From an optimization exercise on the open Yosys and OpenROAD flow, aimed at small area; shortcuts taken in it are not production practice. In this exercise RTL edits were held to simulation tests only and were not proved equivalent to the original. Some runs may be left out. An edit can pass the tests and still lose a function that they never use. Power and IR drop assume default switching activity.

### flow/design.v
module TCAM_TOP (
        input                   CLK
       ,input                   RESET
       ,input                   SEARCH
       ,input                   SETTING
       ,input   [DATA_BITS-1:0] KEY
       ,input   [IDWID-1:0]     SETTING_ID
       ,input   [MASKWID-1:0]   SETTING_MASKID
       ,input   [IDWID-1:0]     SETTING_PRIORITY
       ,output  [IDWID-1:0]     RULEID
       ,output                  SETTING_COMPLETE
       ,output                  SEARCH_COMPLETE
       ,output                  MISMATCH
       ,input                     DDR3_AVL_INIT
       ,input   [SDRAM_DATA-1:0]  DDR3_AVL_READDATA
       ,input                     DDR3_AVL_WAITREQUEST
       ,input                     DDR3_AVL_READDATAVALID
       ,output                    DDR3_AVL_READ
       ,output                    DDR3_AVL_WRITE
       ,output  [SDRAM_ADDR-1:0]  DDR3_AVL_ADDRESS
       ,output  [SDRAM_DATA-1:0]  DDR3_AVL_WRITEDATA
       ,output                    DDR3_AVL_BURSTCOUNT
       ,output                    DDR3_AVL_INITCOMPLETE
	);
    parameter   DATA_BITS = 128;  
    parameter   FRAGMENTS = 8;	 
    parameter   FRAG_BITS = 3;	 
    parameter   IDWID     = 16;   
    parameter   MASKWID   = 18;
    parameter   SDRAM_ADDR = 19;
    parameter   SDRAM_DATA = 256;
    localparam  FRAG_WID  = (DATA_BITS/FRAGMENTS);
    localparam  ADDR_WID  = FRAG_BITS+FRAG_WID;
    localparam  PRIOWID   = IDWID;
    localparam  KWID      = DATA_BITS;
    localparam  SEGWID    = 2+IDWID+MASKWID+KWID+PRIOWID;  
    wire [ DATA_BITS-1:0 ] in_key      = KEY;
    wire [     IDWID-1:0 ] in_id       = SETTING_ID;
    wire [   MASKWID-1:0 ] in_maskid   = SETTING_MASKID;
    wire [   PRIOWID-1:0 ] in_priority = SETTING_PRIORITY;
    wire                 w_read;
    wire                 w_write;
    wire  [ADDR_WID-1:0] w_address;
    wire  [  SEGWID-1:0] w_readdata;
    wire  [  SEGWID-1:0] w_writedata;
    wire                 w_waitrequest;
    wire                 w_readdatavalid;
    TCAM_CONTROLLER
    #( 
        .DATA_BITS            ( DATA_BITS ), 
        .FRAGMENTS            ( FRAGMENTS ), 
        .FRAG_BITS            ( FRAG_BITS ), 
        .IDWID                ( IDWID     ),
        .MASKWID              ( MASKWID   )
    )    
    TCAM_TOP_INST    
    (
        .CLK                  ( CLK              ),
        .RESET                ( RESET            ),
        .SEARCH               ( SEARCH           ),   
        .SETTING              ( SETTING          ),   
        .KEY                  ( in_key           ),   
        .SETTING_ID           ( in_id            ),   
        .SETTING_MASKID       ( in_maskid        ),   
        .SETTING_PRIORITY     ( in_priority      ),   
        .RULEID               ( RULEID           ),   
        .SETTING_COMPLETE     ( SETTING_COMPLETE ),   
        .SEARCH_COMPLETE      ( SEARCH_COMPLETE  ),   
        .MISMATCH             ( MISMATCH         ),   
        .SDRAM_READ           ( w_read           ),
        .SDRAM_WRITE          ( w_write          ),
        .SDRAM_ADDRESS        ( w_address        ),
        .SDRAM_READDATA       ( w_readdata       ),
        .SDRAM_WRITEDATA      ( w_writedata      ),
        .SDRAM_WAITREQUEST    ( w_waitrequest    ),
        .SDRAM_READDATAVALID  ( w_readdatavalid  )
    );
    SDRAM_CONTROLLER  
    #(
        .ADDR_WID                   ( SDRAM_ADDR ),
        .DATA_WID                   ( SDRAM_DATA )
    )	
    SDRAM_CONTROLLER_INST 
    (
        .CLK                        ( CLK                    ),
        .RESET                      ( RESET                  ),
        .AVM_M0_WAITREQUEST         ( DDR3_AVL_WAITREQUEST   ),
        .AVM_M0_READDATA            ( DDR3_AVL_READDATA      ),
        .AVM_M0_READDATAVALID       ( DDR3_AVL_READDATAVALID ),
        .AVM_M0_READ                ( DDR3_AVL_READ          ),
        .AVM_M0_WRITE               ( DDR3_AVL_WRITE         ),
        .AVM_M0_WRITEDATA           ( DDR3_AVL_WRITEDATA     ),
        .AVM_M0_ADDRESS             ( DDR3_AVL_ADDRESS       ),	
        .AVM_M0_BURSTCOUNT          ( DDR3_AVL_BURSTCOUNT    ),
        .AVM_S0_INIT                ( DDR3_AVL_INIT          ),   
        .AVM_S0_READ                ( w_read                 ),   
        .AVM_S0_WRITE               ( w_write                ),   
        .AVM_S0_ADDRESS             ( w_address              ),   
        .AVM_S0_WRITEDATA           ( w_writedata            ),   
        .AVM_S0_READDATA            ( w_readdata             ),   
        .AVM_S0_WAITREQUEST         ( w_waitrequest          ),   
        .AVM_S0_READDATAVALID       ( w_readdatavalid        ),   
        .AVM_S0_INITCOMPLETE        ( DDR3_AVL_INITCOMPLETE  )    
    );
endmodule
module TCAM_CONTROLLER  (
        input                       CLK
       ,input                       RESET
       ,input                       SEARCH
       ,input                       SETTING
       ,input     [    KWID-1:0 ]   KEY
       ,input     [   IDWID-1:0 ]   SETTING_ID
       ,input     [ MASKWID-1:0 ]   SETTING_MASKID
       ,input     [ PRIOWID-1:0 ]   SETTING_PRIORITY
       ,output    [   IDWID-1:0 ]   RULEID
       ,output                      SETTING_COMPLETE
       ,output                      SEARCH_COMPLETE
       ,output                      MISMATCH
       ,input     [   SEGWID-1:0 ]  SDRAM_READDATA
       ,input                       SDRAM_WAITREQUEST
       ,input                       SDRAM_READDATAVALID
       ,output                      SDRAM_READ
       ,output                      SDRAM_WRITE
       ,output    [ ADDR_WID-1:0 ]  SDRAM_ADDRESS
       ,output    [   SEGWID-1:0 ]  SDRAM_WRITEDATA
	);
    parameter   DATA_BITS = 10;  
    parameter   FRAGMENTS = 5;	 
    parameter   FRAG_BITS = 3;	 
    parameter   IDWID     = 2;   
    parameter   MASKWID   = 5;
    localparam  FRAG_WID  = (DATA_BITS/FRAGMENTS);
    localparam  ADDR_WID  = FRAG_BITS+FRAG_WID;
    localparam  PRIOWID   = IDWID;
    localparam  KWID      = DATA_BITS;
    localparam  SEGWID    = 2+IDWID+MASKWID+KWID+PRIOWID;  
    reg                  search_en_sync1;
    reg                  setting_en_sync1;
    reg  [   KWID-1:0]	 key_sync1;
    reg  [  IDWID-1:0]	 setting_id_sync1;
    reg  [MASKWID-1:0]   setting_maskid_sync1;
    reg  [PRIOWID-1:0]   setting_priority_sync1;
    always @(posedge CLK or posedge RESET)
    begin 
        if (RESET) begin 
            key_sync1              <= 0;
            search_en_sync1        <= 0;
            setting_en_sync1       <= 0;
            setting_id_sync1       <= 0;
            setting_maskid_sync1   <= 0;
            setting_priority_sync1 <= 0;
        end 
        else begin
            key_sync1		       <= KEY;
            search_en_sync1        <= SEARCH;
            setting_en_sync1       <= SETTING;
            setting_id_sync1       <= SETTING_ID;
            setting_maskid_sync1   <= SETTING_MASKID;
            setting_priority_sync1 <= SETTING_PRIORITY;
        end
    end
    wire                    w_cntl_searchcomplete;	
    wire                    w_cntl_searchdatavalid;
    wire    [SEGWID-1:0] 	w_confirm_segment;
    wire                    w_compare_complete;
    segment_engine  
    #( 
        .DATA_BITS                  ( DATA_BITS ), 
        .FRAGMENTS                  ( FRAGMENTS ), 
        .FRAG_BITS                  ( FRAG_BITS ), 
        .IDWID                      ( IDWID     ),
        .MASKWID                    ( MASKWID   )
    ) 
    SEGMENTATION_INST   
    (
        .clk                        ( CLK                    ),
        .reset                      ( RESET                  ), 
        .i_search                   ( search_en_sync1        ),
        .i_setting                  ( setting_en_sync1       ),
        .i_key                      ( key_sync1              ),
        .i_setting_id               ( setting_id_sync1       ),
        .i_setting_maskid           ( setting_maskid_sync1   ),
        .i_setting_priority         ( setting_priority_sync1 ),
        .o_search_complete          ( w_cntl_searchcomplete  ),
        .o_setting_complete			( SETTING_COMPLETE       ),
        .o_cntl_m0_searchdatavalid  ( w_cntl_searchdatavalid ),
        .i_sdram_readdata           ( SDRAM_READDATA         ),
        .i_sdram_waitrequest        ( SDRAM_WAITREQUEST      ),
        .i_sdram_readdatavalid		( SDRAM_READDATAVALID    ),
        .o_sdram_read               ( SDRAM_READ             ),
        .o_sdram_write              ( SDRAM_WRITE            ),
        .o_sdram_address            ( SDRAM_ADDRESS          ),
        .o_sdram_writedata          ( SDRAM_WRITEDATA        )
    );
    wire [  IDWID-1:0] w_mask_confirm_id;
    wire [MASKWID-1:0] w_mask_confirm_maskid;
    wire [PRIOWID-1:0] w_mask_confirm_priority;
    wire [   KWID-1:0] w_mask_confirm_key;
    wire               w_mask_confirm_id_update;
    wire               w_mask_complete;
    mask_engine 
    #( 
        .DATA_BITS                  ( DATA_BITS ), 
        .FRAGMENTS                  ( FRAGMENTS ), 
        .FRAG_BITS                  ( FRAG_BITS ), 
        .IDWID                      ( IDWID     ),
        .MASKWID                    ( MASKWID   )
    )
    MASK_ENGINE_INST   
    (
        .clk                        ( CLK                      ),
        .reset                      ( RESET                    ),
        .i_sdram_readdata           ( SDRAM_READDATA           ),
        .o_id                       ( w_mask_confirm_id        ),
        .o_maskid                   ( w_mask_confirm_maskid    ),
        .o_confirm_key              ( w_mask_confirm_key       ),
        .o_priority                 ( w_mask_confirm_priority  ),
        .i_cntl_s0_searchdatavalid  ( w_cntl_searchdatavalid   ),
        .i_segment_complete         ( w_cntl_searchcomplete    ),
        .o_id_update                ( w_mask_confirm_id_update ),
        .o_mask_complete            ( w_mask_complete          )
    );
    wire [KWID-1:0] w_pp_key6;
    ffxkclkx #(6,KWID) pp_search_key (CLK,RESET,key_sync1,w_pp_key6);
    wire [  IDWID-1:0]  w_confirm_prio_ruleid;
    wire [PRIOWID-1:0]  w_confirm_prio_priority;
    wire                w_confirm_complete;
    wire                w_confirm_prio_valid;
    confirm_engine 
    #( 
        .DATA_BITS                  ( DATA_BITS ), 
        .FRAGMENTS                  ( FRAGMENTS ), 
        .FRAG_BITS                  ( FRAG_BITS ), 
        .IDWID                      ( IDWID     ),
        .MASKWID                    ( MASKWID   )
    )
    CONFIRM_ENGINE_INST   
    (
        .clk                        ( CLK                      ),
        .reset                      ( RESET                    ),
        .i_key                      ( w_pp_key6                ),
        .i_id                       ( w_mask_confirm_id        ),
        .i_maskid                   ( w_mask_confirm_maskid    ),
        .i_priority                 ( w_mask_confirm_priority  ),
        .i_confirm_key              ( w_mask_confirm_key       ),
        .o_confirm_ruleid           ( w_confirm_prio_ruleid    ),
        .o_confirm_priority         ( w_confirm_prio_priority  ),
        .i_id_update                ( w_mask_confirm_id_update ),     
        .i_mask_complete            ( w_mask_complete          ),
        .o_confirm_complete         ( w_confirm_complete       ), 
        .o_confirm_valid            ( w_confirm_prio_valid     )
    );
    priority_engine 
    #( 
        .DATA_BITS                  ( DATA_BITS ), 
        .FRAGMENTS                  ( FRAGMENTS ), 
        .FRAG_BITS                  ( FRAG_BITS ), 
        .IDWID                      ( IDWID     ),
        .MASKWID                    ( MASKWID   )
    )
    PRIORITY_ENGINE_INST    
    (   
        .clk                        ( CLK                     ),
        .reset                      ( RESET                   ),
        .i_confirm_ruleid           ( w_confirm_prio_ruleid   ),
        .i_confirm_priority         ( w_confirm_prio_priority ),
        .o_final_id                 ( RULEID                  ), 
        .o_mismatch                 ( MISMATCH                ),
        .i_confirm_valid            ( w_confirm_prio_valid    ),
        .i_confirm_complete         ( w_confirm_complete      ),
        .o_priority_complete        ( SEARCH_COMPLETE         )
    );
endmodule
module SDRAM_CONTROLLER (
        input 		                CLK
       ,input 		                RESET
       ,input                       AVM_M0_WAITREQUEST
       ,input       [DATA_WID-1:0]	AVM_M0_READDATA
       ,input                       AVM_M0_READDATAVALID
       ,output                      AVM_M0_READ
       ,output                      AVM_M0_WRITE
       ,output reg  [DATA_WID-1:0]	AVM_M0_WRITEDATA
       ,output reg  [ADDR_WID-1:0]	AVM_M0_ADDRESS
       ,output      [        10:0]  AVM_M0_BURSTCOUNT
       ,input                       AVM_S0_INIT
       ,input                       AVM_S0_READ
       ,input                       AVM_S0_WRITE
       ,input       [ADDR_WID-1:0]  AVM_S0_ADDRESS
       ,input       [DATA_WID-1:0]  AVM_S0_WRITEDATA
       ,output reg  [DATA_WID-1:0]  AVM_S0_READDATA
       ,output                      AVM_S0_INITCOMPLETE
       ,output                      AVM_S0_WAITREQUEST
       ,output                      AVM_S0_READDATAVALID
	);
    parameter ADDR_WID = 27;
    parameter DATA_WID = 32;
    localparam IDLE  = 2'd0;
    localparam INIT  = 2'd1;
    localparam READ  = 2'd2;
    localparam WRITE = 2'd3;
    reg [ADDR_WID-1:0] 	avs_address_sync1;
    reg [DATA_WID-1:0] 	avs_writedata_sync1;
    reg 				avs_init_sync1;
    reg 				avs_read_sync1;
    reg 				avs_write_sync1;
    always @(posedge CLK or posedge RESET)
    begin 
        if (RESET) begin 
            avs_init_sync1  	<= 0;
            avs_read_sync1  	<= 0;
            avs_write_sync1 	<= 0;
            avs_address_sync1 	<= 0;
            avs_writedata_sync1 <= 0;
        end 
        else begin 
            avs_init_sync1  	<= AVM_S0_INIT;
            avs_read_sync1  	<= AVM_S0_READ;
            avs_write_sync1 	<= AVM_S0_WRITE;
            avs_address_sync1 	<= AVM_S0_ADDRESS;
            avs_writedata_sync1 <= AVM_S0_WRITEDATA;
        end
    end
    wire [ADDR_WID-1:0] max_address;
    assign max_address = {ADDR_WID{1'b1}};
    wire max_avm_address;
    assign max_avm_address = (AVM_M0_ADDRESS == max_address) ? 1'b1 : 1'b0;
    reg [3:0] wr_burst_count;
    reg drv_status_waitrequest;
    reg drv_status_init_complete;
    reg drv_status_readdatavalid;
    reg [1:0] current_state;
    always @(posedge CLK or posedge RESET) 	 
    begin 
        if (RESET) begin
            current_state <= IDLE;
            drv_status_init_complete <= 0;
        end
        else begin
            case (current_state)
                IDLE : begin
                    drv_status_waitrequest   <= 1'b0;
                    drv_status_readdatavalid <= 1'b1;
                    if (avs_init_sync1 == 1) begin
                        AVM_M0_ADDRESS   <= 0;
                        AVM_M0_WRITEDATA <= 0;
                        wr_burst_count 	 <= 0;
                        current_state 	 <= INIT;	 
                        drv_status_init_complete <= 0;
                    end
                    else if (avs_read_sync1 == 1) begin 
                        AVM_M0_ADDRESS <= avs_address_sync1;
                        drv_status_readdatavalid <= 1'b0;
                        current_state  <= READ;	 
                    end 
                    else if (avs_write_sync1 == 1) begin
                        AVM_M0_ADDRESS   <= avs_address_sync1;
                        AVM_M0_WRITEDATA <= avs_writedata_sync1;
                        current_state    <= WRITE;  
                    end
                    else begin
                        AVM_M0_ADDRESS   <= AVM_M0_ADDRESS;
                        AVM_M0_WRITEDATA <= AVM_M0_WRITEDATA;
                        current_state <= IDLE; 	 
                    end
                end
                INIT : begin
                    drv_status_waitrequest <= 1'b1;
                    if (!AVM_M0_WAITREQUEST & !max_avm_address) begin 
                        if (wr_burst_count == 0) begin 
                            AVM_M0_ADDRESS <= AVM_M0_ADDRESS + 1;
                            wr_burst_count <= 0;
                        end
                        else begin 
                            wr_burst_count <= wr_burst_count + 1;
                        end
                    end
                    else if (!AVM_M0_WAITREQUEST & max_avm_address) begin 
                        if (wr_burst_count == 0) begin 
                            drv_status_init_complete <= 1;
                            current_state <= IDLE;	 
                        end
                        else begin 
                            wr_burst_count <= wr_burst_count + 1;
                        end
                    end
                    else begin 
                        wr_burst_count <= wr_burst_count + 1;
                    end 
                end
                READ : begin
                    drv_status_waitrequest <= 1'b1;
                    if (!AVM_M0_WAITREQUEST & !AVM_M0_READDATAVALID) begin
                        current_state <= READ;	 
                    end
                    else if (!AVM_M0_WAITREQUEST & AVM_M0_READDATAVALID) begin
                        drv_status_readdatavalid <= 1'b1;
                        current_state <= IDLE; 
                    end
                    else begin
                        current_state <= READ;  
                    end
                end
                WRITE : begin
                    drv_status_waitrequest <= 1'b1;
                    if (!AVM_M0_WAITREQUEST)	current_state <= IDLE;
                    else 						current_state <= WRITE;  
                end 
                default : begin 
                    current_state <= current_state;
                end 
            endcase
        end
    end 
    assign AVM_M0_BURSTCOUNT = 1;
    assign AVM_M0_WRITE = ((current_state==WRITE || current_state==INIT) && RESET==0) ? 1'b1 : 1'b0;
    assign AVM_M0_READ  = (current_state==READ && RESET==0) ? 1'b1 : 1'b0;
    assign AVM_S0_WAITREQUEST   = drv_status_waitrequest;
    assign AVM_S0_INITCOMPLETE  = drv_status_init_complete;
    assign AVM_S0_READDATAVALID = drv_status_readdatavalid;
    always @(posedge CLK or posedge RESET) 
    begin 
        if 		(RESET)					AVM_S0_READDATA <= 0;
        else if (AVM_M0_READDATAVALID)	AVM_S0_READDATA <= AVM_M0_READDATA;
        else 							AVM_S0_READDATA <= AVM_S0_READDATA;
    end 
endmodule
module segment_engine (
        input 					clk
       ,input 					reset
       ,input                   i_search
       ,input                   i_setting
       ,input   [   KWID-1:0]   i_key
       ,input   [MASKWID-1:0]   i_setting_maskid
       ,input   [PRIOWID-1:0]   i_setting_priority
       ,input   [  IDWID-1:0]   i_setting_id
       ,output                  o_search_complete
       ,output                  o_setting_complete
       ,output                  o_cntl_m0_searchdatavalid
       ,input   [ SEGWID-1:0]   i_sdram_readdata
       ,input                   i_sdram_waitrequest
       ,input                   i_sdram_readdatavalid
       ,output                  o_sdram_read
       ,output                  o_sdram_write
       ,output  [ADDR_WID-1:0]  o_sdram_address
       ,output  [  SEGWID-1:0]  o_sdram_writedata
	);
    parameter   DATA_BITS = 10;  
    parameter   FRAGMENTS = 5;	 
    parameter   FRAG_BITS = 3;	 
    parameter   IDWID     = 2;   
    parameter   MASKWID   = 5;
    localparam  FRAG_WID  = (DATA_BITS/FRAGMENTS);
    localparam  ADDR_WID  = FRAG_BITS+FRAG_WID;
    localparam  PRIOWID   = IDWID;
    localparam  KWID      = DATA_BITS;
    localparam  SEGWID    = 2+IDWID+MASKWID+KWID+PRIOWID;  
	reg 				search_en_sync1;
	reg 				setting_en_sync1;
	reg   [   KWID-1:0]	key_sync1;
	reg   [  IDWID-1:0]	setting_id_sync1;
	reg	  [MASKWID-1:0]	setting_maskid_sync1;
    reg   [PRIOWID-1:0] setting_priority_sync1;
	always @(posedge clk or posedge reset)
	begin 
		if (reset) begin 
			key_sync1 		  	   <= 0;
			search_en_sync1   	   <= 0;
			setting_en_sync1  	   <= 0;
			setting_id_sync1  	   <= 0;
			setting_maskid_sync1   <= 0;
            setting_priority_sync1 <= 0;
		end 
		else begin
			key_sync1		       <= i_key;
			search_en_sync1        <= i_search;
			setting_en_sync1       <= i_setting;
			setting_id_sync1       <= i_setting_id;
			setting_maskid_sync1   <= i_setting_maskid;
            setting_priority_sync1 <= i_setting_priority;
		end
	end 
    wire					w_cntl_load;
    wire 					w_cntl_modify;
    wire					w_cntl_shift;
    wire 					w_cntl_search;
    wire 					w_cntl_modify_done;
    wire   [ADDR_WID-1:0]	w_fragment_key;
    fragmentation  
    #( 
        .DATA_BITS                 ( DATA_BITS          ), 
        .FRAGMENTS                 ( FRAGMENTS          ), 
        .FRAG_BITS                 ( FRAG_BITS          ), 
        .IDWID                     ( IDWID              ),
        .MASKWID                   ( MASKWID            )
    )
    FRAGMENT_INST  
    (
        .clk	                   ( clk                ),
        .reset                     ( reset              ),
        .i_key                     ( key_sync1          ),
        .o_fragment_key            ( w_fragment_key     ),
        .i_load				       ( w_cntl_load        ),
        .i_shift                   ( w_cntl_shift       )
    );
    segment_controller 
    #( 
        .FRAGMENTS                 ( FRAGMENTS                 )  
    )	
    SEGMENT_CONTROLLER_INST   
    (
        .clk                       ( clk                       ),
        .reset                     ( reset                     ), 
        .i_search_enable           ( search_en_sync1           ),
        .i_setting_enable          ( setting_en_sync1          ),
        .o_sdram_read              ( o_sdram_read              ),
        .o_sdram_write             ( o_sdram_write             ),
        .i_sdram_waitrequest       ( i_sdram_waitrequest       ),
        .i_sdram_readdatavalid     ( i_sdram_readdatavalid     ),
        .o_cntl_m0_load            ( w_cntl_load               ),
        .o_cntl_m0_modify          ( w_cntl_modify             ),
        .o_cntl_m0_shift           ( w_cntl_shift              ),
        .i_cntl_m0_modify_done     ( w_cntl_modify_done        ),
        .o_cntl_m0_searchdatavalid ( o_cntl_m0_searchdatavalid ),
        .o_search_complete         ( o_search_complete         ),
        .o_setting_complete        ( o_setting_complete        )
    );
    segment_datapath  
    #( 
        .DATA_BITS                 ( DATA_BITS              ), 
        .FRAGMENTS                 ( FRAGMENTS              ), 
        .FRAG_BITS                 ( FRAG_BITS              ), 
        .IDWID                     ( IDWID                  ),
        .MASKWID                   ( MASKWID                )
    )	
    SEGMENT_DATAPATH_INST  
    (
        .clk					   ( clk                    ),
        .reset					   ( reset                  ), 
        .i_setting_id		       ( setting_id_sync1       ),
        .i_setting_key		       ( key_sync1              ),
        .i_setting_maskid		   ( setting_maskid_sync1   ),
        .i_setting_priority        ( setting_priority_sync1 ),
        .i_fragment_key            ( w_fragment_key         ),
        .i_sdram_readdata          ( i_sdram_readdata       ),		
        .o_sdram_writedata		   ( o_sdram_writedata      ),
        .o_sdram_segment_address   ( o_sdram_address        ), 
        .i_cntl_s0_modify          ( w_cntl_modify          ),
        .o_cntl_s0_modify_done     ( w_cntl_modify_done     )
    );
endmodule
module segment_controller (
        input 		 clk
       ,input 		 reset
       ,input 		 i_search_enable
       ,input		 i_setting_enable
       ,input 		 i_sdram_waitrequest
       ,input 		 i_sdram_readdatavalid
       ,output 	reg	 o_sdram_read
       ,output 	reg	 o_sdram_write
       ,input 		 i_cntl_m0_modify_done
       ,output  	 o_cntl_m0_load
       ,output 	reg  o_cntl_m0_modify
       ,output	reg  o_cntl_m0_shift
       ,output  reg  o_cntl_m0_searchdatavalid
       ,output       o_search_complete
       ,output       o_setting_complete
	);
    parameter  FRAGMENTS = 5;	 
    localparam IDLE        = 4'b0000;  
    localparam SHIFT       = 4'b0001;  
    localparam STABLE_RD_1 = 4'b0010;  
    localparam STABLE_RD_2 = 4'b0011;  
    localparam READ        = 4'b0100;  
    localparam MODIFY      = 4'b0101;  
    localparam STABLE_WR   = 4'b0110;  
    localparam WRITE       = 4'b0111;  
    localparam COUNT       = 4'b1000;  
	reg search_mode;
	reg setting_mode;
	reg [3:0] loop_count;  
	reg [3:0] current_state; 
	always @(posedge clk or posedge reset)
	begin 
		if (reset) begin
			loop_count    <= FRAGMENTS;
			search_mode   <= 0;
			setting_mode  <= 0;
			current_state <= IDLE;
			o_sdram_read     <= 0;
			o_sdram_write    <= 0;
			o_cntl_m0_shift  <= 0;
			o_cntl_m0_modify <= 0;
			o_cntl_m0_searchdatavalid <= 0;
		end
		else begin 
			case (current_state) 
				IDLE : begin
					o_sdram_read     <= 0;
					o_sdram_write    <= 0;
					o_cntl_m0_shift  <= 0;
					o_cntl_m0_modify <= 0;
					o_cntl_m0_searchdatavalid <= 0;
					search_mode <= 0;
					setting_mode <= 0;
					loop_count <= FRAGMENTS;
					if (i_setting_enable) begin
						setting_mode  <= 1'b1;   
						current_state <= SHIFT;	 
					end 
					else if (i_search_enable) begin 
						search_mode    <= 1'b1;   
						current_state  <= SHIFT;  
					end 
					else begin 
						current_state <= IDLE;	 
					end 
				end 
				SHIFT : begin 
					o_cntl_m0_shift <= 1'b1;
					current_state <= STABLE_RD_1;  
				end 
				STABLE_RD_1 : begin
					o_cntl_m0_shift <= 1'b0;
					current_state <= STABLE_RD_2;
				end
				STABLE_RD_2 : begin
					current_state <= READ;
				end
				READ : begin
					o_sdram_read    <= 1'b1;  
					if (i_sdram_waitrequest & !i_sdram_readdatavalid) begin 
						o_sdram_read    <= 1'b0;  
						current_state <= READ;  
					end
					else if (i_sdram_waitrequest & i_sdram_readdatavalid & setting_mode) begin
						o_sdram_read    <= 1'b0;  
						current_state <= MODIFY;  
					end
					else if (i_sdram_waitrequest & i_sdram_readdatavalid & search_mode) begin
						o_sdram_read    <= 1'b0;  
						o_cntl_m0_searchdatavalid <= 1'b1;  
						current_state <= COUNT;  
					end 
					else begin 
						current_state <= READ;  
					end 
				end 
				MODIFY : begin
					o_cntl_m0_modify <= 1'b1;  
					if (i_cntl_m0_modify_done == 1) begin 
						o_cntl_m0_modify <= 1'b0;
						current_state  <= STABLE_WR;  
					end 
					else begin
						current_state <= MODIFY;  
					end 
				end 
				STABLE_WR : begin
					o_cntl_m0_modify <= 1'b0;
					current_state <= WRITE;
				end 
				WRITE : begin
					o_sdram_write    <= 1'b1;
					if 	  (i_sdram_waitrequest) 	current_state <= COUNT;	 
					else 						current_state <= WRITE;
				end 
				COUNT : begin
					o_sdram_read  <= 1'b0;
					o_sdram_write <= 1'b0;
					o_cntl_m0_searchdatavalid <= 1'b0;
					if (loop_count > 1) begin 
						loop_count <= loop_count - 1;
						current_state <= SHIFT;  
					end 
					else begin 
						current_state <= IDLE;  
					end 
				end
				default : begin
					current_state <= current_state;
				end	 
			endcase 
		end 
	end
	assign o_cntl_m0_load 	  = (current_state==IDLE & reset==0) ? 1'b1 : 1'b0;
	assign o_search_complete  = (search_mode==0 	 & reset==0) ? 1'b1 : 1'b0;
	assign o_setting_complete = (setting_mode==0 	 & reset==0) ? 1'b1 : 1'b0;
endmodule 
module segment_datapath (
        input                   clk
       ,input                   reset
       ,input   [  IDWID-1:0]   i_setting_id
       ,input   [   KWID-1:0]   i_setting_key
       ,input   [MASKWID-1:0]   i_setting_maskid
       ,input   [PRIOWID-1:0]   i_setting_priority
       ,input   [ SEGWID-1:0]   i_sdram_readdata    
       ,output  [ SEGWID-1:0]   o_sdram_writedata   
       ,input   [ADDR_WID-1:0]	i_fragment_key
       ,output  [ADDR_WID-1:0]	o_sdram_segment_address  
       ,input                   i_cntl_s0_modify
       ,output                  o_cntl_s0_modify_done
    );
    parameter	DATA_BITS = 10;  
    parameter 	FRAGMENTS = 5;	 
    parameter 	FRAG_BITS = 3;	 
    parameter	IDWID     = 2;   
    parameter   MASKWID   = 5;
    localparam 	FRAG_WID  = (DATA_BITS/FRAGMENTS);
    localparam 	ADDR_WID  = FRAG_BITS+FRAG_WID;
    localparam  PRIOWID   = IDWID;
    localparam 	KWID	  = DATA_BITS;
    localparam 	SEGWID	  = 2+IDWID+MASKWID+KWID+PRIOWID;  
    reg [SEGWID-1:0] sdram_readdata;
    always @(posedge clk or posedge reset)
    begin 
        if (reset) begin 
            sdram_readdata <= 0;
        end
        else begin 
            sdram_readdata <= i_sdram_readdata;
        end 
    end 
    addresspath_orientator 
    #( 
        .DATA_BITS                ( DATA_BITS          ), 
        .FRAGMENTS                ( FRAGMENTS          ), 
        .FRAG_BITS                ( FRAG_BITS          )
    )  
    ADDRESS_ORIENTATOR_INST   
    (
        .clk                      (clk),
        .reset                    (reset), 
        .i_fragment_key           (i_fragment_key),
        .o_sdram_segment_address  (o_sdram_segment_address)  
    );
    status_generator 
    #( 
        .DATA_BITS             ( DATA_BITS            ), 
        .FRAGMENTS             ( FRAGMENTS            ), 
        .FRAG_BITS             ( FRAG_BITS            ), 
        .IDWID                 ( IDWID                ),
        .MASKWID               ( MASKWID              )
    )
    STATUS_GENERATOR_INST   
    (
        .clk                   ( clk                   ),
        .reset                 ( reset                 ), 
        .i_modify              ( i_cntl_s0_modify      ),
        .i_setting_id          ( i_setting_id          ),
        .i_setting_key         ( i_setting_key         ),
        .i_setting_maskid      ( i_setting_maskid      ),  
        .i_setting_priority    ( i_setting_priority    ),
        .i_sdram_readdata      ( sdram_readdata        ),
        .o_sdram_writedata     ( o_sdram_writedata     ),  
        .o_modify_complete     ( o_cntl_s0_modify_done )
    );
endmodule
module addresspath_orientator (
        input						clk,
        input 						reset, 
        input		[ADDR_WID-1:0]	i_fragment_key,
        output 	reg [ADDR_WID-1:0]	o_sdram_segment_address  
	);
    parameter	DATA_BITS = 10;  
    parameter 	FRAGMENTS = 5;	 
    parameter 	FRAG_BITS = 3;	 
    localparam 	FRAG_WID  = (DATA_BITS/FRAGMENTS);
    localparam 	ADDR_WID  = FRAG_BITS+FRAG_WID;
	always @(posedge clk or posedge reset)
	begin 
		if   (reset)	o_sdram_segment_address <= 0;
		else 			o_sdram_segment_address <= i_fragment_key;
	end
endmodule
module status_generator (
        input			            clk
       ,input 			            reset 
       ,input 						i_modify
       ,input       [    KWID-1:0 ] i_setting_key
       ,input  		[   IDWID-1:0 ]	i_setting_id
       ,input 		[ MASKWID-1:0 ]	i_setting_maskid
       ,input       [ PRIOWID-1:0 ] i_setting_priority
       ,input		[  SEGWID-1:0 ]	i_sdram_readdata
       ,output 	reg	[  SEGWID-1:0 ]	o_sdram_writedata
       ,output 	 					o_modify_complete
	);
    parameter   DATA_BITS = 10;  
    parameter   FRAGMENTS = 5;	 
    parameter   FRAG_BITS = 3;	 
    parameter   IDWID     = 2;   
    parameter   MASKWID   = 5;
    localparam  FRAG_WID  = (DATA_BITS/FRAGMENTS);
    localparam  ADDR_WID  = FRAG_BITS+FRAG_WID;
    localparam  PRIOWID   = IDWID;
    localparam  KWID      = DATA_BITS;
    localparam  SEGWID    = 2+IDWID+MASKWID+KWID+PRIOWID;  
    localparam IDLE     = 0;
    localparam MODIFY   = 1;
    localparam COMPLETE = 2;
    wire cell_empty;
    assign cell_empty = ~i_sdram_readdata[SEGWID-2];
    reg [		1:0] current_state;
    reg [SEGWID-1:0] writedata_mod;
    reg				 reg_modify_complete;
    always @(posedge clk or posedge reset) 
    begin 
        if (reset) begin
            writedata_mod <= 0;
            current_state <= IDLE;
            reg_modify_complete	<= 0;
        end
        else begin 
            case (current_state)
                IDLE : begin
                    reg_modify_complete <= 1'b0;
                    if   (i_modify)	current_state <= MODIFY;  
                    else            current_state <= IDLE;  
                end 
                MODIFY : begin
                    reg_modify_complete <= 1'b0;
                    if (cell_empty) begin 
                        writedata_mod <= {2'b01, i_setting_id, i_setting_maskid, i_setting_key, i_setting_priority};
                        reg_modify_complete <= 1'b1;
                        current_state <= COMPLETE;	 
                    end
                    else begin 
                        writedata_mod <= {2'b11, i_sdram_readdata[SEGWID-3:0]};
                        reg_modify_complete <= 1'b1;
                        current_state <= COMPLETE;	 
                    end 
                end 
                COMPLETE : begin 
                    reg_modify_complete <= 1'b1;
                    current_state <= IDLE;  
                end 
                default : begin 
                    writedata_mod <= writedata_mod;
                end 
            endcase 
        end 
    end
    always @(posedge clk or posedge reset)
    begin 
        if (reset) begin 
            o_sdram_writedata <= 0;
        end 
        else if (reg_modify_complete) begin 
            o_sdram_writedata <= writedata_mod;
        end
        else begin 
            o_sdram_writedata <= o_sdram_writedata;
        end 
    end 
    assign o_modify_complete = reg_modify_complete;
endmodule
module fragmentation (
        input                       clk
       ,input                       reset
       ,input       [    KWID-1:0]  i_key
       ,output reg  [ADDR_WID-1:0]  o_fragment_key
       ,input                       i_load
       ,input                       i_shift
	);
    parameter   DATA_BITS = 10;  
    parameter   FRAGMENTS = 5;	 
    parameter   FRAG_BITS = 3;	 
    parameter   IDWID     = 2;   
    parameter   MASKWID   = 5;
    localparam  FRAG_WID  = (DATA_BITS/FRAGMENTS);
    localparam  ADDR_WID  = FRAG_BITS+FRAG_WID;
    localparam  PRIOWID   = IDWID;
    localparam  KWID      = DATA_BITS;
    localparam  SEGWID    = 2+IDWID+MASKWID+KWID+PRIOWID;  
    wire [FRAG_WID-1:0] zeros;
    assign zeros = {FRAG_WID{1'b0}};
    reg [     KWID-1:0] shift_register;
    reg [FRAG_BITS-1:0] prefix_address;
    always @(posedge clk or posedge reset)
    begin 
        if (reset) begin
            o_fragment_key <= 0;		
            shift_register <= 0;
            prefix_address <= 0;
        end 
        else if (i_load) begin 
            shift_register <= i_key;
            prefix_address <= 0;
        end
        else if (i_shift) begin
            prefix_address <= prefix_address + 1;
            o_fragment_key <= {prefix_address, shift_register[FRAG_WID-1:0]};
            shift_register <= {zeros, shift_register[KWID-1:FRAG_WID]};
        end 
        else begin
            prefix_address <= prefix_address;
            shift_register <= shift_register; 
        end
    end 
endmodule
module mask_engine (
        input                         clk
       ,input                         reset
       ,input       [  SEGWID-1:0 ]   i_sdram_readdata    
       ,output      [   IDWID-1:0 ]   o_id
       ,output      [ MASKWID-1:0 ]   o_maskid
       ,output      [    KWID-1:0 ]   o_confirm_key
       ,output      [ PRIOWID-1:0 ]   o_priority
       ,input                         i_cntl_s0_searchdatavalid
       ,input                         i_segment_complete
       ,output                        o_id_update
       ,output                        o_mask_complete
    );
    parameter	DATA_BITS = 10;  
    parameter 	FRAGMENTS = 5;	 
    parameter 	FRAG_BITS = 3;	 
    parameter	IDWID     = 2;   
    parameter   MASKWID   = 5;
    localparam  PRIOWID   = IDWID;
    localparam 	KWID	  = DATA_BITS;
    localparam 	SEGWID	  = 2+IDWID+MASKWID+KWID+PRIOWID;  
    reg               r_id_valid;
    reg [  IDWID-1:0] r_id;
    reg [MASKWID-1:0] r_maskid;
    reg [   KWID-1:0] r_confirm_key;
    reg [PRIOWID-1:0] r_priority;
    always @(posedge clk or posedge reset)
    begin 
        if (reset) begin 
            r_id_valid    <= 'h0;
            r_id          <= 'h0;
            r_maskid      <= 'h0;
            r_priority    <= 'h0;
            r_confirm_key <= 'h0;
        end
        else if (i_cntl_s0_searchdatavalid) begin
            r_id_valid    <= (~i_sdram_readdata[SEGWID-1] & i_sdram_readdata[SEGWID-2]);  
            r_id          <= i_sdram_readdata[       SEGWID-3:KWID+MASKWID+PRIOWID ];
            r_maskid      <= i_sdram_readdata[ KWID+MASKWID+PRIOWID-1:KWID+PRIOWID ];
            r_confirm_key <= i_sdram_readdata[ KWID+PRIOWID-1:PRIOWID ];
            r_priority    <= i_sdram_readdata[      PRIOWID-1:0            ];
        end 
    end
    reg r_searchdatavalid_sync1;
    always @(posedge clk or posedge reset)
    begin 
        if (reset)  r_searchdatavalid_sync1 <= 0;
        else        r_searchdatavalid_sync1 <= i_cntl_s0_searchdatavalid;
    end 
    wire p_searchdatavalid; 
    assign p_searchdatavalid = (i_cntl_s0_searchdatavalid & ~r_searchdatavalid_sync1);
    reg r_segment_complete_sync1;
    always @(posedge clk or posedge reset)
    begin 
        if   (reset) r_segment_complete_sync1 <= 0;
        else         r_segment_complete_sync1 <= i_segment_complete;
    end 
    wire p_segment_complete;
    assign p_segment_complete = (i_segment_complete & ~r_segment_complete_sync1);
    wire p_segment_processing;
    assign p_segment_processing = (~i_segment_complete & r_segment_complete_sync1);
    reg [        1:0] ro_id_valid;
    reg [  IDWID-1:0] ro_id;
    reg [MASKWID-1:0] ro_maskid;
    reg [   KWID-1:0] ro_confirm_key;
    reg [PRIOWID-1:0] ro_priority;
    always @(posedge clk or posedge reset)
    begin 
        if (reset) begin 
            ro_id          <= 'h0;
            ro_maskid      <= 'h0;
            ro_priority    <= 'h0;
            ro_confirm_key <= 'h0;
        end
        else if (p_segment_complete) begin 
            ro_id          <= 'h0;
            ro_maskid      <= 'h0;
            ro_priority    <= 'h0;
            ro_confirm_key <= 'h0;
        end
        else if (r_id_valid) begin 
            ro_id          <= r_id;
            ro_maskid      <= r_maskid;
            ro_priority    <= r_priority;
            ro_confirm_key <= r_confirm_key;
        end  
        else begin 
            ro_id          <= ro_id;
            ro_maskid      <= ro_maskid;
            ro_priority    <= ro_priority;
            ro_confirm_key <= ro_confirm_key;
        end 
    end
    assign o_id          = ro_id;            
    assign o_maskid      = ro_maskid;     
    assign o_priority    = ro_priority;   
    assign o_confirm_key = ro_confirm_key;
    wire w_new_id;
    assign w_new_id = ~p_segment_complete & p_searchdatavalid & r_id_valid;
    reg ro_id_update;
    always @(posedge clk or posedge reset)
    begin 
        if      ( reset        )  ro_id_update <= 1'b0;
        else if ( w_new_id     )  ro_id_update <= 1'b1;
        else if ( ro_id_update )  ro_id_update <= 1'b0;
        else                      ro_id_update <= ro_id_update;
    end 
    assign o_id_update = ro_id_update;
    reg ro_mask_complete;
    always @(posedge clk or posedge reset)
    begin 
        if      ( reset                )  ro_mask_complete <= 1'b0;
        else if ( p_segment_complete   )  ro_mask_complete <= 1'b1;
        else if ( p_segment_processing )  ro_mask_complete <= 1'b0;
        else                              ro_mask_complete <= ro_mask_complete;
    end
    assign o_mask_complete = ro_mask_complete;
endmodule
module confirm_engine (
        input                       clk
       ,input                       reset
       ,input   [     KWID-1:0 ]    i_key
       ,input   [    IDWID-1:0 ]    i_id
       ,input   [  MASKWID-1:0 ]    i_maskid
       ,input   [  PRIOWID-1:0 ]    i_priority
       ,input   [     KWID-1:0 ]    i_confirm_key
       ,output  [    IDWID-1:0 ] 	o_confirm_ruleid
       ,output  [  PRIOWID-1:0 ]    o_confirm_priority
       ,input                       i_id_update       
       ,input                       i_mask_complete
       ,output                      o_confirm_complete
       ,output                      o_confirm_valid
	);
    parameter   DATA_BITS = 10;  
    parameter   FRAGMENTS = 5;	 
    parameter   FRAG_BITS = 3;	 
    parameter   IDWID     = 2;   
    parameter   MASKWID   = 5;
    localparam  FRAG_WID  = (DATA_BITS/FRAGMENTS);
    localparam  PRIOWID   = IDWID;
    localparam  KWID      = DATA_BITS;
    localparam  SEGWID    = 2+IDWID+MASKWID+KWID+PRIOWID;  
    localparam  CNFM_WID  = (DATA_BITS/MASKWID);
    reg r_mask_complete_sync1;
    always @(posedge clk or posedge reset)
    begin 
        if   (reset) r_mask_complete_sync1 <= 0;
        else         r_mask_complete_sync1 <= i_mask_complete;
    end 
    wire p_mask_complete;
    assign p_mask_complete = (i_mask_complete & ~r_mask_complete_sync1);
    wire p_mask_processing;
    assign p_mask_processing = (~i_mask_complete & r_mask_complete_sync1);
    reg [   KWID-1:0] r_key;
    reg [  IDWID-1:0] r_id;
    reg [MASKWID-1:0] r_maskid;
    reg [   KWID-1:0] r_confirm_key;
    reg [PRIOWID-1:0] r_priority; 
    always @(posedge clk or posedge reset)
    begin 
        if (reset) begin 
            r_key         <= 'h0;
            r_id          <= 'h0;
            r_maskid      <= 'h0;
            r_priority    <= 'h0;
            r_confirm_key <= 'h0;
        end 
        else if (p_mask_complete) begin 
            r_key         <= i_key;
            r_id          <= 'h0;
            r_maskid      <= 'h0;
            r_priority    <= 'h0;
            r_confirm_key <= 'h0;
        end 
        else if (i_id_update) begin 
            r_key         <= i_key;
            r_id          <= i_id;
            r_maskid      <= i_maskid;
            r_priority    <= i_priority;
            r_confirm_key <= i_confirm_key;
        end 
        else begin 
            r_key         <= r_key;
            r_id          <= r_id;
            r_maskid      <= r_maskid;
            r_priority    <= r_priority;
            r_confirm_key <= r_confirm_key;
        end 
    end 
    reg [MASKWID-1:0] r_id_match_vector;
    generate 
        genvar mask_idx;
    for (mask_idx = 0; mask_idx < MASKWID; mask_idx=mask_idx+1)
        begin: mask_bit
            always @(posedge clk or posedge reset)
            begin 
                if (reset) begin
                    r_id_match_vector[mask_idx] <= 0;
                end 
                else begin 
                    r_id_match_vector[mask_idx] <= (r_maskid[mask_idx]) ? 1'b1 : (r_confirm_key[(CNFM_WID+(CNFM_WID*mask_idx)-1):(CNFM_WID*mask_idx)] == r_key[(CNFM_WID+(CNFM_WID*mask_idx)-1):(CNFM_WID*mask_idx)]);
                end
            end
        end
    endgenerate
    wire w_id_match;
    assign w_id_match = &r_id_match_vector;
    reg [  IDWID-1:0] ro_confirm_ruleid;
    reg [PRIOWID-1:0] ro_confirm_priority;
    reg               ro_confirm_valid;
    always @(posedge clk or posedge reset)
    begin 
        if      ( reset      )  ro_confirm_ruleid <= 'h0;
        else if ( w_id_match )  ro_confirm_ruleid <= r_id;   
        else                    ro_confirm_ruleid <= ro_confirm_ruleid;
    end
    always @(posedge clk or posedge reset)
    begin 
        if      ( reset      )  ro_confirm_priority <= 'h0;
        else if ( w_id_match )  ro_confirm_priority <= r_priority; 
        else                    ro_confirm_priority <= ro_confirm_priority;
    end 
    always @(posedge clk or posedge reset) 
    begin 
        if      ( reset            )  ro_confirm_valid <= 1'b0;
        else if ( w_id_match       )  ro_confirm_valid <= 1'b1;
        else if ( ro_confirm_valid )  ro_confirm_valid <= 1'b0;
        else                          ro_confirm_valid <= ro_confirm_valid;
    end 
    assign o_confirm_ruleid   = ro_confirm_ruleid;
    assign o_confirm_priority = ro_confirm_priority;
    assign o_confirm_valid    = ro_confirm_valid;
    reg ro_confirm_complete; 
    always @(posedge clk or posedge reset)
    begin 
        if      ( reset             ) ro_confirm_complete <= 1'b0;
        else if ( p_mask_complete   ) ro_confirm_complete <= 1'b1;
        else if ( p_mask_processing ) ro_confirm_complete <= 1'b0;
        else                          ro_confirm_complete <= ro_confirm_complete;
    end 
    assign o_confirm_complete = ro_confirm_complete;
endmodule
module priority_engine (
        input                   clk
       ,input                   reset
       ,input  [   IDWID-1:0 ]  i_confirm_ruleid
       ,input  [ PRIOWID-1:0 ]  i_confirm_priority
       ,output [   IDWID-1:0 ]  o_final_id
       ,output                  o_mismatch
       ,input                   i_confirm_valid
       ,input                   i_confirm_complete
       ,output                  o_priority_complete
    );
    parameter	DATA_BITS = 10;  
    parameter 	FRAGMENTS = 5;	 
    parameter 	FRAG_BITS = 3;	 
    parameter	IDWID     = 2;   
    parameter   MASKWID   = 5;
    localparam  PRIOWID   = IDWID;
    localparam  KWID      = DATA_BITS;
    localparam  SEGWID    = 2+IDWID+MASKWID+KWID+PRIOWID;  
    reg r_confirm_complete_sync1;
    always @(posedge clk or posedge reset)
    begin 
        if   (reset) r_confirm_complete_sync1 <= 0;
        else         r_confirm_complete_sync1 <= i_confirm_complete;
    end 
    wire p_confirm_complete;
    assign p_confirm_complete = (i_confirm_complete & ~r_confirm_complete_sync1);
    wire p_confirm_processing; 
    assign p_confirm_processing = (~i_confirm_complete & r_confirm_complete_sync1);
    reg [  IDWID-1:0] r_confirm_ruleid;
    reg [PRIOWID-1:0] r_confirm_priority;
    always @(posedge clk or posedge reset)
    begin 
        if (reset) begin 
            r_confirm_ruleid   <= 'h0;
            r_confirm_priority <= 'h0;
        end 
        else if (i_confirm_complete) begin 
            r_confirm_ruleid   <= 'h0;
            r_confirm_priority <= 'h0;
        end
        else if (i_confirm_valid) begin 
            r_confirm_ruleid   <= i_confirm_ruleid;
            r_confirm_priority <= i_confirm_priority;
        end  
        else begin 
            r_confirm_ruleid   <= r_confirm_ruleid;  
            r_confirm_priority <= r_confirm_priority;
        end 
    end 
    wire w_id_select; 
    assign w_id_select = (r_confirm_priority > r_stored_priority) ? 1'b1 : 1'b0;
    reg [  IDWID-1:0] r_stored_id; 
    reg [PRIOWID-1:0] r_stored_priority;
    always @(posedge clk or posedge reset)
    begin 
        if (reset) begin 
            r_stored_id       <= 'h0;
            r_stored_priority <= 'h0;
        end 
        else if (p_confirm_complete) begin 
            r_stored_id       <= 'h0;
            r_stored_priority <= 'h0;
        end
        else if (w_id_select) begin 
            r_stored_id       <= r_confirm_ruleid;
            r_stored_priority <= r_confirm_priority;
        end
        else begin 
            r_stored_id       <= r_stored_id;
            r_stored_priority <= r_stored_priority;      
        end 
    end 
    wire w_id_match;
    assign w_id_match = ( i_confirm_valid & ~i_confirm_complete );
    reg ro_mismatch;
    always @(posedge clk or posedge reset)
    begin 
        if      ( reset              ) ro_mismatch <= 1'b1;  
        else if ( p_confirm_complete ) ro_mismatch <= 1'b1;
        else if ( w_id_match         ) ro_mismatch <= 1'b0;
        else                           ro_mismatch <= ro_mismatch;
    end
    assign o_mismatch = ro_mismatch;
    reg ro_priority_complete;
    always @(posedge clk or posedge reset)
    begin 
        if      ( reset                )  ro_priority_complete <= 1'b0;
        else if ( p_confirm_complete   )  ro_priority_complete <= 1'b1;
        else if ( p_confirm_processing )  ro_priority_complete <= 1'b0;
        else                              ro_priority_complete <= 1'b0;
    end
    assign o_priority_complete = ro_priority_complete;
    reg [IDWID-1:0] ro_final_id;
    always @(posedge clk or posedge reset)
    begin 
        if   ( reset )  ro_final_id <= 'h0;
        else            ro_final_id <= r_stored_id;    
    end 
    assign o_final_id = ro_final_id;
endmodule
module ffxkclk
    (
     clk,
     rst,
     idat,
     odat
     );
parameter           K = 3;     
input               clk,
                    rst;
input               idat;
output              odat;
wire                odat;
reg [K-1:0]         shift_dat;
wire [K:0]          shift_in;
assign              shift_in = {shift_dat,idat};
always @ (posedge clk)
    begin
    shift_dat <= shift_in[K-1:0];
    end
assign odat = shift_dat[K-1];
endmodule 
module ffxkclkx
    (
     clk,
     rst,
     idat,
     odat
     );
parameter           K = 3;   
parameter           W = 10;  
input               clk;
input               rst;
input [W-1:0]       idat;
output [W-1:0]      odat;
wire [W-1:0]        odat;
generate
    genvar bit_idx;
for (bit_idx=0;bit_idx<W;bit_idx=bit_idx+1'b1)
    begin: i_bit
    ffxkclk #(K)    flxodat (clk,rst,idat[bit_idx],odat[bit_idx]);
    end
endgenerate
endmodule 
### flow/run.sh
#!/bin/bash
# synth_recipe.tcl (not shown) runs the flow's synth.tcl, then flattens the netlist and writes it again
# the make line also repeats each setting of config.mk as NAME=value (left out here)
make -C /OpenROAD-flow-scripts/flow DESIGN_CONFIG=/design/flow/config.mk WORK_HOME=/design/flow/orfs CLKGATE_MAP_FILE= SYNTH_SCRIPT=/design/flow/synth_recipe.tcl finish
### flow/config.mk
export PLATFORM = sky130hd
export DESIGN_NAME = TCAM_TOP
export DESIGN_NICKNAME = TCAM_TOP
export VERILOG_FILES = /design/flow/design.v
export SDC_FILE = /design/flow/constraint.sdc
export NUM_CORES = 4
export LEC_CHECK = 0
export CAP_MARGIN = 20
export CORE_MARGIN = 2
export CORE_UTILIZATION = 40
export SLEW_MARGIN = 20
### flow/constraint.sdc
create_clock -name core_clock -period 10.0 [get_ports {CLK}]
set_input_delay 2.0000 -clock core_clock [delete_from_list [all_inputs] [get_ports {CLK}]]
set_output_delay 2.0000 -clock core_clock [all_outputs]
set_load 0.01 [all_outputs]
Run 1, clock wiring as the flow saved it:
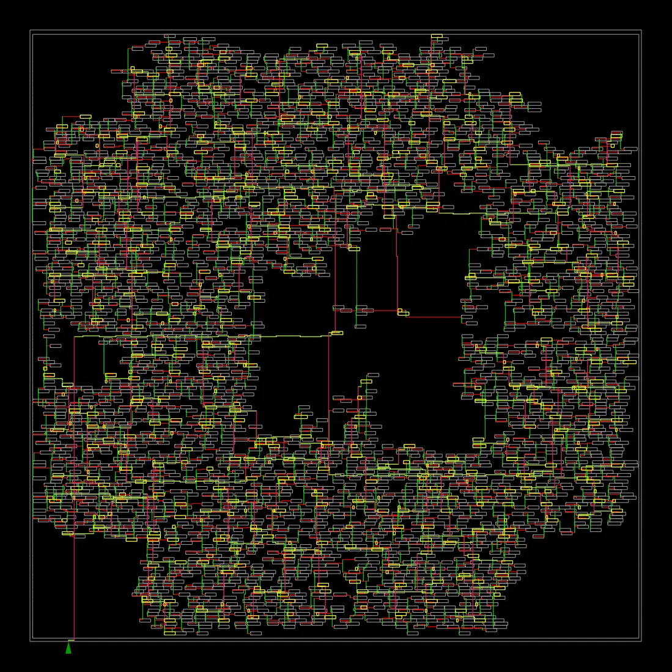
Clk. pwr: 12700 uW
worst-skew pair later-pin latency: 0.97 ns

Run 1, port wiring:
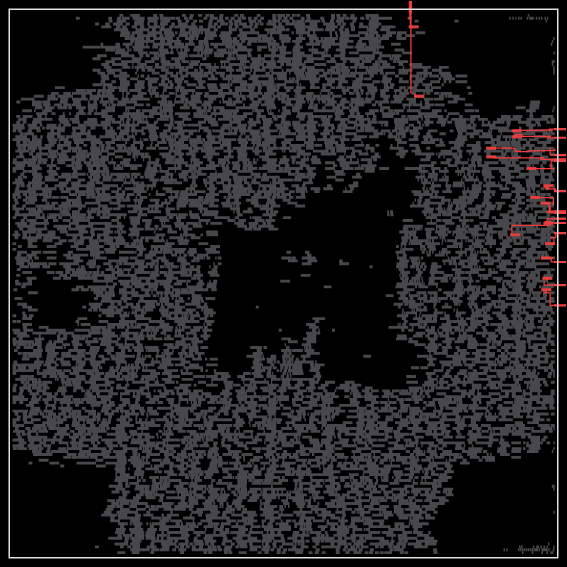
SETTING_ID -> red  # bits 16, direction input, end cells 16, wire 636 um
top-level port count: 739
PortBufs: 585

Run 1, the metal 2 layer:
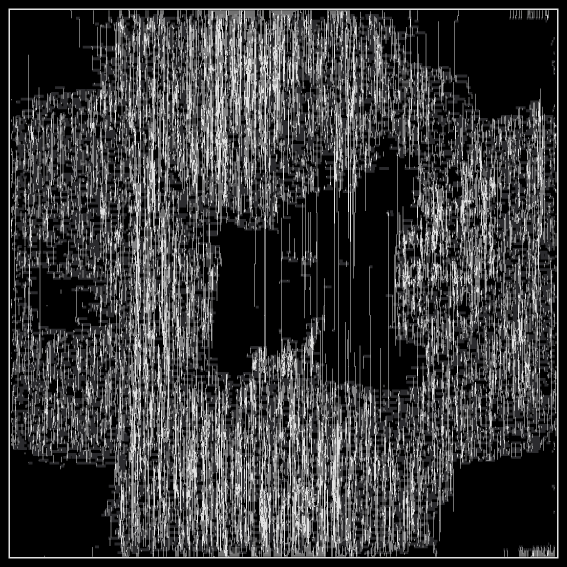
longest straight run = 325 um
share of all routed wire = 48%
nets with wire on the layer = 6740
main direction = vertical
wire length on this layer = 117 mm
met2 Usage GRT: 29.9%
vias: 53.6k
DRT Wirelength: 242 mm

Run 1, routing congestion map:
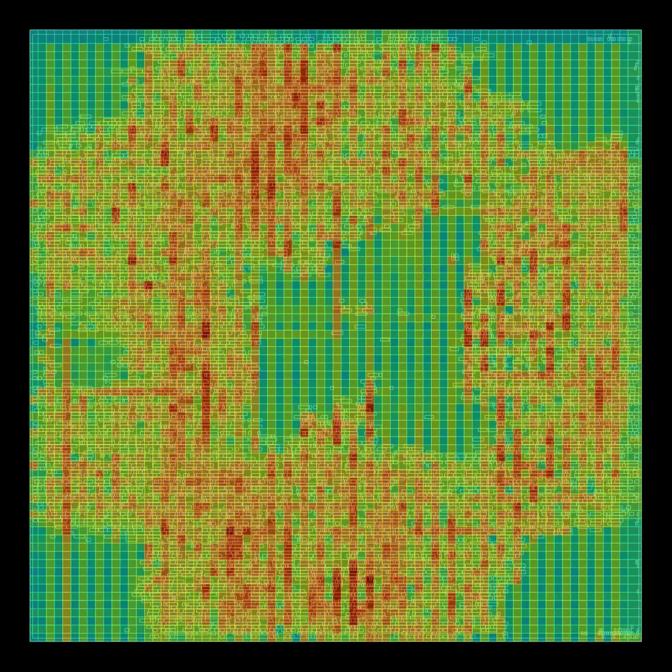
grt met3 use: 3.16%
GR Layer Usage met1: 25.4%
Top Usage Layer GRT: met2
post-layout util: 48.2%

[run 1: synthesized netlist by cell type (35+ instances only)]
master / count
inv_1: 35
nand2_1: 299
buf_4: 83
xnor2_1: 64
mux2i_1: 675
nand4_1: 43
nor2_1: 617
edfxtp_1: 205
mux2_2: 675
nand3_1: 62
xor2_1: 86
dfrtp_1: 2264
clkbuf_1: 240
buf_2: 41
nor2b_1: 184
dfxtp_1: 756
buf_1: 45
a21oi_1: 193
o21ai_1: 125
[run 1: metal layers]
| layer | track usage (%) | part of all wire, % |
|---|---|---|
| met5 | 0 | 0.025 |
| met4 | 4.70 | 2.2 |
| met3 | 3.16 | 4.2 |
| met2 | 29.9 | 48 |
| met1 | 25.4 | 45 |
[run 1: area by class of cell]
| cell class | instances | area [um2] | share of cell area [%] |
|---|---|---|---|
| Multi-Input combinational cell | 3311 | 24700 | 19.7 |
| Sequential cell | 3227 | 78000 | 62.3 |
| Timing Repair Buffer | 658 | 6720 | 5.36 |
| Clock buffer | 489 | 10100 | 8.07 |
| Clock inverter | 117 | 1320 | 1.06 |
| Tap cell | 3402 | 4260 | 3.40 |
| Antenna cell | 7 | 17.5 | 0.0140 |
| Inverter | 36 | 139 | 0.111 |
[run 1: kinds of logic (layout without fill, tap and decap cells)]
| logic type | count (synthesis) | count (layout) |
|---|---|---|
| flops | 3227 | 3227 |
| compound gates | 415 | 415 |
| simple gates | 1281 | 1281 |
| xor+xnor | 150 | 150 |
| mux | 1361 | 1361 |
| buf+inv | 450 | 1300 |
| fa+ha+maj | 27 | 27 |
| other cells | 2 | 84 |
[run 1: power breakdown]
part / switching [uW] / leakage (uW) / internal (uW) / total [uW]
registers: 1670 / 0.0358 / 15900 / 17500
logic: 2680 / 0.0127 / 2640 / 5320
clock network: 4990 / 0.00565 / 7680 / 12700
[run 1: through the flow]
step / cells / instance area (um2) / hold WS [ns] / total power (uW)
floorplan: 6988 / 105000 / 0.310 / 21400
global placement: 10600 / 114000 / 0.310 / 22900
detailed placement: 10600 / 114000 / 0.312 / 23200
CTS: 11200 / 125000 / 0.258 / 36000
global route: 11200 / 125000 / 0.273 / 37300
finish: 11200 / 125000 / 0.256 / 35500
[run 1: critical path, delay by kind of cell]
| family | cells | cell delay, ns |
|---|---|---|
| and+or+nand+nor | 1 | 0.32 |
| buffers and inverters | 2 | 1.34 |
==> results.cfg, run 1 <==
[clock_network]
cts_tree = yes
numCtsBuffers = 338
clk_pin_slew_ns = 0.06
htreeDepth = 5
cts.sinks = 3227
clockBufferDepth = 4
post_cts_buffers = 0
clk_root_buffer_cell = clkbuf_16
cts-resized-gates = 0
hold_buffers = 0

[power]
p_per_area_nw_per_um2 = 284
p_leak_uw = 0.0541
peakVddDrop_mv = 0.174

[timing]
setup_violations = 0
slew_viol_final = 0
fmax_mhz = 177
rsz0062_at_grt = false
relSlewSlack_pct = 26.8
worstMarginPinSlew_ns = 1.10
clock_skew_ns = 0.0965
fin_crit_sh_pct = 56.7
tns_ns = 0
worst_slack_ns = 4.33
fin_crit_ns = 5.67
finalHoldViolCount = 0

[die]
core_area_um2 = 260000
start_util_pct = 40.2
rows = 187
die_area_um2 = 265000
die_x_um = 515
die_y_um = 515

[critical_path]
crit_path_start = RESET
cp.arrival_ns = 3.67
r2r-end = TCAM_TOP_INST.CONFIRM_ENGINE_INST.r_key[78]
cp-end-kind = output port
cpMaxStageDelayCell = clkdlybuf4s50_1
cp_max_fo = 10
cp-start-kind = input port
crit_type = in -> out
crit_path_max_incr_delay_ns = 0.77
ff2ff_path_depth = 5
critPathMostFrequentCell = clkdlybuf4s50_1
crit_path_end = DDR3_AVL_READ
required_ns = 8.00
timing.critical_path.cells = clkdlybuf4s50_1, nor3_1, clkdlybuf4s50_1
rr_startpoint = TCAM_TOP_INST.MASK_ENGINE_INST.ro_mask_complete
regToRegSetupSlack_ns = 6.58

[synthesis]
synth_xor_area_share_pct = 1.26
synth_top_cell_by_area = dfrtp_1
synth.area.mux_share_pct = 13.9
ys.flop_type = dfrtp_1
synthSimpleGateAreaFrac_pct = 5.43
synth_sequential_area_ratio_pct = 74.7
synthCells = 6913
synth_seq_cells = 3227
yosysWarnings = 15
syn_avg_cell_area_um2 = 15.1
netlist_area_um2 = 104000
netlist-cell-type-count = 61
synth_edf_count = 205
synth_compound_area_share_pct = 2.43
yosys-top-cells-area = dfrtp_1 54%, dfxtp_1 14%, mux2_2 7.3%
synth_fa_ha_area_share_pct = 0.323
synth_top_family_by_area = multiplexers
synth_top_area_share_pct = 54.2
async_flop_share_pct = 70.2

[drt]
drt_iter0_drc = 3528
post_drt_wl_per_cell_um = 21.5
final_antenna_net_count = 0
viasPerCell = 4.76
drt_first_pass_iters = 5
drt_drc_violations_left = 0

[status]
status = timing/DRC/antenna clean

[global_routing]
grt_max_degree = 182
grt_overflow_total = 0
grt_first_pass_wirelength_mm = 366
track_usage_pct = 18.3
grt_pass1_vias = 56100
antenna_found_initial = 16

[cells_and_area]
final_common_cell = dfrtp_1
nFillCells = 22200
syn2layout_area_growth_pct = 19.9
drive_gt1_share_pct = 17.1
num-nets-final = 8040
final_cell_mix = 2256 x dfrtp_1, 756 x dfxtp_1, 675 x mux2_2, 675 x mux2i_1, 616 x nor2_1

[job]
maxCapViolations = 0

[placement]
pre_cts_ws_ns = 4.28
dp_hpwl_mm = 155
gp_congestion = 0.804

[min_path]
holdPathStages = 0
min_path_type = reg -> reg
--- run 2 (changed files replaced; the others as in run 1) ---
==> flow/design.v <==
module TCAM_TOP (
        input                   CLK
       ,input                   RESET
       ,input                   SEARCH
       ,input                   SETTING
       ,input   [127:0]         KEY
       ,input   [15:0]          SETTING_ID
       ,input   [17:0]          SETTING_MASKID
       ,input   [15:0]          SETTING_PRIORITY
       ,output  [15:0]          RULEID
       ,output                  SETTING_COMPLETE
       ,output                  SEARCH_COMPLETE
       ,output                  MISMATCH
       ,input                   DDR3_AVL_INIT
       ,input   [255:0]         DDR3_AVL_READDATA
       ,input                   DDR3_AVL_WAITREQUEST
       ,input                   DDR3_AVL_READDATAVALID
       ,output                  DDR3_AVL_READ
       ,output                  DDR3_AVL_WRITE
       ,output  [18:0]          DDR3_AVL_ADDRESS
       ,output  [255:0]         DDR3_AVL_WRITEDATA
       ,output                  DDR3_AVL_BURSTCOUNT
       ,output                  DDR3_AVL_INITCOMPLETE
	);
    reg search_s1, setting_s1, search_s2, setting_s2;
    always @(posedge CLK or posedge RESET)
        if (RESET) begin
            search_s1 <= 0; setting_s1 <= 0; search_s2 <= 0; setting_s2 <= 0;
        end else begin
            search_s1 <= SEARCH;    setting_s1 <= SETTING;
            search_s2 <= search_s1; setting_s2 <= setting_s1;
        end
    localparam S_IDLE = 4'd0, S_SHIFT = 4'd1, S_RD1 = 4'd2, S_RD2 = 4'd3, S_READ = 4'd4,
               S_MODIFY = 4'd5, S_STWR = 4'd6, S_WRITE = 4'd7, S_COUNT = 4'd8;
    reg [3:0] sc_state;
    reg [3:0] loop_count;
    reg       search_mode, setting_mode;
    reg       sc_read, sc_write, sc_shift, sc_modify, sc_sdv;
    wire      drv_wr, drv_rdv;    
    wire      modify_done;        
    always @(posedge CLK or posedge RESET)
        if (RESET) begin
            loop_count <= 4'd8; search_mode <= 0; setting_mode <= 0; sc_state <= S_IDLE;
            sc_read <= 0; sc_write <= 0; sc_shift <= 0; sc_modify <= 0; sc_sdv <= 0;
        end else begin
            case (sc_state)
                S_IDLE: begin
                    sc_read <= 0; sc_write <= 0; sc_shift <= 0; sc_modify <= 0; sc_sdv <= 0;
                    search_mode <= 0; setting_mode <= 0; loop_count <= 4'd8;
                    if (setting_s2)     begin setting_mode <= 1'b1; sc_state <= S_SHIFT; end
                    else if (search_s2) begin search_mode  <= 1'b1; sc_state <= S_SHIFT; end
                end
                S_SHIFT: begin sc_shift <= 1'b1; sc_state <= S_RD1; end
                S_RD1:   begin sc_shift <= 1'b0; sc_state <= S_RD2; end
                S_RD2:   sc_state <= S_READ;
                S_READ: begin
                    sc_read <= 1'b1;
                    if (drv_wr & !drv_rdv) sc_read <= 1'b0;
                    else if (drv_wr & drv_rdv & setting_mode) begin sc_read <= 1'b0; sc_state <= S_MODIFY; end
                    else if (drv_wr & drv_rdv & search_mode) begin sc_read <= 1'b0; sc_sdv <= 1'b1; sc_state <= S_COUNT; end
                end
                S_MODIFY: begin
                    sc_modify <= 1'b1;
                    if (modify_done) begin sc_modify <= 1'b0; sc_state <= S_STWR; end
                end
                S_STWR:  begin sc_modify <= 1'b0; sc_state <= S_WRITE; end
                S_WRITE: begin
                    sc_write <= 1'b1;
                    if (drv_wr) sc_state <= S_COUNT;
                end
                S_COUNT: begin
                    sc_read <= 1'b0; sc_write <= 1'b0; sc_sdv <= 1'b0;
                    if (loop_count > 1) begin loop_count <= loop_count - 1'b1; sc_state <= S_SHIFT; end
                    else sc_state <= S_IDLE;
                end
                default: sc_state <= sc_state;
            endcase
        end
    wire seg_search_complete = ~search_mode & ~RESET;
    assign SETTING_COMPLETE  = ~setting_mode & ~RESET;
    reg [2:0] frag_idx, addr_idx, avs_idx;
    always @(posedge CLK or posedge RESET)
        if (RESET) begin
            frag_idx <= 0; addr_idx <= 0; avs_idx <= 0;
        end else begin
            if (sc_shift && sc_state != S_IDLE) frag_idx <= 3'd0 - loop_count[2:0];
            addr_idx <= frag_idx;
            avs_idx  <= addr_idx;
        end
    reg [15:0] key_frag;
    always @* begin
        case (avs_idx)
            3'd0: key_frag = KEY[ 15:  0];
            3'd1: key_frag = KEY[ 31: 16];
            3'd2: key_frag = KEY[ 47: 32];
            3'd3: key_frag = KEY[ 63: 48];
            3'd4: key_frag = KEY[ 79: 64];
            3'd5: key_frag = KEY[ 95: 80];
            3'd6: key_frag = KEY[111: 96];
            default: key_frag = KEY[127:112];
        endcase
    end
    localparam M_IDLE = 2'd0, M_INIT = 2'd1, M_READ = 2'd2, M_WRITE = 2'd3;
    reg         avs_init, avs_read, avs_write;
    always @(posedge CLK or posedge RESET)
        if (RESET) begin avs_init <= 0; avs_read <= 0; avs_write <= 0; end
        else begin avs_init <= DDR3_AVL_INIT; avs_read <= sc_read; avs_write <= sc_write; end
    reg [1:0]   m_state;
    reg         init_complete;
    reg         st_wr, st_rdv;
    reg [3:0]   burst_cnt;
    reg [18:0]  m_addr;
    reg [179:0] m_wdata;
    reg [179:0] wdata_mod;
    wire max_addr = &m_addr;
    always @(posedge CLK or posedge RESET)
        if (RESET) begin
            m_state <= M_IDLE; init_complete <= 0;
        end else begin
            case (m_state)
                M_IDLE: begin
                    if (avs_init) begin init_complete <= 0; m_state <= M_INIT; end
                    else if (avs_read) m_state <= M_READ;
                    else if (avs_write) m_state <= M_WRITE;
                end
                M_INIT: if (!DDR3_AVL_WAITREQUEST & max_addr & burst_cnt == 0) begin
                    init_complete <= 1; m_state <= M_IDLE;
                end
                M_READ: if (!DDR3_AVL_WAITREQUEST & DDR3_AVL_READDATAVALID) m_state <= M_IDLE;
                M_WRITE: if (!DDR3_AVL_WAITREQUEST) m_state <= M_IDLE;
            endcase
        end
    always @(posedge CLK)
        if (!RESET) begin
            case (m_state)
                M_IDLE: begin
                    st_wr  <= 1'b0;
                    st_rdv <= 1'b1;
                    if (avs_init) begin
                        m_addr <= 0; m_wdata <= 0; burst_cnt <= 0;
                    end else if (avs_read) begin
                        m_addr <= {avs_idx, key_frag}; st_rdv <= 1'b0;
                    end else if (avs_write) begin
                        m_addr <= {avs_idx, key_frag}; m_wdata <= wdata_mod;
                    end
                end
                M_INIT: begin
                    st_wr <= 1'b1;
                    if (!DDR3_AVL_WAITREQUEST) begin
                        if (burst_cnt == 0) begin
                            if (!max_addr) m_addr <= m_addr + 1'b1;
                        end else burst_cnt <= burst_cnt + 1'b1;
                    end else burst_cnt <= burst_cnt + 1'b1;
                end
                M_READ: begin
                    st_wr <= 1'b1;
                    if (!DDR3_AVL_WAITREQUEST & DDR3_AVL_READDATAVALID) st_rdv <= 1'b1;
                end
                M_WRITE: st_wr <= 1'b1;
            endcase
        end
    assign drv_wr  = st_wr;
    assign drv_rdv = st_rdv;
    assign DDR3_AVL_BURSTCOUNT   = 1'b1;
    assign DDR3_AVL_WRITE        = (m_state == M_WRITE) | (m_state == M_INIT);
    assign DDR3_AVL_READ         = (m_state == M_READ);
    assign DDR3_AVL_ADDRESS      = m_addr;
    assign DDR3_AVL_WRITEDATA    = {76'd0, m_wdata};
    assign DDR3_AVL_INITCOMPLETE = init_complete;
    reg [179:0] rdata;
    always @(posedge CLK)
        if (DDR3_AVL_READDATAVALID) rdata <= DDR3_AVL_READDATA[179:0];
    localparam G_IDLE = 2'd0, G_MODIFY = 2'd1, G_COMPLETE = 2'd2;
    reg [1:0] sg_state;
    reg       sg_done;
    always @(posedge CLK or posedge RESET)
        if (RESET) begin
            sg_state <= G_IDLE; sg_done <= 0;
        end else begin
            case (sg_state)
                G_IDLE:     begin sg_done <= 0; if (sc_modify) sg_state <= G_MODIFY; end
                G_MODIFY:   begin sg_done <= 1; sg_state <= G_COMPLETE; end
                G_COMPLETE: begin sg_done <= 1; sg_state <= G_IDLE; end
                default:    ;
            endcase
        end
    assign modify_done = sg_done;
    always @(posedge CLK)
        if (sg_state == G_IDLE && sc_modify)
            wdata_mod <= rdata[178] ? {2'b11, rdata[177:0]}
                                    : {2'b01, SETTING_ID, SETTING_MASKID, KEY, SETTING_PRIORITY};
    reg         r_id_valid;
    reg [15:0]  r_id, r_prio;
    reg [17:0]  r_mask;
    reg [125:0] r_ckey;
    always @(posedge CLK or posedge RESET)
        if (RESET) r_id_valid <= 0;
        else if (sc_sdv) r_id_valid <= ~rdata[179] & rdata[178];
    always @(posedge CLK)
        if (!RESET && sc_sdv) begin
            r_id   <= rdata[177:162];
            r_mask <= rdata[161:144];
            r_ckey <= rdata[141:16];
            r_prio <= rdata[15:0];
        end
    reg sdv_d, segc_d;
    always @(posedge CLK or posedge RESET)
        if (RESET) begin sdv_d <= 0; segc_d <= 0; end
        else begin sdv_d <= sc_sdv; segc_d <= seg_search_complete; end
    wire p_sdv      = sc_sdv & ~sdv_d;
    wire p_segc     = seg_search_complete & ~segc_d;
    wire p_segproc  = ~seg_search_complete & segc_d;
    wire w_new_id   = ~p_segc & p_sdv & r_id_valid;
    reg id_update, mask_complete;
    always @(posedge CLK or posedge RESET)
        if (RESET) begin id_update <= 0; mask_complete <= 0; end
        else begin
            id_update <= w_new_id;
            if (p_segc) mask_complete <= 1'b1;
            else if (p_segproc) mask_complete <= 1'b0;
        end
    wire [17:0] grp_ok;
    genvar gi;
    generate for (gi = 0; gi < 18; gi = gi + 1) begin : grp
        assign grp_ok[gi] = r_mask[gi] | (r_ckey[7*gi +: 7] == KEY[7*gi +: 7]);
    end endgenerate
    reg [15:0] h_id, h_prio;
    reg        h_match;
    always @(posedge CLK)
        if (!RESET && w_new_id) begin
            h_id <= r_id; h_prio <= r_prio; h_match <= &grp_ok;
        end
    reg mc_d;
    always @(posedge CLK or posedge RESET)
        if (RESET) mc_d <= 0; else mc_d <= mask_complete;
    wire p_mc   = mask_complete & ~mc_d;
    wire p_mproc = ~mask_complete & mc_d;
    reg        first_mc;      
    reg [15:0] c_id, c_prio;
    reg        c_match, c_match_d;
    always @(posedge CLK or posedge RESET)
        if (RESET) begin
            first_mc <= 1; c_id <= 0; c_prio <= 0; c_match <= 1; c_match_d <= 0;
        end else begin
            c_match_d <= c_match;
            if (p_mc) begin
                first_mc <= 0; c_id <= 0; c_prio <= 0;
                c_match <= first_mc | ~|KEY[125:0];
            end else if (id_update) begin
                c_id <= h_id; c_prio <= h_prio; c_match <= h_match;
            end
        end
    wire w_id_match = c_match_d;
    reg [15:0] cf_id, cf_prio;
    reg        cf_valid, cf_complete;
    always @(posedge CLK or posedge RESET)
        if (RESET) begin
            cf_id <= 0; cf_prio <= 0; cf_valid <= 0; cf_complete <= 0;
        end else begin
            if (w_id_match) begin cf_id <= c_id; cf_prio <= c_prio; end
            if (w_id_match) cf_valid <= 1'b1; else if (cf_valid) cf_valid <= 1'b0;
            if (p_mc) cf_complete <= 1'b1; else if (p_mproc) cf_complete <= 1'b0;
        end
    reg cc_d;
    always @(posedge CLK or posedge RESET)
        if (RESET) cc_d <= 0; else cc_d <= cf_complete;
    wire p_cc    = cf_complete & ~cc_d;
    wire p_cproc = ~cf_complete & cc_d;
    reg [15:0] p_id, p_prio, s_id, s_prio, final_id;
    reg        mismatch, prio_complete;
    wire       id_select = p_prio > s_prio;
    always @(posedge CLK or posedge RESET)
        if (RESET) begin
            p_id <= 0; p_prio <= 0; s_id <= 0; s_prio <= 0; final_id <= 0;
            mismatch <= 1; prio_complete <= 0;
        end else begin
            if (cf_complete) begin p_id <= 0; p_prio <= 0; end
            else if (cf_valid) begin p_id <= cf_id; p_prio <= cf_prio; end
            if (p_cc) begin s_id <= 0; s_prio <= 0; end
            else if (id_select) begin s_id <= p_id; s_prio <= p_prio; end
            if (p_cc) mismatch <= 1'b1;
            else if (cf_valid & ~cf_complete) mismatch <= 1'b0;
            prio_complete <= p_cc;
            final_id <= s_id;
        end
    assign RULEID          = final_id;
    assign MISMATCH        = mismatch;
    assign SEARCH_COMPLETE = prio_complete;
endmodule
Run 2, the metal 2 layer:
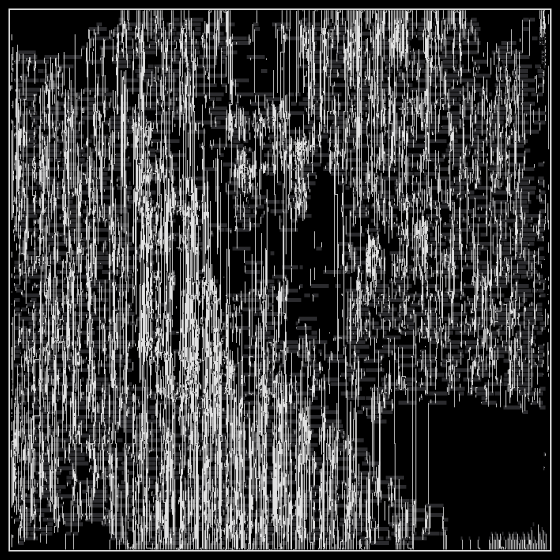
nets with wire on the layer = 3036
longest straight run = 158 um
share of all routed wire = 49%
wire length on this layer = 57.9 mm
DRT Wirelength: 118 mm
met2 Usage GRT: 39.0%

Run 2, clock wiring as the flow saved it:
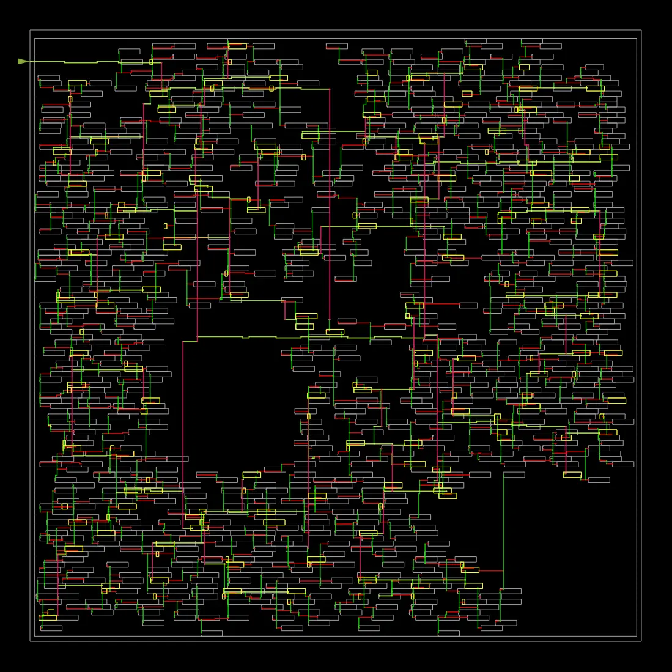
clk sinks: 968
num sequential: 968

==> run 2 against run 1 <==
Hold slack improved by 0.092 ns. Global-route usage rose by 5.2 points. Cell area decreased by 61%. Largest power group unchanged. Core utilization grew 3.1 points. Sequential share of layout area shrank 4.8 points. Fmax rose by 0.63%. Combinational power down 42%. Sequential power fell by 69%. Still clean. Wire length fell by 51%. Non-clock buffer count fell by 39. Synthesized area decreased by 63%. Largest cell class unchanged.
==> results.cfg, run 2 <==
[drt]
vias = 22900
final_antenna_net_count = 0
drt_first_pass_iters = 7
drt_drc_violations_left = 0
viasPerCell = 5.22
post_drt_wl_per_cell_um = 26.9
drt_iter0_drc = 1963

[timing]
fin_crit_sh_pct = 56.3
fmax_mhz = 178
slew_viol_final = 0
tns_ns = 0
finalHoldViolCount = 0
relSlewSlack_pct = 14.0
worstMarginPinSlew_ns = 1.29
setup_violations = 0
fin_crit_ns = 5.63
clock_skew_ns = 0.0237
rsz0062_at_grt = false

[synthesis]
netlist-cell-type-count = 65
yosys-top-cells-area = edfxtp_1 60%, dfrtp_1 12%, mux2_2 6.6%
netlist_area_um2 = 38500
synth_edf_count = 773
synth_seq_cells = 968
yosysWarnings = 1
synth_sequential_area_ratio_pct = 72.9
yosysMostFrequentCell = edfxtp_1
synthCells = 2416
async_flop_share_pct = 20.1
syn_avg_cell_area_um2 = 15.9
synth_common_cells = 773 x edfxtp_1, 226 x mux2_2, 191 x dfrtp_1
synth_top_area_share_pct = 60.3
synth_top_cell_by_area = edfxtp_1

[critical_path]
required_ns = 8.00
cp-start-kind = input port
cp-end-kind = output port
cp.arrival_ns = 3.63
crit_type = in -> out
cp_max_fo = 9
regToRegSetupSlack_ns = 6.89

[clock_network]
numCtsBuffers = 101
clk_root_buffer_cell = clkbuf_16
cts_tree = yes
post_cts_buffers = 0
hold_buffers = 0
clockBufferDepth = 3
clk_pin_slew_ns = 0.06
htreeDepth = 3
clk_latency_ns = 0.69
cts-resized-gates = 0

[global_routing]
grt_first_pass_wirelength_mm = 167
antenna_found_initial = 29
grt_max_degree = 134
grt_overflow_total = 0
track_usage_pct = 23.6
grt_pass1_vias = 23200

[power]
seq_power_share_pct = 44.6
p_int_uw = 8390
p_leak_uw = 0.0174
switchingPower_uw = 3950
p_per_area_nw_per_um2 = 253
peakVddDrop_mv = 0.470
switching_share_pct = 32.0
power_frac_comb_pct = 25.0
power_frac_clock_pct = 30.4

[min_path]
min_path_type = reg -> reg

[die]
die_area_um2 = 98800
die_y_um = 314
die_x_um = 314
ioPinCount = 739
start_util_pct = 40.5
core_area_um2 = 95200
rows = 113

[cells_and_area]
nFillCells = 7947
fin_util_pct = 51.3
drive_gt1_share_pct = 14.2
seq_area_um2 = 28100
multi_input_area_um2 = 9550
final_cell_mix = 773 x edfxtp_1, 584 x clkdlybuf4s50_1, 226 x mux2_2
num-nets-final = 3493
fin_cells = 4389

[job]
maxCapViolations = 0

[placement]
dpl.cell_count = 4188
port-buffer-count = 585
dp_hpwl_mm = 84.1
gp_congestion = 0.871

[status]
status = timing/DRC/antenna clean
Run 2, sizing map:
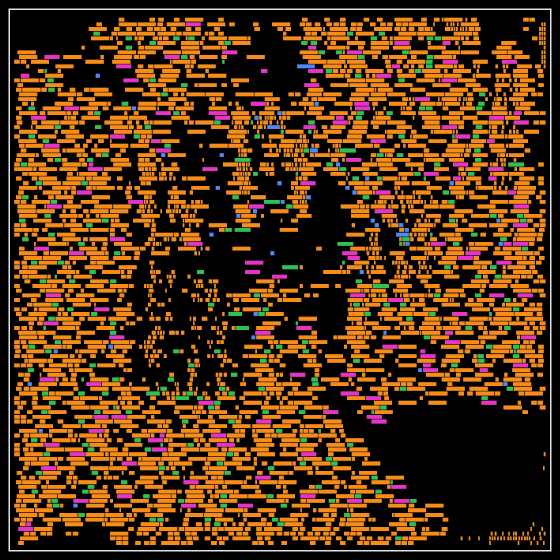
drive 6 and up -> magenta  # cells 134, share 4.3%
drive 2 -> green  # cells 267, share 8.6%
drive 3 to 4 -> blue  # cells 42, share 1.3%
drive 1 or less -> orange  # cells 2671, share 86%
fin area: 48900 um2
Layout Area Growth over Synthesis: 26.8%
fin worst setup slack: 4.37 ns

==> run 2: path summary, 6_finish.rpt <==
check / startpoint / to / depth (start not counted)
hold / removal: addr_idx[0] / avs_idx[0] / 0
hold reg to reg: addr_idx[0] / avs_idx[0] / 0
setup / recovery: RESET / SETTING_COMPLETE / 3
setup reg to reg: rdata[178] / wdata_mod[104] / 3
min in group asynchronous: RESET / avs_init / 2
max in group asynchronous: RESET / cf_valid / 3
==> run 2: per-layer routing <==
metal,GRT usage (%),wire length (um),vias up
met1,29.8,47500,11700
li1,-,-,10100
met2,39.0,57900,896
met3,6.85,9480,187
met4,7.55,3120,28
met5,0,188,-
==> run 2: critical path, stage by stage <==
cell and delay, ns:
clkdlybuf4s50_1 0.82, nor2_1 0.24, clkdlybuf4s50_1 0.56
==> run 2: power by group through the flow <==
stage | registers [uW] | logic [uW] | clock network (uW)
after floorplan | 5490 | 2010 | 0
after CTS | 5510 | 3110 | 3830
after global routing | 5580 | 3350 | 3990
final | 5510 | 3080 | 3750
after detailed placement | 5590 | 3110 | 0
after global placement | 5560 | 3020 | 0
==> run 2: stage by stage <==
stage / cell area (um2) / hold slack [ns] / setup slack, ns / power, uW
after floorplan: 38800 / 0.331 / 1.59 / 7500
after global placement: 45500 / 0.335 / 4.36 / 8580
after detailed placement: 45500 / 0.336 / 4.33 / 8690
after CTS: 48800 / 0.350 / 4.34 / 12500
after global routing: 48900 / 0.352 / 4.29 / 12900
final: 48900 / 0.348 / 4.37 / 12300
==> run 2: area by class of cell <==
class,instances,area share (%)
well taps,1265,3.24
clock buffers,140,6.00
repair buffers,619,12.5
multi-input cells,1300,19.5
diodes,10,0.0512
inverters,36,0.292
clock inverters,51,0.807
flip-flops and latches,968,57.5
==> run 2: logic make-up (layout without fill, tap and decap cells) <==
group / Yosys count / after routing / synth area share [%]
buffers and inverters: 223 / 846 / 3.13
other: 2 / 87 / 0.0195
multiplexers: 304 / 304 / 8.76
AO/OA/AOI/OAI: 236 / 236 / 3.73
AND/OR/NAND/NOR: 509 / 509 / 7.21
XOR/XNOR: 148 / 148 / 3.36
adder cells (fa/ha/maj): 26 / 26 / 0.844
flip-flops: 968 / 968 / 72.9
==> run 3, diff against run 2 <==
--- a/flow/design.v
+++ b/flow/design.v
@@ -110,8 +110,6 @@
     reg         st_wr, st_rdv;
     reg [3:0]   burst_cnt;
     reg [18:0]  m_addr;
-    reg [179:0] m_wdata;
-    reg [179:0] wdata_mod;
     wire max_addr = &m_addr;
     always @(posedge CLK or posedge RESET)
         if (RESET) begin
@@ -137,11 +135,11 @@
                     st_wr  <= 1'b0;
                     st_rdv <= 1'b1;
                     if (avs_init) begin
-                        m_addr <= 0; m_wdata <= 0; burst_cnt <= 0;
+                        m_addr <= 0; burst_cnt <= 0;
                     end else if (avs_read) begin
                         m_addr <= {avs_idx, key_frag}; st_rdv <= 1'b0;
                     end else if (avs_write) begin
-                        m_addr <= {avs_idx, key_frag}; m_wdata <= wdata_mod;
+                        m_addr <= {avs_idx, key_frag};
                     end
                 end
                 M_INIT: begin
@@ -165,11 +163,16 @@
     assign DDR3_AVL_WRITE        = (m_state == M_WRITE) | (m_state == M_INIT);
     assign DDR3_AVL_READ         = (m_state == M_READ);
     assign DDR3_AVL_ADDRESS      = m_addr;
-    assign DDR3_AVL_WRITEDATA    = {76'd0, m_wdata};
+    reg  [179:0] rdata;
+    assign DDR3_AVL_WRITEDATA    = {76'd0, rdata[178], m_state[1], rdata[177:0]};
     assign DDR3_AVL_INITCOMPLETE = init_complete;
-    reg [179:0] rdata;
+    wire take_init  = (m_state == M_IDLE) & avs_init;
+    wire take_write = (m_state == M_IDLE) & ~avs_init & ~avs_read & avs_write;
     always @(posedge CLK)
         if (DDR3_AVL_READDATAVALID) rdata <= DDR3_AVL_READDATA[179:0];
+        else if (take_init) rdata <= 180'd0;
+        else if (take_write & ~rdata[178])
+            rdata[177:0] <= {SETTING_ID, SETTING_MASKID, KEY, SETTING_PRIORITY};
     localparam G_IDLE = 2'd0, G_MODIFY = 2'd1, G_COMPLETE = 2'd2;
     reg [1:0] sg_state;
     reg       sg_done;
@@ -185,25 +188,21 @@
             endcase
         end
     assign modify_done = sg_done;
-    always @(posedge CLK)
-        if (sg_state == G_IDLE && sc_modify)
-            wdata_mod <= rdata[178] ? {2'b11, rdata[177:0]}
-                                    : {2'b01, SETTING_ID, SETTING_MASKID, KEY, SETTING_PRIORITY};
     reg         r_id_valid;
     reg [15:0]  r_id, r_prio;
     reg [17:0]  r_mask;
     reg [125:0] r_ckey;
+    reg sdv_d, segc_d;
     always @(posedge CLK or posedge RESET)
         if (RESET) r_id_valid <= 0;
-        else if (sc_sdv) r_id_valid <= ~rdata[179] & rdata[178];
+        else if (sdv_d) r_id_valid <= ~rdata[179] & rdata[178];
     always @(posedge CLK)
-        if (!RESET && sc_sdv) begin
+        if (sdv_d) begin
             r_id   <= rdata[177:162];
             r_mask <= rdata[161:144];
             r_ckey <= rdata[141:16];
             r_prio <= rdata[15:0];
         end
-    reg sdv_d, segc_d;
     always @(posedge CLK or posedge RESET)
         if (RESET) begin sdv_d <= 0; segc_d <= 0; end
         else begin sdv_d <= sc_sdv; segc_d <= seg_search_complete; end
@@ -224,12 +223,6 @@
     generate for (gi = 0; gi < 18; gi = gi + 1) begin : grp
         assign grp_ok[gi] = r_mask[gi] | (r_ckey[7*gi +: 7] == KEY[7*gi +: 7]);
     end endgenerate
-    reg [15:0] h_id, h_prio;
-    reg        h_match;
-    always @(posedge CLK)
-        if (!RESET && w_new_id) begin
-            h_id <= r_id; h_prio <= r_prio; h_match <= &grp_ok;
-        end
     reg mc_d;
     always @(posedge CLK or posedge RESET)
         if (RESET) mc_d <= 0; else mc_d <= mask_complete;
@@ -247,7 +240,7 @@
                 first_mc <= 0; c_id <= 0; c_prio <= 0;
                 c_match <= first_mc | ~|KEY[125:0];
             end else if (id_update) begin
-                c_id <= h_id; c_prio <= h_prio; c_match <= h_match;
+                c_id <= r_id; c_prio <= r_prio; c_match <= &grp_ok;
             end
         end
     wire w_id_match = c_match_d;
Run 3, routing congestion map:
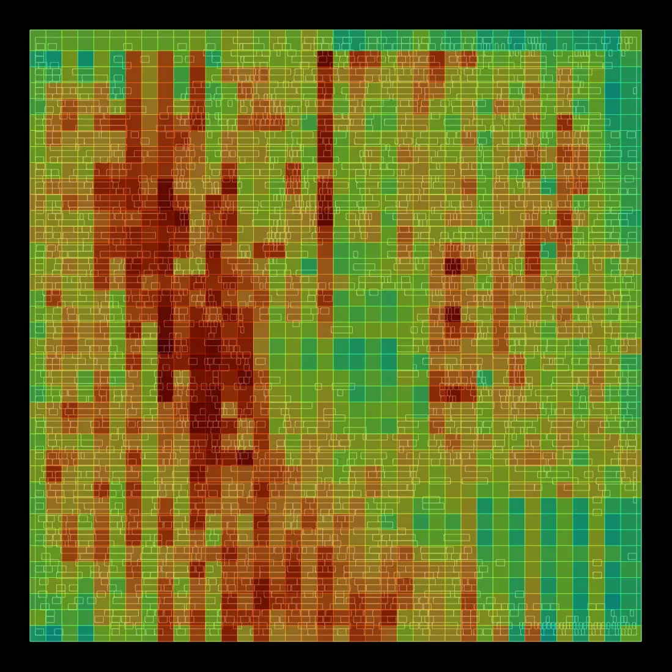
met2 Usage GRT: 45.8%
GR Layer Usage met1: 35.4%
WL/cell: 29.4 um

Run 3, sizing map:
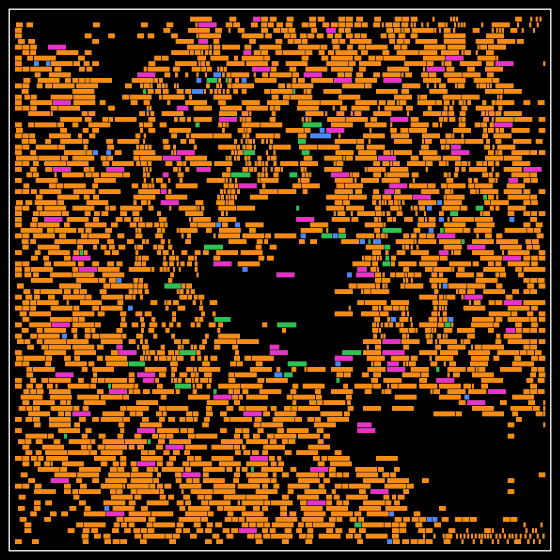
drive 6 and up -> magenta  # cells 86, share 3.4%
drive 3 to 4 -> blue  # cells 37, share 1.5%
drive 1 or less -> orange  # cells 2367, share 93%
drive 2 -> green  # cells 44, share 1.7%
fin area: 34300 um2
Layout Area Growth over Synthesis: 26.7%
buffers outside the clock class: 614
fin worst setup slack: 4.60 ns

==> run 3 against run 2 <==
Still clean. Clock skew down 0.0031 ns. Cell area fell by 30%. Hold slack improved by 0.0028 ns. Fmax grew 4.3%. Largest power group unchanged.
==> results.cfg, run 3 <==
[min_path]
min_path_type = reg -> reg

[global_routing]
grt_pass1_vias = 19400
grt_max_degree = 128
track_usage_pct = 28.4
grt_first_pass_wirelength_mm = 142
antenna_found_initial = 35
grt_overflow_total = 0

[clock_network]
htreeDepth = 3
hold_buffers = 0
numCtsBuffers = 66
clk_latency_ns = 0.61
clockBufferDepth = 3
post_cts_buffers = 0
clk_pin_slew_ns = 0.06
cts-resized-gates = 0
cts_tree = yes
clk_root_buffer_cell = clkbuf_16
cts.sinks = 576

[synthesis]
synth_top_area_share_pct = 42.2
yosysWarnings = 1
synth_seq_cells = 576
synth_edf_count = 381
synth_sequential_area_ratio_pct = 60.3
yosys-top-cells-area = edfxtp_1 42%, dfrtp_1 18%, buf_4 7.1%
netlist_area_um2 = 27100
ys.flop_type = edfxtp_1
synthCells = 2107
synth_common_cells = 381 x edfxtp_1, 258 x buf_4, 191 x dfrtp_1
yosysMostFrequentCell = edfxtp_1
synth_top_cell_by_area = edfxtp_1
syn_avg_cell_area_um2 = 12.9
async_flop_share_pct = 33.9
netlist-cell-type-count = 61

[critical_path]
r2r-end = rdata[62]
crit_path_start = RESET
crit_type = in -> out
required_ns = 8.00
cp_top_family = buffers and inverters
crit_path_end = SETTING_COMPLETE
cp-start-kind = input port
cp_num_buf_inv = 2
cp_max_fo = 6
critPathMostFrequentCell = clkdlybuf4s50_1
ff2ff_path_depth = 5
crit_path_max_incr_delay_ns = 0.65
timing.critical_path.cells = clkdlybuf4s50_1, nor2_1, clkdlybuf4s50_1
cpMaxStageDelayCell = clkdlybuf4s50_1
cp.arrival_ns = 3.40
cp-end-kind = output port
path_depth = 3
regToRegSetupSlack_ns = 6.45
rr_startpoint = m_state[0]

[status]
status = timing/DRC/antenna clean

[placement]
dp_hpwl_mm = 74.9
port-buffer-count = 585
dpl.cell_count = 3289
gp_congestion = 0.959
pre_cts_ws_ns = 4.61

[job]
maxCapViolations = 0

[drt]
drt_iter0_drc = 1948
routed_wl_mm = 101
vias = 19400
viasPerCell = 5.64
drt_drc_violations_left = 0
final_antenna_net_count = 0
drt_first_pass_iters = 6

[die]
core_area_um2 = 67200
die_area_um2 = 69800
die_y_um = 264
ioPinCount = 739
die_x_um = 264
rows = 95
start_util_pct = 40.3

[cells_and_area]
final_common_cell = clkdlybuf4s50_1
top_register = rdata
fin_cells = 3431
drive_gt1_share_pct = 6.59
final_cell_mix = 584 x clkdlybuf4s50_1, 381 x edfxtp_1, 187 x dfrtp_1
largest_reg_flops = 180
reg.largest.list = rdata x180, r_ckey x126, m_addr x19
nFillCells = 5743
num-nets-final = 2951

[timing]
worstMarginPinSlew_ns = 1.17
finalHoldViolCount = 0
setup_violations = 0
relSlewSlack_pct = 21.8
fmax_mhz = 185
tns_ns = 0
fin_crit_sh_pct = 54.0
clock_skew_ns = 0.0206
rsz0062_at_grt = false
slew_viol_final = 0
fin_crit_ns = 5.40

[power]
p_per_area_nw_per_um2 = 184
p_leak_uw = 0.0128
peakVddDrop_mv = 0.0969
Run 3, sequential cells grouped by signal name:
Bar = 100 um.
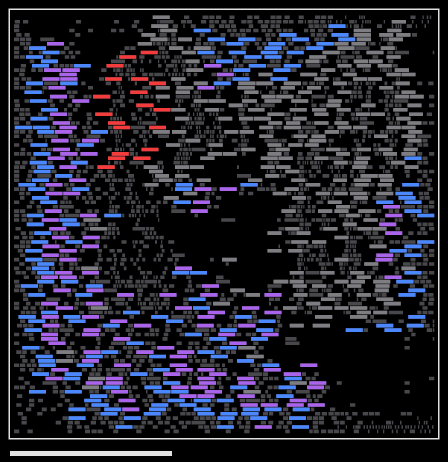
r_ckey -> purple  # sequential cells 126
rdata -> blue  # sequential cells 180, where widely spread
m_addr -> red  # sequential cells 19, where upper left
not coloured = 251
Flop+latch power: 2890 uW
post-layout util: 51.1%
Reg area: 16300 um2
sequential share of cell area: 47.6%

## run 3: cell count changes in the layout (fill, tap and decap cells not counted), sizes merged, moves of 18 or more
cell     previous run  this run
clkbuf            140        87
nand3              46        11
edfxtp            773       381
nand2              46        75
o221ai              9        43
nor2b             190        14
a21oi              62        31
o2111ai             0        32
o21ai              88        61
a31oi               8        40
a22o                1       179
mux2              226        51
nor2              109       127
## run 3: layout make-up
class	count	area (um2)	share of cell area [%]
Clock inverter	31	239	0.696
Sequential cell	576	16300	47.6
Inverter	36	143	0.416
Antenna cell	24	60.1	0.175
Tap cell	873	1090	3.18
Timing Repair Buffer	614	6090	17.7
Multi-Input combinational cell	1190	8550	24.9
Clock buffer	87	1820	5.30
## run 3: metrics by stage
step                instance area, um2  power (uW)  hold slack [ns]  util, %
floorplan                        27400        3570            0.331        -
global placement                 32200        4010            0.336     48.0
detailed placement               32200        4030            0.338     48.0
CTS                              34300        6370            0.351     51.0
global route                     34300        6550            0.363     51.1
finish                           34300        6320            0.351     51.1
## run 3: routing by layer
| layer | global-route usage [%] | routed length (um) | up-vias |
|---|---|---|---|
| met4 | 13.9 | 4230 | 6 |
| met3 | 7.48 | 8450 | 191 |
| li1 | - | - | 8396 |
| met2 | 45.8 | 48600 | 948 |
| met5 | 0 | 41 | - |
| met1 | 35.4 | 39500 | 9818 |
## run 3: worst min path at each step
stage | from | endpoint | slack (ns) | depth (start not counted)
finish | addr_idx[1] | avs_idx[1] | 0.35 | 0
global route | addr_idx[1] | avs_idx[1] | 0.36 | 0
CTS | addr_idx[1] | avs_idx[1] | 0.35 | 0
detailed placement | addr_idx[1] | avs_idx[1] | 0.34 | 0
global placement | addr_idx[0] | avs_idx[0] | 0.34 | 0
floorplan | addr_idx[0] | avs_idx[0] | 0.33 | 0
## run 3: report_power, final
| part | switching, uW | internal (uW) | leakage [uW] |
|---|---|---|---|
| Clock | 1010 | 1320 | 0.00101 |
| Combinational | 628 | 478 | 0.00559 |
| Sequential | 159 | 2730 | 0.00625 |
## run 3: cell families (layout without fill, tap and decap cells)
group / after synthesis / in the layout / share of synthesized area (%)
other cells: 2 / 101 / 0.0277
buf+inv: 416 / 768 / 9.42
xor+xnor: 149 / 149 / 4.82
compound gates: 445 / 445 / 12.5
flops: 576 / 576 / 60.3
simple gates: 367 / 367 / 6.64
fa+ha+maj: 26 / 26 / 1.20
mux: 126 / 126 / 5.12
==> run 4, diff against run 3 <==
--- a/flow/design.v
+++ b/flow/design.v
@@ -192,20 +192,20 @@
     reg [15:0]  r_id, r_prio;
     reg [17:0]  r_mask;
     reg [125:0] r_ckey;
-    reg sdv_d, segc_d;
+    reg sdv_d, sdv_dd, segc_d;
     always @(posedge CLK or posedge RESET)
         if (RESET) r_id_valid <= 0;
-        else if (sdv_d) r_id_valid <= ~rdata[179] & rdata[178];
+        else if (sdv_dd) r_id_valid <= ~rdata[179] & rdata[178];
     always @(posedge CLK)
-        if (sdv_d) begin
+        if (sdv_dd) begin
             r_id   <= rdata[177:162];
             r_mask <= rdata[161:144];
             r_ckey <= rdata[141:16];
             r_prio <= rdata[15:0];
         end
     always @(posedge CLK or posedge RESET)
-        if (RESET) begin sdv_d <= 0; segc_d <= 0; end
-        else begin sdv_d <= sc_sdv; segc_d <= seg_search_complete; end
+        if (RESET) begin sdv_d <= 0; sdv_dd <= 0; segc_d <= 0; end
+        else begin sdv_d <= sc_sdv; sdv_dd <= sdv_d; segc_d <= seg_search_complete; end
     wire p_sdv      = sc_sdv & ~sdv_d;
     wire p_segc     = seg_search_complete & ~segc_d;
     wire p_segproc  = ~seg_search_complete & segc_d;
@@ -229,29 +229,25 @@
     wire p_mc   = mask_complete & ~mc_d;
     wire p_mproc = ~mask_complete & mc_d;
     reg        first_mc;      
+    reg        iu_d, pmc_d;
     reg [15:0] c_id, c_prio;
-    reg        c_match, c_match_d;
+    reg        c_match, c_match_d, cf_valid, cf_complete;
     always @(posedge CLK or posedge RESET)
         if (RESET) begin
             first_mc <= 1; c_id <= 0; c_prio <= 0; c_match <= 1; c_match_d <= 0;
-        end else begin
+            iu_d <= 0; pmc_d <= 0; cf_valid <= 0; cf_complete <= 0;
+        end else begin
+            iu_d <= id_update;
+            pmc_d <= p_mc;
             c_match_d <= c_match;
             if (p_mc) begin
-                first_mc <= 0; c_id <= 0; c_prio <= 0;
+                first_mc <= 0;
                 c_match <= first_mc | ~|KEY[125:0];
-            end else if (id_update) begin
-                c_id <= r_id; c_prio <= r_prio; c_match <= &grp_ok;
-            end
-        end
-    wire w_id_match = c_match_d;
-    reg [15:0] cf_id, cf_prio;
-    reg        cf_valid, cf_complete;
-    always @(posedge CLK or posedge RESET)
-        if (RESET) begin
-            cf_id <= 0; cf_prio <= 0; cf_valid <= 0; cf_complete <= 0;
-        end else begin
-            if (w_id_match) begin cf_id <= c_id; cf_prio <= c_prio; end
-            if (w_id_match) cf_valid <= 1'b1; else if (cf_valid) cf_valid <= 1'b0;
+            end else if (id_update)
+                c_match <= &grp_ok;
+            if (pmc_d) begin c_id <= 0; c_prio <= 0; end
+            else if (iu_d) begin c_id <= r_id; c_prio <= r_prio; end
+            cf_valid <= c_match_d;
             if (p_mc) cf_complete <= 1'b1; else if (p_mproc) cf_complete <= 1'b0;
         end
     reg cc_d;
@@ -259,24 +255,27 @@
         if (RESET) cc_d <= 0; else cc_d <= cf_complete;
     wire p_cc    = cf_complete & ~cc_d;
     wire p_cproc = ~cf_complete & cc_d;
-    reg [15:0] p_id, p_prio, s_id, s_prio, final_id;
+    wire       cand_load = cf_valid & ~cf_complete;
+    wire       c_chg     = iu_d | pmc_d;
+    reg        cand_new, cand_cmp, pcc_d;
+    reg [15:0] best_id, best_prio;
     reg        mismatch, prio_complete;
-    wire       id_select = p_prio > s_prio;
-    always @(posedge CLK or posedge RESET)
-        if (RESET) begin
-            p_id <= 0; p_prio <= 0; s_id <= 0; s_prio <= 0; final_id <= 0;
+    always @(posedge CLK or posedge RESET)
+        if (RESET) begin
+            cand_new <= 0; cand_cmp <= 0; pcc_d <= 0;
+            best_id <= 0; best_prio <= 0;
             mismatch <= 1; prio_complete <= 0;
         end else begin
-            if (cf_complete) begin p_id <= 0; p_prio <= 0; end
-            else if (cf_valid) begin p_id <= cf_id; p_prio <= cf_prio; end
-            if (p_cc) begin s_id <= 0; s_prio <= 0; end
-            else if (id_select) begin s_id <= p_id; s_prio <= p_prio; end
+            cand_new <= cand_load & ~c_chg;
+            cand_cmp <= cand_new & ~c_chg;
+            pcc_d    <= p_cc;
+            if (pcc_d) begin best_id <= 0; best_prio <= 0; end
+            else if (cand_cmp && c_prio > best_prio) begin best_id <= c_id; best_prio <= c_prio; end
             if (p_cc) mismatch <= 1'b1;
-            else if (cf_valid & ~cf_complete) mismatch <= 1'b0;
+            else if (cand_load) mismatch <= 1'b0;
             prio_complete <= p_cc;
-            final_id <= s_id;
-        end
-    assign RULEID          = final_id;
+        end
+    assign RULEID          = best_id;
     assign MISMATCH        = mismatch;
     assign SEARCH_COMPLETE = prio_complete;
 endmodule
==> flow/flow/run.sh (new file) <==
#!/bin/bash
export BUFFER_PORTS_ARGS="-buffer_cell sky130_fd_sc_hd__buf_1"
export CTS_ARGS="-sink_clustering_enable -repair_clock_nets -dont_use_dummy_load -buf_list {sky130_fd_sc_hd__clkbuf_4 sky130_fd_sc_hd__clkbuf_8}"
bash standard.sh > standard.log 2>&1
==> flow/standard.sh (new file) <==
#!/bin/bash
# synth_recipe.tcl (not shown) runs the flow's synth.tcl, then flattens the netlist and writes it again
# the make line also repeats each setting of config.mk as NAME=value (left out here)
make -C /OpenROAD-flow-scripts/flow DESIGN_CONFIG=/design/flow/config.mk WORK_HOME=/design/flow/orfs CLKGATE_MAP_FILE= SYNTH_SCRIPT=/design/flow/synth_recipe.tcl "${@:-finish}"
--- a/flow/config.mk
+++ b/flow/config.mk
@@ -5,6 +5,7 @@
 export SDC_FILE = /design/flow/constraint.sdc
 export NUM_CORES = 4
 export LEC_CHECK = 0
+export ABC_AREA = 1
 export CAP_MARGIN = 20
 export CORE_MARGIN = 2
 export CORE_UTILIZATION = 40
removed: flow/run.sh
Run 4, the metal 2 layer:
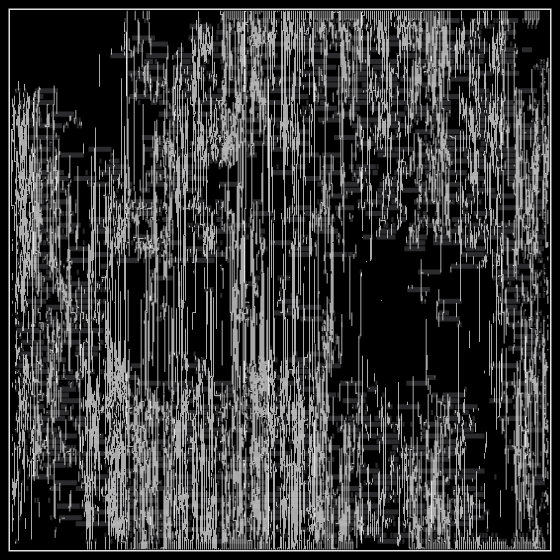
nets with wire on the layer = 2703
main direction = vertical
wire length on this layer = 40.9 mm
longest straight run = 118 um
met2 Usage GRT: 43.8%
DRT Wirelength: 88.8 mm
vias: 18.7k

Run 4, sizing map:
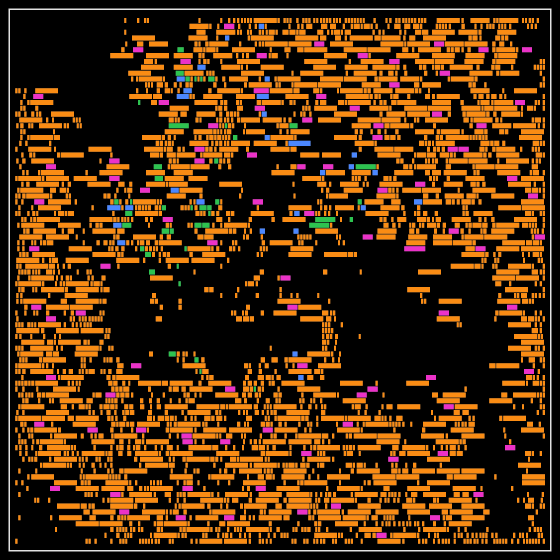
drive 1 or less -> orange  # cells 2581, share 94%
drive 6 and up -> magenta  # cells 93, share 3.4%
drive 2 -> green  # cells 43, share 1.6%
drive 3 to 4 -> blue  # cells 28, share 1.0%
fin worst setup slack: 5.51 ns
fin area: 27100 um2
Layout Area Growth over Synthesis: 10.8%
buffers outside the clock class: 600

==> run 4 against run 3 <==
Global-route usage down 0.83 points. Clock power down 32%. Wire length down 12%. Clock skew up 0.045 ns. Clock-buffer cell count up 3. Core utilization down 6.3 points. Power down 3.2%. Fmax up 20%. Non-clock buffer count down 14. Critical path type unchanged. Highest routed layer unchanged.
==> results.cfg, run 4 <==
[global_routing]
track_usage_pct = 27.5
grt_pass1_vias = 18300
grt_max_degree = 81
grt_overflow_total = 0
antenna_found_initial = 31
grt_first_pass_wirelength_mm = 125

[power]
p_int_uw = 3940
p_leak_uw = 0.0106
power_frac_comb_pct = 25.5
p_per_area_nw_per_um2 = 226
switching_share_pct = 35.7
p_comb_uw = 1560
power_leader = registers
seq_power_share_pct = 48.6
switchingPower_uw = 2180
power_frac_clock_pct = 25.9
power_clock_uw = 1580
peakVddDrop_mv = 0.110

[synthesis]
ys.flop_type = edfxtp_1
synth_top_cell_by_area = edfxtp_1
yosysWarnings = 1
async_flop_share_pct = 24.0
netlist_area_um2 = 24400
yosysMostFrequentCell = edfxtp_1
yosys-top-cells-area = edfxtp_1 47%, dfrtp_1 12%, buf_4 8.1%
synth_common_cells = 381 x edfxtp_1, 374 x nand2_1, 264 x inv_1
syn_avg_cell_area_um2 = 10.6
synth_top_area_share_pct = 46.9
synth_edf_count = 381
netlist-cell-type-count = 53
synth_seq_cells = 501
synthCells = 2311

[min_path]
min_path_type = reg -> reg

[clock_network]
clk_root_buffer_cell = clkbuf_8
post_cts_buffers = 0
cts_tree = yes
cts-resized-gates = 0
clockBufferDepth = 3
htreeDepth = 3
clk_pin_slew_ns = 0.06
clk_latency_ns = 0.70
hold_buffers = 0
cts.sinks = 501
numCtsBuffers = 90

[critical_path]
rr_startpoint = avs_init
crit_path_end = SETTING_COMPLETE
timing.critical_path.cells = buf_1, nor2_1, buf_1
required_ns = 8.00
cp-start-kind = input port
cp_max_fo = 4
critPathMostFrequentCell = buf_1
r2r-end = rdata[95]
crit_path_start = RESET
cpMaxStageDelayCell = buf_1
ff2ff_path_depth = 7
cp-end-kind = output port
cp.arrival_ns = 2.49

[timing]
rsz0062_at_grt = false
relSlewSlack_pct = 29.0
fin_crit_ns = 4.49
fin_crit_sh_pct = 44.9
fmax_mhz = 223
slew_viol_final = 0
finalHoldViolCount = 0
setup_violations = 0
tns_ns = 0

[placement]
gp_congestion = 0.956
dp_hpwl_mm = 67.4
port-buffer-count = 585

[drt]
post_drt_wl_per_cell_um = 25.1
final_antenna_net_count = 0
drt_first_pass_iters = 6
drt_drc_violations_left = 0
drt_iter0_drc = 1959
viasPerCell = 5.27

[die]
start_util_pct = 40.4
ioPinCount = 739
die_x_um = 251
rows = 90
core_area_um2 = 60400
die_y_um = 251
die_area_um2 = 63000

[cells_and_area]
nFillCells = 5880
reg.largest.list = rdata x180, r_ckey x126, m_addr x19
final_common_cell = buf_1
largest_reg_flops = 180
num-nets-final = 3214
final_cell_mix = 584 x buf_1, 381 x edfxtp_1, 374 x nand2_1
drive_gt1_share_pct = 5.97

[status]
status = timing/DRC/antenna clean

[job]
maxCapViolations = 0
Run 4, sequential cells grouped by signal name:
Bar = 100 um.
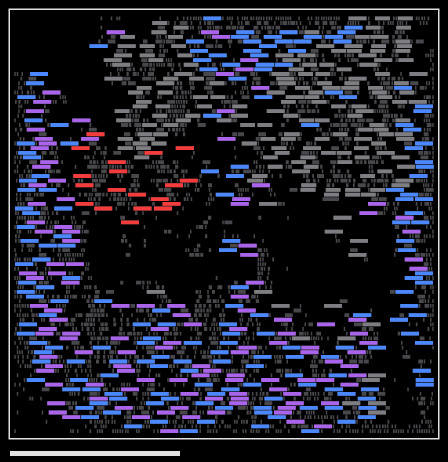
m_addr -> red  # sequential cells 19, where middle left
rdata -> blue  # sequential cells 180, where widely spread
r_ckey -> purple  # sequential cells 126, where widely spread
not coloured = 176
Reg area: 14500 um2
sequential share of cell area: 53.4%
Flop+latch power: 2980 uW
post-layout util: 44.8%

-- run 4: cell types whose count changed in the layout (fill, tap and decap cells not counted), sizes merged, moves of 120 or more --
| cell | delta |
|---|---|
| a22o | -120 |
| buf | +569 |
| clkdlybuf4s50 | -584 |
| inv | +234 |
| nand2 | +305 |
| o21ai | +154 |
-- run 4: cell families (layout without fill, tap and decap cells) --
group	Yosys count	in the layout	synth area share (%)
adder cells (fa/ha/maj)	26	26	1.33
XOR/XNOR	97	97	3.48
multiplexers	3	3	0.138
buffers and inverters	609	968	13.6
flip-flops	501	501	59.2
AO/OA/AOI/OAI	407	407	10.3
other	2	94	0.0308
AND/OR/NAND/NOR	666	666	12.0
-- run 4: worst max-delay path: cells and delay by family --
family | cells | cell delay (ns)
buffers and inverters | 2 | 0.41
AND/OR/NAND/NOR | 1 | 0.08
-- run 4: area by class of cell --
class	count	area [um2]	area share [%]
sequential	501	14500	53.4
antenna	17	42.5	0.157
inverter	278	1050	3.87
timing repair buffer	600	2340	8.63
tap	782	978	3.62
clock buffer	90	1240	4.58
multi-input combinational	1276	6960	25.7
-- run 4: metal layers --
layer	global-route usage (%)	part of all wire, %
met1	36.0	41
met2	43.8	46
met3	8.99	10
met4	8.04	2.7
met5	0	0.14
-- run 4: how the worst min path moves through the flow --
stage	depth (start not counted)	slack [ns]	to	start
6_report	0	0.32	avs_idx[2]	addr_idx[2]
5_1_grt	0	0.32	avs_idx[2]	addr_idx[2]
4_1_cts	0	0.32	avs_idx[2]	addr_idx[2]
3_5_place_dp	0	0.34	avs_idx[2]	addr_idx[2]
3_3_place_gp	0	0.34	avs_idx[1]	addr_idx[1]
2_1_floorplan	0	0.33	avs_idx[0]	addr_idx[0]
-- run 4: metrics by stage --
| step | setup slack (ns) | area, um2 | utilization, % | total power (uW) | instances |
|---|---|---|---|---|---|
| 2_1_floorplan | 0.602 | 24700 | - | 4100 | 2386 |
| 6_report | 5.51 | 27100 | 44.8 | 6120 | 3544 |
| 3_5_place_dp | 5.12 | 25700 | 42.6 | 4550 | 3436 |
| 4_1_cts | 5.51 | 27000 | 44.7 | 6150 | 3526 |
| 3_3_place_gp | 5.21 | 25700 | 42.6 | 4510 | 3436 |
| 5_1_grt | 5.50 | 27000 | 44.8 | 6400 | 3534 |
==> run 5, diff against run 4 <==
==> flow/flow/run.sh (replaced) <==
#!/bin/bash
export BUFFER_PORTS_ARGS="-buffer_cell sky130_fd_sc_hd__buf_1"
export CTS_ARGS="-sink_clustering_enable -repair_clock_nets -dont_use_dummy_load -sink_clustering_size 25 -sink_clustering_max_diameter 60"
bash standard.sh > standard.log 2>&1
--- a/flow/config.mk
+++ b/flow/config.mk
@@ -5,8 +5,7 @@
 export SDC_FILE = /design/flow/constraint.sdc
 export NUM_CORES = 4
 export LEC_CHECK = 0
-export ABC_AREA = 1
 export CAP_MARGIN = 20
 export CORE_MARGIN = 2
-export CORE_UTILIZATION = 40
+export CORE_UTILIZATION = 60
 export SLEW_MARGIN = 20
==> run 5 against run 4 <==
The flow now stops in I/O pin placement (3_2_place_iop). Synthesized cell count fell by 21%. Synthesized area fell by 2.0%.
==> results.cfg, run 5 <==
[die]
die_x_um = 204
rows = 73
die_y_um = 204
start_util_pct = 60.5

[synthesis]
synthCells = 1820
ys.flop_type = edfxtp_1
synth_edf_count = 381
synth_top_cell_by_area = edfxtp_1
synth_sequential_area_ratio_pct = 60.4
netlist_area_um2 = 23900
synth_seq_cells = 501
syn_avg_cell_area_um2 = 13.1
yosysWarnings = 1
yosys-top-cells-area = edfxtp_1 48%, dfrtp_1 12%, buf_4 8.1%
netlist-cell-type-count = 63
async_flop_share_pct = 24.0
synth_common_cells = 381 x edfxtp_1, 257 x buf_4, 176 x a22o_1
yosysMostFrequentCell = edfxtp_1
synth_top_area_share_pct = 47.8

[status]
first-error = [ERROR PPL-0024] Number of IO pins (739) exceeds maximum number of available positions (732). Increase the die perimeter from 814.66um to 1005.04um.
lastStage = I/O pin placement (3_2_place_iop)
status = aborted with a tool error
## run 5: cells by family after synthesis
logic type / Yosys count / synth area share, %
AND/OR/NAND/NOR: 328 / 7.39
flip-flops: 501 / 60.4
AO/OA/AOI/OAI: 338 / 10.7
other: 2 / 0.0314
XOR/XNOR: 147 / 5.38
multiplexers: 98 / 4.66
buffers and inverters: 380 / 10.0
adder cells (fa/ha/maj): 26 / 1.36
==> run 6, diff against run 5 <==
==> flow/flow/run.sh (replaced) <==
#!/bin/bash
# Standard ORFS layout; ports are buffered with the smallest buffer and CTS
# adds no dummy loads. Each tool's output is logged by ORFS under orfs/logs.
export BUFFER_PORTS_ARGS="-buffer_cell sky130_fd_sc_hd__buf_1"
export CTS_ARGS="-sink_clustering_enable -repair_clock_nets -dont_use_dummy_load"
bash standard.sh > standard.log 2>&1
--- a/flow/config.mk
+++ b/flow/config.mk
@@ -7,5 +7,5 @@
 export LEC_CHECK = 0
 export CAP_MARGIN = 20
 export CORE_MARGIN = 2
-export CORE_UTILIZATION = 60
+export CORE_UTILIZATION = 40
 export SLEW_MARGIN = 20
Run 6, the metal 2 layer:
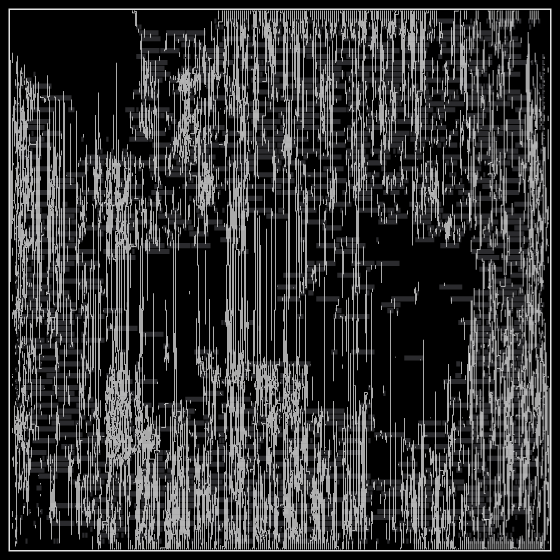
longest straight run = 117 um
main direction = vertical
share of all routed wire = 47%
wire length on this layer = 38.0 mm
nets with wire on the layer = 2301
met2 Usage GRT: 41.4%
DRT Wirelength: 80.8 mm
vias: 16.4k

Run 6, port wiring:
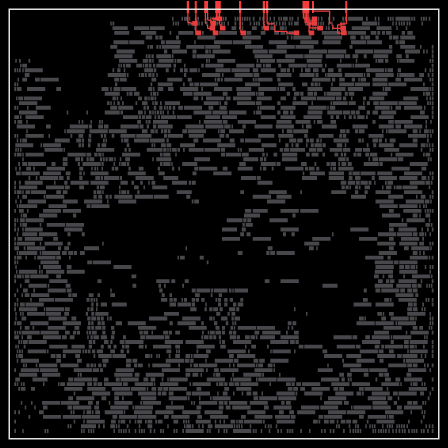
SETTING_ID -> red  # bits 16, direction input, end cells 16, wire 228 um

==> run 6 against run 5 <==
Now clean on timing, DRC and antenna. Synthesized cell count is the same. Synthesized area stayed put.
==> results.cfg, run 6 <==
[placement]
gp_congestion = 0.849
port-buffer-count = 585

[job]
maxCapViolations = 0

[critical_path]
cp-start-kind = input port
cp-end-kind = output port
crit_type = in -> out
required_ns = 8.00
cp_max_fo = 6

[die]
ioPinCount = 739
core_area_um2 = 59000
rows = 89
die_x_um = 249
start_util_pct = 40.5
die_area_um2 = 61800
die_y_um = 249

[power]
peakVddDrop_mv = 0.191
p_leak_uw = 0.00942
p_per_area_nw_per_um2 = 209

[cells_and_area]
reg.largest.list = rdata x180, r_ckey x126, m_addr x19
syn2layout_area_growth_pct = 11.7
final_cell_mix = 584 x buf_1, 381 x edfxtp_1, 176 x a22o_1
largest_reg_flops = 180
drive_gt1_share_pct = 5.73
top_register = rdata
final_common_cell = buf_1

[synthesis]
netlist_area_um2 = 23900
syn_avg_cell_area_um2 = 13.1
synthCells = 1820
synth_top_family_by_area = compound AO/OA/AOI/OAI gates
yosysMostFrequentCell = edfxtp_1
netlist-cell-type-count = 63
synth_compound_area_share_pct = 10.7
synth_top_area_share_pct = 47.8
yosys-top-cells-area = edfxtp_1 48%, dfrtp_1 12%, buf_4 8.1%
synth_common_cells = 381 x edfxtp_1, 257 x buf_4, 176 x a22o_1
async_flop_share_pct = 24.0
synth.area.mux_share_pct = 4.66
synth_top_cell_by_area = edfxtp_1
synth_seq_cells = 501
synth_sequential_area_ratio_pct = 60.4
yosysWarnings = 1
synth_fa_ha_area_share_pct = 1.36

[clock_network]
cts.sinks = 501
clockBufferDepth = 3
clk_root_buffer_cell = clkbuf_16
htreeDepth = 2
cts_tree = yes
clk_pin_slew_ns = 0.06

[global_routing]
grt_max_degree = 78
grt_pass1_vias = 16200
grt_overflow_total = 0
track_usage_pct = 25.5
grt_first_pass_wirelength_mm = 115

[drt]
drt_iter0_drc = 1428
viasPerCell = 5.49
post_drt_wl_per_cell_um = 27.0
final_antenna_net_count = 0

[timing]
slew_viol_final = 0
fin_crit_sh_pct = 45.4
finalHoldViolCount = 0
rsz0062_at_grt = false
fin_crit_ns = 4.54
clock_skew_ns = 0.0477
setup_violations = 0
worstMarginPinSlew_ns = 1.12
tns_ns = 0

[status]
status = timing/DRC/antenna clean

[min_path]
min_path_type = reg -> reg
Run 6, sequential cells grouped by signal name:
Bar = 50 um.
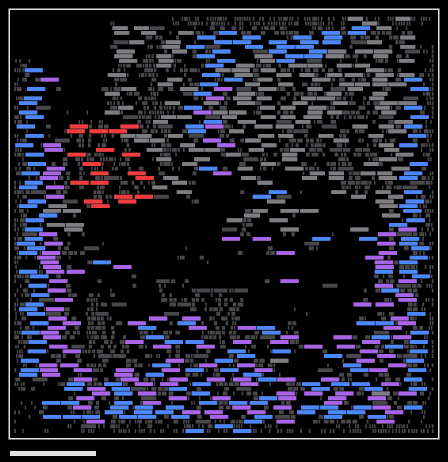
r_ckey -> purple  # sequential cells 126
rdata -> blue  # sequential cells 180, where widely spread
m_addr -> red  # sequential cells 19
not coloured = 176
sequential share of cell area: 54.1%
post-layout util: 45.3%
Flop+latch power: 2810 uW
Reg area: 14500 um2

run 6: cell counts after synthesis:
No cell type changed its count.
run 6: cell type report:
cell class / instances / area [um2] / share of cell area, %
Multi-Input combinational cell: 1014 / 7380 / 27.7
Inverter: 36 / 138 / 0.515
Sequential cell: 501 / 14500 / 54.1
Antenna cell: 3 / 7.51 / 0.0281
Tap cell: 773 / 967 / 3.62
Timing Repair Buffer: 612 / 2400 / 9.00
Clock buffer: 54 / 1350 / 5.06
run 6: cell families after synthesis:
logic type               after synthesis
other                                  2
AND/OR/NAND/NOR                      328
buffers and inverters                380
XOR/XNOR                             147
adder cells (fa/ha/maj)               26
multiplexers                          98
flip-flops                           501
AO/OA/AOI/OAI                        338
run 6: per-layer routing:
metal  global-route usage [%]  vias to the layer above  part of all wire (%)
met4                     6.09                       12                   2.2
met5                        0                        -                 0.093
met2                     41.4                      867                    47
met3                     7.38                      131                   9.3
met1                     33.7                     8224                    41
li1                         -                     7184                     -
run 6: worst paths after layout:
path | start | to | slack, ns | cells after the start
max | RESET | SETTING_COMPLETE | 5.46 | 3
min | setting_s1 | setting_s2 | 0.34 | 0
max reg2reg | m_state[1] | rdata[19] | 6.76 | 4
min reg2reg | setting_s1 | setting_s2 | 0.34 | 0
max in group asynchronous | RESET | iu_d | 6.94 | 3
min in group asynchronous | RESET | mask_complete | 1.64 | 2
run 6: report_power, final:
group          switching [uW]  internal [uW]
Clock                     771            939
Sequential                217           2590
Combinational             664            408
run 6: metrics by stage:
| stage | hold WS, ns | instance area (um2) | setup WS [ns] | std cells |
|---|---|---|---|---|
| after floorplan | 0.331 | 24200 | 2.60 | 1895 |
| after global placement | 0.332 | 25300 | 5.25 | 2936 |
| after detailed placement | 0.335 | 25300 | 5.14 | 2936 |
| after CTS | 0.345 | 26700 | 5.45 | 2990 |
| after global routing | 0.356 | 26700 | 5.40 | 2990 |
| final | 0.338 | 26700 | 5.46 | 2993 |
run 6: worst max-delay path: stages:
cell and delay, ns:
buf_1 0.32, nor2_1 0.08, buf_1 0.14
==> run 7, diff against run 6 <==
--- a/flow/design.v
+++ b/flow/design.v
@@ -78,15 +78,11 @@
         end
     wire seg_search_complete = ~search_mode & ~RESET;
     assign SETTING_COMPLETE  = ~setting_mode & ~RESET;
-    reg [2:0] frag_idx, addr_idx, avs_idx;
-    always @(posedge CLK or posedge RESET)
-        if (RESET) begin
-            frag_idx <= 0; addr_idx <= 0; avs_idx <= 0;
-        end else begin
-            if (sc_shift && sc_state != S_IDLE) frag_idx <= 3'd0 - loop_count[2:0];
-            addr_idx <= frag_idx;
-            avs_idx  <= addr_idx;
-        end
+    reg [2:0] frag_idx;
+    always @(posedge CLK or posedge RESET)
+        if (RESET) frag_idx <= 0;
+        else if (sc_shift && sc_state != S_IDLE) frag_idx <= 3'd0 - loop_count[2:0];
+    wire [2:0] avs_idx = frag_idx;
     reg [15:0] key_frag;
     always @* begin
         case (avs_idx)
@@ -192,20 +188,27 @@
     reg [15:0]  r_id, r_prio;
     reg [17:0]  r_mask;
     reg [125:0] r_ckey;
-    reg sdv_d, sdv_dd, segc_d;
+    reg sdv_d, sdv_dd, sdv_d3, sdv_d4, sdv_d5, sdv_d6, segc_d;
     always @(posedge CLK or posedge RESET)
         if (RESET) r_id_valid <= 0;
         else if (sdv_dd) r_id_valid <= ~rdata[179] & rdata[178];
     always @(posedge CLK)
         if (sdv_dd) begin
-            r_id   <= rdata[177:162];
             r_mask <= rdata[161:144];
             r_ckey <= rdata[141:16];
+        end
+    always @(posedge CLK)
+        if (sdv_d6) begin
+            r_id   <= rdata[177:162];
             r_prio <= rdata[15:0];
         end
     always @(posedge CLK or posedge RESET)
-        if (RESET) begin sdv_d <= 0; sdv_dd <= 0; segc_d <= 0; end
-        else begin sdv_d <= sc_sdv; sdv_dd <= sdv_d; segc_d <= seg_search_complete; end
+        if (RESET) begin
+            sdv_d <= 0; sdv_dd <= 0; sdv_d3 <= 0; sdv_d4 <= 0; sdv_d5 <= 0; sdv_d6 <= 0; segc_d <= 0;
+        end else begin
+            sdv_d <= sc_sdv; sdv_dd <= sdv_d; sdv_d3 <= sdv_dd; sdv_d4 <= sdv_d3; sdv_d5 <= sdv_d4; sdv_d6 <= sdv_d5;
+            segc_d <= seg_search_complete;
+        end
     wire p_sdv      = sc_sdv & ~sdv_d;
     wire p_segc     = seg_search_complete & ~segc_d;
     wire p_segproc  = ~seg_search_complete & segc_d;
@@ -229,15 +232,15 @@
     wire p_mc   = mask_complete & ~mc_d;
     wire p_mproc = ~mask_complete & mc_d;
     reg        first_mc;      
-    reg        iu_d, pmc_d;
-    reg [15:0] c_id, c_prio;
+    reg        iu_d, iu_d2, iu_d3, iu_d4, iu_d5, pmc_d;
     reg        c_match, c_match_d, cf_valid, cf_complete;
     always @(posedge CLK or posedge RESET)
         if (RESET) begin
-            first_mc <= 1; c_id <= 0; c_prio <= 0; c_match <= 1; c_match_d <= 0;
-            iu_d <= 0; pmc_d <= 0; cf_valid <= 0; cf_complete <= 0;
-        end else begin
-            iu_d <= id_update;
+            first_mc <= 1; c_match <= 1; c_match_d <= 0;
+            iu_d <= 0; iu_d2 <= 0; iu_d3 <= 0; iu_d4 <= 0; iu_d5 <= 0;
+            pmc_d <= 0; cf_valid <= 0; cf_complete <= 0;
+        end else begin
+            iu_d <= id_update; iu_d2 <= iu_d; iu_d3 <= iu_d2; iu_d4 <= iu_d3; iu_d5 <= iu_d4;
             pmc_d <= p_mc;
             c_match_d <= c_match;
             if (p_mc) begin
@@ -245,8 +248,6 @@
                 c_match <= first_mc | ~|KEY[125:0];
             end else if (id_update)
                 c_match <= &grp_ok;
-            if (pmc_d) begin c_id <= 0; c_prio <= 0; end
-            else if (iu_d) begin c_id <= r_id; c_prio <= r_prio; end
             cf_valid <= c_match_d;
             if (p_mc) cf_complete <= 1'b1; else if (p_mproc) cf_complete <= 1'b0;
         end
@@ -270,7 +271,7 @@
             cand_cmp <= cand_new & ~c_chg;
             pcc_d    <= p_cc;
             if (pcc_d) begin best_id <= 0; best_prio <= 0; end
-            else if (cand_cmp && c_prio > best_prio) begin best_id <= c_id; best_prio <= c_prio; end
+            else if (cand_cmp && (iu_d4 | iu_d5) && r_prio > best_prio) begin best_id <= r_id; best_prio <= r_prio; end
             if (p_cc) mismatch <= 1'b1;
             else if (cand_load) mismatch <= 1'b0;
             prio_complete <= p_cc;
==> flow/flow/run.sh (replaced) <==
#!/bin/bash
export BUFFER_PORTS_ARGS="-buffer_cell sky130_fd_sc_hd__buf_1"
export CTS_ARGS="-sink_clustering_enable -repair_clock_nets -dont_use_dummy_load -sink_clustering_size 12 -sink_clustering_max_diameter 50 -buf_list sky130_fd_sc_hd__clkbuf_8"
bash standard.sh > standard.log 2>&1
Run 7, sequential cells grouped by signal name:
Bar = 50 um.
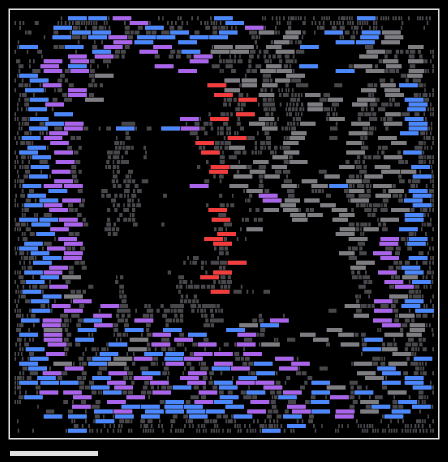
r_ckey -> purple  # sequential cells 126, where widely spread
rdata -> blue  # sequential cells 180, where widely spread
m_addr -> red  # sequential cells 19
not coloured = 146
Reg area: 13700 um2
sequential share of cell area: 54.8%
post-layout util: 44.3%

Run 7, sizing map:
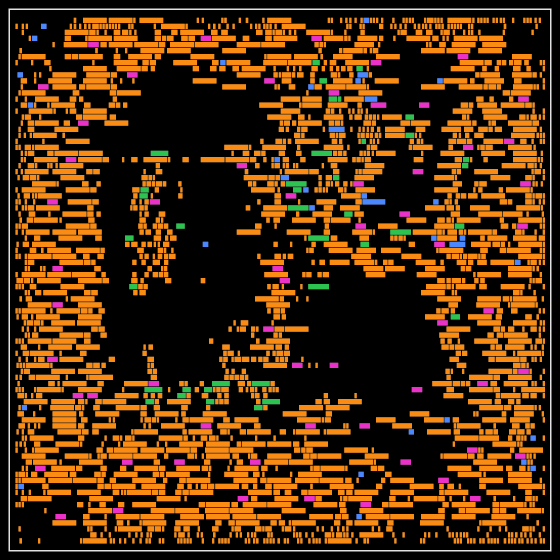
drive 3 to 4 -> blue  # cells 33, share 1.6%
drive 6 and up -> magenta  # cells 60, share 2.8%
drive 1 or less -> orange  # cells 1995, share 94%
drive 2 -> green  # cells 38, share 1.8%
Layout Area Growth over Synthesis: 9.71%
fin area: 25000 um2
fin worst setup slack: 5.50 ns
buffers outside the clock class: 613

==> run 7 against run 6 <==
First-iteration DRC count grew 4.7%. Clock-buffer cell count up 4. Synthesized cell count down 5.8%. Cell area is 6.4% lower. Fmax increased by 0.98%. Clock skew decreased by 0.0043 ns. Sequential share of layout area up 0.71 points. Core utilization is 0.93 points lower. Worst setup slack better by 0.044 ns. Sequential cell count is 30 lower. Critical path type unchanged. Critical endpoint unchanged. Largest cell class unchanged. Largest power group unchanged.
==> results.cfg, run 7 <==
[global_routing]
grt_first_pass_wirelength_mm = 108
grt_overflow_total = 0
grt_max_degree = 180
antenna_found_initial = 19
grt_pass1_vias = 15200

[cells_and_area]
largest_reg_flops = 180
nFillCells = 5345
final_cell_mix = 584 x buf_1, 381 x edfxtp_1, 180 x a22o_1
reg.largest.list = rdata x180, r_ckey x126, m_addr x19
top_register = rdata
final_common_cell = buf_1
num-nets-final = 2595
drive_gt1_share_pct = 6.16

[timing]
fin_crit_ns = 4.50
worstMarginPinSlew_ns = 1.41
slew_viol_final = 0
fmax_mhz = 222
tns_ns = 0
fin_crit_sh_pct = 45.0
setup_violations = 0
relSlewSlack_pct = 6.06
rsz0062_at_grt = false
fin_hold_ws_ns = 0.306
finalHoldViolCount = 0
clock_skew_ns = 0.0434

[clock_network]
cts_tree = yes
cts.sinks = 471
clockBufferDepth = 3
hold_buffers = 0
clk_pin_slew_ns = 0.08
htreeDepth = 2
clk_root_buffer_cell = clkbuf_8
numCtsBuffers = 58
clk_latency_ns = 0.66
cts-resized-gates = 0
post_cts_buffers = 0

[job]
maxCapViolations = 0

[synthesis]
syn_avg_cell_area_um2 = 13.3
ys.flop_type = edfxtp_1
yosys-top-cells-area = edfxtp_1 50%, dfrtp_1 9.4%, buf_4 8.5%
synth_edf_count = 381
yosysMostFrequentCell = edfxtp_1
async_flop_share_pct = 19.1
synth_sequential_area_ratio_pct = 60.1
synth_seq_cells = 471
netlist-cell-type-count = 67
synth_top_cell_by_area = edfxtp_1
synth_top_area_share_pct = 50.2
synth_common_cells = 381 x edfxtp_1, 257 x buf_4, 180 x a22o_1
netlist_area_um2 = 22800
yosysWarnings = 1
synthCells = 1715

[critical_path]
cp-start-kind = input port
cp.arrival_ns = 2.50
crit_type = in -> out
cp_max_fo = 6
required_ns = 8.00
cp-end-kind = output port
regToRegSetupSlack_ns = 6.85

[min_path]
min_path_type = reg -> reg

[power]
p_per_area_nw_per_um2 = 211
peakVddDrop_mv = 0.116
p_leak_uw = 0.00879

[drt]
viasPerCell = 5.43
vias = 15700
drt_first_pass_iters = 5
drt_iter0_drc = 1495
final_antenna_net_count = 0
drt_drc_violations_left = 0
routed_wl_mm = 77.9

[die]
die_area_um2 = 58900
die_y_um = 243
start_util_pct = 40.4
rows = 87
core_area_um2 = 56400
die_x_um = 243
ioPinCount = 739

[placement]
pre_cts_ws_ns = 4.93
port-buffer-count = 585
gp_congestion = 0.879
dp_hpwl_mm = 59.3

[status]
status = timing/DRC/antenna clean
Run 7, routing congestion map:
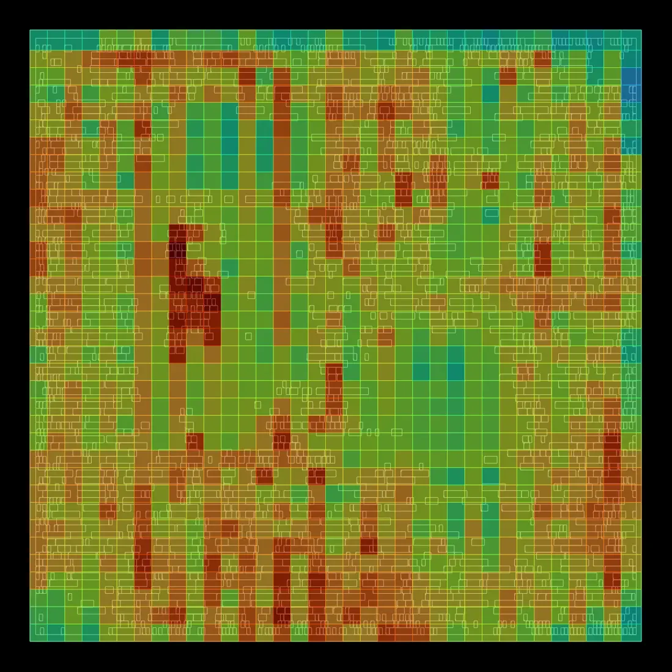
met2 Usage GRT: 43.4%
Total Routing Usage GR: 25.5%
grt met3 use: 5.45%
WL/cell: 27.0 um

==> run 7: cell count changes after synthesis, sizes merged, moves of 7 or more <==
cell	previous run	this run
dfrtp	116	86
o211ai	11	2
nor2	77	38
mux2i	72	40
buf	270	287
xnor2	81	74
clkbuf	74	48
nor2b	9	17
xor2	66	73
==> run 7: per-stage QoR <==
step	instances	instance area [um2]	total power, uW
CTS	2882	25000	5320
floorplan	1790	23100	3760
detailed placement	2824	24200	4130
global placement	2824	24200	4100
global route	2885	25000	5540
finish	2890	25000	5270
==> run 7: layout make-up <==
type                            instances  area (um2)  share of cell area, %
Antenna cell                            8        20.0                 0.0801
Multi-Input combinational cell        951        6970                   27.9
Sequential cell                       471       13700                   54.8
Timing Repair Buffer                  613        2430                   9.71
Inverter                               33         125                  0.501
Clock buffer                           58         798                   3.19
Tap cell                              756         946                   3.79
==> run 7: cell families (layout without fill, tap and decap cells) <==
logic type | count (synthesis) | in the layout | synth area share, %
flip-flops | 471 | 471 | 60.1
multiplexers | 62 | 62 | 3.09
XOR/XNOR | 147 | 147 | 5.65
buffers and inverters | 368 | 704 | 10.6
AO/OA/AOI/OAI | 341 | 341 | 11.6
other | 2 | 85 | 0.0330
adder cells (fa/ha/maj) | 26 | 26 | 1.43
AND/OR/NAND/NOR | 298 | 298 | 7.50
==> run 7: worst max-delay path: stages <==
cell    delay, ns
buf_1        0.28
nor2_1       0.08
buf_1        0.14
==> run 7: per-layer routing <==
| metal | GRT usage [%] | vias up | part of all wire (%) |
|---|---|---|---|
| li1 | - | 6891 | - |
| met1 | 33.1 | 7858 | 40 |
| met2 | 43.4 | 845 | 49 |
| met3 | 5.45 | 109 | 8.3 |
| met4 | 6.64 | 4 | 2.1 |
| met5 | 0 | - | 0.031 |
==> run 7: worst paths after layout <==
path | from | endpoint | cells past startpoint
worst max-delay path | RESET | SETTING_COMPLETE | 3
worst min-delay path | sdv_d5 | sdv_d6 | 0
worst max register to register | m_state[1] | rdata[94] | 5
worst min register to register | sdv_d5 | sdv_d6 | 0
max in group asynchronous | RESET | sdv_dd | 3
min in group asynchronous | RESET | search_s1 | 2
==> run 7: power breakdown <==
part           total, uW  internal (uW)  switching, uW
sequential          2850           2590            262
combinational       1250            477            768
clock               1180            509            666
==> run 8, diff against run 7 <==
==> flow/flow/run.sh (replaced) <==
#!/bin/bash
export BUFFER_PORTS_ARGS="-buffer_cell sky130_fd_sc_hd__buf_1"
export CTS_ARGS="-sink_clustering_enable -repair_clock_nets -dont_use_dummy_load -sink_clustering_size 24 -sink_clustering_max_diameter 60 -buf_list sky130_fd_sc_hd__clkbuf_16"
bash standard.sh > standard.log 2>&1
Run 8, port wiring:
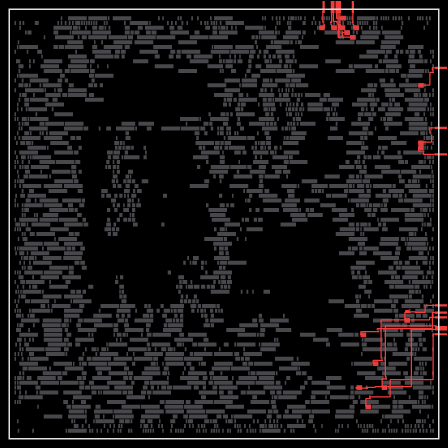
SETTING_ID -> red  # bits 16, direction input, end cells 16, wire 528 um

Run 8, clock wiring as the flow saved it:
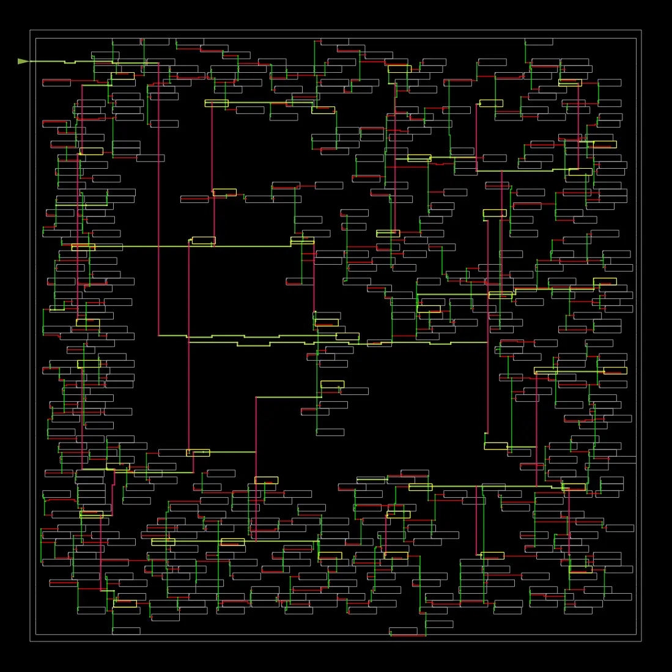
clk sinks: 471
clock buf count: 41
CTS Buf Count: 41
num sequential: 471
Clk. pwr: 1400 uW

==> run 8 against run 7 <==
Core utilization grew 0.41 points. Die area is the same. Non-clock buffer count is the same. Critical path type unchanged. Critical endpoint unchanged. Largest cell class unchanged. Highest routed layer unchanged.
==> results.cfg, run 8 <==
[timing]
clock_skew_ns = 0.0685
finalHoldViolCount = 0
worstMarginPinSlew_ns = 1.40
tns_ns = 0
fmax_mhz = 220
setup_violations = 0
fin_crit_ns = 4.54
slew_viol_final = 0
fin_crit_sh_pct = 45.4
rsz0062_at_grt = false
relSlewSlack_pct = 6.86

[placement]
dp_hpwl_mm = 59.3
port-buffer-count = 585
dpl.cell_count = 2824
gp_congestion = 0.879
pre_cts_ws_ns = 4.93

[power]
switchingPower_uw = 1710
power_frac_clock_pct = 25.5
peakVddDrop_mv = 0.133
p_int_uw = 3790
seq_power_share_pct = 51.9
power_frac_comb_pct = 22.6
switching_share_pct = 31.0
p_per_area_nw_per_um2 = 218
p_leak_uw = 0.00888
fin_total_pwr_uw = 5490

[critical_path]
cp_num_buf_inv = 2
timing.critical_path.cells = buf_1, nor2_1, buf_1
cp_top_family = buffers and inverters
crit_type = in -> out
cp-start-kind = input port
critPathMostFrequentCell = buf_1
regToRegSetupSlack_ns = 6.85
ff2ff_path_depth = 5
cpMaxStageDelayCell = buf_1
cp-end-kind = output port
r2r-end = rdata[22]
rr_startpoint = m_state[1]
crit_path_max_incr_delay_ns = 0.31
required_ns = 8.00
cp.arrival_ns = 2.54
cp_max_fo = 6

[synthesis]
netlist-cell-type-count = 67
yosys-top-cells-area = edfxtp_1 50%, dfrtp_1 9.4%, buf_4 8.5%
synth_top_cell_by_area = edfxtp_1
synth_edf_count = 381
synthCells = 1715
synth_sequential_area_ratio_pct = 60.1
ys.flop_type = edfxtp_1
synth_common_cells = 381 x edfxtp_1, 257 x buf_4, 180 x a22o_1
yosysMostFrequentCell = edfxtp_1
synth_seq_cells = 471
synth_top_area_share_pct = 50.2
yosysWarnings = 1
syn_avg_cell_area_um2 = 13.3
async_flop_share_pct = 19.1
netlist_area_um2 = 22800

[cells_and_area]
drive_gt1_share_pct = 5.45
nFillCells = 5304
fin_cells = 2873
top_register = rdata
final_common_cell = buf_1
num-nets-final = 2578
largest_reg_flops = 180
fin_util_pct = 44.7
reg.largest.list = rdata x180, r_ckey x126, m_addr x19
final_cell_mix = 584 x buf_1, 381 x edfxtp_1, 180 x a22o_1

[drt]
viasPerCell = 5.44
drt_drc_violations_left = 0
final_antenna_net_count = 0
drt_iter0_drc = 1376
post_drt_wl_per_cell_um = 27.1
vias = 15600
routed_wl_mm = 77.7
drt_first_pass_iters = 5

[global_routing]
grt_overflow_total = 0
antenna_found_initial = 19
grt_pass1_vias = 15100
grt_first_pass_wirelength_mm = 108
grt_max_degree = 180
track_usage_pct = 25.4

[clock_network]
hold_buffers = 0
cts-resized-gates = 0
clk_root_buffer_cell = clkbuf_16
clockBufferDepth = 3
htreeDepth = 2
cts_tree = yes
clk_latency_ns = 0.58
clk_pin_slew_ns = 0.10
post_cts_buffers = 0

[die]
core_area_um2 = 56400
rows = 87
die_x_um = 243
ioPinCount = 739
die_y_um = 243
die_area_um2 = 58900
start_util_pct = 40.4

[min_path]
min_to = sdv_d6
min_path_type = reg -> reg
hold_start = sdv_d5
holdPathStages = 0

[status]
status = timing/DRC/antenna clean

[job]
maxCapViolations = 0
Run 8, sizing map:
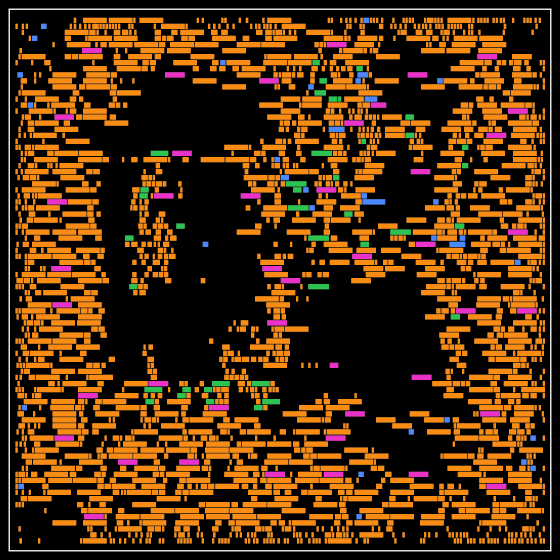
drive 2 -> green  # cells 39, share 1.8%
drive 3 to 4 -> blue  # cells 33, share 1.6%
drive 6 and up -> magenta  # cells 43, share 2.0%
drive 1 or less -> orange  # cells 1994, share 95%
fin worst setup slack: 5.46 ns
fin area: 25200 um2
Layout Area Growth over Synthesis: 10.7%

[run 8: cell counts after synthesis]
No cell type changed its count.
[run 8: how the worst max path moves through the flow]
stage,from,endpoint,cells after the start
2_1_floorplan,DDR3_AVL_READDATAVALID,rdata[0],3
3_3_place_gp,KEY[113],c_match,8
3_5_place_dp,KEY[113],c_match,8
4_1_cts,RESET,SETTING_COMPLETE,3
5_1_grt,RESET,SETTING_COMPLETE,3
6_report,RESET,SETTING_COMPLETE,3
[run 8: final cells by class]
cell class / instances / area, um2 / share of cell area (%)
Antenna cell: 8 / 20.0 / 0.0794
Clock buffer: 41 / 1030 / 4.07
Inverter: 33 / 125 / 0.496
Multi-Input combinational cell: 951 / 6970 / 27.7
Sequential cell: 471 / 13700 / 54.3
Tap cell: 756 / 946 / 3.75
Timing Repair Buffer: 613 / 2430 / 9.62
[run 8: cell families after synthesis]
family,Yosys count,share of synthesized area (%)
muxes,62,3.09
DFF,471,60.1
AOI/OAI and AO/OA,341,11.6
other,2,0.0330
adders and majority gates,26,1.43
buffers and inverters,368,10.6
xor gates and xnor gates,147,5.65
and+or+nand+nor,298,7.50
[run 8: layer usage]
layer | track usage (%) | share of wire, % | wire length [um] | up-vias
li1 | - | - | - | 6863
met2 | 42.8 | 49 | 38200 | 793
met4 | 6.87 | 2.2 | 1710 | 6
met3 | 5.34 | 7.8 | 6100 | 112
met5 | 0 | 0.049 | 38 | -
met1 | 33.2 | 41 | 31700 | 7866
[run 8: stage by stage]
step | hold WS [ns] | area (um2)
global placement | 0.331 | 24200
CTS | 0.321 | 25200
finish | 0.314 | 25200
floorplan | 0.331 | 23100
global route | 0.326 | 25200
detailed placement | 0.336 | 24200
[run 8: power groups by stage]
stage	Clock (uW)	Combinational, uW	Sequential [uW]
floorplan	0	881	2880
global placement	0	1210	2880
finish	1400	1240	2850
global route	1500	1360	2890
CTS	1430	1250	2860
detailed placement	0	1240	2890
==> run 9, diff against run 8 <==
==> flow/flow/run.sh (replaced) <==
#!/bin/bash
export BUFFER_PORTS_ARGS="-buffer_cell sky130_fd_sc_hd__buf_1"
export CTS_ARGS="-sink_clustering_enable -repair_clock_nets -dont_use_dummy_load -sink_clustering_size 18 -sink_clustering_max_diameter 60 -buf_list sky130_fd_sc_hd__clkbuf_8"
bash standard.sh > standard.log 2>&1
Run 9, the metal 2 layer:
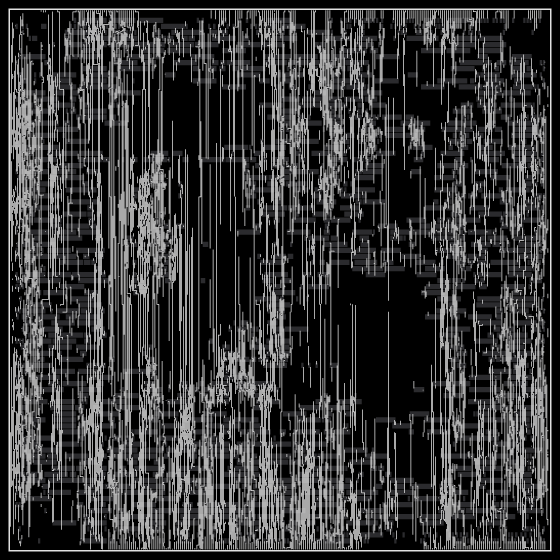
share of all routed wire = 49%
longest straight run = 138 um
met2 Usage GRT: 43.0%
vias: 15.7k

Run 9, sizing map:
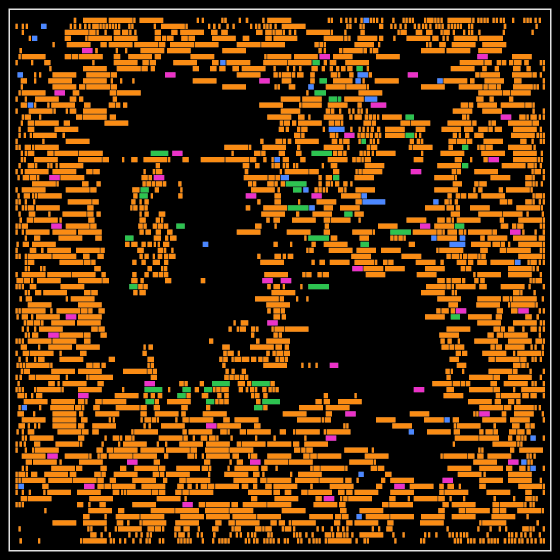
drive 1 or less -> orange  # cells 1994, share 94%
drive 2 -> green  # cells 39, share 1.8%
drive 6 and up -> magenta  # cells 45, share 2.1%
drive 3 to 4 -> blue  # cells 33, share 1.6%
Layout Area Growth over Synthesis: 8.83%
fin area: 24800 um2
fin worst setup slack: 5.47 ns

==> run 9 against run 8 <==
The layout now fails its checks (slew limit). Highest routed layer unchanged. Cell area fell by 1.7%. Final cell count rose by 0.10%. Sequential power barely moved. Register-to-register slack barely moved. Fmax barely moved.
==> results.cfg, run 9 <==
[synthesis]
yosysMostFrequentCell = edfxtp_1
netlist-cell-type-count = 67
synthSimpleGateAreaFrac_pct = 7.50
synth_sequential_area_ratio_pct = 60.1
netlist_area_um2 = 22800
syn_avg_cell_area_um2 = 13.3
synth_fa_ha_area_share_pct = 1.43
synth_top_area_share_pct = 50.2
synth_top_family_by_area = compound AO/OA/AOI/OAI gates
yosys-top-cells-area = edfxtp_1 50%, dfrtp_1 9.4%, buf_4 8.5%
yosysWarnings = 1
synth.area.mux_share_pct = 3.09
async_flop_share_pct = 19.1
synth_xor_area_share_pct = 5.65
ys.flop_type = edfxtp_1
synth_compound_area_share_pct = 11.6
synth_common_cells = 381 x edfxtp_1, 257 x buf_4, 180 x a22o_1

[power]
p_leak_uw = 0.00868
fin_total_pwr_uw = 5100
peakVddDrop_mv = 0.120

[critical_path]
timing.critical_path.cells = buf_1, nor2_1, buf_1
cp_max_fo = 6
cp-start-kind = input port
cp-end-kind = output port
cpMaxStageDelayCell = buf_1
cp_num_buf_inv = 2
critPathMostFrequentCell = buf_1
required_ns = 8.00
crit_type = in -> out
crit_path_max_incr_delay_ns = 0.31

[drt]
routed_wl_mm = 77.7
viasPerCell = 5.44
post_drt_wl_per_cell_um = 27.0
final_antenna_net_count = 0
drt_first_pass_iters = 5
drt_iter0_drc = 1347

[global_routing]
grt_pass1_vias = 15100
grt_max_degree = 180
antenna_found_initial = 20
track_usage_pct = 25.4
grt_overflow_total = 0
grt_first_pass_wirelength_mm = 108

[timing]
relSlewSlack_pct = -1.48
tns_ns = 0
worstMarginPinSlew_ns = 1.52
setup_violations = 0
finalHoldViolCount = 0
fin_crit_ns = 4.53
rsz0062_at_grt = false
fin_crit_sh_pct = 45.3
slew_viol_final = 25
fmax_mhz = 221

[placement]
port-buffer-count = 585
gp_congestion = 0.879

[die]
core_area_um2 = 56400
die_area_um2 = 58900
ioPinCount = 739
rows = 87
die_x_um = 243

[clock_network]
cts-resized-gates = 0
htreeDepth = 2
post_cts_buffers = 0
clk_root_buffer_cell = clkbuf_8
cts.sinks = 471
clk_pin_slew_ns = 0.11
numCtsBuffers = 43
clockBufferDepth = 3
hold_buffers = 0

[cells_and_area]
final_cell_mix = 584 x buf_1, 381 x edfxtp_1, 180 x a22o_1
top_register = rdata
final_common_cell = buf_1
reg.largest.list = rdata x180, r_ckey x126, m_addr x19
largest_reg_flops = 180

[status]
status = finished with violations
so.violations = slew limit

[job]
maxCapViolations = 0
Run 9, clock wiring as the flow saved it:
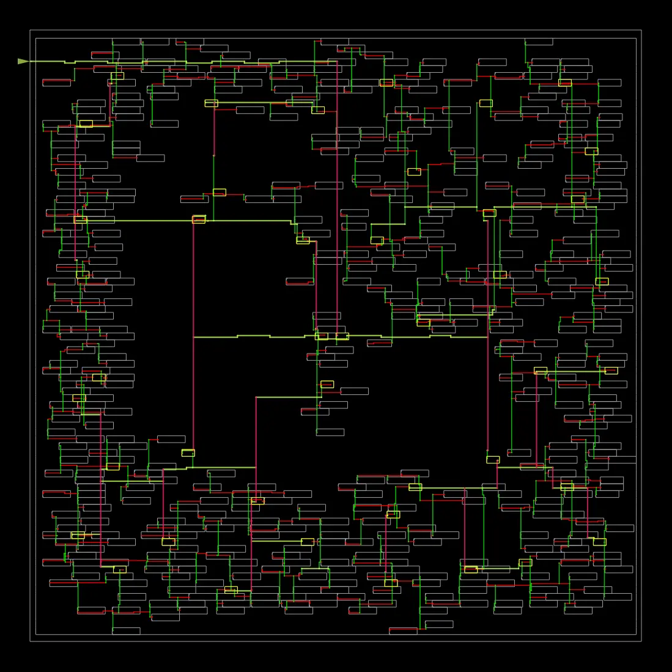
worst-skew pair later-pin latency: 0.64 ns
Clk. pwr: 1010 uW
clock buf count: 43

-- run 9: cell counts after synthesis --
Identical to the previous run, type by type.
-- run 9: cells by family after synthesis --
family,Yosys count
compound gates,341
fa+ha+maj,26
buf+inv,368
simple gates,298
other cells,2
xor+xnor,147
flops,471
mux,62
-- run 9: layer usage --
| layer | up-vias | track usage (%) | wire [um] | part of all wire (%) |
|---|---|---|---|---|
| met1 | 7840 | 33.1 | 31100 | 40 |
| met5 | - | 0 | 24 | 0.031 |
| li1 | 6865 | - | - | - |
| met3 | 117 | 5.31 | 6560 | 8.4 |
| met2 | 830 | 43.0 | 38000 | 49 |
| met4 | 4 | 6.96 | 1920 | 2.5 |
-- run 9: path summary, 6_finish.rpt --
check | start | to | slack, ns | cells after the start
setup / recovery | RESET | SETTING_COMPLETE | 5.47 | 3
hold / removal | sdv_d5 | sdv_d6 | 0.30 | 0
setup reg to reg | m_state[1] | rdata[22] | 6.85 | 5
hold reg to reg | sdv_d5 | sdv_d6 | 0.30 | 0
max in group asynchronous | RESET | sdv_dd | 7.16 | 3
min in group asynchronous | RESET | avs_write | 1.48 | 2
-- run 9: per-stage QoR --
step                std cells  utilization (%)
floorplan                1790                -
global placement         2824             42.9
detailed placement       2824             42.9
CTS                      2867             43.9
global route             2870             43.9
finish                   2876             44.0
-- run 9: where the power goes --
part,internal (uW),switching [uW]
registers,2590,261
clock network,384,627
logic,478,764
total,3450,1650
-- run 9: layout make-up --
type | count | area [um2]
tap | 756 | 946
inverter | 33 | 125
sequential | 471 | 13700
antenna | 9 | 22.5
clock buffer | 43 | 592
fill | 5367 | 31600
timing repair buffer | 613 | 2430
multi-input combinational | 951 | 6970
-- run 9: worst register-to-register path: stages (launching register included) --
cell,delay (ns)
dfrtp_1,0.55
nor2_1,0.34
o21ai_0,0.22
nand2b_4,0.27
buf_4,0.54
buf_4,0.78
==> run 10, diff against run 9 <==
==> flow/flow/run.sh (replaced) <==
#!/bin/bash
# Standard ORFS layout; ports are buffered with the smallest buffer, CTS uses
# small clock buffers on small sink clusters and adds no dummy loads. Each
# tool writes its own log under orfs/logs; make output goes to standard.log.
export BUFFER_PORTS_ARGS="-buffer_cell sky130_fd_sc_hd__buf_1"
export CTS_ARGS="-sink_clustering_enable -repair_clock_nets -dont_use_dummy_load -sink_clustering_size 12 -sink_clustering_max_diameter 50 -buf_list sky130_fd_sc_hd__clkbuf_8"
bash standard.sh > standard.log 2>&1
Run 10, clock wiring as the flow saved it:
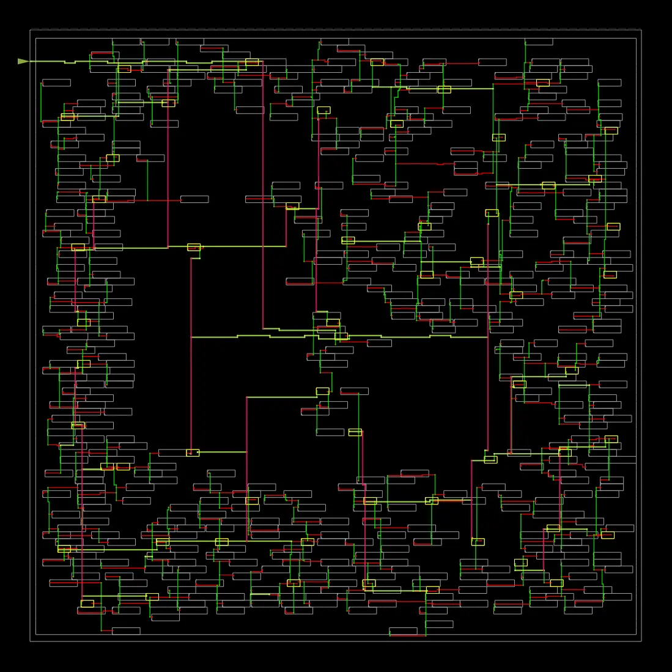
worst-skew pair later-pin latency: 0.66 ns
Clk. pwr: 1180 uW
clock buf count: 58
worst clock skew: 0.0434 ns

Run 10, port wiring:
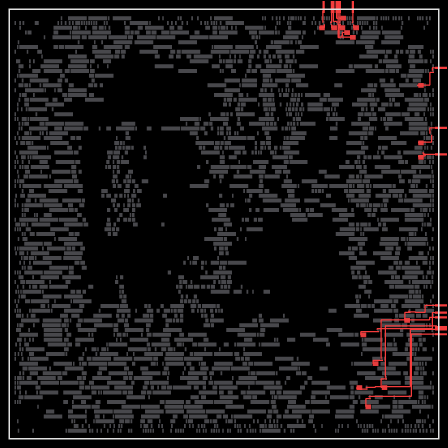
SETTING_ID -> red  # bits 16, direction input, end cells 16, wire 526 um

==> run 10 against run 9 <==
Now clean on timing, DRC and antenna. Sequential share of layout area decreased by 0.44 points. First-iteration DRC count increased by 11%. Via count increased by 0.33%. Wire length increased by 0.30%. Highest routed layer unchanged. Clock-buffer cell count increased by 15. Fmax increased by 0.77%.
==> results.cfg, run 10 <==
[clock_network]
cts_tree = yes
clockBufferDepth = 3
htreeDepth = 2
hold_buffers = 0
post_cts_buffers = 0
clk_pin_slew_ns = 0.08
cts-resized-gates = 0
cts.sinks = 471
numCtsBuffers = 58
clk_root_buffer_cell = clkbuf_8

[timing]
fin_hold_ws_ns = 0.306
slew_viol_final = 0
fin_crit_ns = 4.50
setup_violations = 0
tns_ns = 0
fin_crit_sh_pct = 45.0
worst_slack_ns = 5.50
fmax_mhz = 222
relSlewSlack_pct = 6.06
worstMarginPinSlew_ns = 1.41
finalHoldViolCount = 0
rsz0062_at_grt = false

[placement]
gp_congestion = 0.879
pre_cts_ws_ns = 4.93
dp_hpwl_mm = 59.3
placed_area_um2 = 24200
port-buffer-count = 585

[drt]
final_antenna_net_count = 0
drt_iter0_drc = 1495
viasPerCell = 5.43
drt_drc_violations_left = 0
drt_first_pass_iters = 5
post_drt_wl_per_cell_um = 27.0

[cells_and_area]
finalInstanceArea_um2 = 25000
fin_util_pct = 44.3
drive_gt1_share_pct = 6.16
num-nets-final = 2595
nFillCells = 5345
reg.largest.list = rdata x180, r_ckey x126, m_addr x19
syn2layout_area_growth_pct = 9.71
top_register = rdata
largest_reg_flops = 180
final_cell_mix = 584 x buf_1, 381 x edfxtp_1, 180 x a22o_1
final_common_cell = buf_1

[die]
die_y_um = 243
core_area_um2 = 56400
die_x_um = 243
start_util_pct = 40.4
rows = 87
ioPinCount = 739
die_area_um2 = 58900

[synthesis]
synth_top_area_share_pct = 50.2
netlist_area_um2 = 22800
netlist-cell-type-count = 67
synthCells = 1715
synth.area.mux_share_pct = 3.09
synth_top_cell_by_area = edfxtp_1
synth_fa_ha_area_share_pct = 1.43
synth_common_cells = 381 x edfxtp_1, 257 x buf_4, 180 x a22o_1
yosysMostFrequentCell = edfxtp_1
synth_edf_count = 381
synth_top_family_by_area = compound AO/OA/AOI/OAI gates
async_flop_share_pct = 19.1
synthSimpleGateAreaFrac_pct = 7.50
synth_compound_area_share_pct = 11.6
synth_seq_cells = 471
ys.flop_type = edfxtp_1
syn_avg_cell_area_um2 = 13.3
synth_xor_area_share_pct = 5.65
yosys-top-cells-area = edfxtp_1 50%, dfrtp_1 9.4%, buf_4 8.5%
yosysWarnings = 1
synth_sequential_area_ratio_pct = 60.1

[min_path]
hold_start = sdv_d5
min_path_type = reg -> reg

[global_routing]
grt_max_degree = 180
track_usage_pct = 25.5
antenna_found_initial = 19
grt_pass1_vias = 15200
grt_first_pass_wirelength_mm = 108
grt_overflow_total = 0

[power]
p_leak_uw = 0.00879
p_per_area_nw_per_um2 = 211
peakVddDrop_mv = 0.116

[critical_path]
required_ns = 8.00
crit_path_start = RESET
cp-end-kind = output port
cp-start-kind = input port
cp_max_fo = 6
cp.arrival_ns = 2.50
rr_startpoint = m_state[1]
crit_type = in -> out

[job]
maxCapViolations = 0

[status]
status = timing/DRC/antenna clean
Run 10, the metal 2 layer:
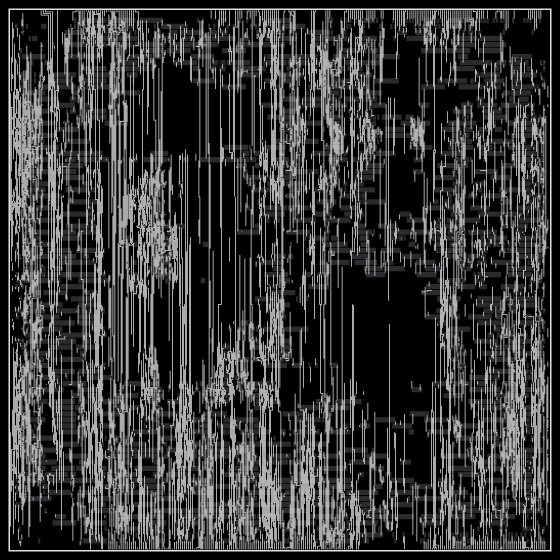
main direction = vertical
wire length on this layer = 38.5 mm
longest straight run = 146 um
nets with wire on the layer = 2228
met2 Usage GRT: 43.4%
DRT Wirelength: 77.9 mm
vias: 15.7k

## run 10: cell counts after synthesis
Identical to the previous run, type by type.
## run 10: where the power goes
group          internal (uW)  switching [uW]  total, uW  leakage (uW)
sequential              2590             262       2850       0.00488
clock                    509             666       1180      0.000417
combinational            477             768       1250       0.00349
total                   3580            1700       5270       0.00879
## run 10: cell type report
class	count	area [um2]	area share, %
clock buffer	58	798	3.19
timing repair buffer	613	2430	9.71
sequential	471	13700	54.8
multi-input combinational	951	6970	27.9
antenna	8	20.0	0.0801
tap	756	946	3.79
inverter	33	125	0.501
## run 10: worst max-delay path, stage by stage
cell    delay, ns
buf_1        0.28
nor2_1       0.08
buf_1        0.14
## run 10: logic make-up (layout without fill, tap and decap cells)
family,Yosys count,count (layout)
DFF,471,471
other,2,85
adders and majority gates,26,26
buffers and inverters,368,704
muxes,62,62
xor gates and xnor gates,147,147
and+or+nand+nor,298,298
AOI/OAI and AO/OA,341,341
## run 10: routing by layer
metal / up-vias / track usage (%) / wire, um
li1: 6891 / - / -
met2: 845 / 43.4 / 38500
met3: 109 / 5.45 / 6440
met5: - / 0 / 24
met4: 4 / 6.64 / 1640
met1: 7858 / 33.1 / 31300
## run 10: final timing paths
path | cells after the start | slack [ns] | endpoint
min in group asynchronous | 2 | 1.44 | search_s1
worst min-delay path | 0 | 0.31 | sdv_d6
worst max register to register | 5 | 6.85 | rdata[94]
worst min register to register | 0 | 0.31 | sdv_d6
worst max-delay path | 3 | 5.50 | SETTING_COMPLETE
max in group asynchronous | 3 | 7.17 | sdv_dd
## run 10: through the flow
stage          cells  total power [uW]
4_1_cts         2882              5320
2_1_floorplan   1790              3760
6_report        2890              5270
5_1_grt         2885              5540
3_5_place_dp    2824              4130
3_3_place_gp    2824              4100
==> run 11, diff against run 10 <==
--- a/flow/design.v
+++ b/flow/design.v
@@ -125,7 +125,7 @@
             endcase
         end
     always @(posedge CLK)
-        if (!RESET) begin
+        begin
             case (m_state)
                 M_IDLE: begin
                     st_wr  <= 1'b0;
@@ -232,6 +232,11 @@
     wire p_mc   = mask_complete & ~mc_d;
     wire p_mproc = ~mask_complete & mc_d;
     reg        first_mc;      
+    wire [15:0] kf_bits = {key_frag[15:14] & {2{avs_idx != 3'd7}}, key_frag[13:0]};
+    reg         key_zero;
+    always @(posedge CLK)
+        if (sc_state == S_SHIFT && loop_count == 4'd8) key_zero <= ~|kf_bits;
+        else key_zero <= key_zero & ~|kf_bits;
     reg        iu_d, iu_d2, iu_d3, iu_d4, iu_d5, pmc_d;
     reg        c_match, c_match_d, cf_valid, cf_complete;
     always @(posedge CLK or posedge RESET)
@@ -245,7 +250,7 @@
             c_match_d <= c_match;
             if (p_mc) begin
                 first_mc <= 0;
-                c_match <= first_mc | ~|KEY[125:0];
+                c_match <= first_mc | key_zero;
             end else if (id_update)
                 c_match <= &grp_ok;
             cf_valid <= c_match_d;
Run 11, clock wiring as the flow saved it:
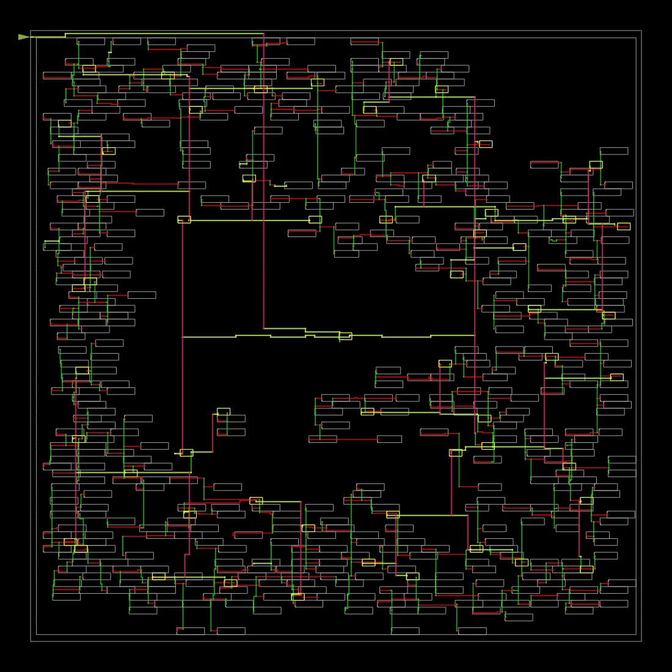
num sequential: 472
Clk. pwr: 1160 uW
clk sinks: 472
CTS Buf Count: 57
clock buf count: 57

Run 11, the metal 2 layer:
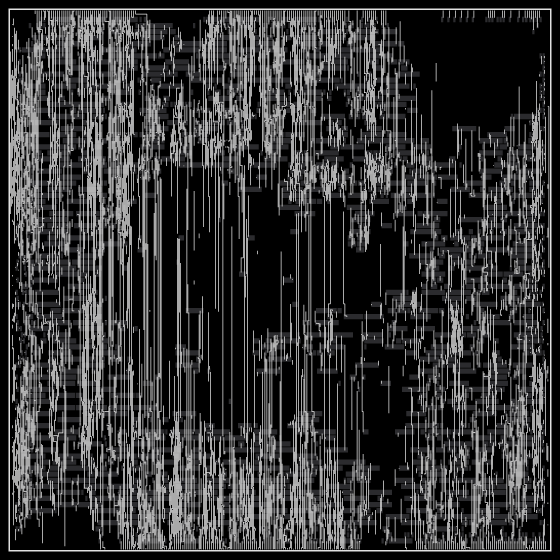
share of all routed wire = 50%
longest straight run = 166 um
wire length on this layer = 35.8 mm
nets with wire on the layer = 2205
DRT Wirelength: 72.3 mm
met2 Usage GRT: 40.3%
vias: 15.0k

==> run 11 against run 10 <==
Non-clock buffer count down 10. Sequential power up about 10%. Largest cell class unchanged. Hold slack better by 0.024 ns. Fmax up 0.74%. Synthesized area down 0.31%.
==> results.cfg, run 11 <==
[status]
status = timing/DRC/antenna clean

[die]
die_y_um = 242
start_util_pct = 40.3
die_x_um = 242
die_area_um2 = 58700
rows = 87
core_area_um2 = 56300

[cells_and_area]
top_register = rdata
fin_cells = 2851
fin_util_pct = 44.1
final_common_cell = buf_1
syn2layout_area_growth_pct = 9.25
reg.largest.list = rdata x180, r_ckey x126, m_addr x19
drive_gt1_share_pct = 5.89
num-nets-final = 2559
largest_reg_flops = 180

[clock_network]
clockBufferDepth = 3
clk_pin_slew_ns = 0.07
clk_latency_ns = 0.65
cts-resized-gates = 0
hold_buffers = 0
htreeDepth = 2
clk_root_buffer_cell = clkbuf_8

[power]
p_leak_uw = 0.00882
fin_total_pwr_uw = 6000
peakVddDrop_mv = 0.149
p_per_area_nw_per_um2 = 242

[synthesis]
synthCells = 1689
netlist-cell-type-count = 87
async_flop_share_pct = 19.1
synth_top_area_share_pct = 50.3
synth_edf_count = 380
syn_avg_cell_area_um2 = 13.4
synth_sequential_area_ratio_pct = 60.4
netlist_area_um2 = 22700
yosys-top-cells-area = edfxtp_1 50%, dfrtp_1 9.5%, buf_4 8.7%
synth_seq_cells = 472
synth_top_cell_by_area = edfxtp_1

[drt]
drt_iter0_drc = 1088
viasPerCell = 5.27
post_drt_wl_per_cell_um = 25.3
drt_drc_violations_left = 0
final_antenna_net_count = 0

[min_path]
min_path_type = reg -> reg

[global_routing]
grt_pass1_vias = 14900
grt_max_degree = 184
grt_overflow_total = 0
antenna_found_initial = 9
track_usage_pct = 23.9
grt_first_pass_wirelength_mm = 102

[timing]
relSlewSlack_pct = 4.69
fin_hold_ws_ns = 0.330
fin_crit_ns = 4.47
worstMarginPinSlew_ns = 1.43
fmax_mhz = 224
fin_crit_sh_pct = 44.7
finalHoldViolCount = 0
tns_ns = 0
setup_violations = 0
slew_viol_final = 0
clock_skew_ns = 0.0573

[critical_path]
cp.arrival_ns = 2.47
cp-end-kind = output port
crit_path_max_incr_delay_ns = 0.22
cp_num_buf_inv = 2
crit_type = in -> out
cp-start-kind = input port
critPathMostFrequentCell = buf_1
cp_top_family = buffers and inverters
required_ns = 8.00
cpMaxStageDelayCell = buf_1
timing.critical_path.cells = buf_1, nor2_1, buf_1

[job]
maxCapViolations = 0

[placement]
dp_hpwl_mm = 54.4
gp_congestion = 0.866
dpl.cell_count = 2789
port-buffer-count = 585
Run 11, port wiring:
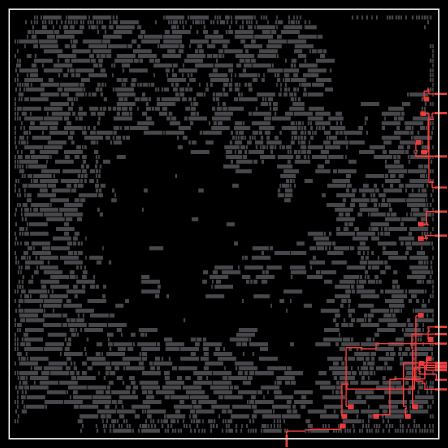
SETTING_ID -> red  # bits 16, direction input, end cells 16, wire 634 um

[run 11: kinds of logic after synthesis]
group,after synthesis,share of synthesized area [%]
AO/OA/AOI/OAI,335,11.7
XOR/XNOR,149,5.75
adder cells (fa/ha/maj),26,1.43
buffers and inverters,373,10.8
flip-flops,472,60.4
multiplexers,66,3.34
other,2,0.0331
AND/OR/NAND/NOR,266,6.56
[run 11: final timing paths]
path,start,to,depth (start not counted)
max,RESET,SETTING_COMPLETE,3
min in group asynchronous,RESET,search_s2,2
max reg2reg,r_prio[1],best_prio[10],9
min reg2reg,sdv_d5,sdv_d6,0
max in group asynchronous,RESET,sdv_dd,3
min,sdv_d5,sdv_d6,0
[run 11: worst register-to-register path: cells and delay by family (launching register included)]
kind	cells	cell delay (ns)
AOI/OAI and AO/OA	5	1.34
adders and majority gates	1	0.31
buffers and inverters	1	0.48
DFF	1	0.40
muxes	1	0.25
and+or+nand+nor	1	0.14
[run 11: cell type report]
| class | count | area [um2] |
|---|---|---|
| inverter | 39 | 149 |
| antenna | 5 | 12.5 |
| timing repair buffer | 603 | 2360 |
| tap | 756 | 946 |
| fill | 5316 | 31500 |
| sequential | 472 | 13700 |
| multi-input combinational | 919 | 6840 |
| clock buffer | 57 | 785 |
[run 11: per-stage QoR]
step           setup WS [ns]  cell area (um2)
3_3_place_gp            5.32            24000
4_1_cts                 5.53            24800
6_report                5.53            24800
5_1_grt                 5.50            24800
2_1_floorplan           2.87            23000
3_5_place_dp            5.30            24000
[run 11: per-layer routing]
layer,global-route usage [%],share of wire (%)
met5,0,0.014
met1,31.2,41
met4,7.77,2.7
met3,4.33,6.6
met2,40.3,50
[run 11: power by group]
part           total (uW)  switching (uW)  internal [uW]
registers            3140             351           2790
logic                1700            1090            606
clock network        1160             658            502
total                6000            2100           3900
==> run 12, diff against run 11 <==
==> flow/flow/run.sh (replaced) <==
#!/bin/bash
export BUFFER_PORTS_ARGS="-buffer_cell sky130_fd_sc_hd__buf_1"
export CTS_ARGS="-sink_clustering_enable -repair_clock_nets -dont_use_dummy_load -sink_clustering_size 8 -sink_clustering_max_diameter 40 -buf_list {sky130_fd_sc_hd__clkbuf_4 sky130_fd_sc_hd__clkbuf_8} -sink_clustering_buffer sky130_fd_sc_hd__clkbuf_4"
bash standard.sh > standard.log 2>&1
Run 12, routing congestion map:
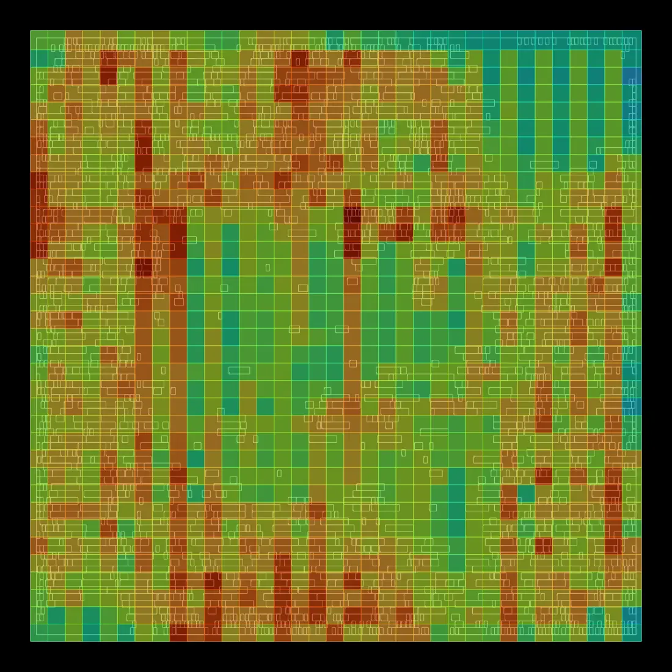
post-layout util: 43.9%
Total Routing Usage GR: 24.1%
met2 Usage GRT: 40.4%

Run 12, sequential cells grouped by signal name:
Bar = 50 um.
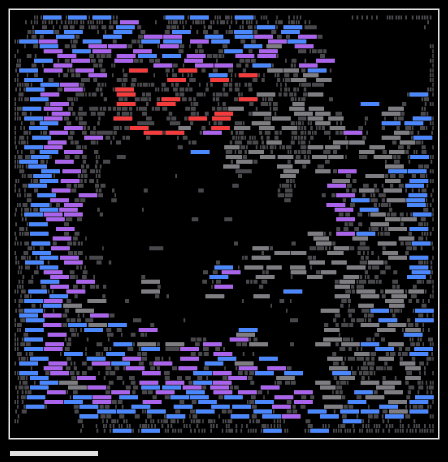
m_addr -> red  # sequential cells 19, where top centre
r_ckey -> purple  # sequential cells 126
rdata -> blue  # sequential cells 180, where widely spread
not coloured = 147
sequential share of cell area: 55.5%
Reg area: 13700 um2
Flop+latch power: 3140 uW

==> run 12 against run 11 <==
Via count is 1.3% higher. Worst setup slack gained 0.0083 ns. Hold slack worse by 0.015 ns. Die area is the same. Largest cell class unchanged. Highest routed layer unchanged.
==> results.cfg, run 12 <==
[clock_network]
htreeDepth = 3
clk_latency_ns = 0.67
hold_buffers = 0
cts.sinks = 472
clk_root_buffer_cell = clkbuf_8
cts-resized-gates = 0
cts_tree = yes
post_cts_buffers = 0

[global_routing]
grtUsageMet1_pct = 31.0
grt_first_pass_wirelength_mm = 103
grt_overflow_total = 0
grt_pass1_vias = 15100
grt_busiest_layer = met2
grt_max_degree = 184

[synthesis]
async_flop_share_pct = 19.1
yosysMostFrequentCell = edfxtp_1
yosys-top-cells-area = edfxtp_1 50%, dfrtp_1 9.5%, buf_4 8.7%
syn_avg_cell_area_um2 = 13.4
synth_sequential_area_ratio_pct = 60.4
yosysWarnings = 1
synth_top_area_share_pct = 50.3
synth_seq_cells = 472
ys.flop_type = edfxtp_1
netlist-cell-type-count = 87

[drt]
post_drt_wl_per_cell_um = 25.2
drt_iter0_drc = 1090
drt_first_pass_iters = 6
viasPerCell = 5.28
drt_drc_violations_left = 0

[placement]
port-buffer-count = 585
dp_hpwl_mm = 54.4
pre_cts_ws_ns = 5.30
dpl.cell_count = 2789

[cells_and_area]
reg.largest.list = rdata x180, r_ckey x126, m_addr x19
top_register = rdata
fin_cells = 2880
largest_reg_flops = 180
drive_gt1_share_pct = 7.17
final_common_cell = buf_1
num-nets-final = 2588

[timing]
worst_slack_ns = 5.54
fin_crit_sh_pct = 44.6
rsz0062_at_grt = false
relSlewSlack_pct = 4.28
finalHoldViolCount = 0
setup_violations = 0
tns_ns = 0
fmax_mhz = 224

[power]
peakVddDrop_mv = 0.103
p_per_area_nw_per_um2 = 240

[min_path]
min_to = iu_d4
min_path_type = reg -> reg
hold_start = iu_d3
holdPathStages = 0

[critical_path]
crit_type = in -> out
cp-start-kind = input port
cp_max_fo = 3
r2r-end = rdata[66]
rr_startpoint = m_state[0]

[die]
rows = 87
start_util_pct = 40.3
die_x_um = 242
die_y_um = 242

[job]
maxCapViolations = 0

[status]
status = timing/DRC/antenna clean
Run 12, the metal 2 layer:
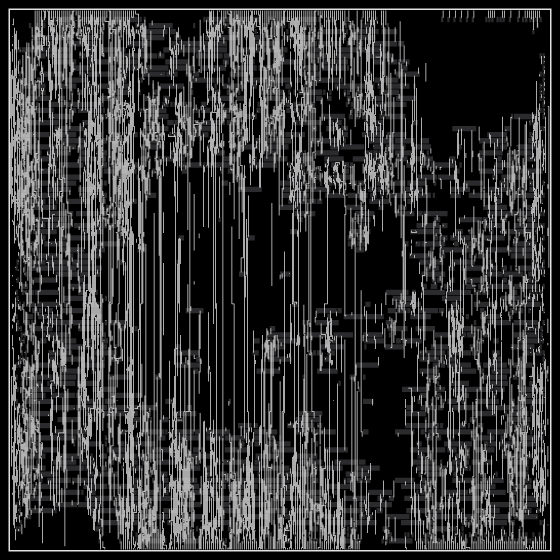
share of all routed wire = 49%
main direction = vertical
vias: 15.2k
DRT Wirelength: 72.4 mm

[run 12: cell types whose count changed in the layout (fill, tap and decap cells not counted)]
cell,previous run,this run
clkbuf_8,57,9
clkbuf_4,1,78
[run 12: through the flow]
| stage | hold WS, ns | total power, uW | area (um2) | util, % |
|---|---|---|---|---|
| 2_1_floorplan | 0.331 | 4390 | 23000 | - |
| 3_3_place_gp | 0.333 | 4840 | 24000 | 42.7 |
| 3_5_place_dp | 0.335 | 4890 | 24000 | 42.7 |
| 4_1_cts | 0.320 | 6010 | 24700 | 43.9 |
| 5_1_grt | 0.319 | 6270 | 24700 | 43.9 |
| 6_report | 0.315 | 5940 | 24700 | 43.9 |
[run 12: worst max path at each step]
stage / slack, ns / start / end / cells after the start
final: 5.54 / RESET / SETTING_COMPLETE / 3
after global routing: 5.50 / RESET / SETTING_COMPLETE / 3
after CTS: 5.53 / RESET / SETTING_COMPLETE / 3
after detailed placement: 5.30 / KEY[112] / c_match / 8
after global placement: 5.32 / KEY[112] / c_match / 8
after floorplan: 2.87 / DDR3_AVL_READDATAVALID / rdata[0] / 2
[run 12: cell type report]
type                    instances  area (um2)
diodes                          5        12.5
flip-flops and latches        472       13700
well taps                     756         946
inverters                      39         149
clock buffers                  86         702
repair buffers                603        2360
multi-input cells             919        6840
fillers                      5316       31600
[run 12: kinds of logic after synthesis]
group           synth area share (%)
other cells                   0.0331
mux                             3.34
simple gates                    6.56
compound gates                  11.7
flops                           60.4
xor+xnor                        5.75
fa+ha+maj                       1.43
buf+inv                         10.8
[run 12: per-layer routing]
layer	vias to the layer above	routed length, um
met3	99	5260
met5	-	10
li1	6802	-
met1	7545	29400
met4	2	2000
met2	769	35700
[run 12: worst max-delay path: stages]
cell    delay [ns]
buf_1         0.13
nor2_1        0.11
buf_1         0.22
[run 12: power by group]
part / internal, uW / switching, uW
clock network: 436 / 669
logic: 606 / 1100
registers: 2790 / 350
==> run 13, diff against run 12 <==
==> flow/flow/run.sh (replaced) <==
#!/bin/bash
# Standard ORFS layout (standard.sh) with three changes that only
# affect cell choice, not the design or its constraints:
#  - synthesis maps logic with an area-oriented ABC script (flow/abc_area.script);
#    registers are untouched (ABC maps combinational logic only),
#  - ports are buffered with the smallest buffer (buf_1),
#  - CTS uses small clock buffers on small sink clusters, no dummy loads.
# Each tool writes its own log under orfs/logs; make's output is standard.log.
HERE=$(pwd)
{ head -n 1 synth_recipe.tcl
  echo "proc abc {args} { set i [lsearch \$args -script]; if {\$i >= 0} { lset args [expr {\$i + 1}] $HERE/flow/abc_area.script }; yosys abc {*}\$args }"
  tail -n +2 synth_recipe.tcl; } > synth_area.tcl
export BUFFER_PORTS_ARGS="-buffer_cell sky130_fd_sc_hd__buf_1"
export CTS_ARGS="-sink_clustering_enable -repair_clock_nets -dont_use_dummy_load -sink_clustering_size 8 -sink_clustering_max_diameter 40 -buf_list {sky130_fd_sc_hd__clkbuf_4 sky130_fd_sc_hd__clkbuf_8} -sink_clustering_buffer sky130_fd_sc_hd__clkbuf_4"
bash standard.sh SYNTH_SCRIPT=$HERE/synth_area.tcl finish > standard.log 2>&1
==> flow/flow/abc_area.script (new file) <==
&get -n
&st
&dch -f
&nf -a -R 1000
&put
Run 13, clock wiring as the flow saved it:
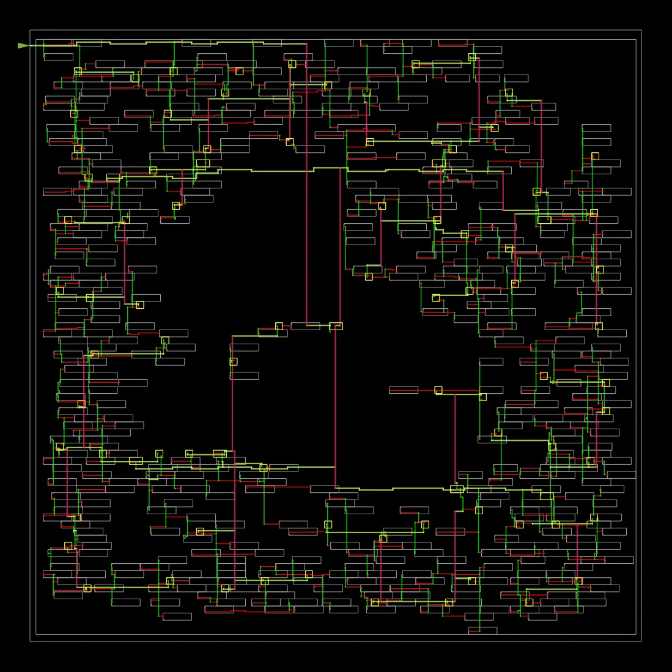
CTS Buf Count: 87
worst clock skew: 0.0867 ns

Run 13, sequential cells grouped by signal name:
Bar = 50 um.
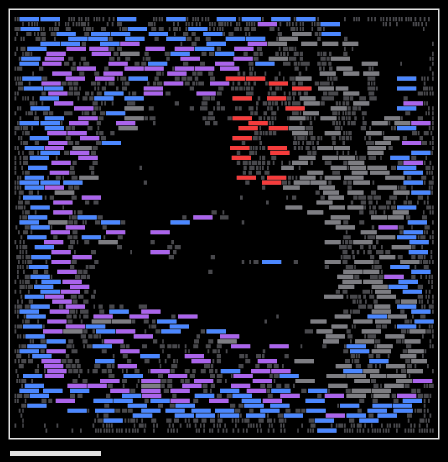
m_addr -> red  # sequential cells 19, where top centre
r_ckey -> purple  # sequential cells 126
rdata -> blue  # sequential cells 180, where widely spread
not coloured = 147
post-layout util: 45.0%
Reg area: 13700 um2
sequential share of cell area: 57.9%
Flop+latch power: 3010 uW

==> run 13 against run 12 <==
Wire length is 4.8% lower. Global-route usage is 0.33 points higher. Still clean. Highest routed layer unchanged. Clock power hardly changed. Sequential share of layout area is 2.4 points higher. Clock-buffer cell count is 1 higher. Worst setup slack better by 0.011 ns. Clock skew is 0.0049 ns higher. Combinational power is 12% lower. Power is 5.5% lower. Sequential cell count stayed put. Die area is 6.0% lower.
==> results.cfg, run 13 <==
[drt]
viasPerCell = 5.44
final_antenna_net_count = 0
drt_iter0_drc = 1281
drt_drc_violations_left = 0
post_drt_wl_per_cell_um = 25.5
vias = 14700
drt_first_pass_iters = 6
routed_wl_mm = 69.0

[synthesis]
synth_top_area_share_pct = 53.5
synth_edf_count = 380
synth_common_cells = 380 x edfxtp_1, 257 x buf_4, 212 x a22o_1
async_flop_share_pct = 19.1
synth_fa_ha_area_share_pct = 1.53
synth_top_family_by_area = compound AO/OA/AOI/OAI gates
syn_avg_cell_area_um2 = 14.3
ys.flop_type = edfxtp_1
synthCells = 1493
yosys-top-cells-area = edfxtp_1 54%, dfrtp_1 10%, buf_4 9.1%
synth.area.mux_share_pct = 0.305
synthSimpleGateAreaFrac_pct = 4.84
synth_sequential_area_ratio_pct = 64.3
synth_xor_area_share_pct = 5.55
yosysMostFrequentCell = edfxtp_1
synth_seq_cells = 472
synth_compound_area_share_pct = 13.8
synth_top_cell_by_area = edfxtp_1
yosysWarnings = 1
netlist_area_um2 = 21300
netlist-cell-type-count = 52

[status]
status = timing/DRC/antenna clean

[timing]
relSlewSlack_pct = 26.6
rsz0062_at_grt = false
fin_hold_ws_ns = 0.315
finalHoldViolCount = 0
worstMarginPinSlew_ns = 1.10
fin_crit_ns = 4.45
slew_viol_final = 0
fmax_mhz = 225
fin_crit_sh_pct = 44.5
setup_violations = 0

[placement]
port-buffer-count = 585
placed_area_um2 = 23000
gp_congestion = 0.868
dp_hpwl_mm = 52.0

[min_path]
holdPathStages = 0
min_path_type = reg -> reg

[cells_and_area]
finalInstanceArea_um2 = 23700
nFillCells = 4920
top_register = rdata
final_cell_mix = 584 x buf_1, 380 x edfxtp_1, 212 x a22o_1
largest_reg_flops = 180
final_common_cell = buf_1
num-nets-final = 2472
drive_gt1_share_pct = 6.24
reg.largest.list = rdata x180, r_ckey x126, m_addr x19

[power]
fin_total_pwr_uw = 5620
p_leak_uw = 0.00847
peakVddDrop_mv = 0.103
p_per_area_nw_per_um2 = 237

[critical_path]
crit_type = in -> out
ff2ff_path_depth = 7
cp_max_fo = 3
regToRegSetupSlack_ns = 6.58
required_ns = 8.00
cp.arrival_ns = 2.45
cp-start-kind = input port
cp-end-kind = output port

[die]
start_util_pct = 40.5
ioPinCount = 739
rows = 84
core_area_um2 = 52700
die_x_um = 235
die_area_um2 = 55100
die_y_um = 235

[job]
maxCapViolations = 0

[global_routing]
grt_first_pass_wirelength_mm = 98.6
track_usage_pct = 24.4
antenna_found_initial = 12
grt_pass1_vias = 14800
grt_max_degree = 152
grt_overflow_total = 0

[clock_network]
cts_tree = yes
cts-resized-gates = 0
post_cts_buffers = 0
clk_latency_ns = 0.67
clk_root_buffer_cell = clkbuf_8
clk_pin_slew_ns = 0.09
clockBufferDepth = 3
htreeDepth = 3
cts.sinks = 472
hold_buffers = 0
Run 13, sizing map:
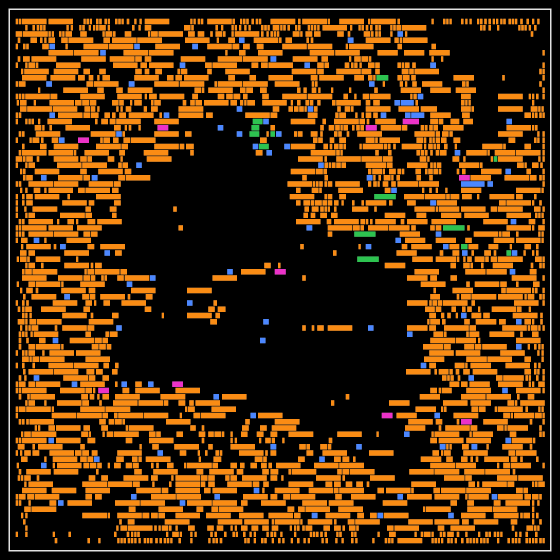
drive 1 or less -> orange  # cells 1878, share 94%
drive 6 and up -> magenta  # cells 10, share 0.50%
drive 3 to 4 -> blue  # cells 102, share 5.1%
drive 2 -> green  # cells 13, share 0.65%
buffers outside the clock class: 606
Layout Area Growth over Synthesis: 11.1%
fin worst setup slack: 5.55 ns

==> run 13: metal layers <==
layer | GRT usage (%) | routed length (um) | vias to the layer above
li1 | - | - | 6494
met1 | 30.1 | 26300 | 7245
met2 | 41.4 | 34500 | 824
met3 | 7.03 | 6540 | 105
met4 | 7.50 | 1620 | 6
met5 | 0 | 41 | -
==> run 13: final cells by class <==
type	instances	area (um2)	area share [%]
well taps	688	861	3.63
repair buffers	606	2370	10.0
clock buffers	87	709	3.00
multi-input cells	808	5900	24.9
diodes	8	20.0	0.0845
flip-flops and latches	472	13700	57.9
inverters	30	114	0.481
==> run 13: logic make-up (layout without fill, tap and decap cells) <==
kind of cell	after synthesis	after routing
buffers and inverters	288	723
DFF	472	472
AOI/OAI and AO/OA	370	370
xor gates and xnor gates	135	135
and+or+nand+nor	194	194
adders and majority gates	26	26
muxes	6	6
other	2	85
==> run 13: power breakdown <==
part           internal (uW)  switching, uW  leakage [uW]
Sequential              2700            306       0.00487
Combinational            486           1020       0.00318
Clock                    439            666      0.000424
Total                   3630           1990       0.00847
==> run 13: worst paths after layout <==
kind	from	end
max	RESET	SETTING_COMPLETE
min	sc_read	avs_read
max reg2reg	m_state[0]	rdata[64]
min reg2reg	sc_read	avs_read
max in group asynchronous	RESET	r_id_valid
min in group asynchronous	RESET	cand_cmp
==> run 13: stage by stage <==
step / setup slack, ns / cells / setup TNS (ns)
2_1_floorplan: -7.78 / 1568 / -1384.05
3_3_place_gp: 4.91 / 2604 / 0
3_5_place_dp: 4.92 / 2604 / 0
4_1_cts: 5.51 / 2691 / 0
5_1_grt: 5.47 / 2696 / 0
6_report: 5.55 / 2699 / 0
==> run 13: worst max-delay path: stages <==
cell	delay [ns]
buf_1	0.12
nor2_1	0.14
buf_1	0.18
==> run 14, diff against run 13 <==
--- a/flow/flow/run.sh
+++ b/flow/flow/run.sh
@@ -11,5 +11,5 @@
   echo "proc abc {args} { set i [lsearch \$args -script]; if {\$i >= 0} { lset args [expr {\$i + 1}] $HERE/flow/abc_area.script }; yosys abc {*}\$args }"
   tail -n +2 synth_recipe.tcl; } > synth_area.tcl
 export BUFFER_PORTS_ARGS="-buffer_cell sky130_fd_sc_hd__buf_1"
-export CTS_ARGS="-sink_clustering_enable -repair_clock_nets -dont_use_dummy_load -sink_clustering_size 8 -sink_clustering_max_diameter 40 -buf_list {sky130_fd_sc_hd__clkbuf_4 sky130_fd_sc_hd__clkbuf_8} -sink_clustering_buffer sky130_fd_sc_hd__clkbuf_4"
+export CTS_ARGS="-sink_clustering_enable -repair_clock_nets -dont_use_dummy_load -sink_clustering_size 6 -sink_clustering_max_diameter 30 -buf_list {sky130_fd_sc_hd__clkbuf_2 sky130_fd_sc_hd__clkbuf_4 sky130_fd_sc_hd__clkbuf_8} -sink_clustering_buffer sky130_fd_sc_hd__clkbuf_2"
 bash standard.sh SYNTH_SCRIPT=$HERE/synth_area.tcl finish > standard.log 2>&1
Run 14, port wiring:
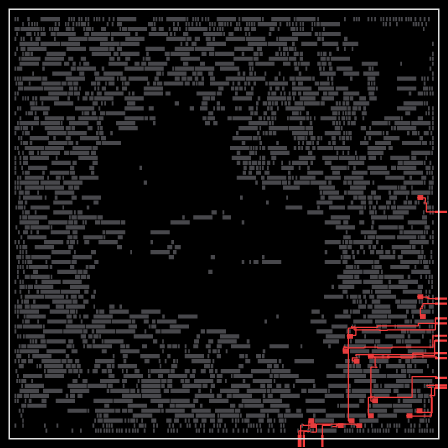
SETTING_ID -> red  # bits 16, direction input, end cells 16, wire 643 um

Run 14, sequential cells grouped by signal name:
Bar = 50 um.
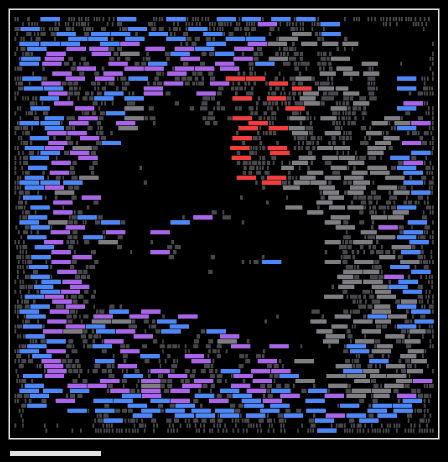
r_ckey -> purple  # sequential cells 126
rdata -> blue  # sequential cells 180, where widely spread
m_addr -> red  # sequential cells 19, where top centre
post-layout util: 44.8%
sequential share of cell area: 58.1%

==> run 14 against run 13 <==
Combinational power about the same. Hold slack worse by 0.024 ns. Global-route usage up 0.072 points. Clock skew down 0.0012 ns. Synthesized area unchanged. Worst setup slack worse by 0.0015 ns. Clock power down 6%. Register-to-register slack better by 0.04 ns. Largest cell class unchanged.
==> results.cfg, run 14 <==
[status]
status = timing/DRC/antenna clean

[power]
power_frac_comb_pct = 27.1
switching_share_pct = 36.3
p_leak_uw = 0.00854
p_per_area_nw_per_um2 = 235
switchingPower_uw = 2020
p_int_uw = 3540
seq_power_share_pct = 54.1
peakVddDrop_mv = 0.115
power_frac_clock_pct = 18.8

[timing]
clock_skew_ns = 0.0854
setup_violations = 0
fin_crit_sh_pct = 44.5
relSlewSlack_pct = 26.6
finalHoldViolCount = 0
fmax_mhz = 225
worstMarginPinSlew_ns = 1.10
fin_crit_ns = 4.45
rsz0062_at_grt = false
fin_hold_ws_ns = 0.292
slew_viol_final = 0

[critical_path]
cpMaxStageDelayCell = buf_1
cp_top_family = buffers and inverters
ff2ff_path_depth = 7
cp-start-kind = input port
r2r-end = rdata[31]
cp.arrival_ns = 2.45
critPathMostFrequentCell = buf_1
crit_path_start = RESET
regToRegSetupSlack_ns = 6.62
required_ns = 8.00
cp_max_fo = 3
crit_path_max_incr_delay_ns = 0.18
cp_num_buf_inv = 2
rr_startpoint = m_state[1]
timing.critical_path.cells = buf_1, nor2_1, buf_1
cp-end-kind = output port
crit_type = in -> out

[drt]
final_antenna_net_count = 0
dr_wl_met2_mm = 34.4
highest_layer = met5
drt_iter0_drc = 1348
wl_met1_mm = 26.5
vias = 14700
post_drt_wl_per_cell_um = 25.4
routed_wl_mm = 69.2
drt_drc_violations_left = 0
drt_first_pass_iters = 6
viasPerCell = 5.42
wl_met3_mm = 6.54

[synthesis]
synth_top_cell_by_area = edfxtp_1
synth_top_family_by_area = compound AO/OA/AOI/OAI gates
synth_sequential_area_ratio_pct = 64.3
yosysWarnings = 1
yosysMostFrequentCell = edfxtp_1
synthCells = 1493
synthSimpleGateAreaFrac_pct = 4.84
synth.area.mux_share_pct = 0.305
netlist-cell-type-count = 52
yosys-top-cells-area = edfxtp_1 54%, dfrtp_1 10%, buf_4 9.1%
synth_fa_ha_area_share_pct = 1.53
synth_seq_cells = 472
synth_edf_count = 380
synth_xor_area_share_pct = 5.55
synth_compound_area_share_pct = 13.8
async_flop_share_pct = 19.1
syn_avg_cell_area_um2 = 14.3
synth_top_area_share_pct = 53.5
netlist_area_um2 = 21300
synth_common_cells = 380 x edfxtp_1, 257 x buf_4, 212 x a22o_1
ys.flop_type = edfxtp_1

[global_routing]
grt_max_degree = 152
grt_first_pass_wirelength_mm = 99.0
grt_pass1_vias = 15000
grt_overflow_total = 0
antenna_found_initial = 13

[min_path]
min_path_type = reg -> reg
hold_start = sdv_d3
holdPathStages = 0
min_to = sdv_d4

[clock_network]
clockBufferDepth = 3
cts.sinks = 472
numCtsBuffers = 111
hold_buffers = 0
clk_root_buffer_cell = clkbuf_8
post_cts_buffers = 0
cts-resized-gates = 0
clk_pin_slew_ns = 0.11
cts_tree = yes
htreeDepth = 3
clk_latency_ns = 0.66

[cells_and_area]
final_cell_mix = 584 x buf_1, 380 x edfxtp_1, 212 x a22o_1
top_register = rdata
num-nets-final = 2496
reg.largest.list = rdata x180, r_ckey x126, m_addr x19
largest_reg_flops = 180
syn2layout_area_growth_pct = 10.8
final_common_cell = buf_1
nFillCells = 4946
drive_gt1_share_pct = 7.35

[die]
die_area_um2 = 55100
die_x_um = 235
rows = 84
die_y_um = 235
start_util_pct = 40.5
core_area_um2 = 52700
ioPinCount = 739

[placement]
dp_hpwl_mm = 52.0
gp_congestion = 0.868
port-buffer-count = 585

[job]
maxCapViolations = 0
Run 14, routing congestion map:
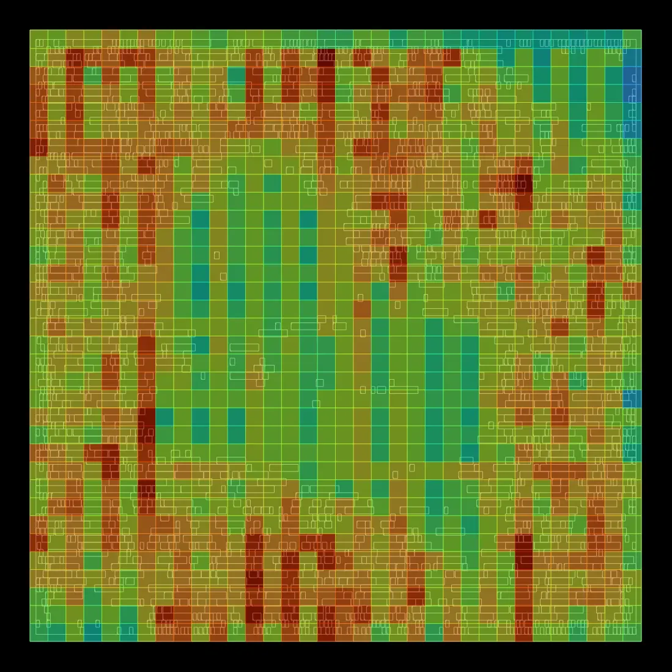
grt met3 use: 7.35%
Total Routing Usage GR: 24.5%
met2 Usage GRT: 41.0%
GR Layer Usage met1: 30.1%

## run 14: power by group through the flow
stage	registers (uW)	clock network (uW)	logic (uW)
after floorplan	3070	0	1030
after global placement	3030	0	1480
after detailed placement	3050	0	1520
after CTS	3010	1090	1520
after global routing	3060	1170	1650
final	3010	1040	1500
## run 14: logic make-up after synthesis
| group | Yosys count |
|---|---|
| AOI/OAI and AO/OA | 370 |
| xor gates and xnor gates | 135 |
| adders and majority gates | 26 |
| buffers and inverters | 288 |
| DFF | 472 |
| muxes | 6 |
| other | 2 |
| and+or+nand+nor | 194 |
## run 14: cell type report
cell class                 count  area [um2]  share of cell area (%)
clock buffer                 111         634                    2.69
inverter                      30         114                   0.482
sequential                   472       13700                    58.1
multi-input combinational    808        5900                    25.0
antenna                        7        17.5                  0.0742
tap                          688         861                    3.65
timing repair buffer         606        2370                    10.0
## run 14: per-layer routing
layer | global-route usage (%) | up-vias
met3 | 7.35 | 106
met4 | 8.19 | 8
met2 | 41.0 | 819
li1 | - | 6537
met5 | 0 | -
met1 | 30.1 | 7275
## run 14: worst register-to-register path: stages (launching register included)
cell      delay (ns)
dfrtp_1         0.49
nor2_1          0.35
clkinv_1        0.18
nor3_1          0.16
nand2_1         0.11
o21ai_4         0.25
buf_4           0.57
buf_4           0.85
## run 14: worst max path at each step
stage | cells past startpoint | endpoint | slack (ns)
finish | 3 | SETTING_COMPLETE | 5.55
global route | 3 | SETTING_COMPLETE | 5.47
CTS | 3 | SETTING_COMPLETE | 5.51
detailed placement | 9 | c_match | 4.92
global placement | 9 | c_match | 4.91
floorplan | 2 | rdata[0] | -7.78
## run 14: per-stage QoR
stage,area (um2),power [uW],setup WS [ns],cells,TNS (ns)
3_5_place_dp,23000,4570,4.92,2604,0
5_1_grt,23600,5880,5.47,2720,0
2_1_floorplan,21600,4100,-7.78,1568,-1384.05
3_3_place_gp,23000,4520,4.91,2604,0
4_1_cts,23600,5620,5.51,2715,0
6_report,23600,5560,5.55,2722,0
==> run 15, diff against run 14 <==
--- a/flow/design.v
+++ b/flow/design.v
@@ -124,35 +124,25 @@
                 M_WRITE: if (!DDR3_AVL_WAITREQUEST) m_state <= M_IDLE;
             endcase
         end
-    always @(posedge CLK)
-        begin
-            case (m_state)
-                M_IDLE: begin
-                    st_wr  <= 1'b0;
-                    st_rdv <= 1'b1;
-                    if (avs_init) begin
-                        m_addr <= 0; burst_cnt <= 0;
-                    end else if (avs_read) begin
-                        m_addr <= {avs_idx, key_frag}; st_rdv <= 1'b0;
-                    end else if (avs_write) begin
-                        m_addr <= {avs_idx, key_frag};
-                    end
-                end
-                M_INIT: begin
-                    st_wr <= 1'b1;
-                    if (!DDR3_AVL_WAITREQUEST) begin
-                        if (burst_cnt == 0) begin
-                            if (!max_addr) m_addr <= m_addr + 1'b1;
-                        end else burst_cnt <= burst_cnt + 1'b1;
-                    end else burst_cnt <= burst_cnt + 1'b1;
-                end
-                M_READ: begin
-                    st_wr <= 1'b1;
-                    if (!DDR3_AVL_WAITREQUEST & DDR3_AVL_READDATAVALID) st_rdv <= 1'b1;
-                end
-                M_WRITE: st_wr <= 1'b1;
-            endcase
-        end
+    always @(posedge CLK) begin
+        st_wr  <= (m_state != M_IDLE);
+        st_rdv <= (m_state == M_IDLE) ? ~(~avs_init & avs_read)
+                : (m_state == M_READ) ? (st_rdv | (~DDR3_AVL_WAITREQUEST & DDR3_AVL_READDATAVALID))
+                : st_rdv;
+    end
+    wire addr_take = (m_state == M_IDLE) & ~avs_init & (avs_read | avs_write);
+    wire addr_zero = (m_state == M_IDLE) & avs_init;
+    wire addr_inc  = (m_state == M_INIT) & ~DDR3_AVL_WAITREQUEST & (burst_cnt == 4'd0) & ~max_addr;
+    wire addr_hold = ~addr_take & ~addr_zero & ~addr_inc;
+    wire [18:0] addr_next = m_addr + 1'b1;
+    wire burst_inc  = (m_state == M_INIT) & (DDR3_AVL_WAITREQUEST | (burst_cnt != 4'd0));
+    wire burst_hold = ~addr_zero & ~burst_inc;
+    wire [3:0] burst_next = burst_cnt + 1'b1;
+    always @(posedge CLK) begin
+        m_addr    <= ({19{addr_take}} & {avs_idx, key_frag}) | ({19{addr_inc}} & addr_next)
+                   | ({19{addr_hold}} & m_addr);
+        burst_cnt <= ({4{burst_inc}} & burst_next) | ({4{burst_hold}} & burst_cnt);
+    end
     assign drv_wr  = st_wr;
     assign drv_rdv = st_rdv;
     assign DDR3_AVL_BURSTCOUNT   = 1'b1;
@@ -164,11 +154,16 @@
     assign DDR3_AVL_INITCOMPLETE = init_complete;
     wire take_init  = (m_state == M_IDLE) & avs_init;
     wire take_write = (m_state == M_IDLE) & ~avs_init & ~avs_read & avs_write;
-    always @(posedge CLK)
-        if (DDR3_AVL_READDATAVALID) rdata <= DDR3_AVL_READDATA[179:0];
-        else if (take_init) rdata <= 180'd0;
-        else if (take_write & ~rdata[178])
-            rdata[177:0] <= {SETTING_ID, SETTING_MASKID, KEY, SETTING_PRIORITY};
+    wire sel_mem    = DDR3_AVL_READDATAVALID;
+    wire sel_rule   = ~DDR3_AVL_READDATAVALID & ~take_init & take_write & ~rdata[178];
+    wire hold_hi    = ~DDR3_AVL_READDATAVALID & ~take_init;
+    wire hold_lo    = hold_hi & ~sel_rule;
+    wire [177:0] rule_bits = {SETTING_ID, SETTING_MASKID, KEY, SETTING_PRIORITY};
+    always @(posedge CLK) begin
+        rdata[179:178] <= ({2{sel_mem}} & DDR3_AVL_READDATA[179:178]) | ({2{hold_hi}} & rdata[179:178]);
+        rdata[177:0]   <= ({178{sel_mem}} & DDR3_AVL_READDATA[177:0]) | ({178{sel_rule}} & rule_bits)
+                        | ({178{hold_lo}} & rdata[177:0]);
+    end
     localparam G_IDLE = 2'd0, G_MODIFY = 2'd1, G_COMPLETE = 2'd2;
     reg [1:0] sg_state;
     reg       sg_done;
--- a/flow/flow/run.sh
+++ b/flow/flow/run.sh
@@ -11,5 +11,5 @@
   echo "proc abc {args} { set i [lsearch \$args -script]; if {\$i >= 0} { lset args [expr {\$i + 1}] $HERE/flow/abc_area.script }; yosys abc {*}\$args }"
   tail -n +2 synth_recipe.tcl; } > synth_area.tcl
 export BUFFER_PORTS_ARGS="-buffer_cell sky130_fd_sc_hd__buf_1"
-export CTS_ARGS="-sink_clustering_enable -repair_clock_nets -dont_use_dummy_load -sink_clustering_size 6 -sink_clustering_max_diameter 30 -buf_list {sky130_fd_sc_hd__clkbuf_2 sky130_fd_sc_hd__clkbuf_4 sky130_fd_sc_hd__clkbuf_8} -sink_clustering_buffer sky130_fd_sc_hd__clkbuf_2"
+export CTS_ARGS="-sink_clustering_enable -repair_clock_nets -dont_use_dummy_load -sink_clustering_size 10 -sink_clustering_max_diameter 40 -buf_list {sky130_fd_sc_hd__clkbuf_4 sky130_fd_sc_hd__clkbuf_8} -sink_clustering_buffer sky130_fd_sc_hd__clkbuf_4"
 bash standard.sh SYNTH_SCRIPT=$HERE/synth_area.tcl finish > standard.log 2>&1
Run 15, sequential cells grouped by signal name:
Bar = 50 um.
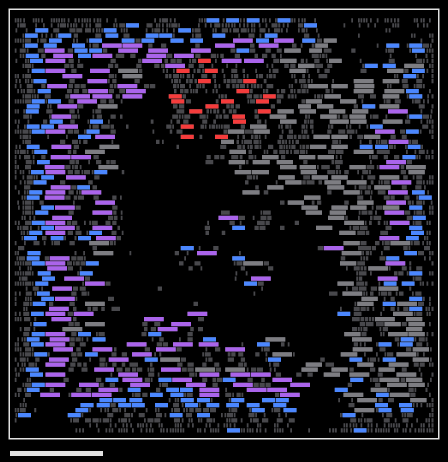
r_ckey -> purple  # sequential cells 126, where widely spread
rdata -> blue  # sequential cells 180, where widely spread
m_addr -> red  # sequential cells 19, where top centre
not coloured = 147
sequential share of cell area: 51.5%
Reg area: 11700 um2
Flop+latch power: 2700 uW
post-layout util: 45.1%

Run 15, the metal 2 layer:
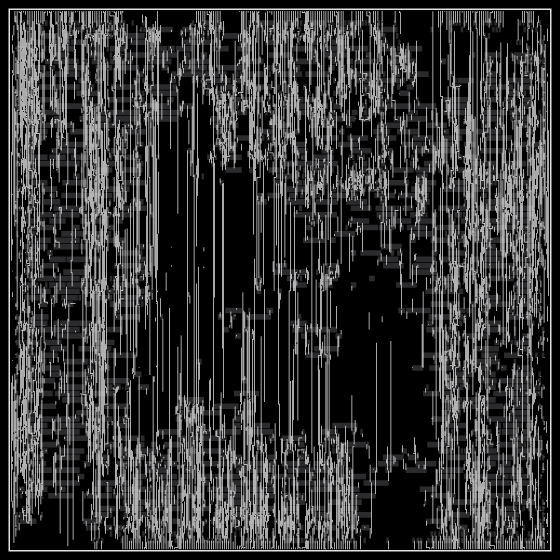
main direction = vertical
wire length on this layer = 34.7 mm
nets with wire on the layer = 2330
vias: 16.1k
DRT Wirelength: 71.7 mm

==> run 15 against run 14 <==
Sequential share of layout area decreased by 6.6 points. Clock skew decreased by 0.017 ns. Worst setup slack worse by 0.084 ns. Final cell count is 6.5% higher. Critical path type unchanged. Global-route usage rose by 1.8 points. Still clean on timing, DRC and antenna. Synthesized cell count up 15%. Power fell by 7.3%. Register-to-register slack lost 0.41 ns. Synthesized area fell by 4.2%. Die area decreased by 4.1%. Via count up 9.0%. Clock-buffer cell count fell by 40.
==> results.cfg, run 15 <==
[critical_path]
cp.arrival_ns = 2.53
cp-start-kind = input port
cpMaxStageDelayCell = buf_1
cp_max_fo = 3
timing.critical_path.cells = buf_1, nor2_1, buf_1
required_ns = 8.00
regToRegSetupSlack_ns = 6.21
r2r-end = rdata[138]

[synthesis]
synthCells = 1717
ys.flop_type = dfxtp_1
netlist-cell-type-count = 56
async_flop_share_pct = 19.1
yosysWarnings = 1
synth_common_cells = 257 x buf_4, 213 x clkinv_1, 205 x dfxtp_1
synth_top_area_share_pct = 26.0
yosysMostFrequentCell = buf_4
yosys-top-cells-area = edfxtp_1 26%, dfxtp_1 20%, dfrtp_1 11%
synth_seq_cells = 472
synth_top_cell_by_area = edfxtp_1
syn_avg_cell_area_um2 = 11.9

[drt]
drt_iter0_drc = 2120
viasPerCell = 5.54
drt_first_pass_iters = 11

[die]
rows = 82
die_x_um = 230
core_area_um2 = 50300
start_util_pct = 40.6
ioPinCount = 739
die_area_um2 = 52900

[cells_and_area]
top_register = rdata
fin_cells = 2899
num-nets-final = 2684
reg.largest.list = rdata x180, r_ckey x126, m_addr x19
largest_reg_flops = 180
final_common_cell = buf_1
syn2layout_area_growth_pct = 11.1

[min_path]
holdPathStages = 0
min_to = iu_d4
min_path_type = reg -> reg

[timing]
relSlewSlack_pct = 22.1
setup_violations = 0
fin_crit_ns = 4.53
worstMarginPinSlew_ns = 1.17
fmax_mhz = 221
tns_ns = 0
fin_crit_sh_pct = 45.3
slew_viol_final = 0

[clock_network]
cts-resized-gates = 0
cts.sinks = 472
clk_root_buffer_cell = clkbuf_8
cts_tree = yes
post_cts_buffers = 0
hold_buffers = 0

[global_routing]
grt_first_pass_wirelength_mm = 101
track_usage_pct = 26.2
grt_pass1_vias = 15200
grt_overflow_total = 0
grt_max_degree = 99

[placement]
dpl.cell_count = 2815
gp_congestion = 0.887
dp_hpwl_mm = 54.9

[power]
p_leak_uw = 0.00812
peakVddDrop_mv = 0.109

[job]
maxCapViolations = 0

[status]
status = timing/DRC/antenna clean
Run 15, clock wiring as the flow saved it:
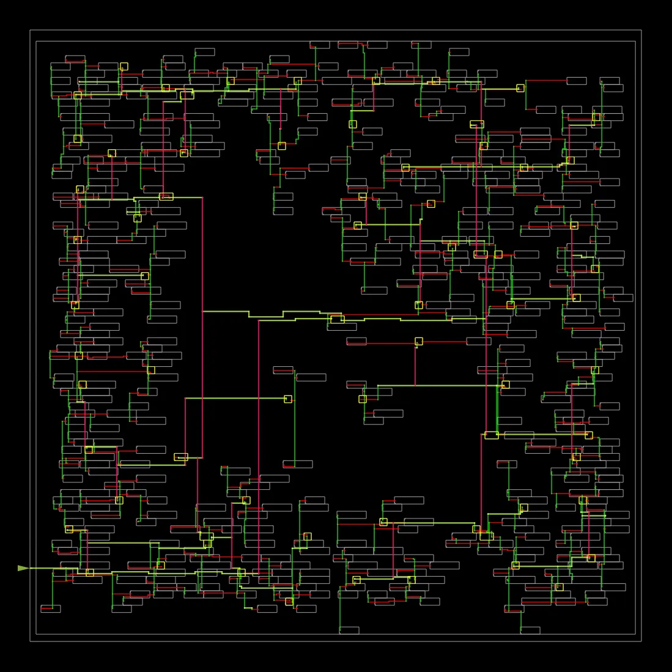
worst-skew pair later-pin latency: 0.63 ns
CTS Buf Count: 71
Clk. pwr: 999 uW
worst clock skew: 0.0685 ns

-- run 15: changes by cell type in the layout (fill, tap and decap cells not counted), sizes merged, moves of 9 or more --
cell	delta
nor2	+25
nand4	+9
clkbuf	-40
dfxtp	+203
edfxtp	-203
a22o	-184
clkinv	+183
a222oi	+179
a22oi	-12
nand2	+20
mux2i	+16
-- run 15: cells by family after synthesis --
logic type      count (synthesis)  share of synthesized area [%]
flops                         472                           57.2
simple gates                  238                           5.82
buf+inv                       471                           13.4
mux                            24                           1.21
xor+xnor                      139                           5.96
other cells                     2                         0.0368
compound gates                345                           14.8
fa+ha+maj                      26                           1.59
-- run 15: report_power, final --
group          switching (uW)  leakage, uW  internal (uW)
clock                     630     0.000350            369
sequential                301      0.00451           2400
combinational             955      0.00326            493
-- run 15: worst max-delay path by stage --
| stage | to | from | slack (ns) |
|---|---|---|---|
| floorplan | rdata[0] | DDR3_AVL_READDATAVALID | -1.76 |
| global placement | rdata[23] | DDR3_AVL_READDATAVALID | 4.83 |
| detailed placement | rdata[87] | DDR3_AVL_READDATAVALID | 4.76 |
| CTS | rdata[138] | DDR3_AVL_READDATAVALID | 5.39 |
| global route | SETTING_COMPLETE | RESET | 5.45 |
| finish | SETTING_COMPLETE | RESET | 5.47 |
-- run 15: worst max-delay path: cells and delay by family --
kind / cells / cell delay (ns)
buf+inv: 2 / 0.33
simple gates: 1 / 0.20
-- run 15: through the flow --
stage / worst slack (ns) / hold slack, ns / power, uW / area (um2) / util [%]
finish: 5.47 / 0.291 / 5150 / 22700 / 45.1
global route: 5.45 / 0.291 / 5440 / 22700 / 45.1
CTS: 5.39 / 0.297 / 5200 / 22600 / 45.0
detailed placement: 4.76 / 0.339 / 4190 / 22000 / 43.9
global placement: 4.83 / 0.333 / 4150 / 22000 / 43.9
floorplan: -1.76 / 0.331 / 3700 / 20700 / -
-- run 15: layout make-up --
cell class	count	area, um2
diodes	12	30.0
clock buffers	71	589
fillers	4840	27600
inverters	213	801
multi-input cells	849	6350
flip-flops and latches	472	11700
well taps	672	841
repair buffers	610	2400
-- run 15: routing by layer --
layer | routed length, um | vias up | GRT usage (%)
met5 | 46 | - | 0
met4 | 2580 | 8 | 10.8
met3 | 7090 | 127 | 5.88
met2 | 34700 | 940 | 43.9
met1 | 27300 | 7842 | 32.8
li1 | - | 7154 | -
==> run 16, diff against run 15 <==
--- a/flow/flow/run.sh
+++ b/flow/flow/run.sh
@@ -11,5 +11,5 @@
   echo "proc abc {args} { set i [lsearch \$args -script]; if {\$i >= 0} { lset args [expr {\$i + 1}] $HERE/flow/abc_area.script }; yosys abc {*}\$args }"
   tail -n +2 synth_recipe.tcl; } > synth_area.tcl
 export BUFFER_PORTS_ARGS="-buffer_cell sky130_fd_sc_hd__buf_1"
-export CTS_ARGS="-sink_clustering_enable -repair_clock_nets -dont_use_dummy_load -sink_clustering_size 10 -sink_clustering_max_diameter 40 -buf_list {sky130_fd_sc_hd__clkbuf_4 sky130_fd_sc_hd__clkbuf_8} -sink_clustering_buffer sky130_fd_sc_hd__clkbuf_4"
+export CTS_ARGS="-sink_clustering_enable -repair_clock_nets -dont_use_dummy_load -sink_clustering_size 8 -sink_clustering_max_diameter 40 -buf_list {sky130_fd_sc_hd__clkbuf_4 sky130_fd_sc_hd__clkbuf_8} -sink_clustering_buffer sky130_fd_sc_hd__clkbuf_4"
 bash standard.sh SYNTH_SCRIPT=$HERE/synth_area.tcl finish > standard.log 2>&1
Run 16, sequential cells grouped by signal name:
Bar = 50 um.
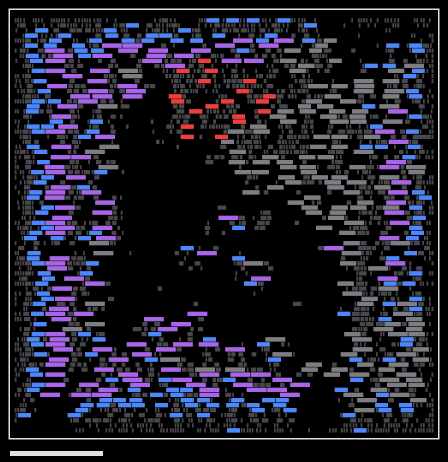
rdata -> blue  # sequential cells 180, where widely spread
m_addr -> red  # sequential cells 19, where top centre
r_ckey -> purple  # sequential cells 126, where widely spread
not coloured = 147
sequential share of cell area: 51.3%
post-layout util: 45.3%

Run 16, routing congestion map:
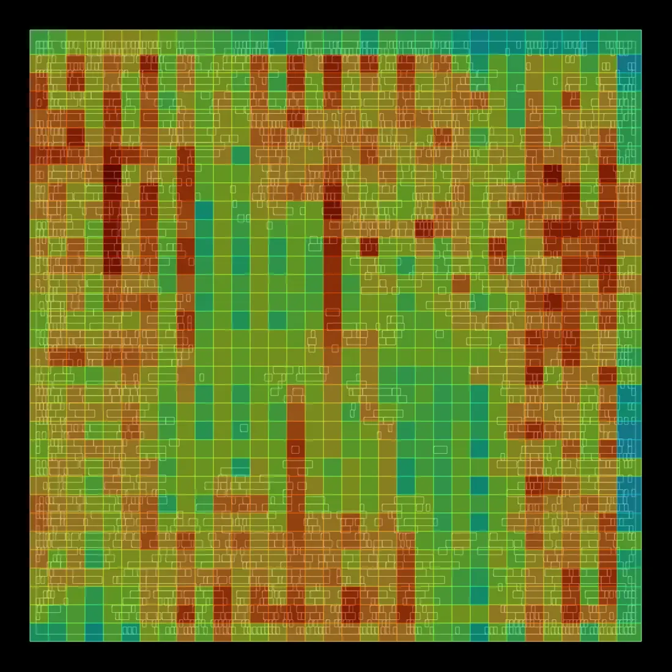
met2 Usage GRT: 44.0%
WL/cell: 24.7 um
Total Routing Usage GR: 26.3%

==> run 16 against run 15 <==
Largest power group unchanged. Clock power hardly changed. Sequential power hardly changed. Sequential cell count stayed put. Highest routed layer unchanged. First-iteration DRC count is 3.9% higher. Global-route usage is 0.083 points higher. Synthesized area stayed put. Power is 0.72% higher. Still clean.
==> results.cfg, run 16 <==
[status]
status = timing/DRC/antenna clean

[synthesis]
synth_common_cells = 257 x buf_4, 213 x clkinv_1, 205 x dfxtp_1
yosys-top-cells-area = edfxtp_1 26%, dfxtp_1 20%, dfrtp_1 11%
synth_edf_count = 177
syn_avg_cell_area_um2 = 11.9
yosysWarnings = 1
synth_top_area_share_pct = 26.0
synth_seq_cells = 472
synth_top_cell_by_area = edfxtp_1
ys.flop_type = dfxtp_1
synthCells = 1717
synth_sequential_area_ratio_pct = 57.2
netlist_area_um2 = 20400
yosysMostFrequentCell = buf_4
netlist-cell-type-count = 56
async_flop_share_pct = 19.1

[power]
fin_total_pwr_uw = 5190
p_leak_uw = 0.00816
peakVddDrop_mv = 0.114
p_per_area_nw_per_um2 = 228

[clock_network]
cts-resized-gates = 0
clockBufferDepth = 3
cts.sinks = 472
cts_tree = yes
htreeDepth = 3
clk_pin_slew_ns = 0.07
hold_buffers = 0
clk_root_buffer_cell = clkbuf_8
post_cts_buffers = 0

[die]
die_y_um = 230
ioPinCount = 739
rows = 82
start_util_pct = 40.6
die_x_um = 230
die_area_um2 = 52900
core_area_um2 = 50300

[drt]
final_antenna_net_count = 0
drt_drc_violations_left = 0
viasPerCell = 5.56
drt_iter0_drc = 2203
vias = 16200
routed_wl_mm = 71.9
drt_first_pass_iters = 11

[job]
maxCapViolations = 0

[cells_and_area]
num-nets-final = 2691
final_common_cell = buf_1
drive_gt1_share_pct = 5.36
seq_area_um2 = 11700
finalInstanceArea_um2 = 22800
reg.largest.list = rdata x180, r_ckey x126, m_addr x19
nFillCells = 4827
top_register = rdata
final_cell_mix = 584 x buf_1, 212 x clkinv_1, 205 x dfxtp_1
multi_input_area_um2 = 6350
largest_reg_flops = 180
syn2layout_area_growth_pct = 11.4

[timing]
rsz0062_at_grt = false
fmax_mhz = 222
fin_crit_ns = 4.50
fin_crit_sh_pct = 45.0
worst_slack_ns = 5.50
worstMarginPinSlew_ns = 1.09
relSlewSlack_pct = 27.6
slew_viol_final = 0
tns_ns = 0
finalHoldViolCount = 0
setup_violations = 0

[placement]
gp_congestion = 0.887
pre_cts_ws_ns = 4.76
port-buffer-count = 585
dp_hpwl_mm = 54.9
placed_area_um2 = 22000

[critical_path]
cp.arrival_ns = 2.50
required_ns = 8.00
cp_max_fo = 3
crit_type = in -> out
cp-start-kind = input port
cp-end-kind = output port

[global_routing]
grt_max_degree = 99
antenna_found_initial = 27
grt_first_pass_wirelength_mm = 102
grt_overflow_total = 0
grt_pass1_vias = 15200

[min_path]
min_path_type = reg -> reg
Run 16, clock wiring as the flow saved it:
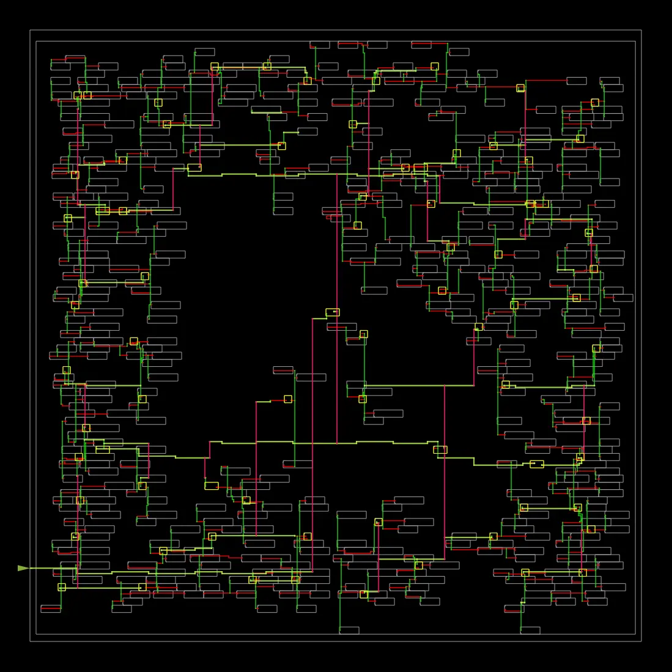
worst clock skew: 0.0772 ns
worst-skew pair later-pin latency: 0.66 ns
CTS Buf Count: 78

run 16: cell counts after synthesis:
No cell type changed its count.
run 16: worst paths after layout:
check / from / endpoint / slack, ns / depth (start not counted)
hold reg to reg: iu_d3 / iu_d4 / 0.27 / 0
max in group asynchronous: RESET / sc_read / 7.35 / 3
setup / recovery: RESET / SETTING_COMPLETE / 5.50 / 3
setup reg to reg: m_state[0] / rdata[131] / 6.12 / 10
hold / removal: iu_d3 / iu_d4 / 0.27 / 0
min in group asynchronous: RESET / best_id[0] / 1.48 / 2
run 16: metrics by stage:
stage	util [%]	hold WS, ns	cells
2_1_floorplan	-	0.331	1792
3_5_place_dp	43.9	0.339	2815
3_3_place_gp	43.9	0.333	2815
6_report	45.3	0.273	2907
5_1_grt	45.2	0.292	2901
4_1_cts	45.1	0.302	2893
run 16: cell type report:
class	count	area share, %
Multi-Input combinational cell	849	27.9
Timing Repair Buffer	610	10.6
Inverter	213	3.52
Antenna cell	13	0.143
Clock buffer	78	2.82
Sequential cell	472	51.3
Tap cell	672	3.70
run 16: worst max-delay path: stages:
cell and delay (ns):
buf_1 0.11, nor2_1 0.17, buf_1 0.22
run 16: cell families (layout without fill, tap and decap cells):
family | Yosys count | after routing | synth area share, %
flip-flops | 472 | 472 | 57.2
buffers and inverters | 471 | 901 | 13.4
AO/OA/AOI/OAI | 345 | 345 | 14.8
AND/OR/NAND/NOR | 238 | 238 | 5.82
XOR/XNOR | 139 | 139 | 5.96
adder cells (fa/ha/maj) | 26 | 26 | 1.59
multiplexers | 24 | 24 | 1.21
other | 2 | 90 | 0.0368
run 16: metal layers:
metal / track usage (%) / up-vias / share of wire (%)
li1: - / 7175 / -
met1: 33.0 / 7929 / 39
met2: 44.0 / 934 / 49
met3: 6.41 / 117 / 9.2
met4: 9.86 / 6 / 3.3
met5: 0 / - / 0.057
run 16: power breakdown:
group	internal (uW)	total, uW	switching (uW)
clock network	400	1030	634
logic	494	1450	957
registers	2400	2700	301
==> run 17: a larger rewrite; changed files in full <==
==> flow/design.v <==
module TCAM_TOP (
        input                   CLK
       ,input                   RESET
       ,input                   SEARCH
       ,input                   SETTING
       ,input   [127:0]         KEY
       ,input   [15:0]          SETTING_ID
       ,input   [17:0]          SETTING_MASKID
       ,input   [15:0]          SETTING_PRIORITY
       ,output  [15:0]          RULEID
       ,output                  SETTING_COMPLETE
       ,output                  SEARCH_COMPLETE
       ,output                  MISMATCH
       ,input                   DDR3_AVL_INIT
       ,input   [255:0]         DDR3_AVL_READDATA
       ,input                   DDR3_AVL_WAITREQUEST
       ,input                   DDR3_AVL_READDATAVALID
       ,output                  DDR3_AVL_READ
       ,output                  DDR3_AVL_WRITE
       ,output  [18:0]          DDR3_AVL_ADDRESS
       ,output  [255:0]         DDR3_AVL_WRITEDATA
       ,output                  DDR3_AVL_BURSTCOUNT
       ,output                  DDR3_AVL_INITCOMPLETE
	);
    reg search_s1, setting_s1, search_s2, setting_s2;
    always @(posedge CLK or posedge RESET)
        if (RESET) begin
            search_s1 <= 0; setting_s1 <= 0; search_s2 <= 0; setting_s2 <= 0;
        end else begin
            search_s1 <= SEARCH;    setting_s1 <= SETTING;
            search_s2 <= search_s1; setting_s2 <= setting_s1;
        end
    localparam S_IDLE = 4'd0, S_SHIFT = 4'd1, S_RD1 = 4'd2, S_RD2 = 4'd3, S_READ = 4'd4,
               S_MODIFY = 4'd5, S_STWR = 4'd6, S_WRITE = 4'd7, S_COUNT = 4'd8;
    reg [3:0] sc_state;
    reg [2:0] frag_cnt;           
    reg       search_mode, setting_mode;
    reg       sc_read, sc_write;
    reg [1:0] mod_cnt;            
    wire      drv_wr, drv_rdv;    
    always @(posedge CLK or posedge RESET)
        if (RESET) begin
            frag_cnt <= 3'd0; search_mode <= 0; setting_mode <= 0; sc_state <= S_IDLE;
            sc_read <= 0; sc_write <= 0; mod_cnt <= 0;
        end else begin
            mod_cnt <= (sc_state == S_MODIFY) ? mod_cnt + 1'b1 : 2'd0;
            case (sc_state)
                S_IDLE: begin
                    sc_read <= 0; sc_write <= 0;
                    search_mode <= 0; setting_mode <= 0; frag_cnt <= 3'd0;
                    if (setting_s2)     begin setting_mode <= 1'b1; sc_state <= S_SHIFT; end
                    else if (search_s2) begin search_mode  <= 1'b1; sc_state <= S_SHIFT; end
                end
                S_SHIFT: sc_state <= S_RD1;
                S_RD1:   sc_state <= S_RD2;
                S_RD2:   sc_state <= S_READ;
                S_READ: begin
                    sc_read <= 1'b1;
                    if (drv_wr & !drv_rdv) sc_read <= 1'b0;
                    else if (drv_wr & drv_rdv & setting_mode) begin sc_read <= 1'b0; sc_state <= S_MODIFY; end
                    else if (drv_wr & drv_rdv & search_mode) begin sc_read <= 1'b0; sc_state <= S_COUNT; end
                end
                S_MODIFY: if (mod_cnt == 2'd3) sc_state <= S_STWR;
                S_STWR:  sc_state <= S_WRITE;
                S_WRITE: begin
                    sc_write <= 1'b1;
                    if (drv_wr) sc_state <= S_COUNT;
                end
                S_COUNT: begin
                    sc_read <= 1'b0; sc_write <= 1'b0;
                    if (frag_cnt != 3'd7) begin frag_cnt <= frag_cnt + 1'b1; sc_state <= S_SHIFT; end
                    else sc_state <= S_IDLE;
                end
                default: sc_state <= sc_state;
            endcase
        end
    wire sc_sdv = (sc_state == S_COUNT) & search_mode;
    wire seg_search_complete = ~search_mode & ~RESET;
    assign SETTING_COMPLETE  = ~setting_mode & ~RESET;
    wire [2:0] avs_idx = (sc_state == S_SHIFT || sc_state == S_RD1) ? frag_cnt - 1'b1 : frag_cnt;
    reg [15:0] key_frag;
    always @* begin
        case (avs_idx)
            3'd0: key_frag = KEY[ 15:  0];
            3'd1: key_frag = KEY[ 31: 16];
            3'd2: key_frag = KEY[ 47: 32];
            3'd3: key_frag = KEY[ 63: 48];
            3'd4: key_frag = KEY[ 79: 64];
            3'd5: key_frag = KEY[ 95: 80];
            3'd6: key_frag = KEY[111: 96];
            default: key_frag = KEY[127:112];
        endcase
    end
    localparam M_IDLE = 2'd0, M_INIT = 2'd1, M_READ = 2'd2, M_WRITE = 2'd3;
    reg         avs_init, avs_read, avs_write;
    always @(posedge CLK or posedge RESET)
        if (RESET) begin avs_init <= 0; avs_read <= 0; avs_write <= 0; end
        else begin avs_init <= DDR3_AVL_INIT; avs_read <= sc_read; avs_write <= sc_write; end
    reg [1:0]   m_state;
    reg         init_complete;
    reg         st_wr, st_rdv;
    reg [3:0]   burst_cnt;
    reg [18:0]  m_addr;
    wire max_addr = &m_addr;
    always @(posedge CLK or posedge RESET)
        if (RESET) begin
            m_state <= M_IDLE; init_complete <= 0;
        end else begin
            case (m_state)
                M_IDLE: begin
                    if (avs_init) begin init_complete <= 0; m_state <= M_INIT; end
                    else if (avs_read) m_state <= M_READ;
                    else if (avs_write) m_state <= M_WRITE;
                end
                M_INIT: if (!DDR3_AVL_WAITREQUEST & max_addr & burst_cnt == 0) begin
                    init_complete <= 1; m_state <= M_IDLE;
                end
                M_READ: if (!DDR3_AVL_WAITREQUEST & DDR3_AVL_READDATAVALID) m_state <= M_IDLE;
                M_WRITE: if (!DDR3_AVL_WAITREQUEST) m_state <= M_IDLE;
            endcase
        end
    always @(posedge CLK) begin
        st_wr  <= (m_state != M_IDLE);
        st_rdv <= (m_state == M_IDLE) ? ~(~avs_init & avs_read)
                : (m_state == M_READ) ? (st_rdv | (~DDR3_AVL_WAITREQUEST & DDR3_AVL_READDATAVALID))
                : st_rdv;
    end
    wire addr_take = (m_state == M_IDLE) & ~avs_init & (avs_read | avs_write);
    wire addr_zero = (m_state == M_IDLE) & avs_init;
    wire addr_inc  = (m_state == M_INIT) & ~DDR3_AVL_WAITREQUEST & (burst_cnt == 4'd0) & ~max_addr;
    wire addr_hold = ~addr_take & ~addr_zero & ~addr_inc;
    wire [18:0] addr_next = m_addr + 1'b1;
    wire burst_inc  = (m_state == M_INIT) & (DDR3_AVL_WAITREQUEST | (burst_cnt != 4'd0));
    wire burst_hold = ~addr_zero & ~burst_inc;
    wire [3:0] burst_next = burst_cnt + 1'b1;
    always @(posedge CLK) begin
        m_addr    <= ({19{addr_take}} & {avs_idx, key_frag}) | ({19{addr_inc}} & addr_next)
                   | ({19{addr_hold}} & m_addr);
        burst_cnt <= ({4{burst_inc}} & burst_next) | ({4{burst_hold}} & burst_cnt);
    end
    assign drv_wr  = st_wr;
    assign drv_rdv = st_rdv;
    assign DDR3_AVL_BURSTCOUNT   = 1'b1;
    assign DDR3_AVL_WRITE        = (m_state == M_WRITE) | (m_state == M_INIT);
    assign DDR3_AVL_READ         = (m_state == M_READ);
    assign DDR3_AVL_ADDRESS      = m_addr;
    reg  [179:0] rdata;
    assign DDR3_AVL_WRITEDATA    = {76'd0, rdata[178], m_state[1], rdata[177:0]};
    assign DDR3_AVL_INITCOMPLETE = init_complete;
    wire take_init  = (m_state == M_IDLE) & avs_init;
    wire take_write = (m_state == M_IDLE) & ~avs_init & ~avs_read & avs_write;
    wire sel_mem    = DDR3_AVL_READDATAVALID;
    wire sel_rule   = ~DDR3_AVL_READDATAVALID & ~take_init & take_write & ~rdata[178];
    wire hold_hi    = ~DDR3_AVL_READDATAVALID & ~take_init;
    wire hold_lo    = hold_hi & ~sel_rule;
    wire [177:0] rule_bits = {SETTING_ID, SETTING_MASKID, KEY, SETTING_PRIORITY};
    always @(posedge CLK) begin
        rdata[179:178] <= ({2{sel_mem}} & DDR3_AVL_READDATA[179:178]) | ({2{hold_hi}} & rdata[179:178]);
        rdata[177:0]   <= ({178{sel_mem}} & DDR3_AVL_READDATA[177:0]) | ({178{sel_rule}} & rule_bits)
                        | ({178{hold_lo}} & rdata[177:0]);
    end
    reg         r_id_valid;
    reg [15:0]  r_id, r_prio;
    reg [17:0]  r_mask;
    reg [125:0] r_ckey;
    reg sdv_d, sdv_dd, sdv_d3, sdv_d4, sdv_d5, sdv_d6;
    reg mask_complete;    
    always @(posedge CLK or posedge RESET)
        if (RESET) r_id_valid <= 0;
        else if (sdv_dd) r_id_valid <= ~rdata[179] & rdata[178];
    always @(posedge CLK)
        if (sdv_dd) begin
            r_mask <= rdata[161:144];
            r_ckey <= rdata[141:16];
        end
    always @(posedge CLK)
        if (sdv_d6) begin
            r_id   <= rdata[177:162];
            r_prio <= rdata[15:0];
        end
    always @(posedge CLK or posedge RESET)
        if (RESET) begin
            sdv_d <= 0; sdv_dd <= 0; sdv_d3 <= 0; sdv_d4 <= 0; sdv_d5 <= 0; sdv_d6 <= 0; mask_complete <= 0;
        end else begin
            sdv_d <= sc_sdv; sdv_dd <= sdv_d; sdv_d3 <= sdv_dd; sdv_d4 <= sdv_d3; sdv_d5 <= sdv_d4; sdv_d6 <= sdv_d5;
            mask_complete <= seg_search_complete;
        end
    wire p_sdv      = sc_sdv & ~sdv_d;
    wire w_new_id   = p_sdv & r_id_valid;
    reg id_update;
    always @(posedge CLK or posedge RESET)
        if (RESET) id_update <= 0;
        else id_update <= w_new_id;
    wire [17:0] grp_ok;
    genvar gi;
    generate for (gi = 0; gi < 18; gi = gi + 1) begin : grp
        assign grp_ok[gi] = r_mask[gi] | (r_ckey[7*gi +: 7] == KEY[7*gi +: 7]);
    end endgenerate
    reg cf_complete;      
    always @(posedge CLK or posedge RESET)
        if (RESET) cf_complete <= 0; else cf_complete <= mask_complete;
    wire p_mc   = mask_complete & ~cf_complete;
    reg        first_mc;      
    wire [15:0] kf_bits = {key_frag[15:14] & {2{avs_idx != 3'd7}}, key_frag[13:0]};
    reg         key_zero;
    always @(posedge CLK)
        if (sc_state == S_SHIFT && frag_cnt == 3'd0) key_zero <= ~|kf_bits;
        else key_zero <= key_zero & ~|kf_bits;
    reg        iu_d, iu_d2, iu_d3, iu_d4, iu_d5;
    reg        c_match, c_match_d, cf_valid;
    always @(posedge CLK or posedge RESET)
        if (RESET) begin
            first_mc <= 1; c_match <= 1; c_match_d <= 0;
            iu_d <= 0; iu_d2 <= 0; iu_d3 <= 0; iu_d4 <= 0; iu_d5 <= 0;
            cf_valid <= 0;
        end else begin
            iu_d <= id_update; iu_d2 <= iu_d; iu_d3 <= iu_d2; iu_d4 <= iu_d3; iu_d5 <= iu_d4;
            c_match_d <= c_match;
            if (p_mc) begin
                first_mc <= 0;
                c_match <= first_mc | key_zero;
            end else if (id_update)
                c_match <= &grp_ok;
            cf_valid <= c_match_d;
        end
    reg cc_d;
    always @(posedge CLK or posedge RESET)
        if (RESET) cc_d <= 0; else cc_d <= cf_complete;
    wire p_cc    = cf_complete & ~cc_d;
    wire       cand_load = cf_valid & ~cf_complete;
    reg        cand_new, cand_cmp, pcc_d;
    reg [15:0] best_id, best_prio;
    reg        mismatch;
    always @(posedge CLK or posedge RESET)
        if (RESET) begin
            cand_new <= 0; cand_cmp <= 0; pcc_d <= 0;
            best_id <= 0; best_prio <= 0;
            mismatch <= 1;
        end else begin
            cand_new <= cand_load;
            cand_cmp <= cand_new;
            pcc_d    <= p_cc;
            if (pcc_d) begin best_id <= 0; best_prio <= 0; end
            else if (cand_cmp && (iu_d4 | iu_d5) && r_prio > best_prio) begin best_id <= r_id; best_prio <= r_prio; end
            if (p_cc) mismatch <= 1'b1;
            else if (cand_load) mismatch <= 1'b0;
        end
    assign RULEID          = best_id;
    assign MISMATCH        = mismatch;
    assign SEARCH_COMPLETE = pcc_d;
endmodule
==> flow/config.mk <==
export PLATFORM = sky130hd
export DESIGN_NAME = TCAM_TOP
export DESIGN_NICKNAME = TCAM_TOP
export VERILOG_FILES = /design/flow/design.v
export SDC_FILE = /design/flow/constraint.sdc
export NUM_CORES = 4
export LEC_CHECK = 0
export CAP_MARGIN = 20
export CORE_MARGIN = 2
export CORE_UTILIZATION = 40
export PLACE_DENSITY = 0.75
export SLEW_MARGIN = 20
Run 17, sizing map:
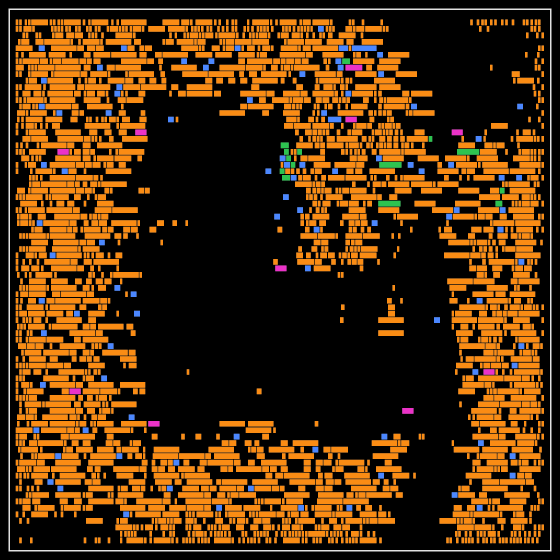
drive 1 or less -> orange  # cells 2050, share 95%
drive 2 -> green  # cells 14, share 0.65%
drive 3 to 4 -> blue  # cells 94, share 4.3%
drive 6 and up -> magenta  # cells 10, share 0.46%
buffers outside the clock class: 608
fin area: 22200 um2
fin worst setup slack: 5.50 ns
Layout Area Growth over Synthesis: 11.6%

Run 17, port wiring:
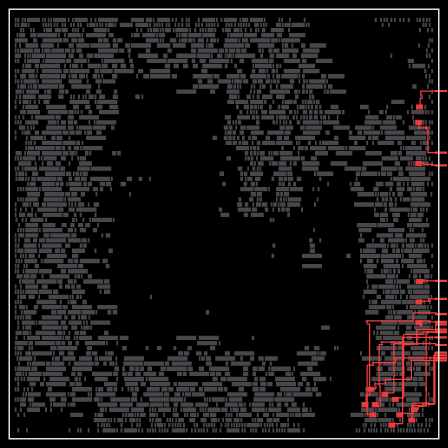
SETTING_ID -> red  # bits 16, direction input, end cells 16, wire 728 um

==> run 17 against run 16 <==
Hold slack better by 0.067 ns. Critical path type is now in -> reg. Sequential share of layout area up 0.082 points. Sequential power down 7.8%.
==> results.cfg, run 17 <==
[cells_and_area]
reg.largest.list = rdata x180, r_ckey x126, m_addr x19
fin_util_pct = 45.3
fin_cells = 2854
largest_reg_flops = 180
final_cell_mix = 584 x buf_1, 209 x clkinv_1, 205 x dfxtp_1
final_common_cell = buf_1

[global_routing]
antenna_found_initial = 44
grt_max_degree = 179
grt_overflow_total = 0
grt_pass1_vias = 15000
grt_first_pass_wirelength_mm = 99.0
track_usage_pct = 27.0

[die]
start_util_pct = 40.6
die_area_um2 = 51500
rows = 81
die_y_um = 227
die_x_um = 227
core_area_um2 = 49000

[clock_network]
numCtsBuffers = 77
post_cts_buffers = 0
clk_latency_ns = 0.66
cts.sinks = 461
clk_root_buffer_cell = clkbuf_8
htreeDepth = 3
clockBufferDepth = 3
cts-resized-gates = 0
clk_pin_slew_ns = 0.08

[drt]
drt_first_pass_iters = 14
vias = 16000
final_antenna_net_count = 0
routed_wl_mm = 72.6

[synthesis]
yosys-top-cells-area = edfxtp_1 27%, dfxtp_1 21%, a222oi_1 9.8%
netlist-cell-type-count = 50
netlist_area_um2 = 19900
async_flop_share_pct = 17.1
ys.flop_type = dfxtp_1
yosysMostFrequentCell = buf_4
yosysWarnings = 1
synth_top_cell_by_area = edfxtp_1
synthCells = 1666
synth_top_area_share_pct = 26.7
synth_common_cells = 257 x buf_4, 210 x clkinv_1, 205 x dfxtp_1

[timing]
setup_violations = 0
fin_crit_ns = 4.50
finalHoldViolCount = 0
relSlewSlack_pct = 18.1
rsz0062_at_grt = false
fin_crit_sh_pct = 45.0
worstMarginPinSlew_ns = 1.23
clock_skew_ns = 0.0819

[power]
p_leak_uw = 0.00790
switching_share_pct = 39.5
p_per_area_nw_per_um2 = 240
p_int_uw = 3210
power_frac_comb_pct = 34.1
peakVddDrop_mv = 0.121
power_frac_clock_pct = 19.0

[status]
status = timing/DRC/antenna clean

[critical_path]
critPathMostFrequentCell = nor4_1
crit_type = in -> reg
crit_path_max_incr_delay_ns = 0.65
cp_top_family = simple AND/OR/NAND/NOR gates
cp-start-kind = input port
cp.arrival_ns = 5.07

[placement]
dp_hpwl_mm = 56.3
gp_congestion = 0.889
Run 17, sequential cells grouped by signal name:
Bar = 50 um.
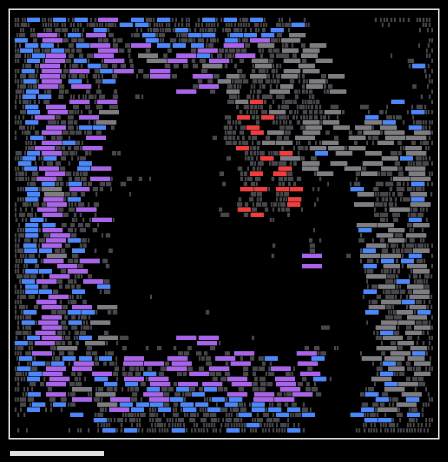
r_ckey -> purple  # sequential cells 126
rdata -> blue  # sequential cells 180, where widely spread
m_addr -> red  # sequential cells 19
not coloured = 136
Flop+latch power: 2490 uW
Reg area: 11400 um2

## run 17: path summary, 6_finish.rpt
| check | cells past startpoint | start | slack (ns) | end |
|---|---|---|---|---|
| worst max-delay path | 8 | KEY[49] | 5.50 | c_match |
| worst min-delay path | 0 | cand_new | 0.34 | cand_cmp |
| worst max register to register | 12 | sc_state[1] | 5.51 | key_zero |
| worst min register to register | 0 | cand_new | 0.34 | cand_cmp |
| max in group asynchronous | 3 | RESET | 7.51 | cand_new |
| min in group asynchronous | 2 | RESET | 1.40 | frag_cnt[1] |
## run 17: cells by family after synthesis
logic type / after synthesis / share of synthesized area [%]
XOR/XNOR: 141 / 6.21
other: 2 / 0.0378
adder cells (fa/ha/maj): 24 / 1.51
flip-flops: 461 / 57.4
buffers and inverters: 468 / 13.7
AND/OR/NAND/NOR: 205 / 5.22
multiplexers: 5 / 0.264
AO/OA/AOI/OAI: 360 / 15.7
## run 17: power groups by stage
| stage | clock [uW] | sequential [uW] | combinational, uW |
|---|---|---|---|
| global route | 1110 | 2520 | 1960 |
| floorplan | 0 | 2470 | 1150 |
| CTS | 1040 | 2480 | 1830 |
| global placement | 0 | 2510 | 1790 |
| finish | 1010 | 2490 | 1810 |
| detailed placement | 0 | 2520 | 1820 |
## run 17: final cells by class
cell class	count	area, um2
fill	4591	26800
sequential	461	11400
multi-input combinational	812	6080
timing repair buffer	608	2380
tap	664	831
inverter	210	790
clock buffer	77	634
antenna	22	55.1
## run 17: layer usage
metal | global-route usage (%) | wire length (um)
met5 | 0 | 34
met4 | 11.9 | 2780
met3 | 6.83 | 7240
met2 | 45.8 | 35900
met1 | 32.4 | 26700
## run 17: worst register-to-register path, stage by stage (launching register included)
cell and delay [ns]:
dfrtp_1 0.41, or2_0 0.31, nand3_1 0.20, o21ai_0 0.66, nand2b_1 0.23, nor2_1 0.05
buf_4 0.23, a222oi_1 0.76, nand3_1 0.31, a21oi_1 0.45, and4_1 0.26, nand4_1 0.11
nor4_1 0.40
## run 17: per-stage QoR
stage	total power, uW	worst slack, ns	cell area, um2	TNS [ns]	hold slack [ns]
after floorplan	3620	-1.76	20200	-313.12	0.331
after global placement	4300	4.85	21500	0	0.332
after detailed placement	4350	4.82	21500	0	0.336
after CTS	5360	5.46	22100	0	0.342
after global routing	5590	5.32	22200	0	0.344
final	5320	5.50	22200	0	0.339
==> run 18, diff against run 17 <==
==> flow/flow/abc_area.script (replaced) <==
&get -n
&st
&dch -f
&nf -a -R 1000
&put
strash
&get -n
&st
&dch -f
&nf -a -R 1000
&put
--- a/flow/config.mk
+++ b/flow/config.mk
@@ -8,5 +8,4 @@
 export CAP_MARGIN = 20
 export CORE_MARGIN = 2
 export CORE_UTILIZATION = 40
-export PLACE_DENSITY = 0.75
 export SLEW_MARGIN = 20
Run 18, the metal 2 layer:
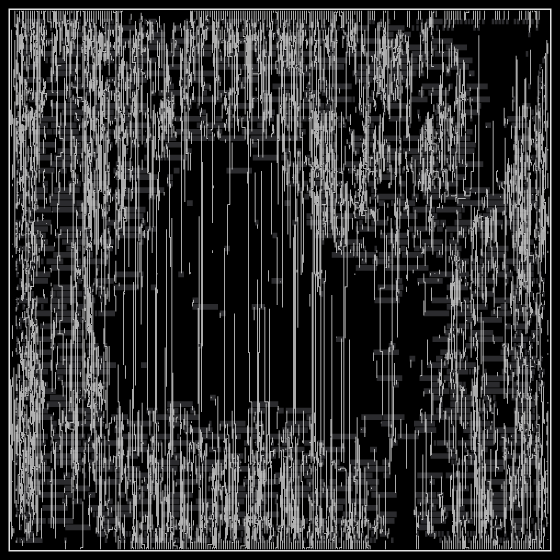
share of all routed wire = 48%
longest straight run = 122 um
main direction = vertical
nets with wire on the layer = 2290
wire length on this layer = 32.7 mm
vias: 15.6k
met2 Usage GRT: 42.6%
DRT Wirelength: 67.6 mm

Run 18, port wiring:
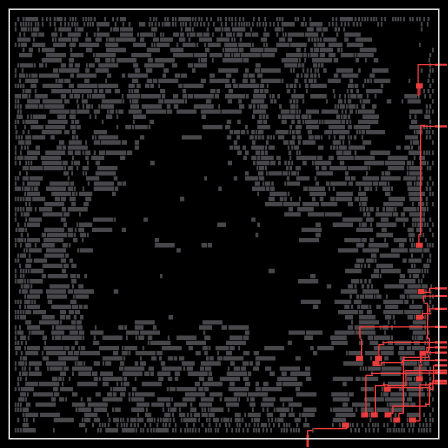
SETTING_ID -> red  # bits 16, direction input, end cells 16, wire 649 um

==> run 18 against run 17 <==
Clock-buffer cell count grew 7. Cell area shrank 0.29%. Sequential power barely moved. Critical path depth is 4 higher. Core utilization decreased by 0.13 points. First-iteration DRC count shrank 2.2%. Clock skew down 0.011 ns. Register-to-register slack got worse by 0.22 ns. Global-route usage fell by 1.5 points. Critical path type is now reg -> reg. Critical endpoint is now key_zero. Largest cell class unchanged. Highest routed layer unchanged.
==> results.cfg, run 18 <==
[timing]
setup_violations = 0
relSlewSlack_pct = 26.7
fin_crit_ns = 4.71
fin_crit_sh_pct = 47.1
rsz0062_at_grt = false
fmax_mhz = 212
finalHoldViolCount = 0
worstMarginPinSlew_ns = 1.10
slew_viol_final = 0
fin_hold_ws_ns = 0.300
clock_skew_ns = 0.0707

[drt]
drt_first_pass_iters = 11
viasPerCell = 5.51
drt_iter0_drc = 2365
drt_drc_violations_left = 0
post_drt_wl_per_cell_um = 23.9
final_antenna_net_count = 0

[min_path]
min_path_type = reg -> reg

[global_routing]
grt_overflow_total = 0
grt_max_degree = 95
grt_first_pass_wirelength_mm = 94.7
antenna_found_initial = 13
grt_pass1_vias = 14600
track_usage_pct = 25.5

[critical_path]
required_ns = 10.55
cp_max_fo = 9
crit_type = reg -> reg
cp-start-kind = flip-flop
cp.arrival_ns = 5.26
cp-end-kind = flip-flop

[cells_and_area]
final_cell_mix = 584 x buf_1, 207 x clkinv_1, 205 x dfxtp_1
final_common_cell = buf_1
finalInstanceArea_um2 = 22100
nFillCells = 4743
drive_gt1_share_pct = 5.78
num-nets-final = 2630
top_register = rdata
multi_input_area_um2 = 6020
largest_reg_flops = 180
reg.largest.list = rdata x180, r_ckey x126, m_addr x19
fin_util_pct = 45.2
seq_area_um2 = 11400

[synthesis]
synth_common_cells = 257 x buf_4, 208 x clkinv_1, 205 x dfxtp_1
yosysWarnings = 1
netlist-cell-type-count = 47
ys.flop_type = dfxtp_1
synth_top_cell_by_area = edfxtp_1
synth_sequential_area_ratio_pct = 57.6
synth_top_area_share_pct = 26.8
netlist_area_um2 = 19800
synth_edf_count = 177
yosysMostFrequentCell = buf_4
synth_seq_cells = 461
syn_avg_cell_area_um2 = 12.0
yosys-top-cells-area = edfxtp_1 27%, dfxtp_1 21%, a222oi_1 10%
synthCells = 1654
async_flop_share_pct = 17.1

[die]
ioPinCount = 739
die_area_um2 = 51300
core_area_um2 = 49000
start_util_pct = 40.5
die_y_um = 227
rows = 81
die_x_um = 227

[clock_network]
clk_root_buffer_cell = clkbuf_8
cts_tree = yes
clk_pin_slew_ns = 0.08
cts.sinks = 461
hold_buffers = 0
clockBufferDepth = 3
cts-resized-gates = 0
htreeDepth = 3
clk_latency_ns = 0.65
numCtsBuffers = 84
post_cts_buffers = 0

[power]
p_per_area_nw_per_um2 = 240
fin_total_pwr_uw = 5320
p_leak_uw = 0.00787
peakVddDrop_mv = 0.161

[placement]
gp_congestion = 0.873
placed_area_um2 = 21400
dp_hpwl_mm = 50.6
port-buffer-count = 585

[status]
status = timing/DRC/antenna clean

[job]
maxCapViolations = 0
Run 18, sizing map:
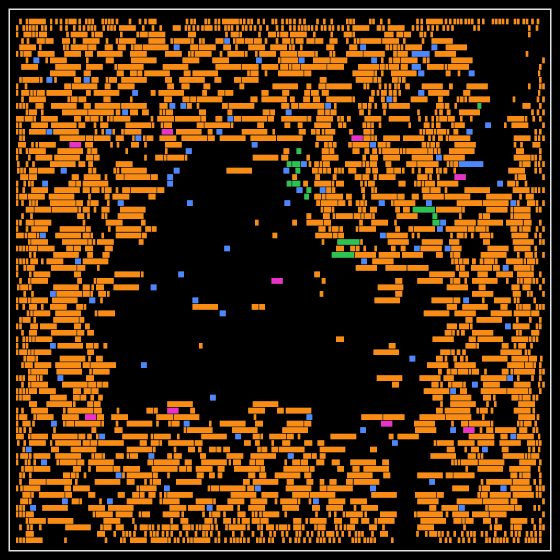
drive 3 to 4 -> blue  # cells 102, share 4.7%
drive 2 -> green  # cells 14, share 0.65%
drive 1 or less -> orange  # cells 2038, share 94%
drive 6 and up -> magenta  # cells 9, share 0.42%
fin worst setup slack: 5.29 ns
Layout Area Growth over Synthesis: 11.7%

==> run 18: cell type report <==
cell class | instances | area share, %
Sequential cell | 461 | 51.6
Timing Repair Buffer | 608 | 10.7
Antenna cell | 6 | 0.0679
Tap cell | 664 | 3.76
Inverter | 208 | 3.54
Clock buffer | 84 | 3.11
Multi-Input combinational cell | 802 | 27.2
==> run 18: cell families (layout without fill, tap and decap cells) <==
kind of cell	after synthesis	count (layout)	synth area share [%]
buffers and inverters	466	900	13.7
AOI/OAI and AO/OA	359	359	15.8
muxes	2	2	0.114
and+or+nand+nor	200	200	5.05
other	2	83	0.0379
adders and majority gates	24	24	1.52
xor gates and xnor gates	140	140	6.19
DFF	461	461	57.6
==> run 18: where the power goes <==
group          switching, uW  leakage [uW]  internal [uW]
Combinational           1220       0.00309            554
Sequential               237       0.00437           2240
Clock                    638      0.000410            426
==> run 18: worst paths after layout <==
kind / from / endpoint / slack [ns] / depth (start not counted)
worst max-delay path: sc_state[0] / key_zero / 5.29 / 12
worst min-delay path: sdv_d5 / sdv_d6 / 0.30 / 0
worst max register to register: sc_state[0] / key_zero / 5.29 / 12
worst min register to register: sdv_d5 / sdv_d6 / 0.30 / 0
max in group asynchronous: RESET / sdv_d5 / 7.47 / 3
min in group asynchronous: RESET / mod_cnt[0] / 1.32 / 2
==> run 18: metrics by stage <==
stage / setup slack (ns) / instances / setup TNS [ns]
2_1_floorplan: -3.93 / 1729 / -700.14
3_3_place_gp: 4.84 / 2743 / 0
3_5_place_dp: 4.79 / 2743 / 0
4_1_cts: 5.26 / 2827 / 0
5_1_grt: 4.92 / 2831 / 0
6_report: 5.29 / 2833 / 0
==> run 18: layer usage <==
metal | global-route usage (%) | wire (um) | vias to the layer above
li1 | - | - | 6961
met1 | 32.3 | 26700 | 7635
met2 | 42.6 | 32700 | 894
met3 | 6.45 | 6240 | 116
met4 | 8.36 | 1880 | 2
met5 | 0 | 10 | -
==> run 18: worst max-delay path, stage by stage (launching register included) <==
cell and delay [ns]:
dfrtp_1 0.42, and2_0 0.23, nor4_1 0.61, nand2_1 0.21, xor2_1 0.71, nor2_2 0.34, buf_4 0.30, a22oi_1 0.19
nand3_1 0.12, a21oi_1 0.51, nand4_1 0.19, or4_1 0.50, nor4_1 0.28
==> run 19, diff against run 18 <==
==> flow/flow/abc_area.script (replaced) <==
&get -n
&st
&dc2
&dch -f
&nf -a -R 1000
&put
Run 19, clock wiring as the flow saved it:
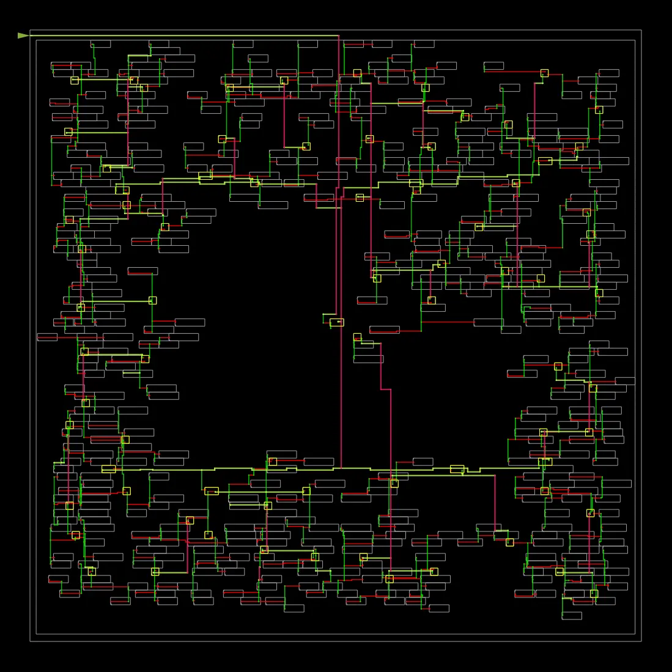
num sequential: 461
CTS Buf Count: 77

Run 19, the metal 2 layer:
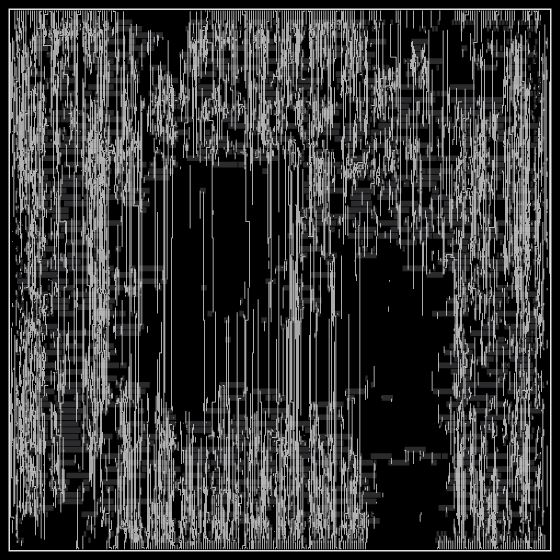
share of all routed wire = 49%
longest straight run = 127 um
main direction = vertical
nets with wire on the layer = 2277
met2 Usage GRT: 44.4%
DRT Wirelength: 71.1 mm

==> run 19 against run 18 <==
Combinational power is 6% lower. Cell area about the same. Register-to-register slack improved by 0.36 ns. Non-clock buffer count decreased by 3. Largest cell class unchanged. Largest power group unchanged.
==> results.cfg, run 19 <==
[status]
status = timing/DRC/antenna clean

[clock_network]
cts_tree = yes
clockBufferDepth = 3
cts.sinks = 461
clk_latency_ns = 0.64
cts-resized-gates = 0
htreeDepth = 3
clk_root_buffer_cell = clkbuf_8
clk_pin_slew_ns = 0.08
hold_buffers = 0
post_cts_buffers = 0

[global_routing]
grt_first_pass_wirelength_mm = 97.0
grt_pass1_vias = 14900
track_usage_pct = 26.4
grt_overflow_total = 0
antenna_found_initial = 23
grt_max_degree = 92

[critical_path]
timing.critical_path.cells = buf_1, nor2_1, buf_1
crit_type = in -> out
crit_path_max_incr_delay_ns = 0.21
rr_startpoint = sc_state[1]
cp.arrival_ns = 2.44
r2r-end = key_zero
ff2ff_path_depth = 10
cp_max_fo = 3
regToRegSetupSlack_ns = 5.65
required_ns = 8.00
cp_top_family = buffers and inverters
critPathMostFrequentCell = buf_1
cp-end-kind = output port
cp_num_buf_inv = 2
cpMaxStageDelayCell = buf_1
cp-start-kind = input port

[power]
p_per_area_nw_per_um2 = 233
seq_power_share_pct = 47.9
power_frac_comb_pct = 32.2
p_leak_uw = 0.00778
peakVddDrop_mv = 0.0952
p_int_uw = 3170
switching_share_pct = 38.5
power_frac_clock_pct = 19.8
switchingPower_uw = 1990

[placement]
dp_hpwl_mm = 53.9
gp_congestion = 0.894
placed_area_um2 = 21400
port-buffer-count = 585
dpl.cell_count = 2742
pre_cts_ws_ns = 4.93

[drt]
final_antenna_net_count = 0
vias = 15900
post_drt_wl_per_cell_um = 25.1
drt_first_pass_iters = 12
viasPerCell = 5.61
drt_iter0_drc = 2387
drt_drc_violations_left = 0

[synthesis]
synth_edf_count = 177
syn_avg_cell_area_um2 = 12.0
synth_seq_cells = 461
yosysWarnings = 1
synth_common_cells = 257 x buf_4, 207 x clkinv_1, 205 x dfxtp_1
synth_sequential_area_ratio_pct = 57.4
netlist_area_um2 = 19900
netlist-cell-type-count = 49
yosysMostFrequentCell = buf_4
yosys-top-cells-area = edfxtp_1 27%, dfxtp_1 21%, buf_4 9.7%
synth_top_area_share_pct = 26.8
synthCells = 1656
ys.flop_type = dfxtp_1
async_flop_share_pct = 17.1
synth_top_cell_by_area = edfxtp_1

[die]
die_x_um = 227
core_area_um2 = 49000
rows = 81
start_util_pct = 40.6
die_area_um2 = 51400
die_y_um = 227
ioPinCount = 739

[timing]
rsz0062_at_grt = false
worstMarginPinSlew_ns = 1.10
tns_ns = 0
setup_violations = 0
slew_viol_final = 0
finalHoldViolCount = 0
fin_crit_ns = 4.44
fin_crit_sh_pct = 44.4
clock_skew_ns = 0.0778
relSlewSlack_pct = 26.4
worst_slack_ns = 5.56
fmax_mhz = 225

[cells_and_area]
top_register = rdata
largest_reg_flops = 180
finalInstanceArea_um2 = 22100
final_cell_mix = 584 x buf_1, 206 x clkinv_1, 205 x dfxtp_1
num-nets-final = 2622
drive_gt1_share_pct = 5.38
final_common_cell = buf_1
syn2layout_area_growth_pct = 11.4
reg.largest.list = rdata x180, r_ckey x126, m_addr x19
fin_cells = 2833

[job]
maxCapViolations = 0

[min_path]
holdPathStages = 0
hold_start = c_match_d
min_to = cf_valid
min_path_type = reg -> reg
Run 19, sequential cells grouped by signal name:
Bar = 50 um.
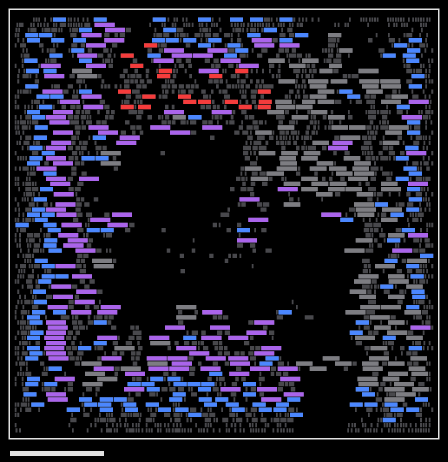
rdata -> blue  # sequential cells 180, where widely spread
m_addr -> red  # sequential cells 19
r_ckey -> purple  # sequential cells 126
sequential share of cell area: 51.5%
post-layout util: 45.2%

run 19: layout make-up:
type	count	area, um2
Inverter	207	778
Multi-Input combinational cell	805	6090
Clock buffer	77	634
Timing Repair Buffer	605	2350
Fill cell	4757	26800
Tap cell	664	831
Sequential cell	461	11400
Antenna cell	14	35.0
run 19: metrics by stage:
step / hold slack, ns / total power, uW / util, %
CTS: 0.337 / 5200 / 45.1
global route: 0.336 / 5410 / 45.2
floorplan: 0.331 / 3550 / -
global placement: 0.331 / 4130 / 43.8
finish: 0.330 / 5160 / 45.2
detailed placement: 0.336 / 4170 / 43.8
run 19: how the worst max path moves through the flow:
stage                       endpoint  cells past startpoint              startpoint  slack [ns]
floorplan                   rdata[0]                      3  DDR3_AVL_READDATAVALID        2.26
global placement             c_match                      8                KEY[105]        4.90
detailed placement           c_match                      8                 KEY[85]        4.93
CTS                         key_zero                     10             sc_state[1]        5.34
global route                 c_match                      8                KEY[105]        5.47
finish              SETTING_COMPLETE                      3                   RESET        5.56
run 19: kinds of logic (layout without fill, tap and decap cells):
logic type / after synthesis / after routing / share of synthesized area (%)
adder cells (fa/ha/maj): 24 / 24 / 1.51
AND/OR/NAND/NOR: 192 / 192 / 5.01
XOR/XNOR: 140 / 140 / 6.17
buffers and inverters: 465 / 889 / 13.6
other: 2 / 91 / 0.0378
multiplexers: 3 / 3 / 0.170
flip-flops: 461 / 461 / 57.4
AO/OA/AOI/OAI: 369 / 369 / 16.0
run 19: per-layer routing:
metal  vias to the layer above  share of wire (%)  global-route usage [%]
met4                         6                3.7                    11.5
met5                         -              0.052                       0
met2                      1023                 49                    44.4
met1                      7743                 37                    32.2
li1                       6971                  -                       -
met3                       143                9.8                    6.61
run 19: worst reg2reg max path, delay by kind of cell (launching register included):
family             cells  cell delay [ns]
and+or+nand+nor        7             2.56
AOI/OAI and AO/OA      3             1.25
DFF                    1             0.44
run 19: power by group through the flow:
stage | sequential (uW) | clock, uW | combinational [uW]
3_5_place_dp | 2510 | 0 | 1660
5_1_grt | 2500 | 1120 | 1790
4_1_cts | 2470 | 1060 | 1670
2_1_floorplan | 2440 | 0 | 1110
3_3_place_gp | 2500 | 0 | 1630
6_report | 2470 | 1020 | 1660
==> run 20, diff against run 19 <==
==> flow/flow/abc_area.script (replaced) <==
&get -n
&st
&dch -f
&nf -a -R 1000
&put
Run 20, the metal 2 layer:
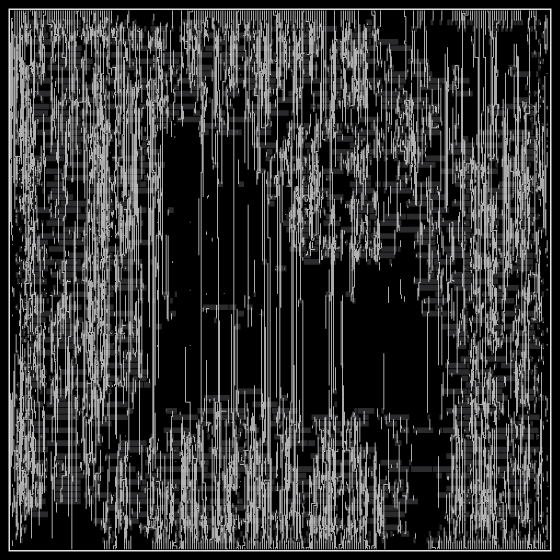
nets with wire on the layer = 2281
share of all routed wire = 47%
met2 Usage GRT: 44.1%
DRT Wirelength: 71.5 mm
vias: 15.6k

Run 20, port wiring:
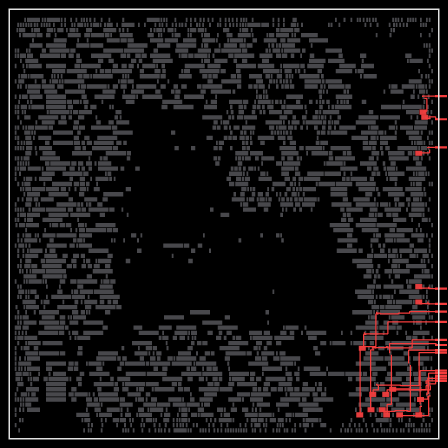
SETTING_ID -> red  # bits 16, direction input, end cells 16, wire 639 um

==> run 20 against run 19 <==
Still clean. Non-clock buffer count is 2 higher. Fmax is 0.76% lower. First-iteration DRC count is 7.9% lower. Worst setup slack worse by 0.034 ns. Final cell count is 0.53% higher. Hold slack worse by 0.017 ns. Largest cell class unchanged.
==> results.cfg, run 20 <==
[power]
p_leak_uw = 0.00789
p_per_area_nw_per_um2 = 239
fin_total_pwr_uw = 5290
peakVddDrop_mv = 0.103

[synthesis]
netlist_area_um2 = 19900
yosys-top-cells-area = edfxtp_1 27%, dfxtp_1 21%, a222oi_1 9.8%
synth.area.mux_share_pct = 0.264
synth_top_cell_by_area = edfxtp_1
synth_sequential_area_ratio_pct = 57.4
yosysWarnings = 1
ys.flop_type = dfxtp_1
synth_top_area_share_pct = 26.7
synthCells = 1666
yosysMostFrequentCell = buf_4
synthSimpleGateAreaFrac_pct = 5.22
synth_common_cells = 257 x buf_4, 210 x clkinv_1, 205 x dfxtp_1
synth_edf_count = 177
synth_top_family_by_area = compound AO/OA/AOI/OAI gates
async_flop_share_pct = 17.1
synth_fa_ha_area_share_pct = 1.51
synth_xor_area_share_pct = 6.21
synth_compound_area_share_pct = 15.7
synth_seq_cells = 461
syn_avg_cell_area_um2 = 11.9
netlist-cell-type-count = 50

[timing]
fin_crit_ns = 4.48
clock_skew_ns = 0.0968
slew_viol_final = 0
finalHoldViolCount = 0
setup_violations = 0
relSlewSlack_pct = 17.1
fin_crit_sh_pct = 44.8
worstMarginPinSlew_ns = 1.24
worst_slack_ns = 5.52
fmax_mhz = 223
rsz0062_at_grt = false

[critical_path]
cp-start-kind = input port
cp-end-kind = flip-flop
required_ns = 10.59
cp.arrival_ns = 5.07
cp_max_fo = 3
crit_type = in -> reg

[cells_and_area]
largest_reg_flops = 180
final_cell_mix = 584 x buf_1, 209 x clkinv_1, 205 x dfxtp_1
syn2layout_area_growth_pct = 11.4
reg.largest.list = rdata x180, r_ckey x126, m_addr x19
num-nets-final = 2633
final_common_cell = buf_1
top_register = rdata
nFillCells = 4805
drive_gt1_share_pct = 5.31

[global_routing]
track_usage_pct = 27.0
grt_pass1_vias = 14800
antenna_found_initial = 35
grt_overflow_total = 0
grt_max_degree = 179
grt_first_pass_wirelength_mm = 99.1

[die]
rows = 81
die_x_um = 227
die_y_um = 227
start_util_pct = 40.6
ioPinCount = 739
core_area_um2 = 49000
die_area_um2 = 51500

[placement]
gp_congestion = 0.865
port-buffer-count = 585
dp_hpwl_mm = 55.0
pre_cts_ws_ns = 4.74

[clock_network]
clk_root_buffer_cell = clkbuf_8
cts-resized-gates = 0
hold_buffers = 0
post_cts_buffers = 0
htreeDepth = 3
clk_pin_slew_ns = 0.08
cts_tree = yes
clockBufferDepth = 3

[drt]
drt_iter0_drc = 2198
drt_drc_violations_left = 0
post_drt_wl_per_cell_um = 25.1
final_antenna_net_count = 0
drt_first_pass_iters = 13
viasPerCell = 5.47

[job]
maxCapViolations = 0

[min_path]
min_path_type = reg -> reg

[status]
status = timing/DRC/antenna clean
Run 20, clock wiring as the flow saved it:
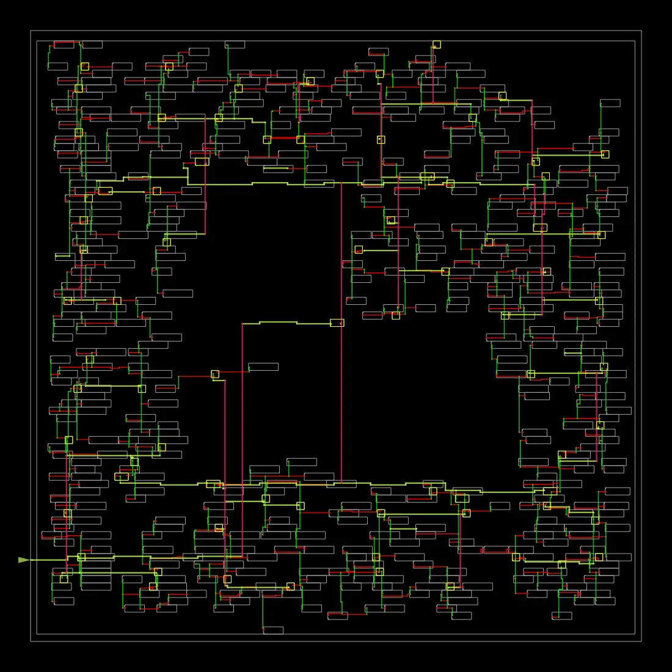
Clk. pwr: 1010 uW
clk sinks: 461
worst-skew pair later-pin latency: 0.65 ns
CTS Buf Count: 76

==> run 20: changes by cell type after synthesis, sizes merged, moves of 6 or more <==
cell	change
nor2	+11
nand3	-6
and3	+9
o32ai	-6
a31oi	-7
a22oi	-9
a21oi	+8
==> run 20: cell families after synthesis <==
kind of cell | Yosys count
other | 2
AND/OR/NAND/NOR | 205
flip-flops | 461
adder cells (fa/ha/maj) | 24
multiplexers | 5
buffers and inverters | 468
AO/OA/AOI/OAI | 360
XOR/XNOR | 141
==> run 20: through the flow <==
| stage | hold WS (ns) | instances | util, % | TNS (ns) | instance area [um2] |
|---|---|---|---|---|---|
| floorplan | 0.331 | 1741 | - | -313.12 | 20200 |
| global placement | 0.332 | 2754 | 43.9 | 0 | 21500 |
| detailed placement | 0.335 | 2754 | 43.9 | 0 | 21500 |
| CTS | 0.312 | 2830 | 45.1 | 0 | 22100 |
| global route | 0.342 | 2833 | 45.2 | 0 | 22100 |
| finish | 0.313 | 2848 | 45.2 | 0 | 22100 |
==> run 20: final timing paths <==
kind | slack (ns) | endpoint | depth (start not counted) | startpoint
max | 5.52 | c_match | 8 | KEY[119]
min reg2reg | 0.31 | sdv_d5 | 0 | sdv_d4
max reg2reg | 5.64 | key_zero | 11 | sc_state[0]
max in group asynchronous | 7.43 | sdv_d3 | 3 | RESET
min | 0.31 | sdv_d5 | 0 | sdv_d4
min in group asynchronous | 1.41 | sc_state[0] | 2 | RESET
==> run 20: area by class of cell <==
cell class	instances	area [um2]	area share [%]
diodes	18	45.0	0.203
clock buffers	76	627	2.83
inverters	210	790	3.57
multi-input cells	812	6070	27.4
flip-flops and latches	461	11400	51.5
well taps	664	831	3.75
repair buffers	607	2380	10.7
==> run 20: report_power, final <==
group / switching [uW] / total [uW] / internal, uW
clock network: 624 / 1010 / 391
registers: 248 / 2500 / 2250
logic: 1210 / 1780 / 569
total: 2080 / 5290 / 3210
==> run 20: worst max-delay path, stage by stage <==
cell and delay [ns]:
buf_1 0.17, xnor2_1 0.31, nand4_1 0.26, nor4_1 0.55, o22ai_1 0.35, or4_1 0.58
nor4_1 0.61, o32a_1 0.23
==> run 20: per-layer routing <==
metal / GRT usage (%) / up-vias / routed length (um)
met1: 33.2 / 7520 / 27100
met5: 0 / - / 91
li1: - / 6981 / -
met2: 44.1 / 943 / 33900
met4: 9.38 / 14 / 2170
met3: 9.38 / 117 / 8280

port drivers added, routing unchanged:
In the flow no input, the clock included, has a driving cell. The finished layouts below were timed again as built, in two steps.
Step 1 (the two cells are an assumption about what drives the block):
set clk [get_ports {CLK}]
set_driving_cell -lib_cell sky130_fd_sc_hd__clkbuf_16 $clk
set_driving_cell -lib_cell sky130_fd_sc_hd__buf_2 [delete_from_list [all_inputs] $clk]
Step 2 adds t to the input delays and takes it off the output delays; t is the mean of the earliest and latest rising clock arrival at the registers after step 1. Input paths then give back, and output paths get back, about the clock's delay inside the block.
a / b / c = no drivers / after step 1 / after step 2; a / b = the first two.
run | t, ns | setup slack, ns | worst setup path after step 2 | latest minus earliest clock arrival (ns) | worst slew at a driven data input, ns
run 1 | 1.008 | 4.335 / 4.307 / 4.307 | input to output | 0.111 / 0.111 | 0.23
run 2 | 0.745 | 4.370 / 4.345 / 4.345 | input to output | 0.028 / 0.028 | 0.15
run 3 | 0.667 | 4.604 / 4.582 / 4.582 | input to output | 0.024 / 0.023 | 0.21
run 4 | 0.730 | 5.512 / 5.482 / 5.078 | input to register | 0.072 / 0.073 | 0.13
run 6 | 0.661 | 5.457 / 5.432 / 5.176 | input to register | 0.050 / 0.051 | 0.12
run 7 | 0.695 | 5.501 / 5.475 / 4.946 | input to register | 0.050 / 0.051 | 0.17
run 8 | 0.615 | 5.463 / 5.437 / 4.980 | input to register | 0.077 / 0.077 | 0.17
run 9 | 0.677 | 5.467 / 5.440 / 5.007 | input to register | 0.088 / 0.088 | 0.18
run 10 | 0.695 | 5.501 / 5.475 / 4.946 | input to register | 0.050 / 0.051 | 0.17
run 11 | 0.681 | 5.535 / 5.488 / 5.355 | input to register | 0.068 / 0.067 | 0.17
run 12 | 0.677 | 5.543 / 5.503 / 5.242 | input to register | 0.098 / 0.097 | 0.19
run 13 | 0.682 | 5.553 / 5.528 / 5.113 | input to register | 0.087 / 0.088 | 0.24
run 14 | 0.681 | 5.552 / 5.526 / 5.096 | input to register | 0.100 / 0.101 | 0.21
run 15 | 0.658 | 5.468 / 5.419 / 5.043 | input to register | 0.075 / 0.075 | 0.21
run 16 | 0.674 | 5.504 / 5.460 / 4.897 | input to register | 0.077 / 0.077 | 0.20
run 17 | 0.668 | 5.501 / 5.513 / 4.859 | input to register | 0.083 / 0.082 | 0.25
run 18 | 0.664 | 5.290 / 5.290 / 5.096 | input to register | 0.081 / 0.081 | 0.18
run 19 | 0.664 | 5.556 / 5.511 / 5.048 | input to register | 0.081 / 0.081 | 0.20
run 20 | 0.652 | 5.522 / 5.534 / 4.903 | input to register | 0.102 / 0.102 | 0.28
The setup slack of run 17, which loses most, moves by +0.012 ns with the drivers and by -0.642 ns with both steps.
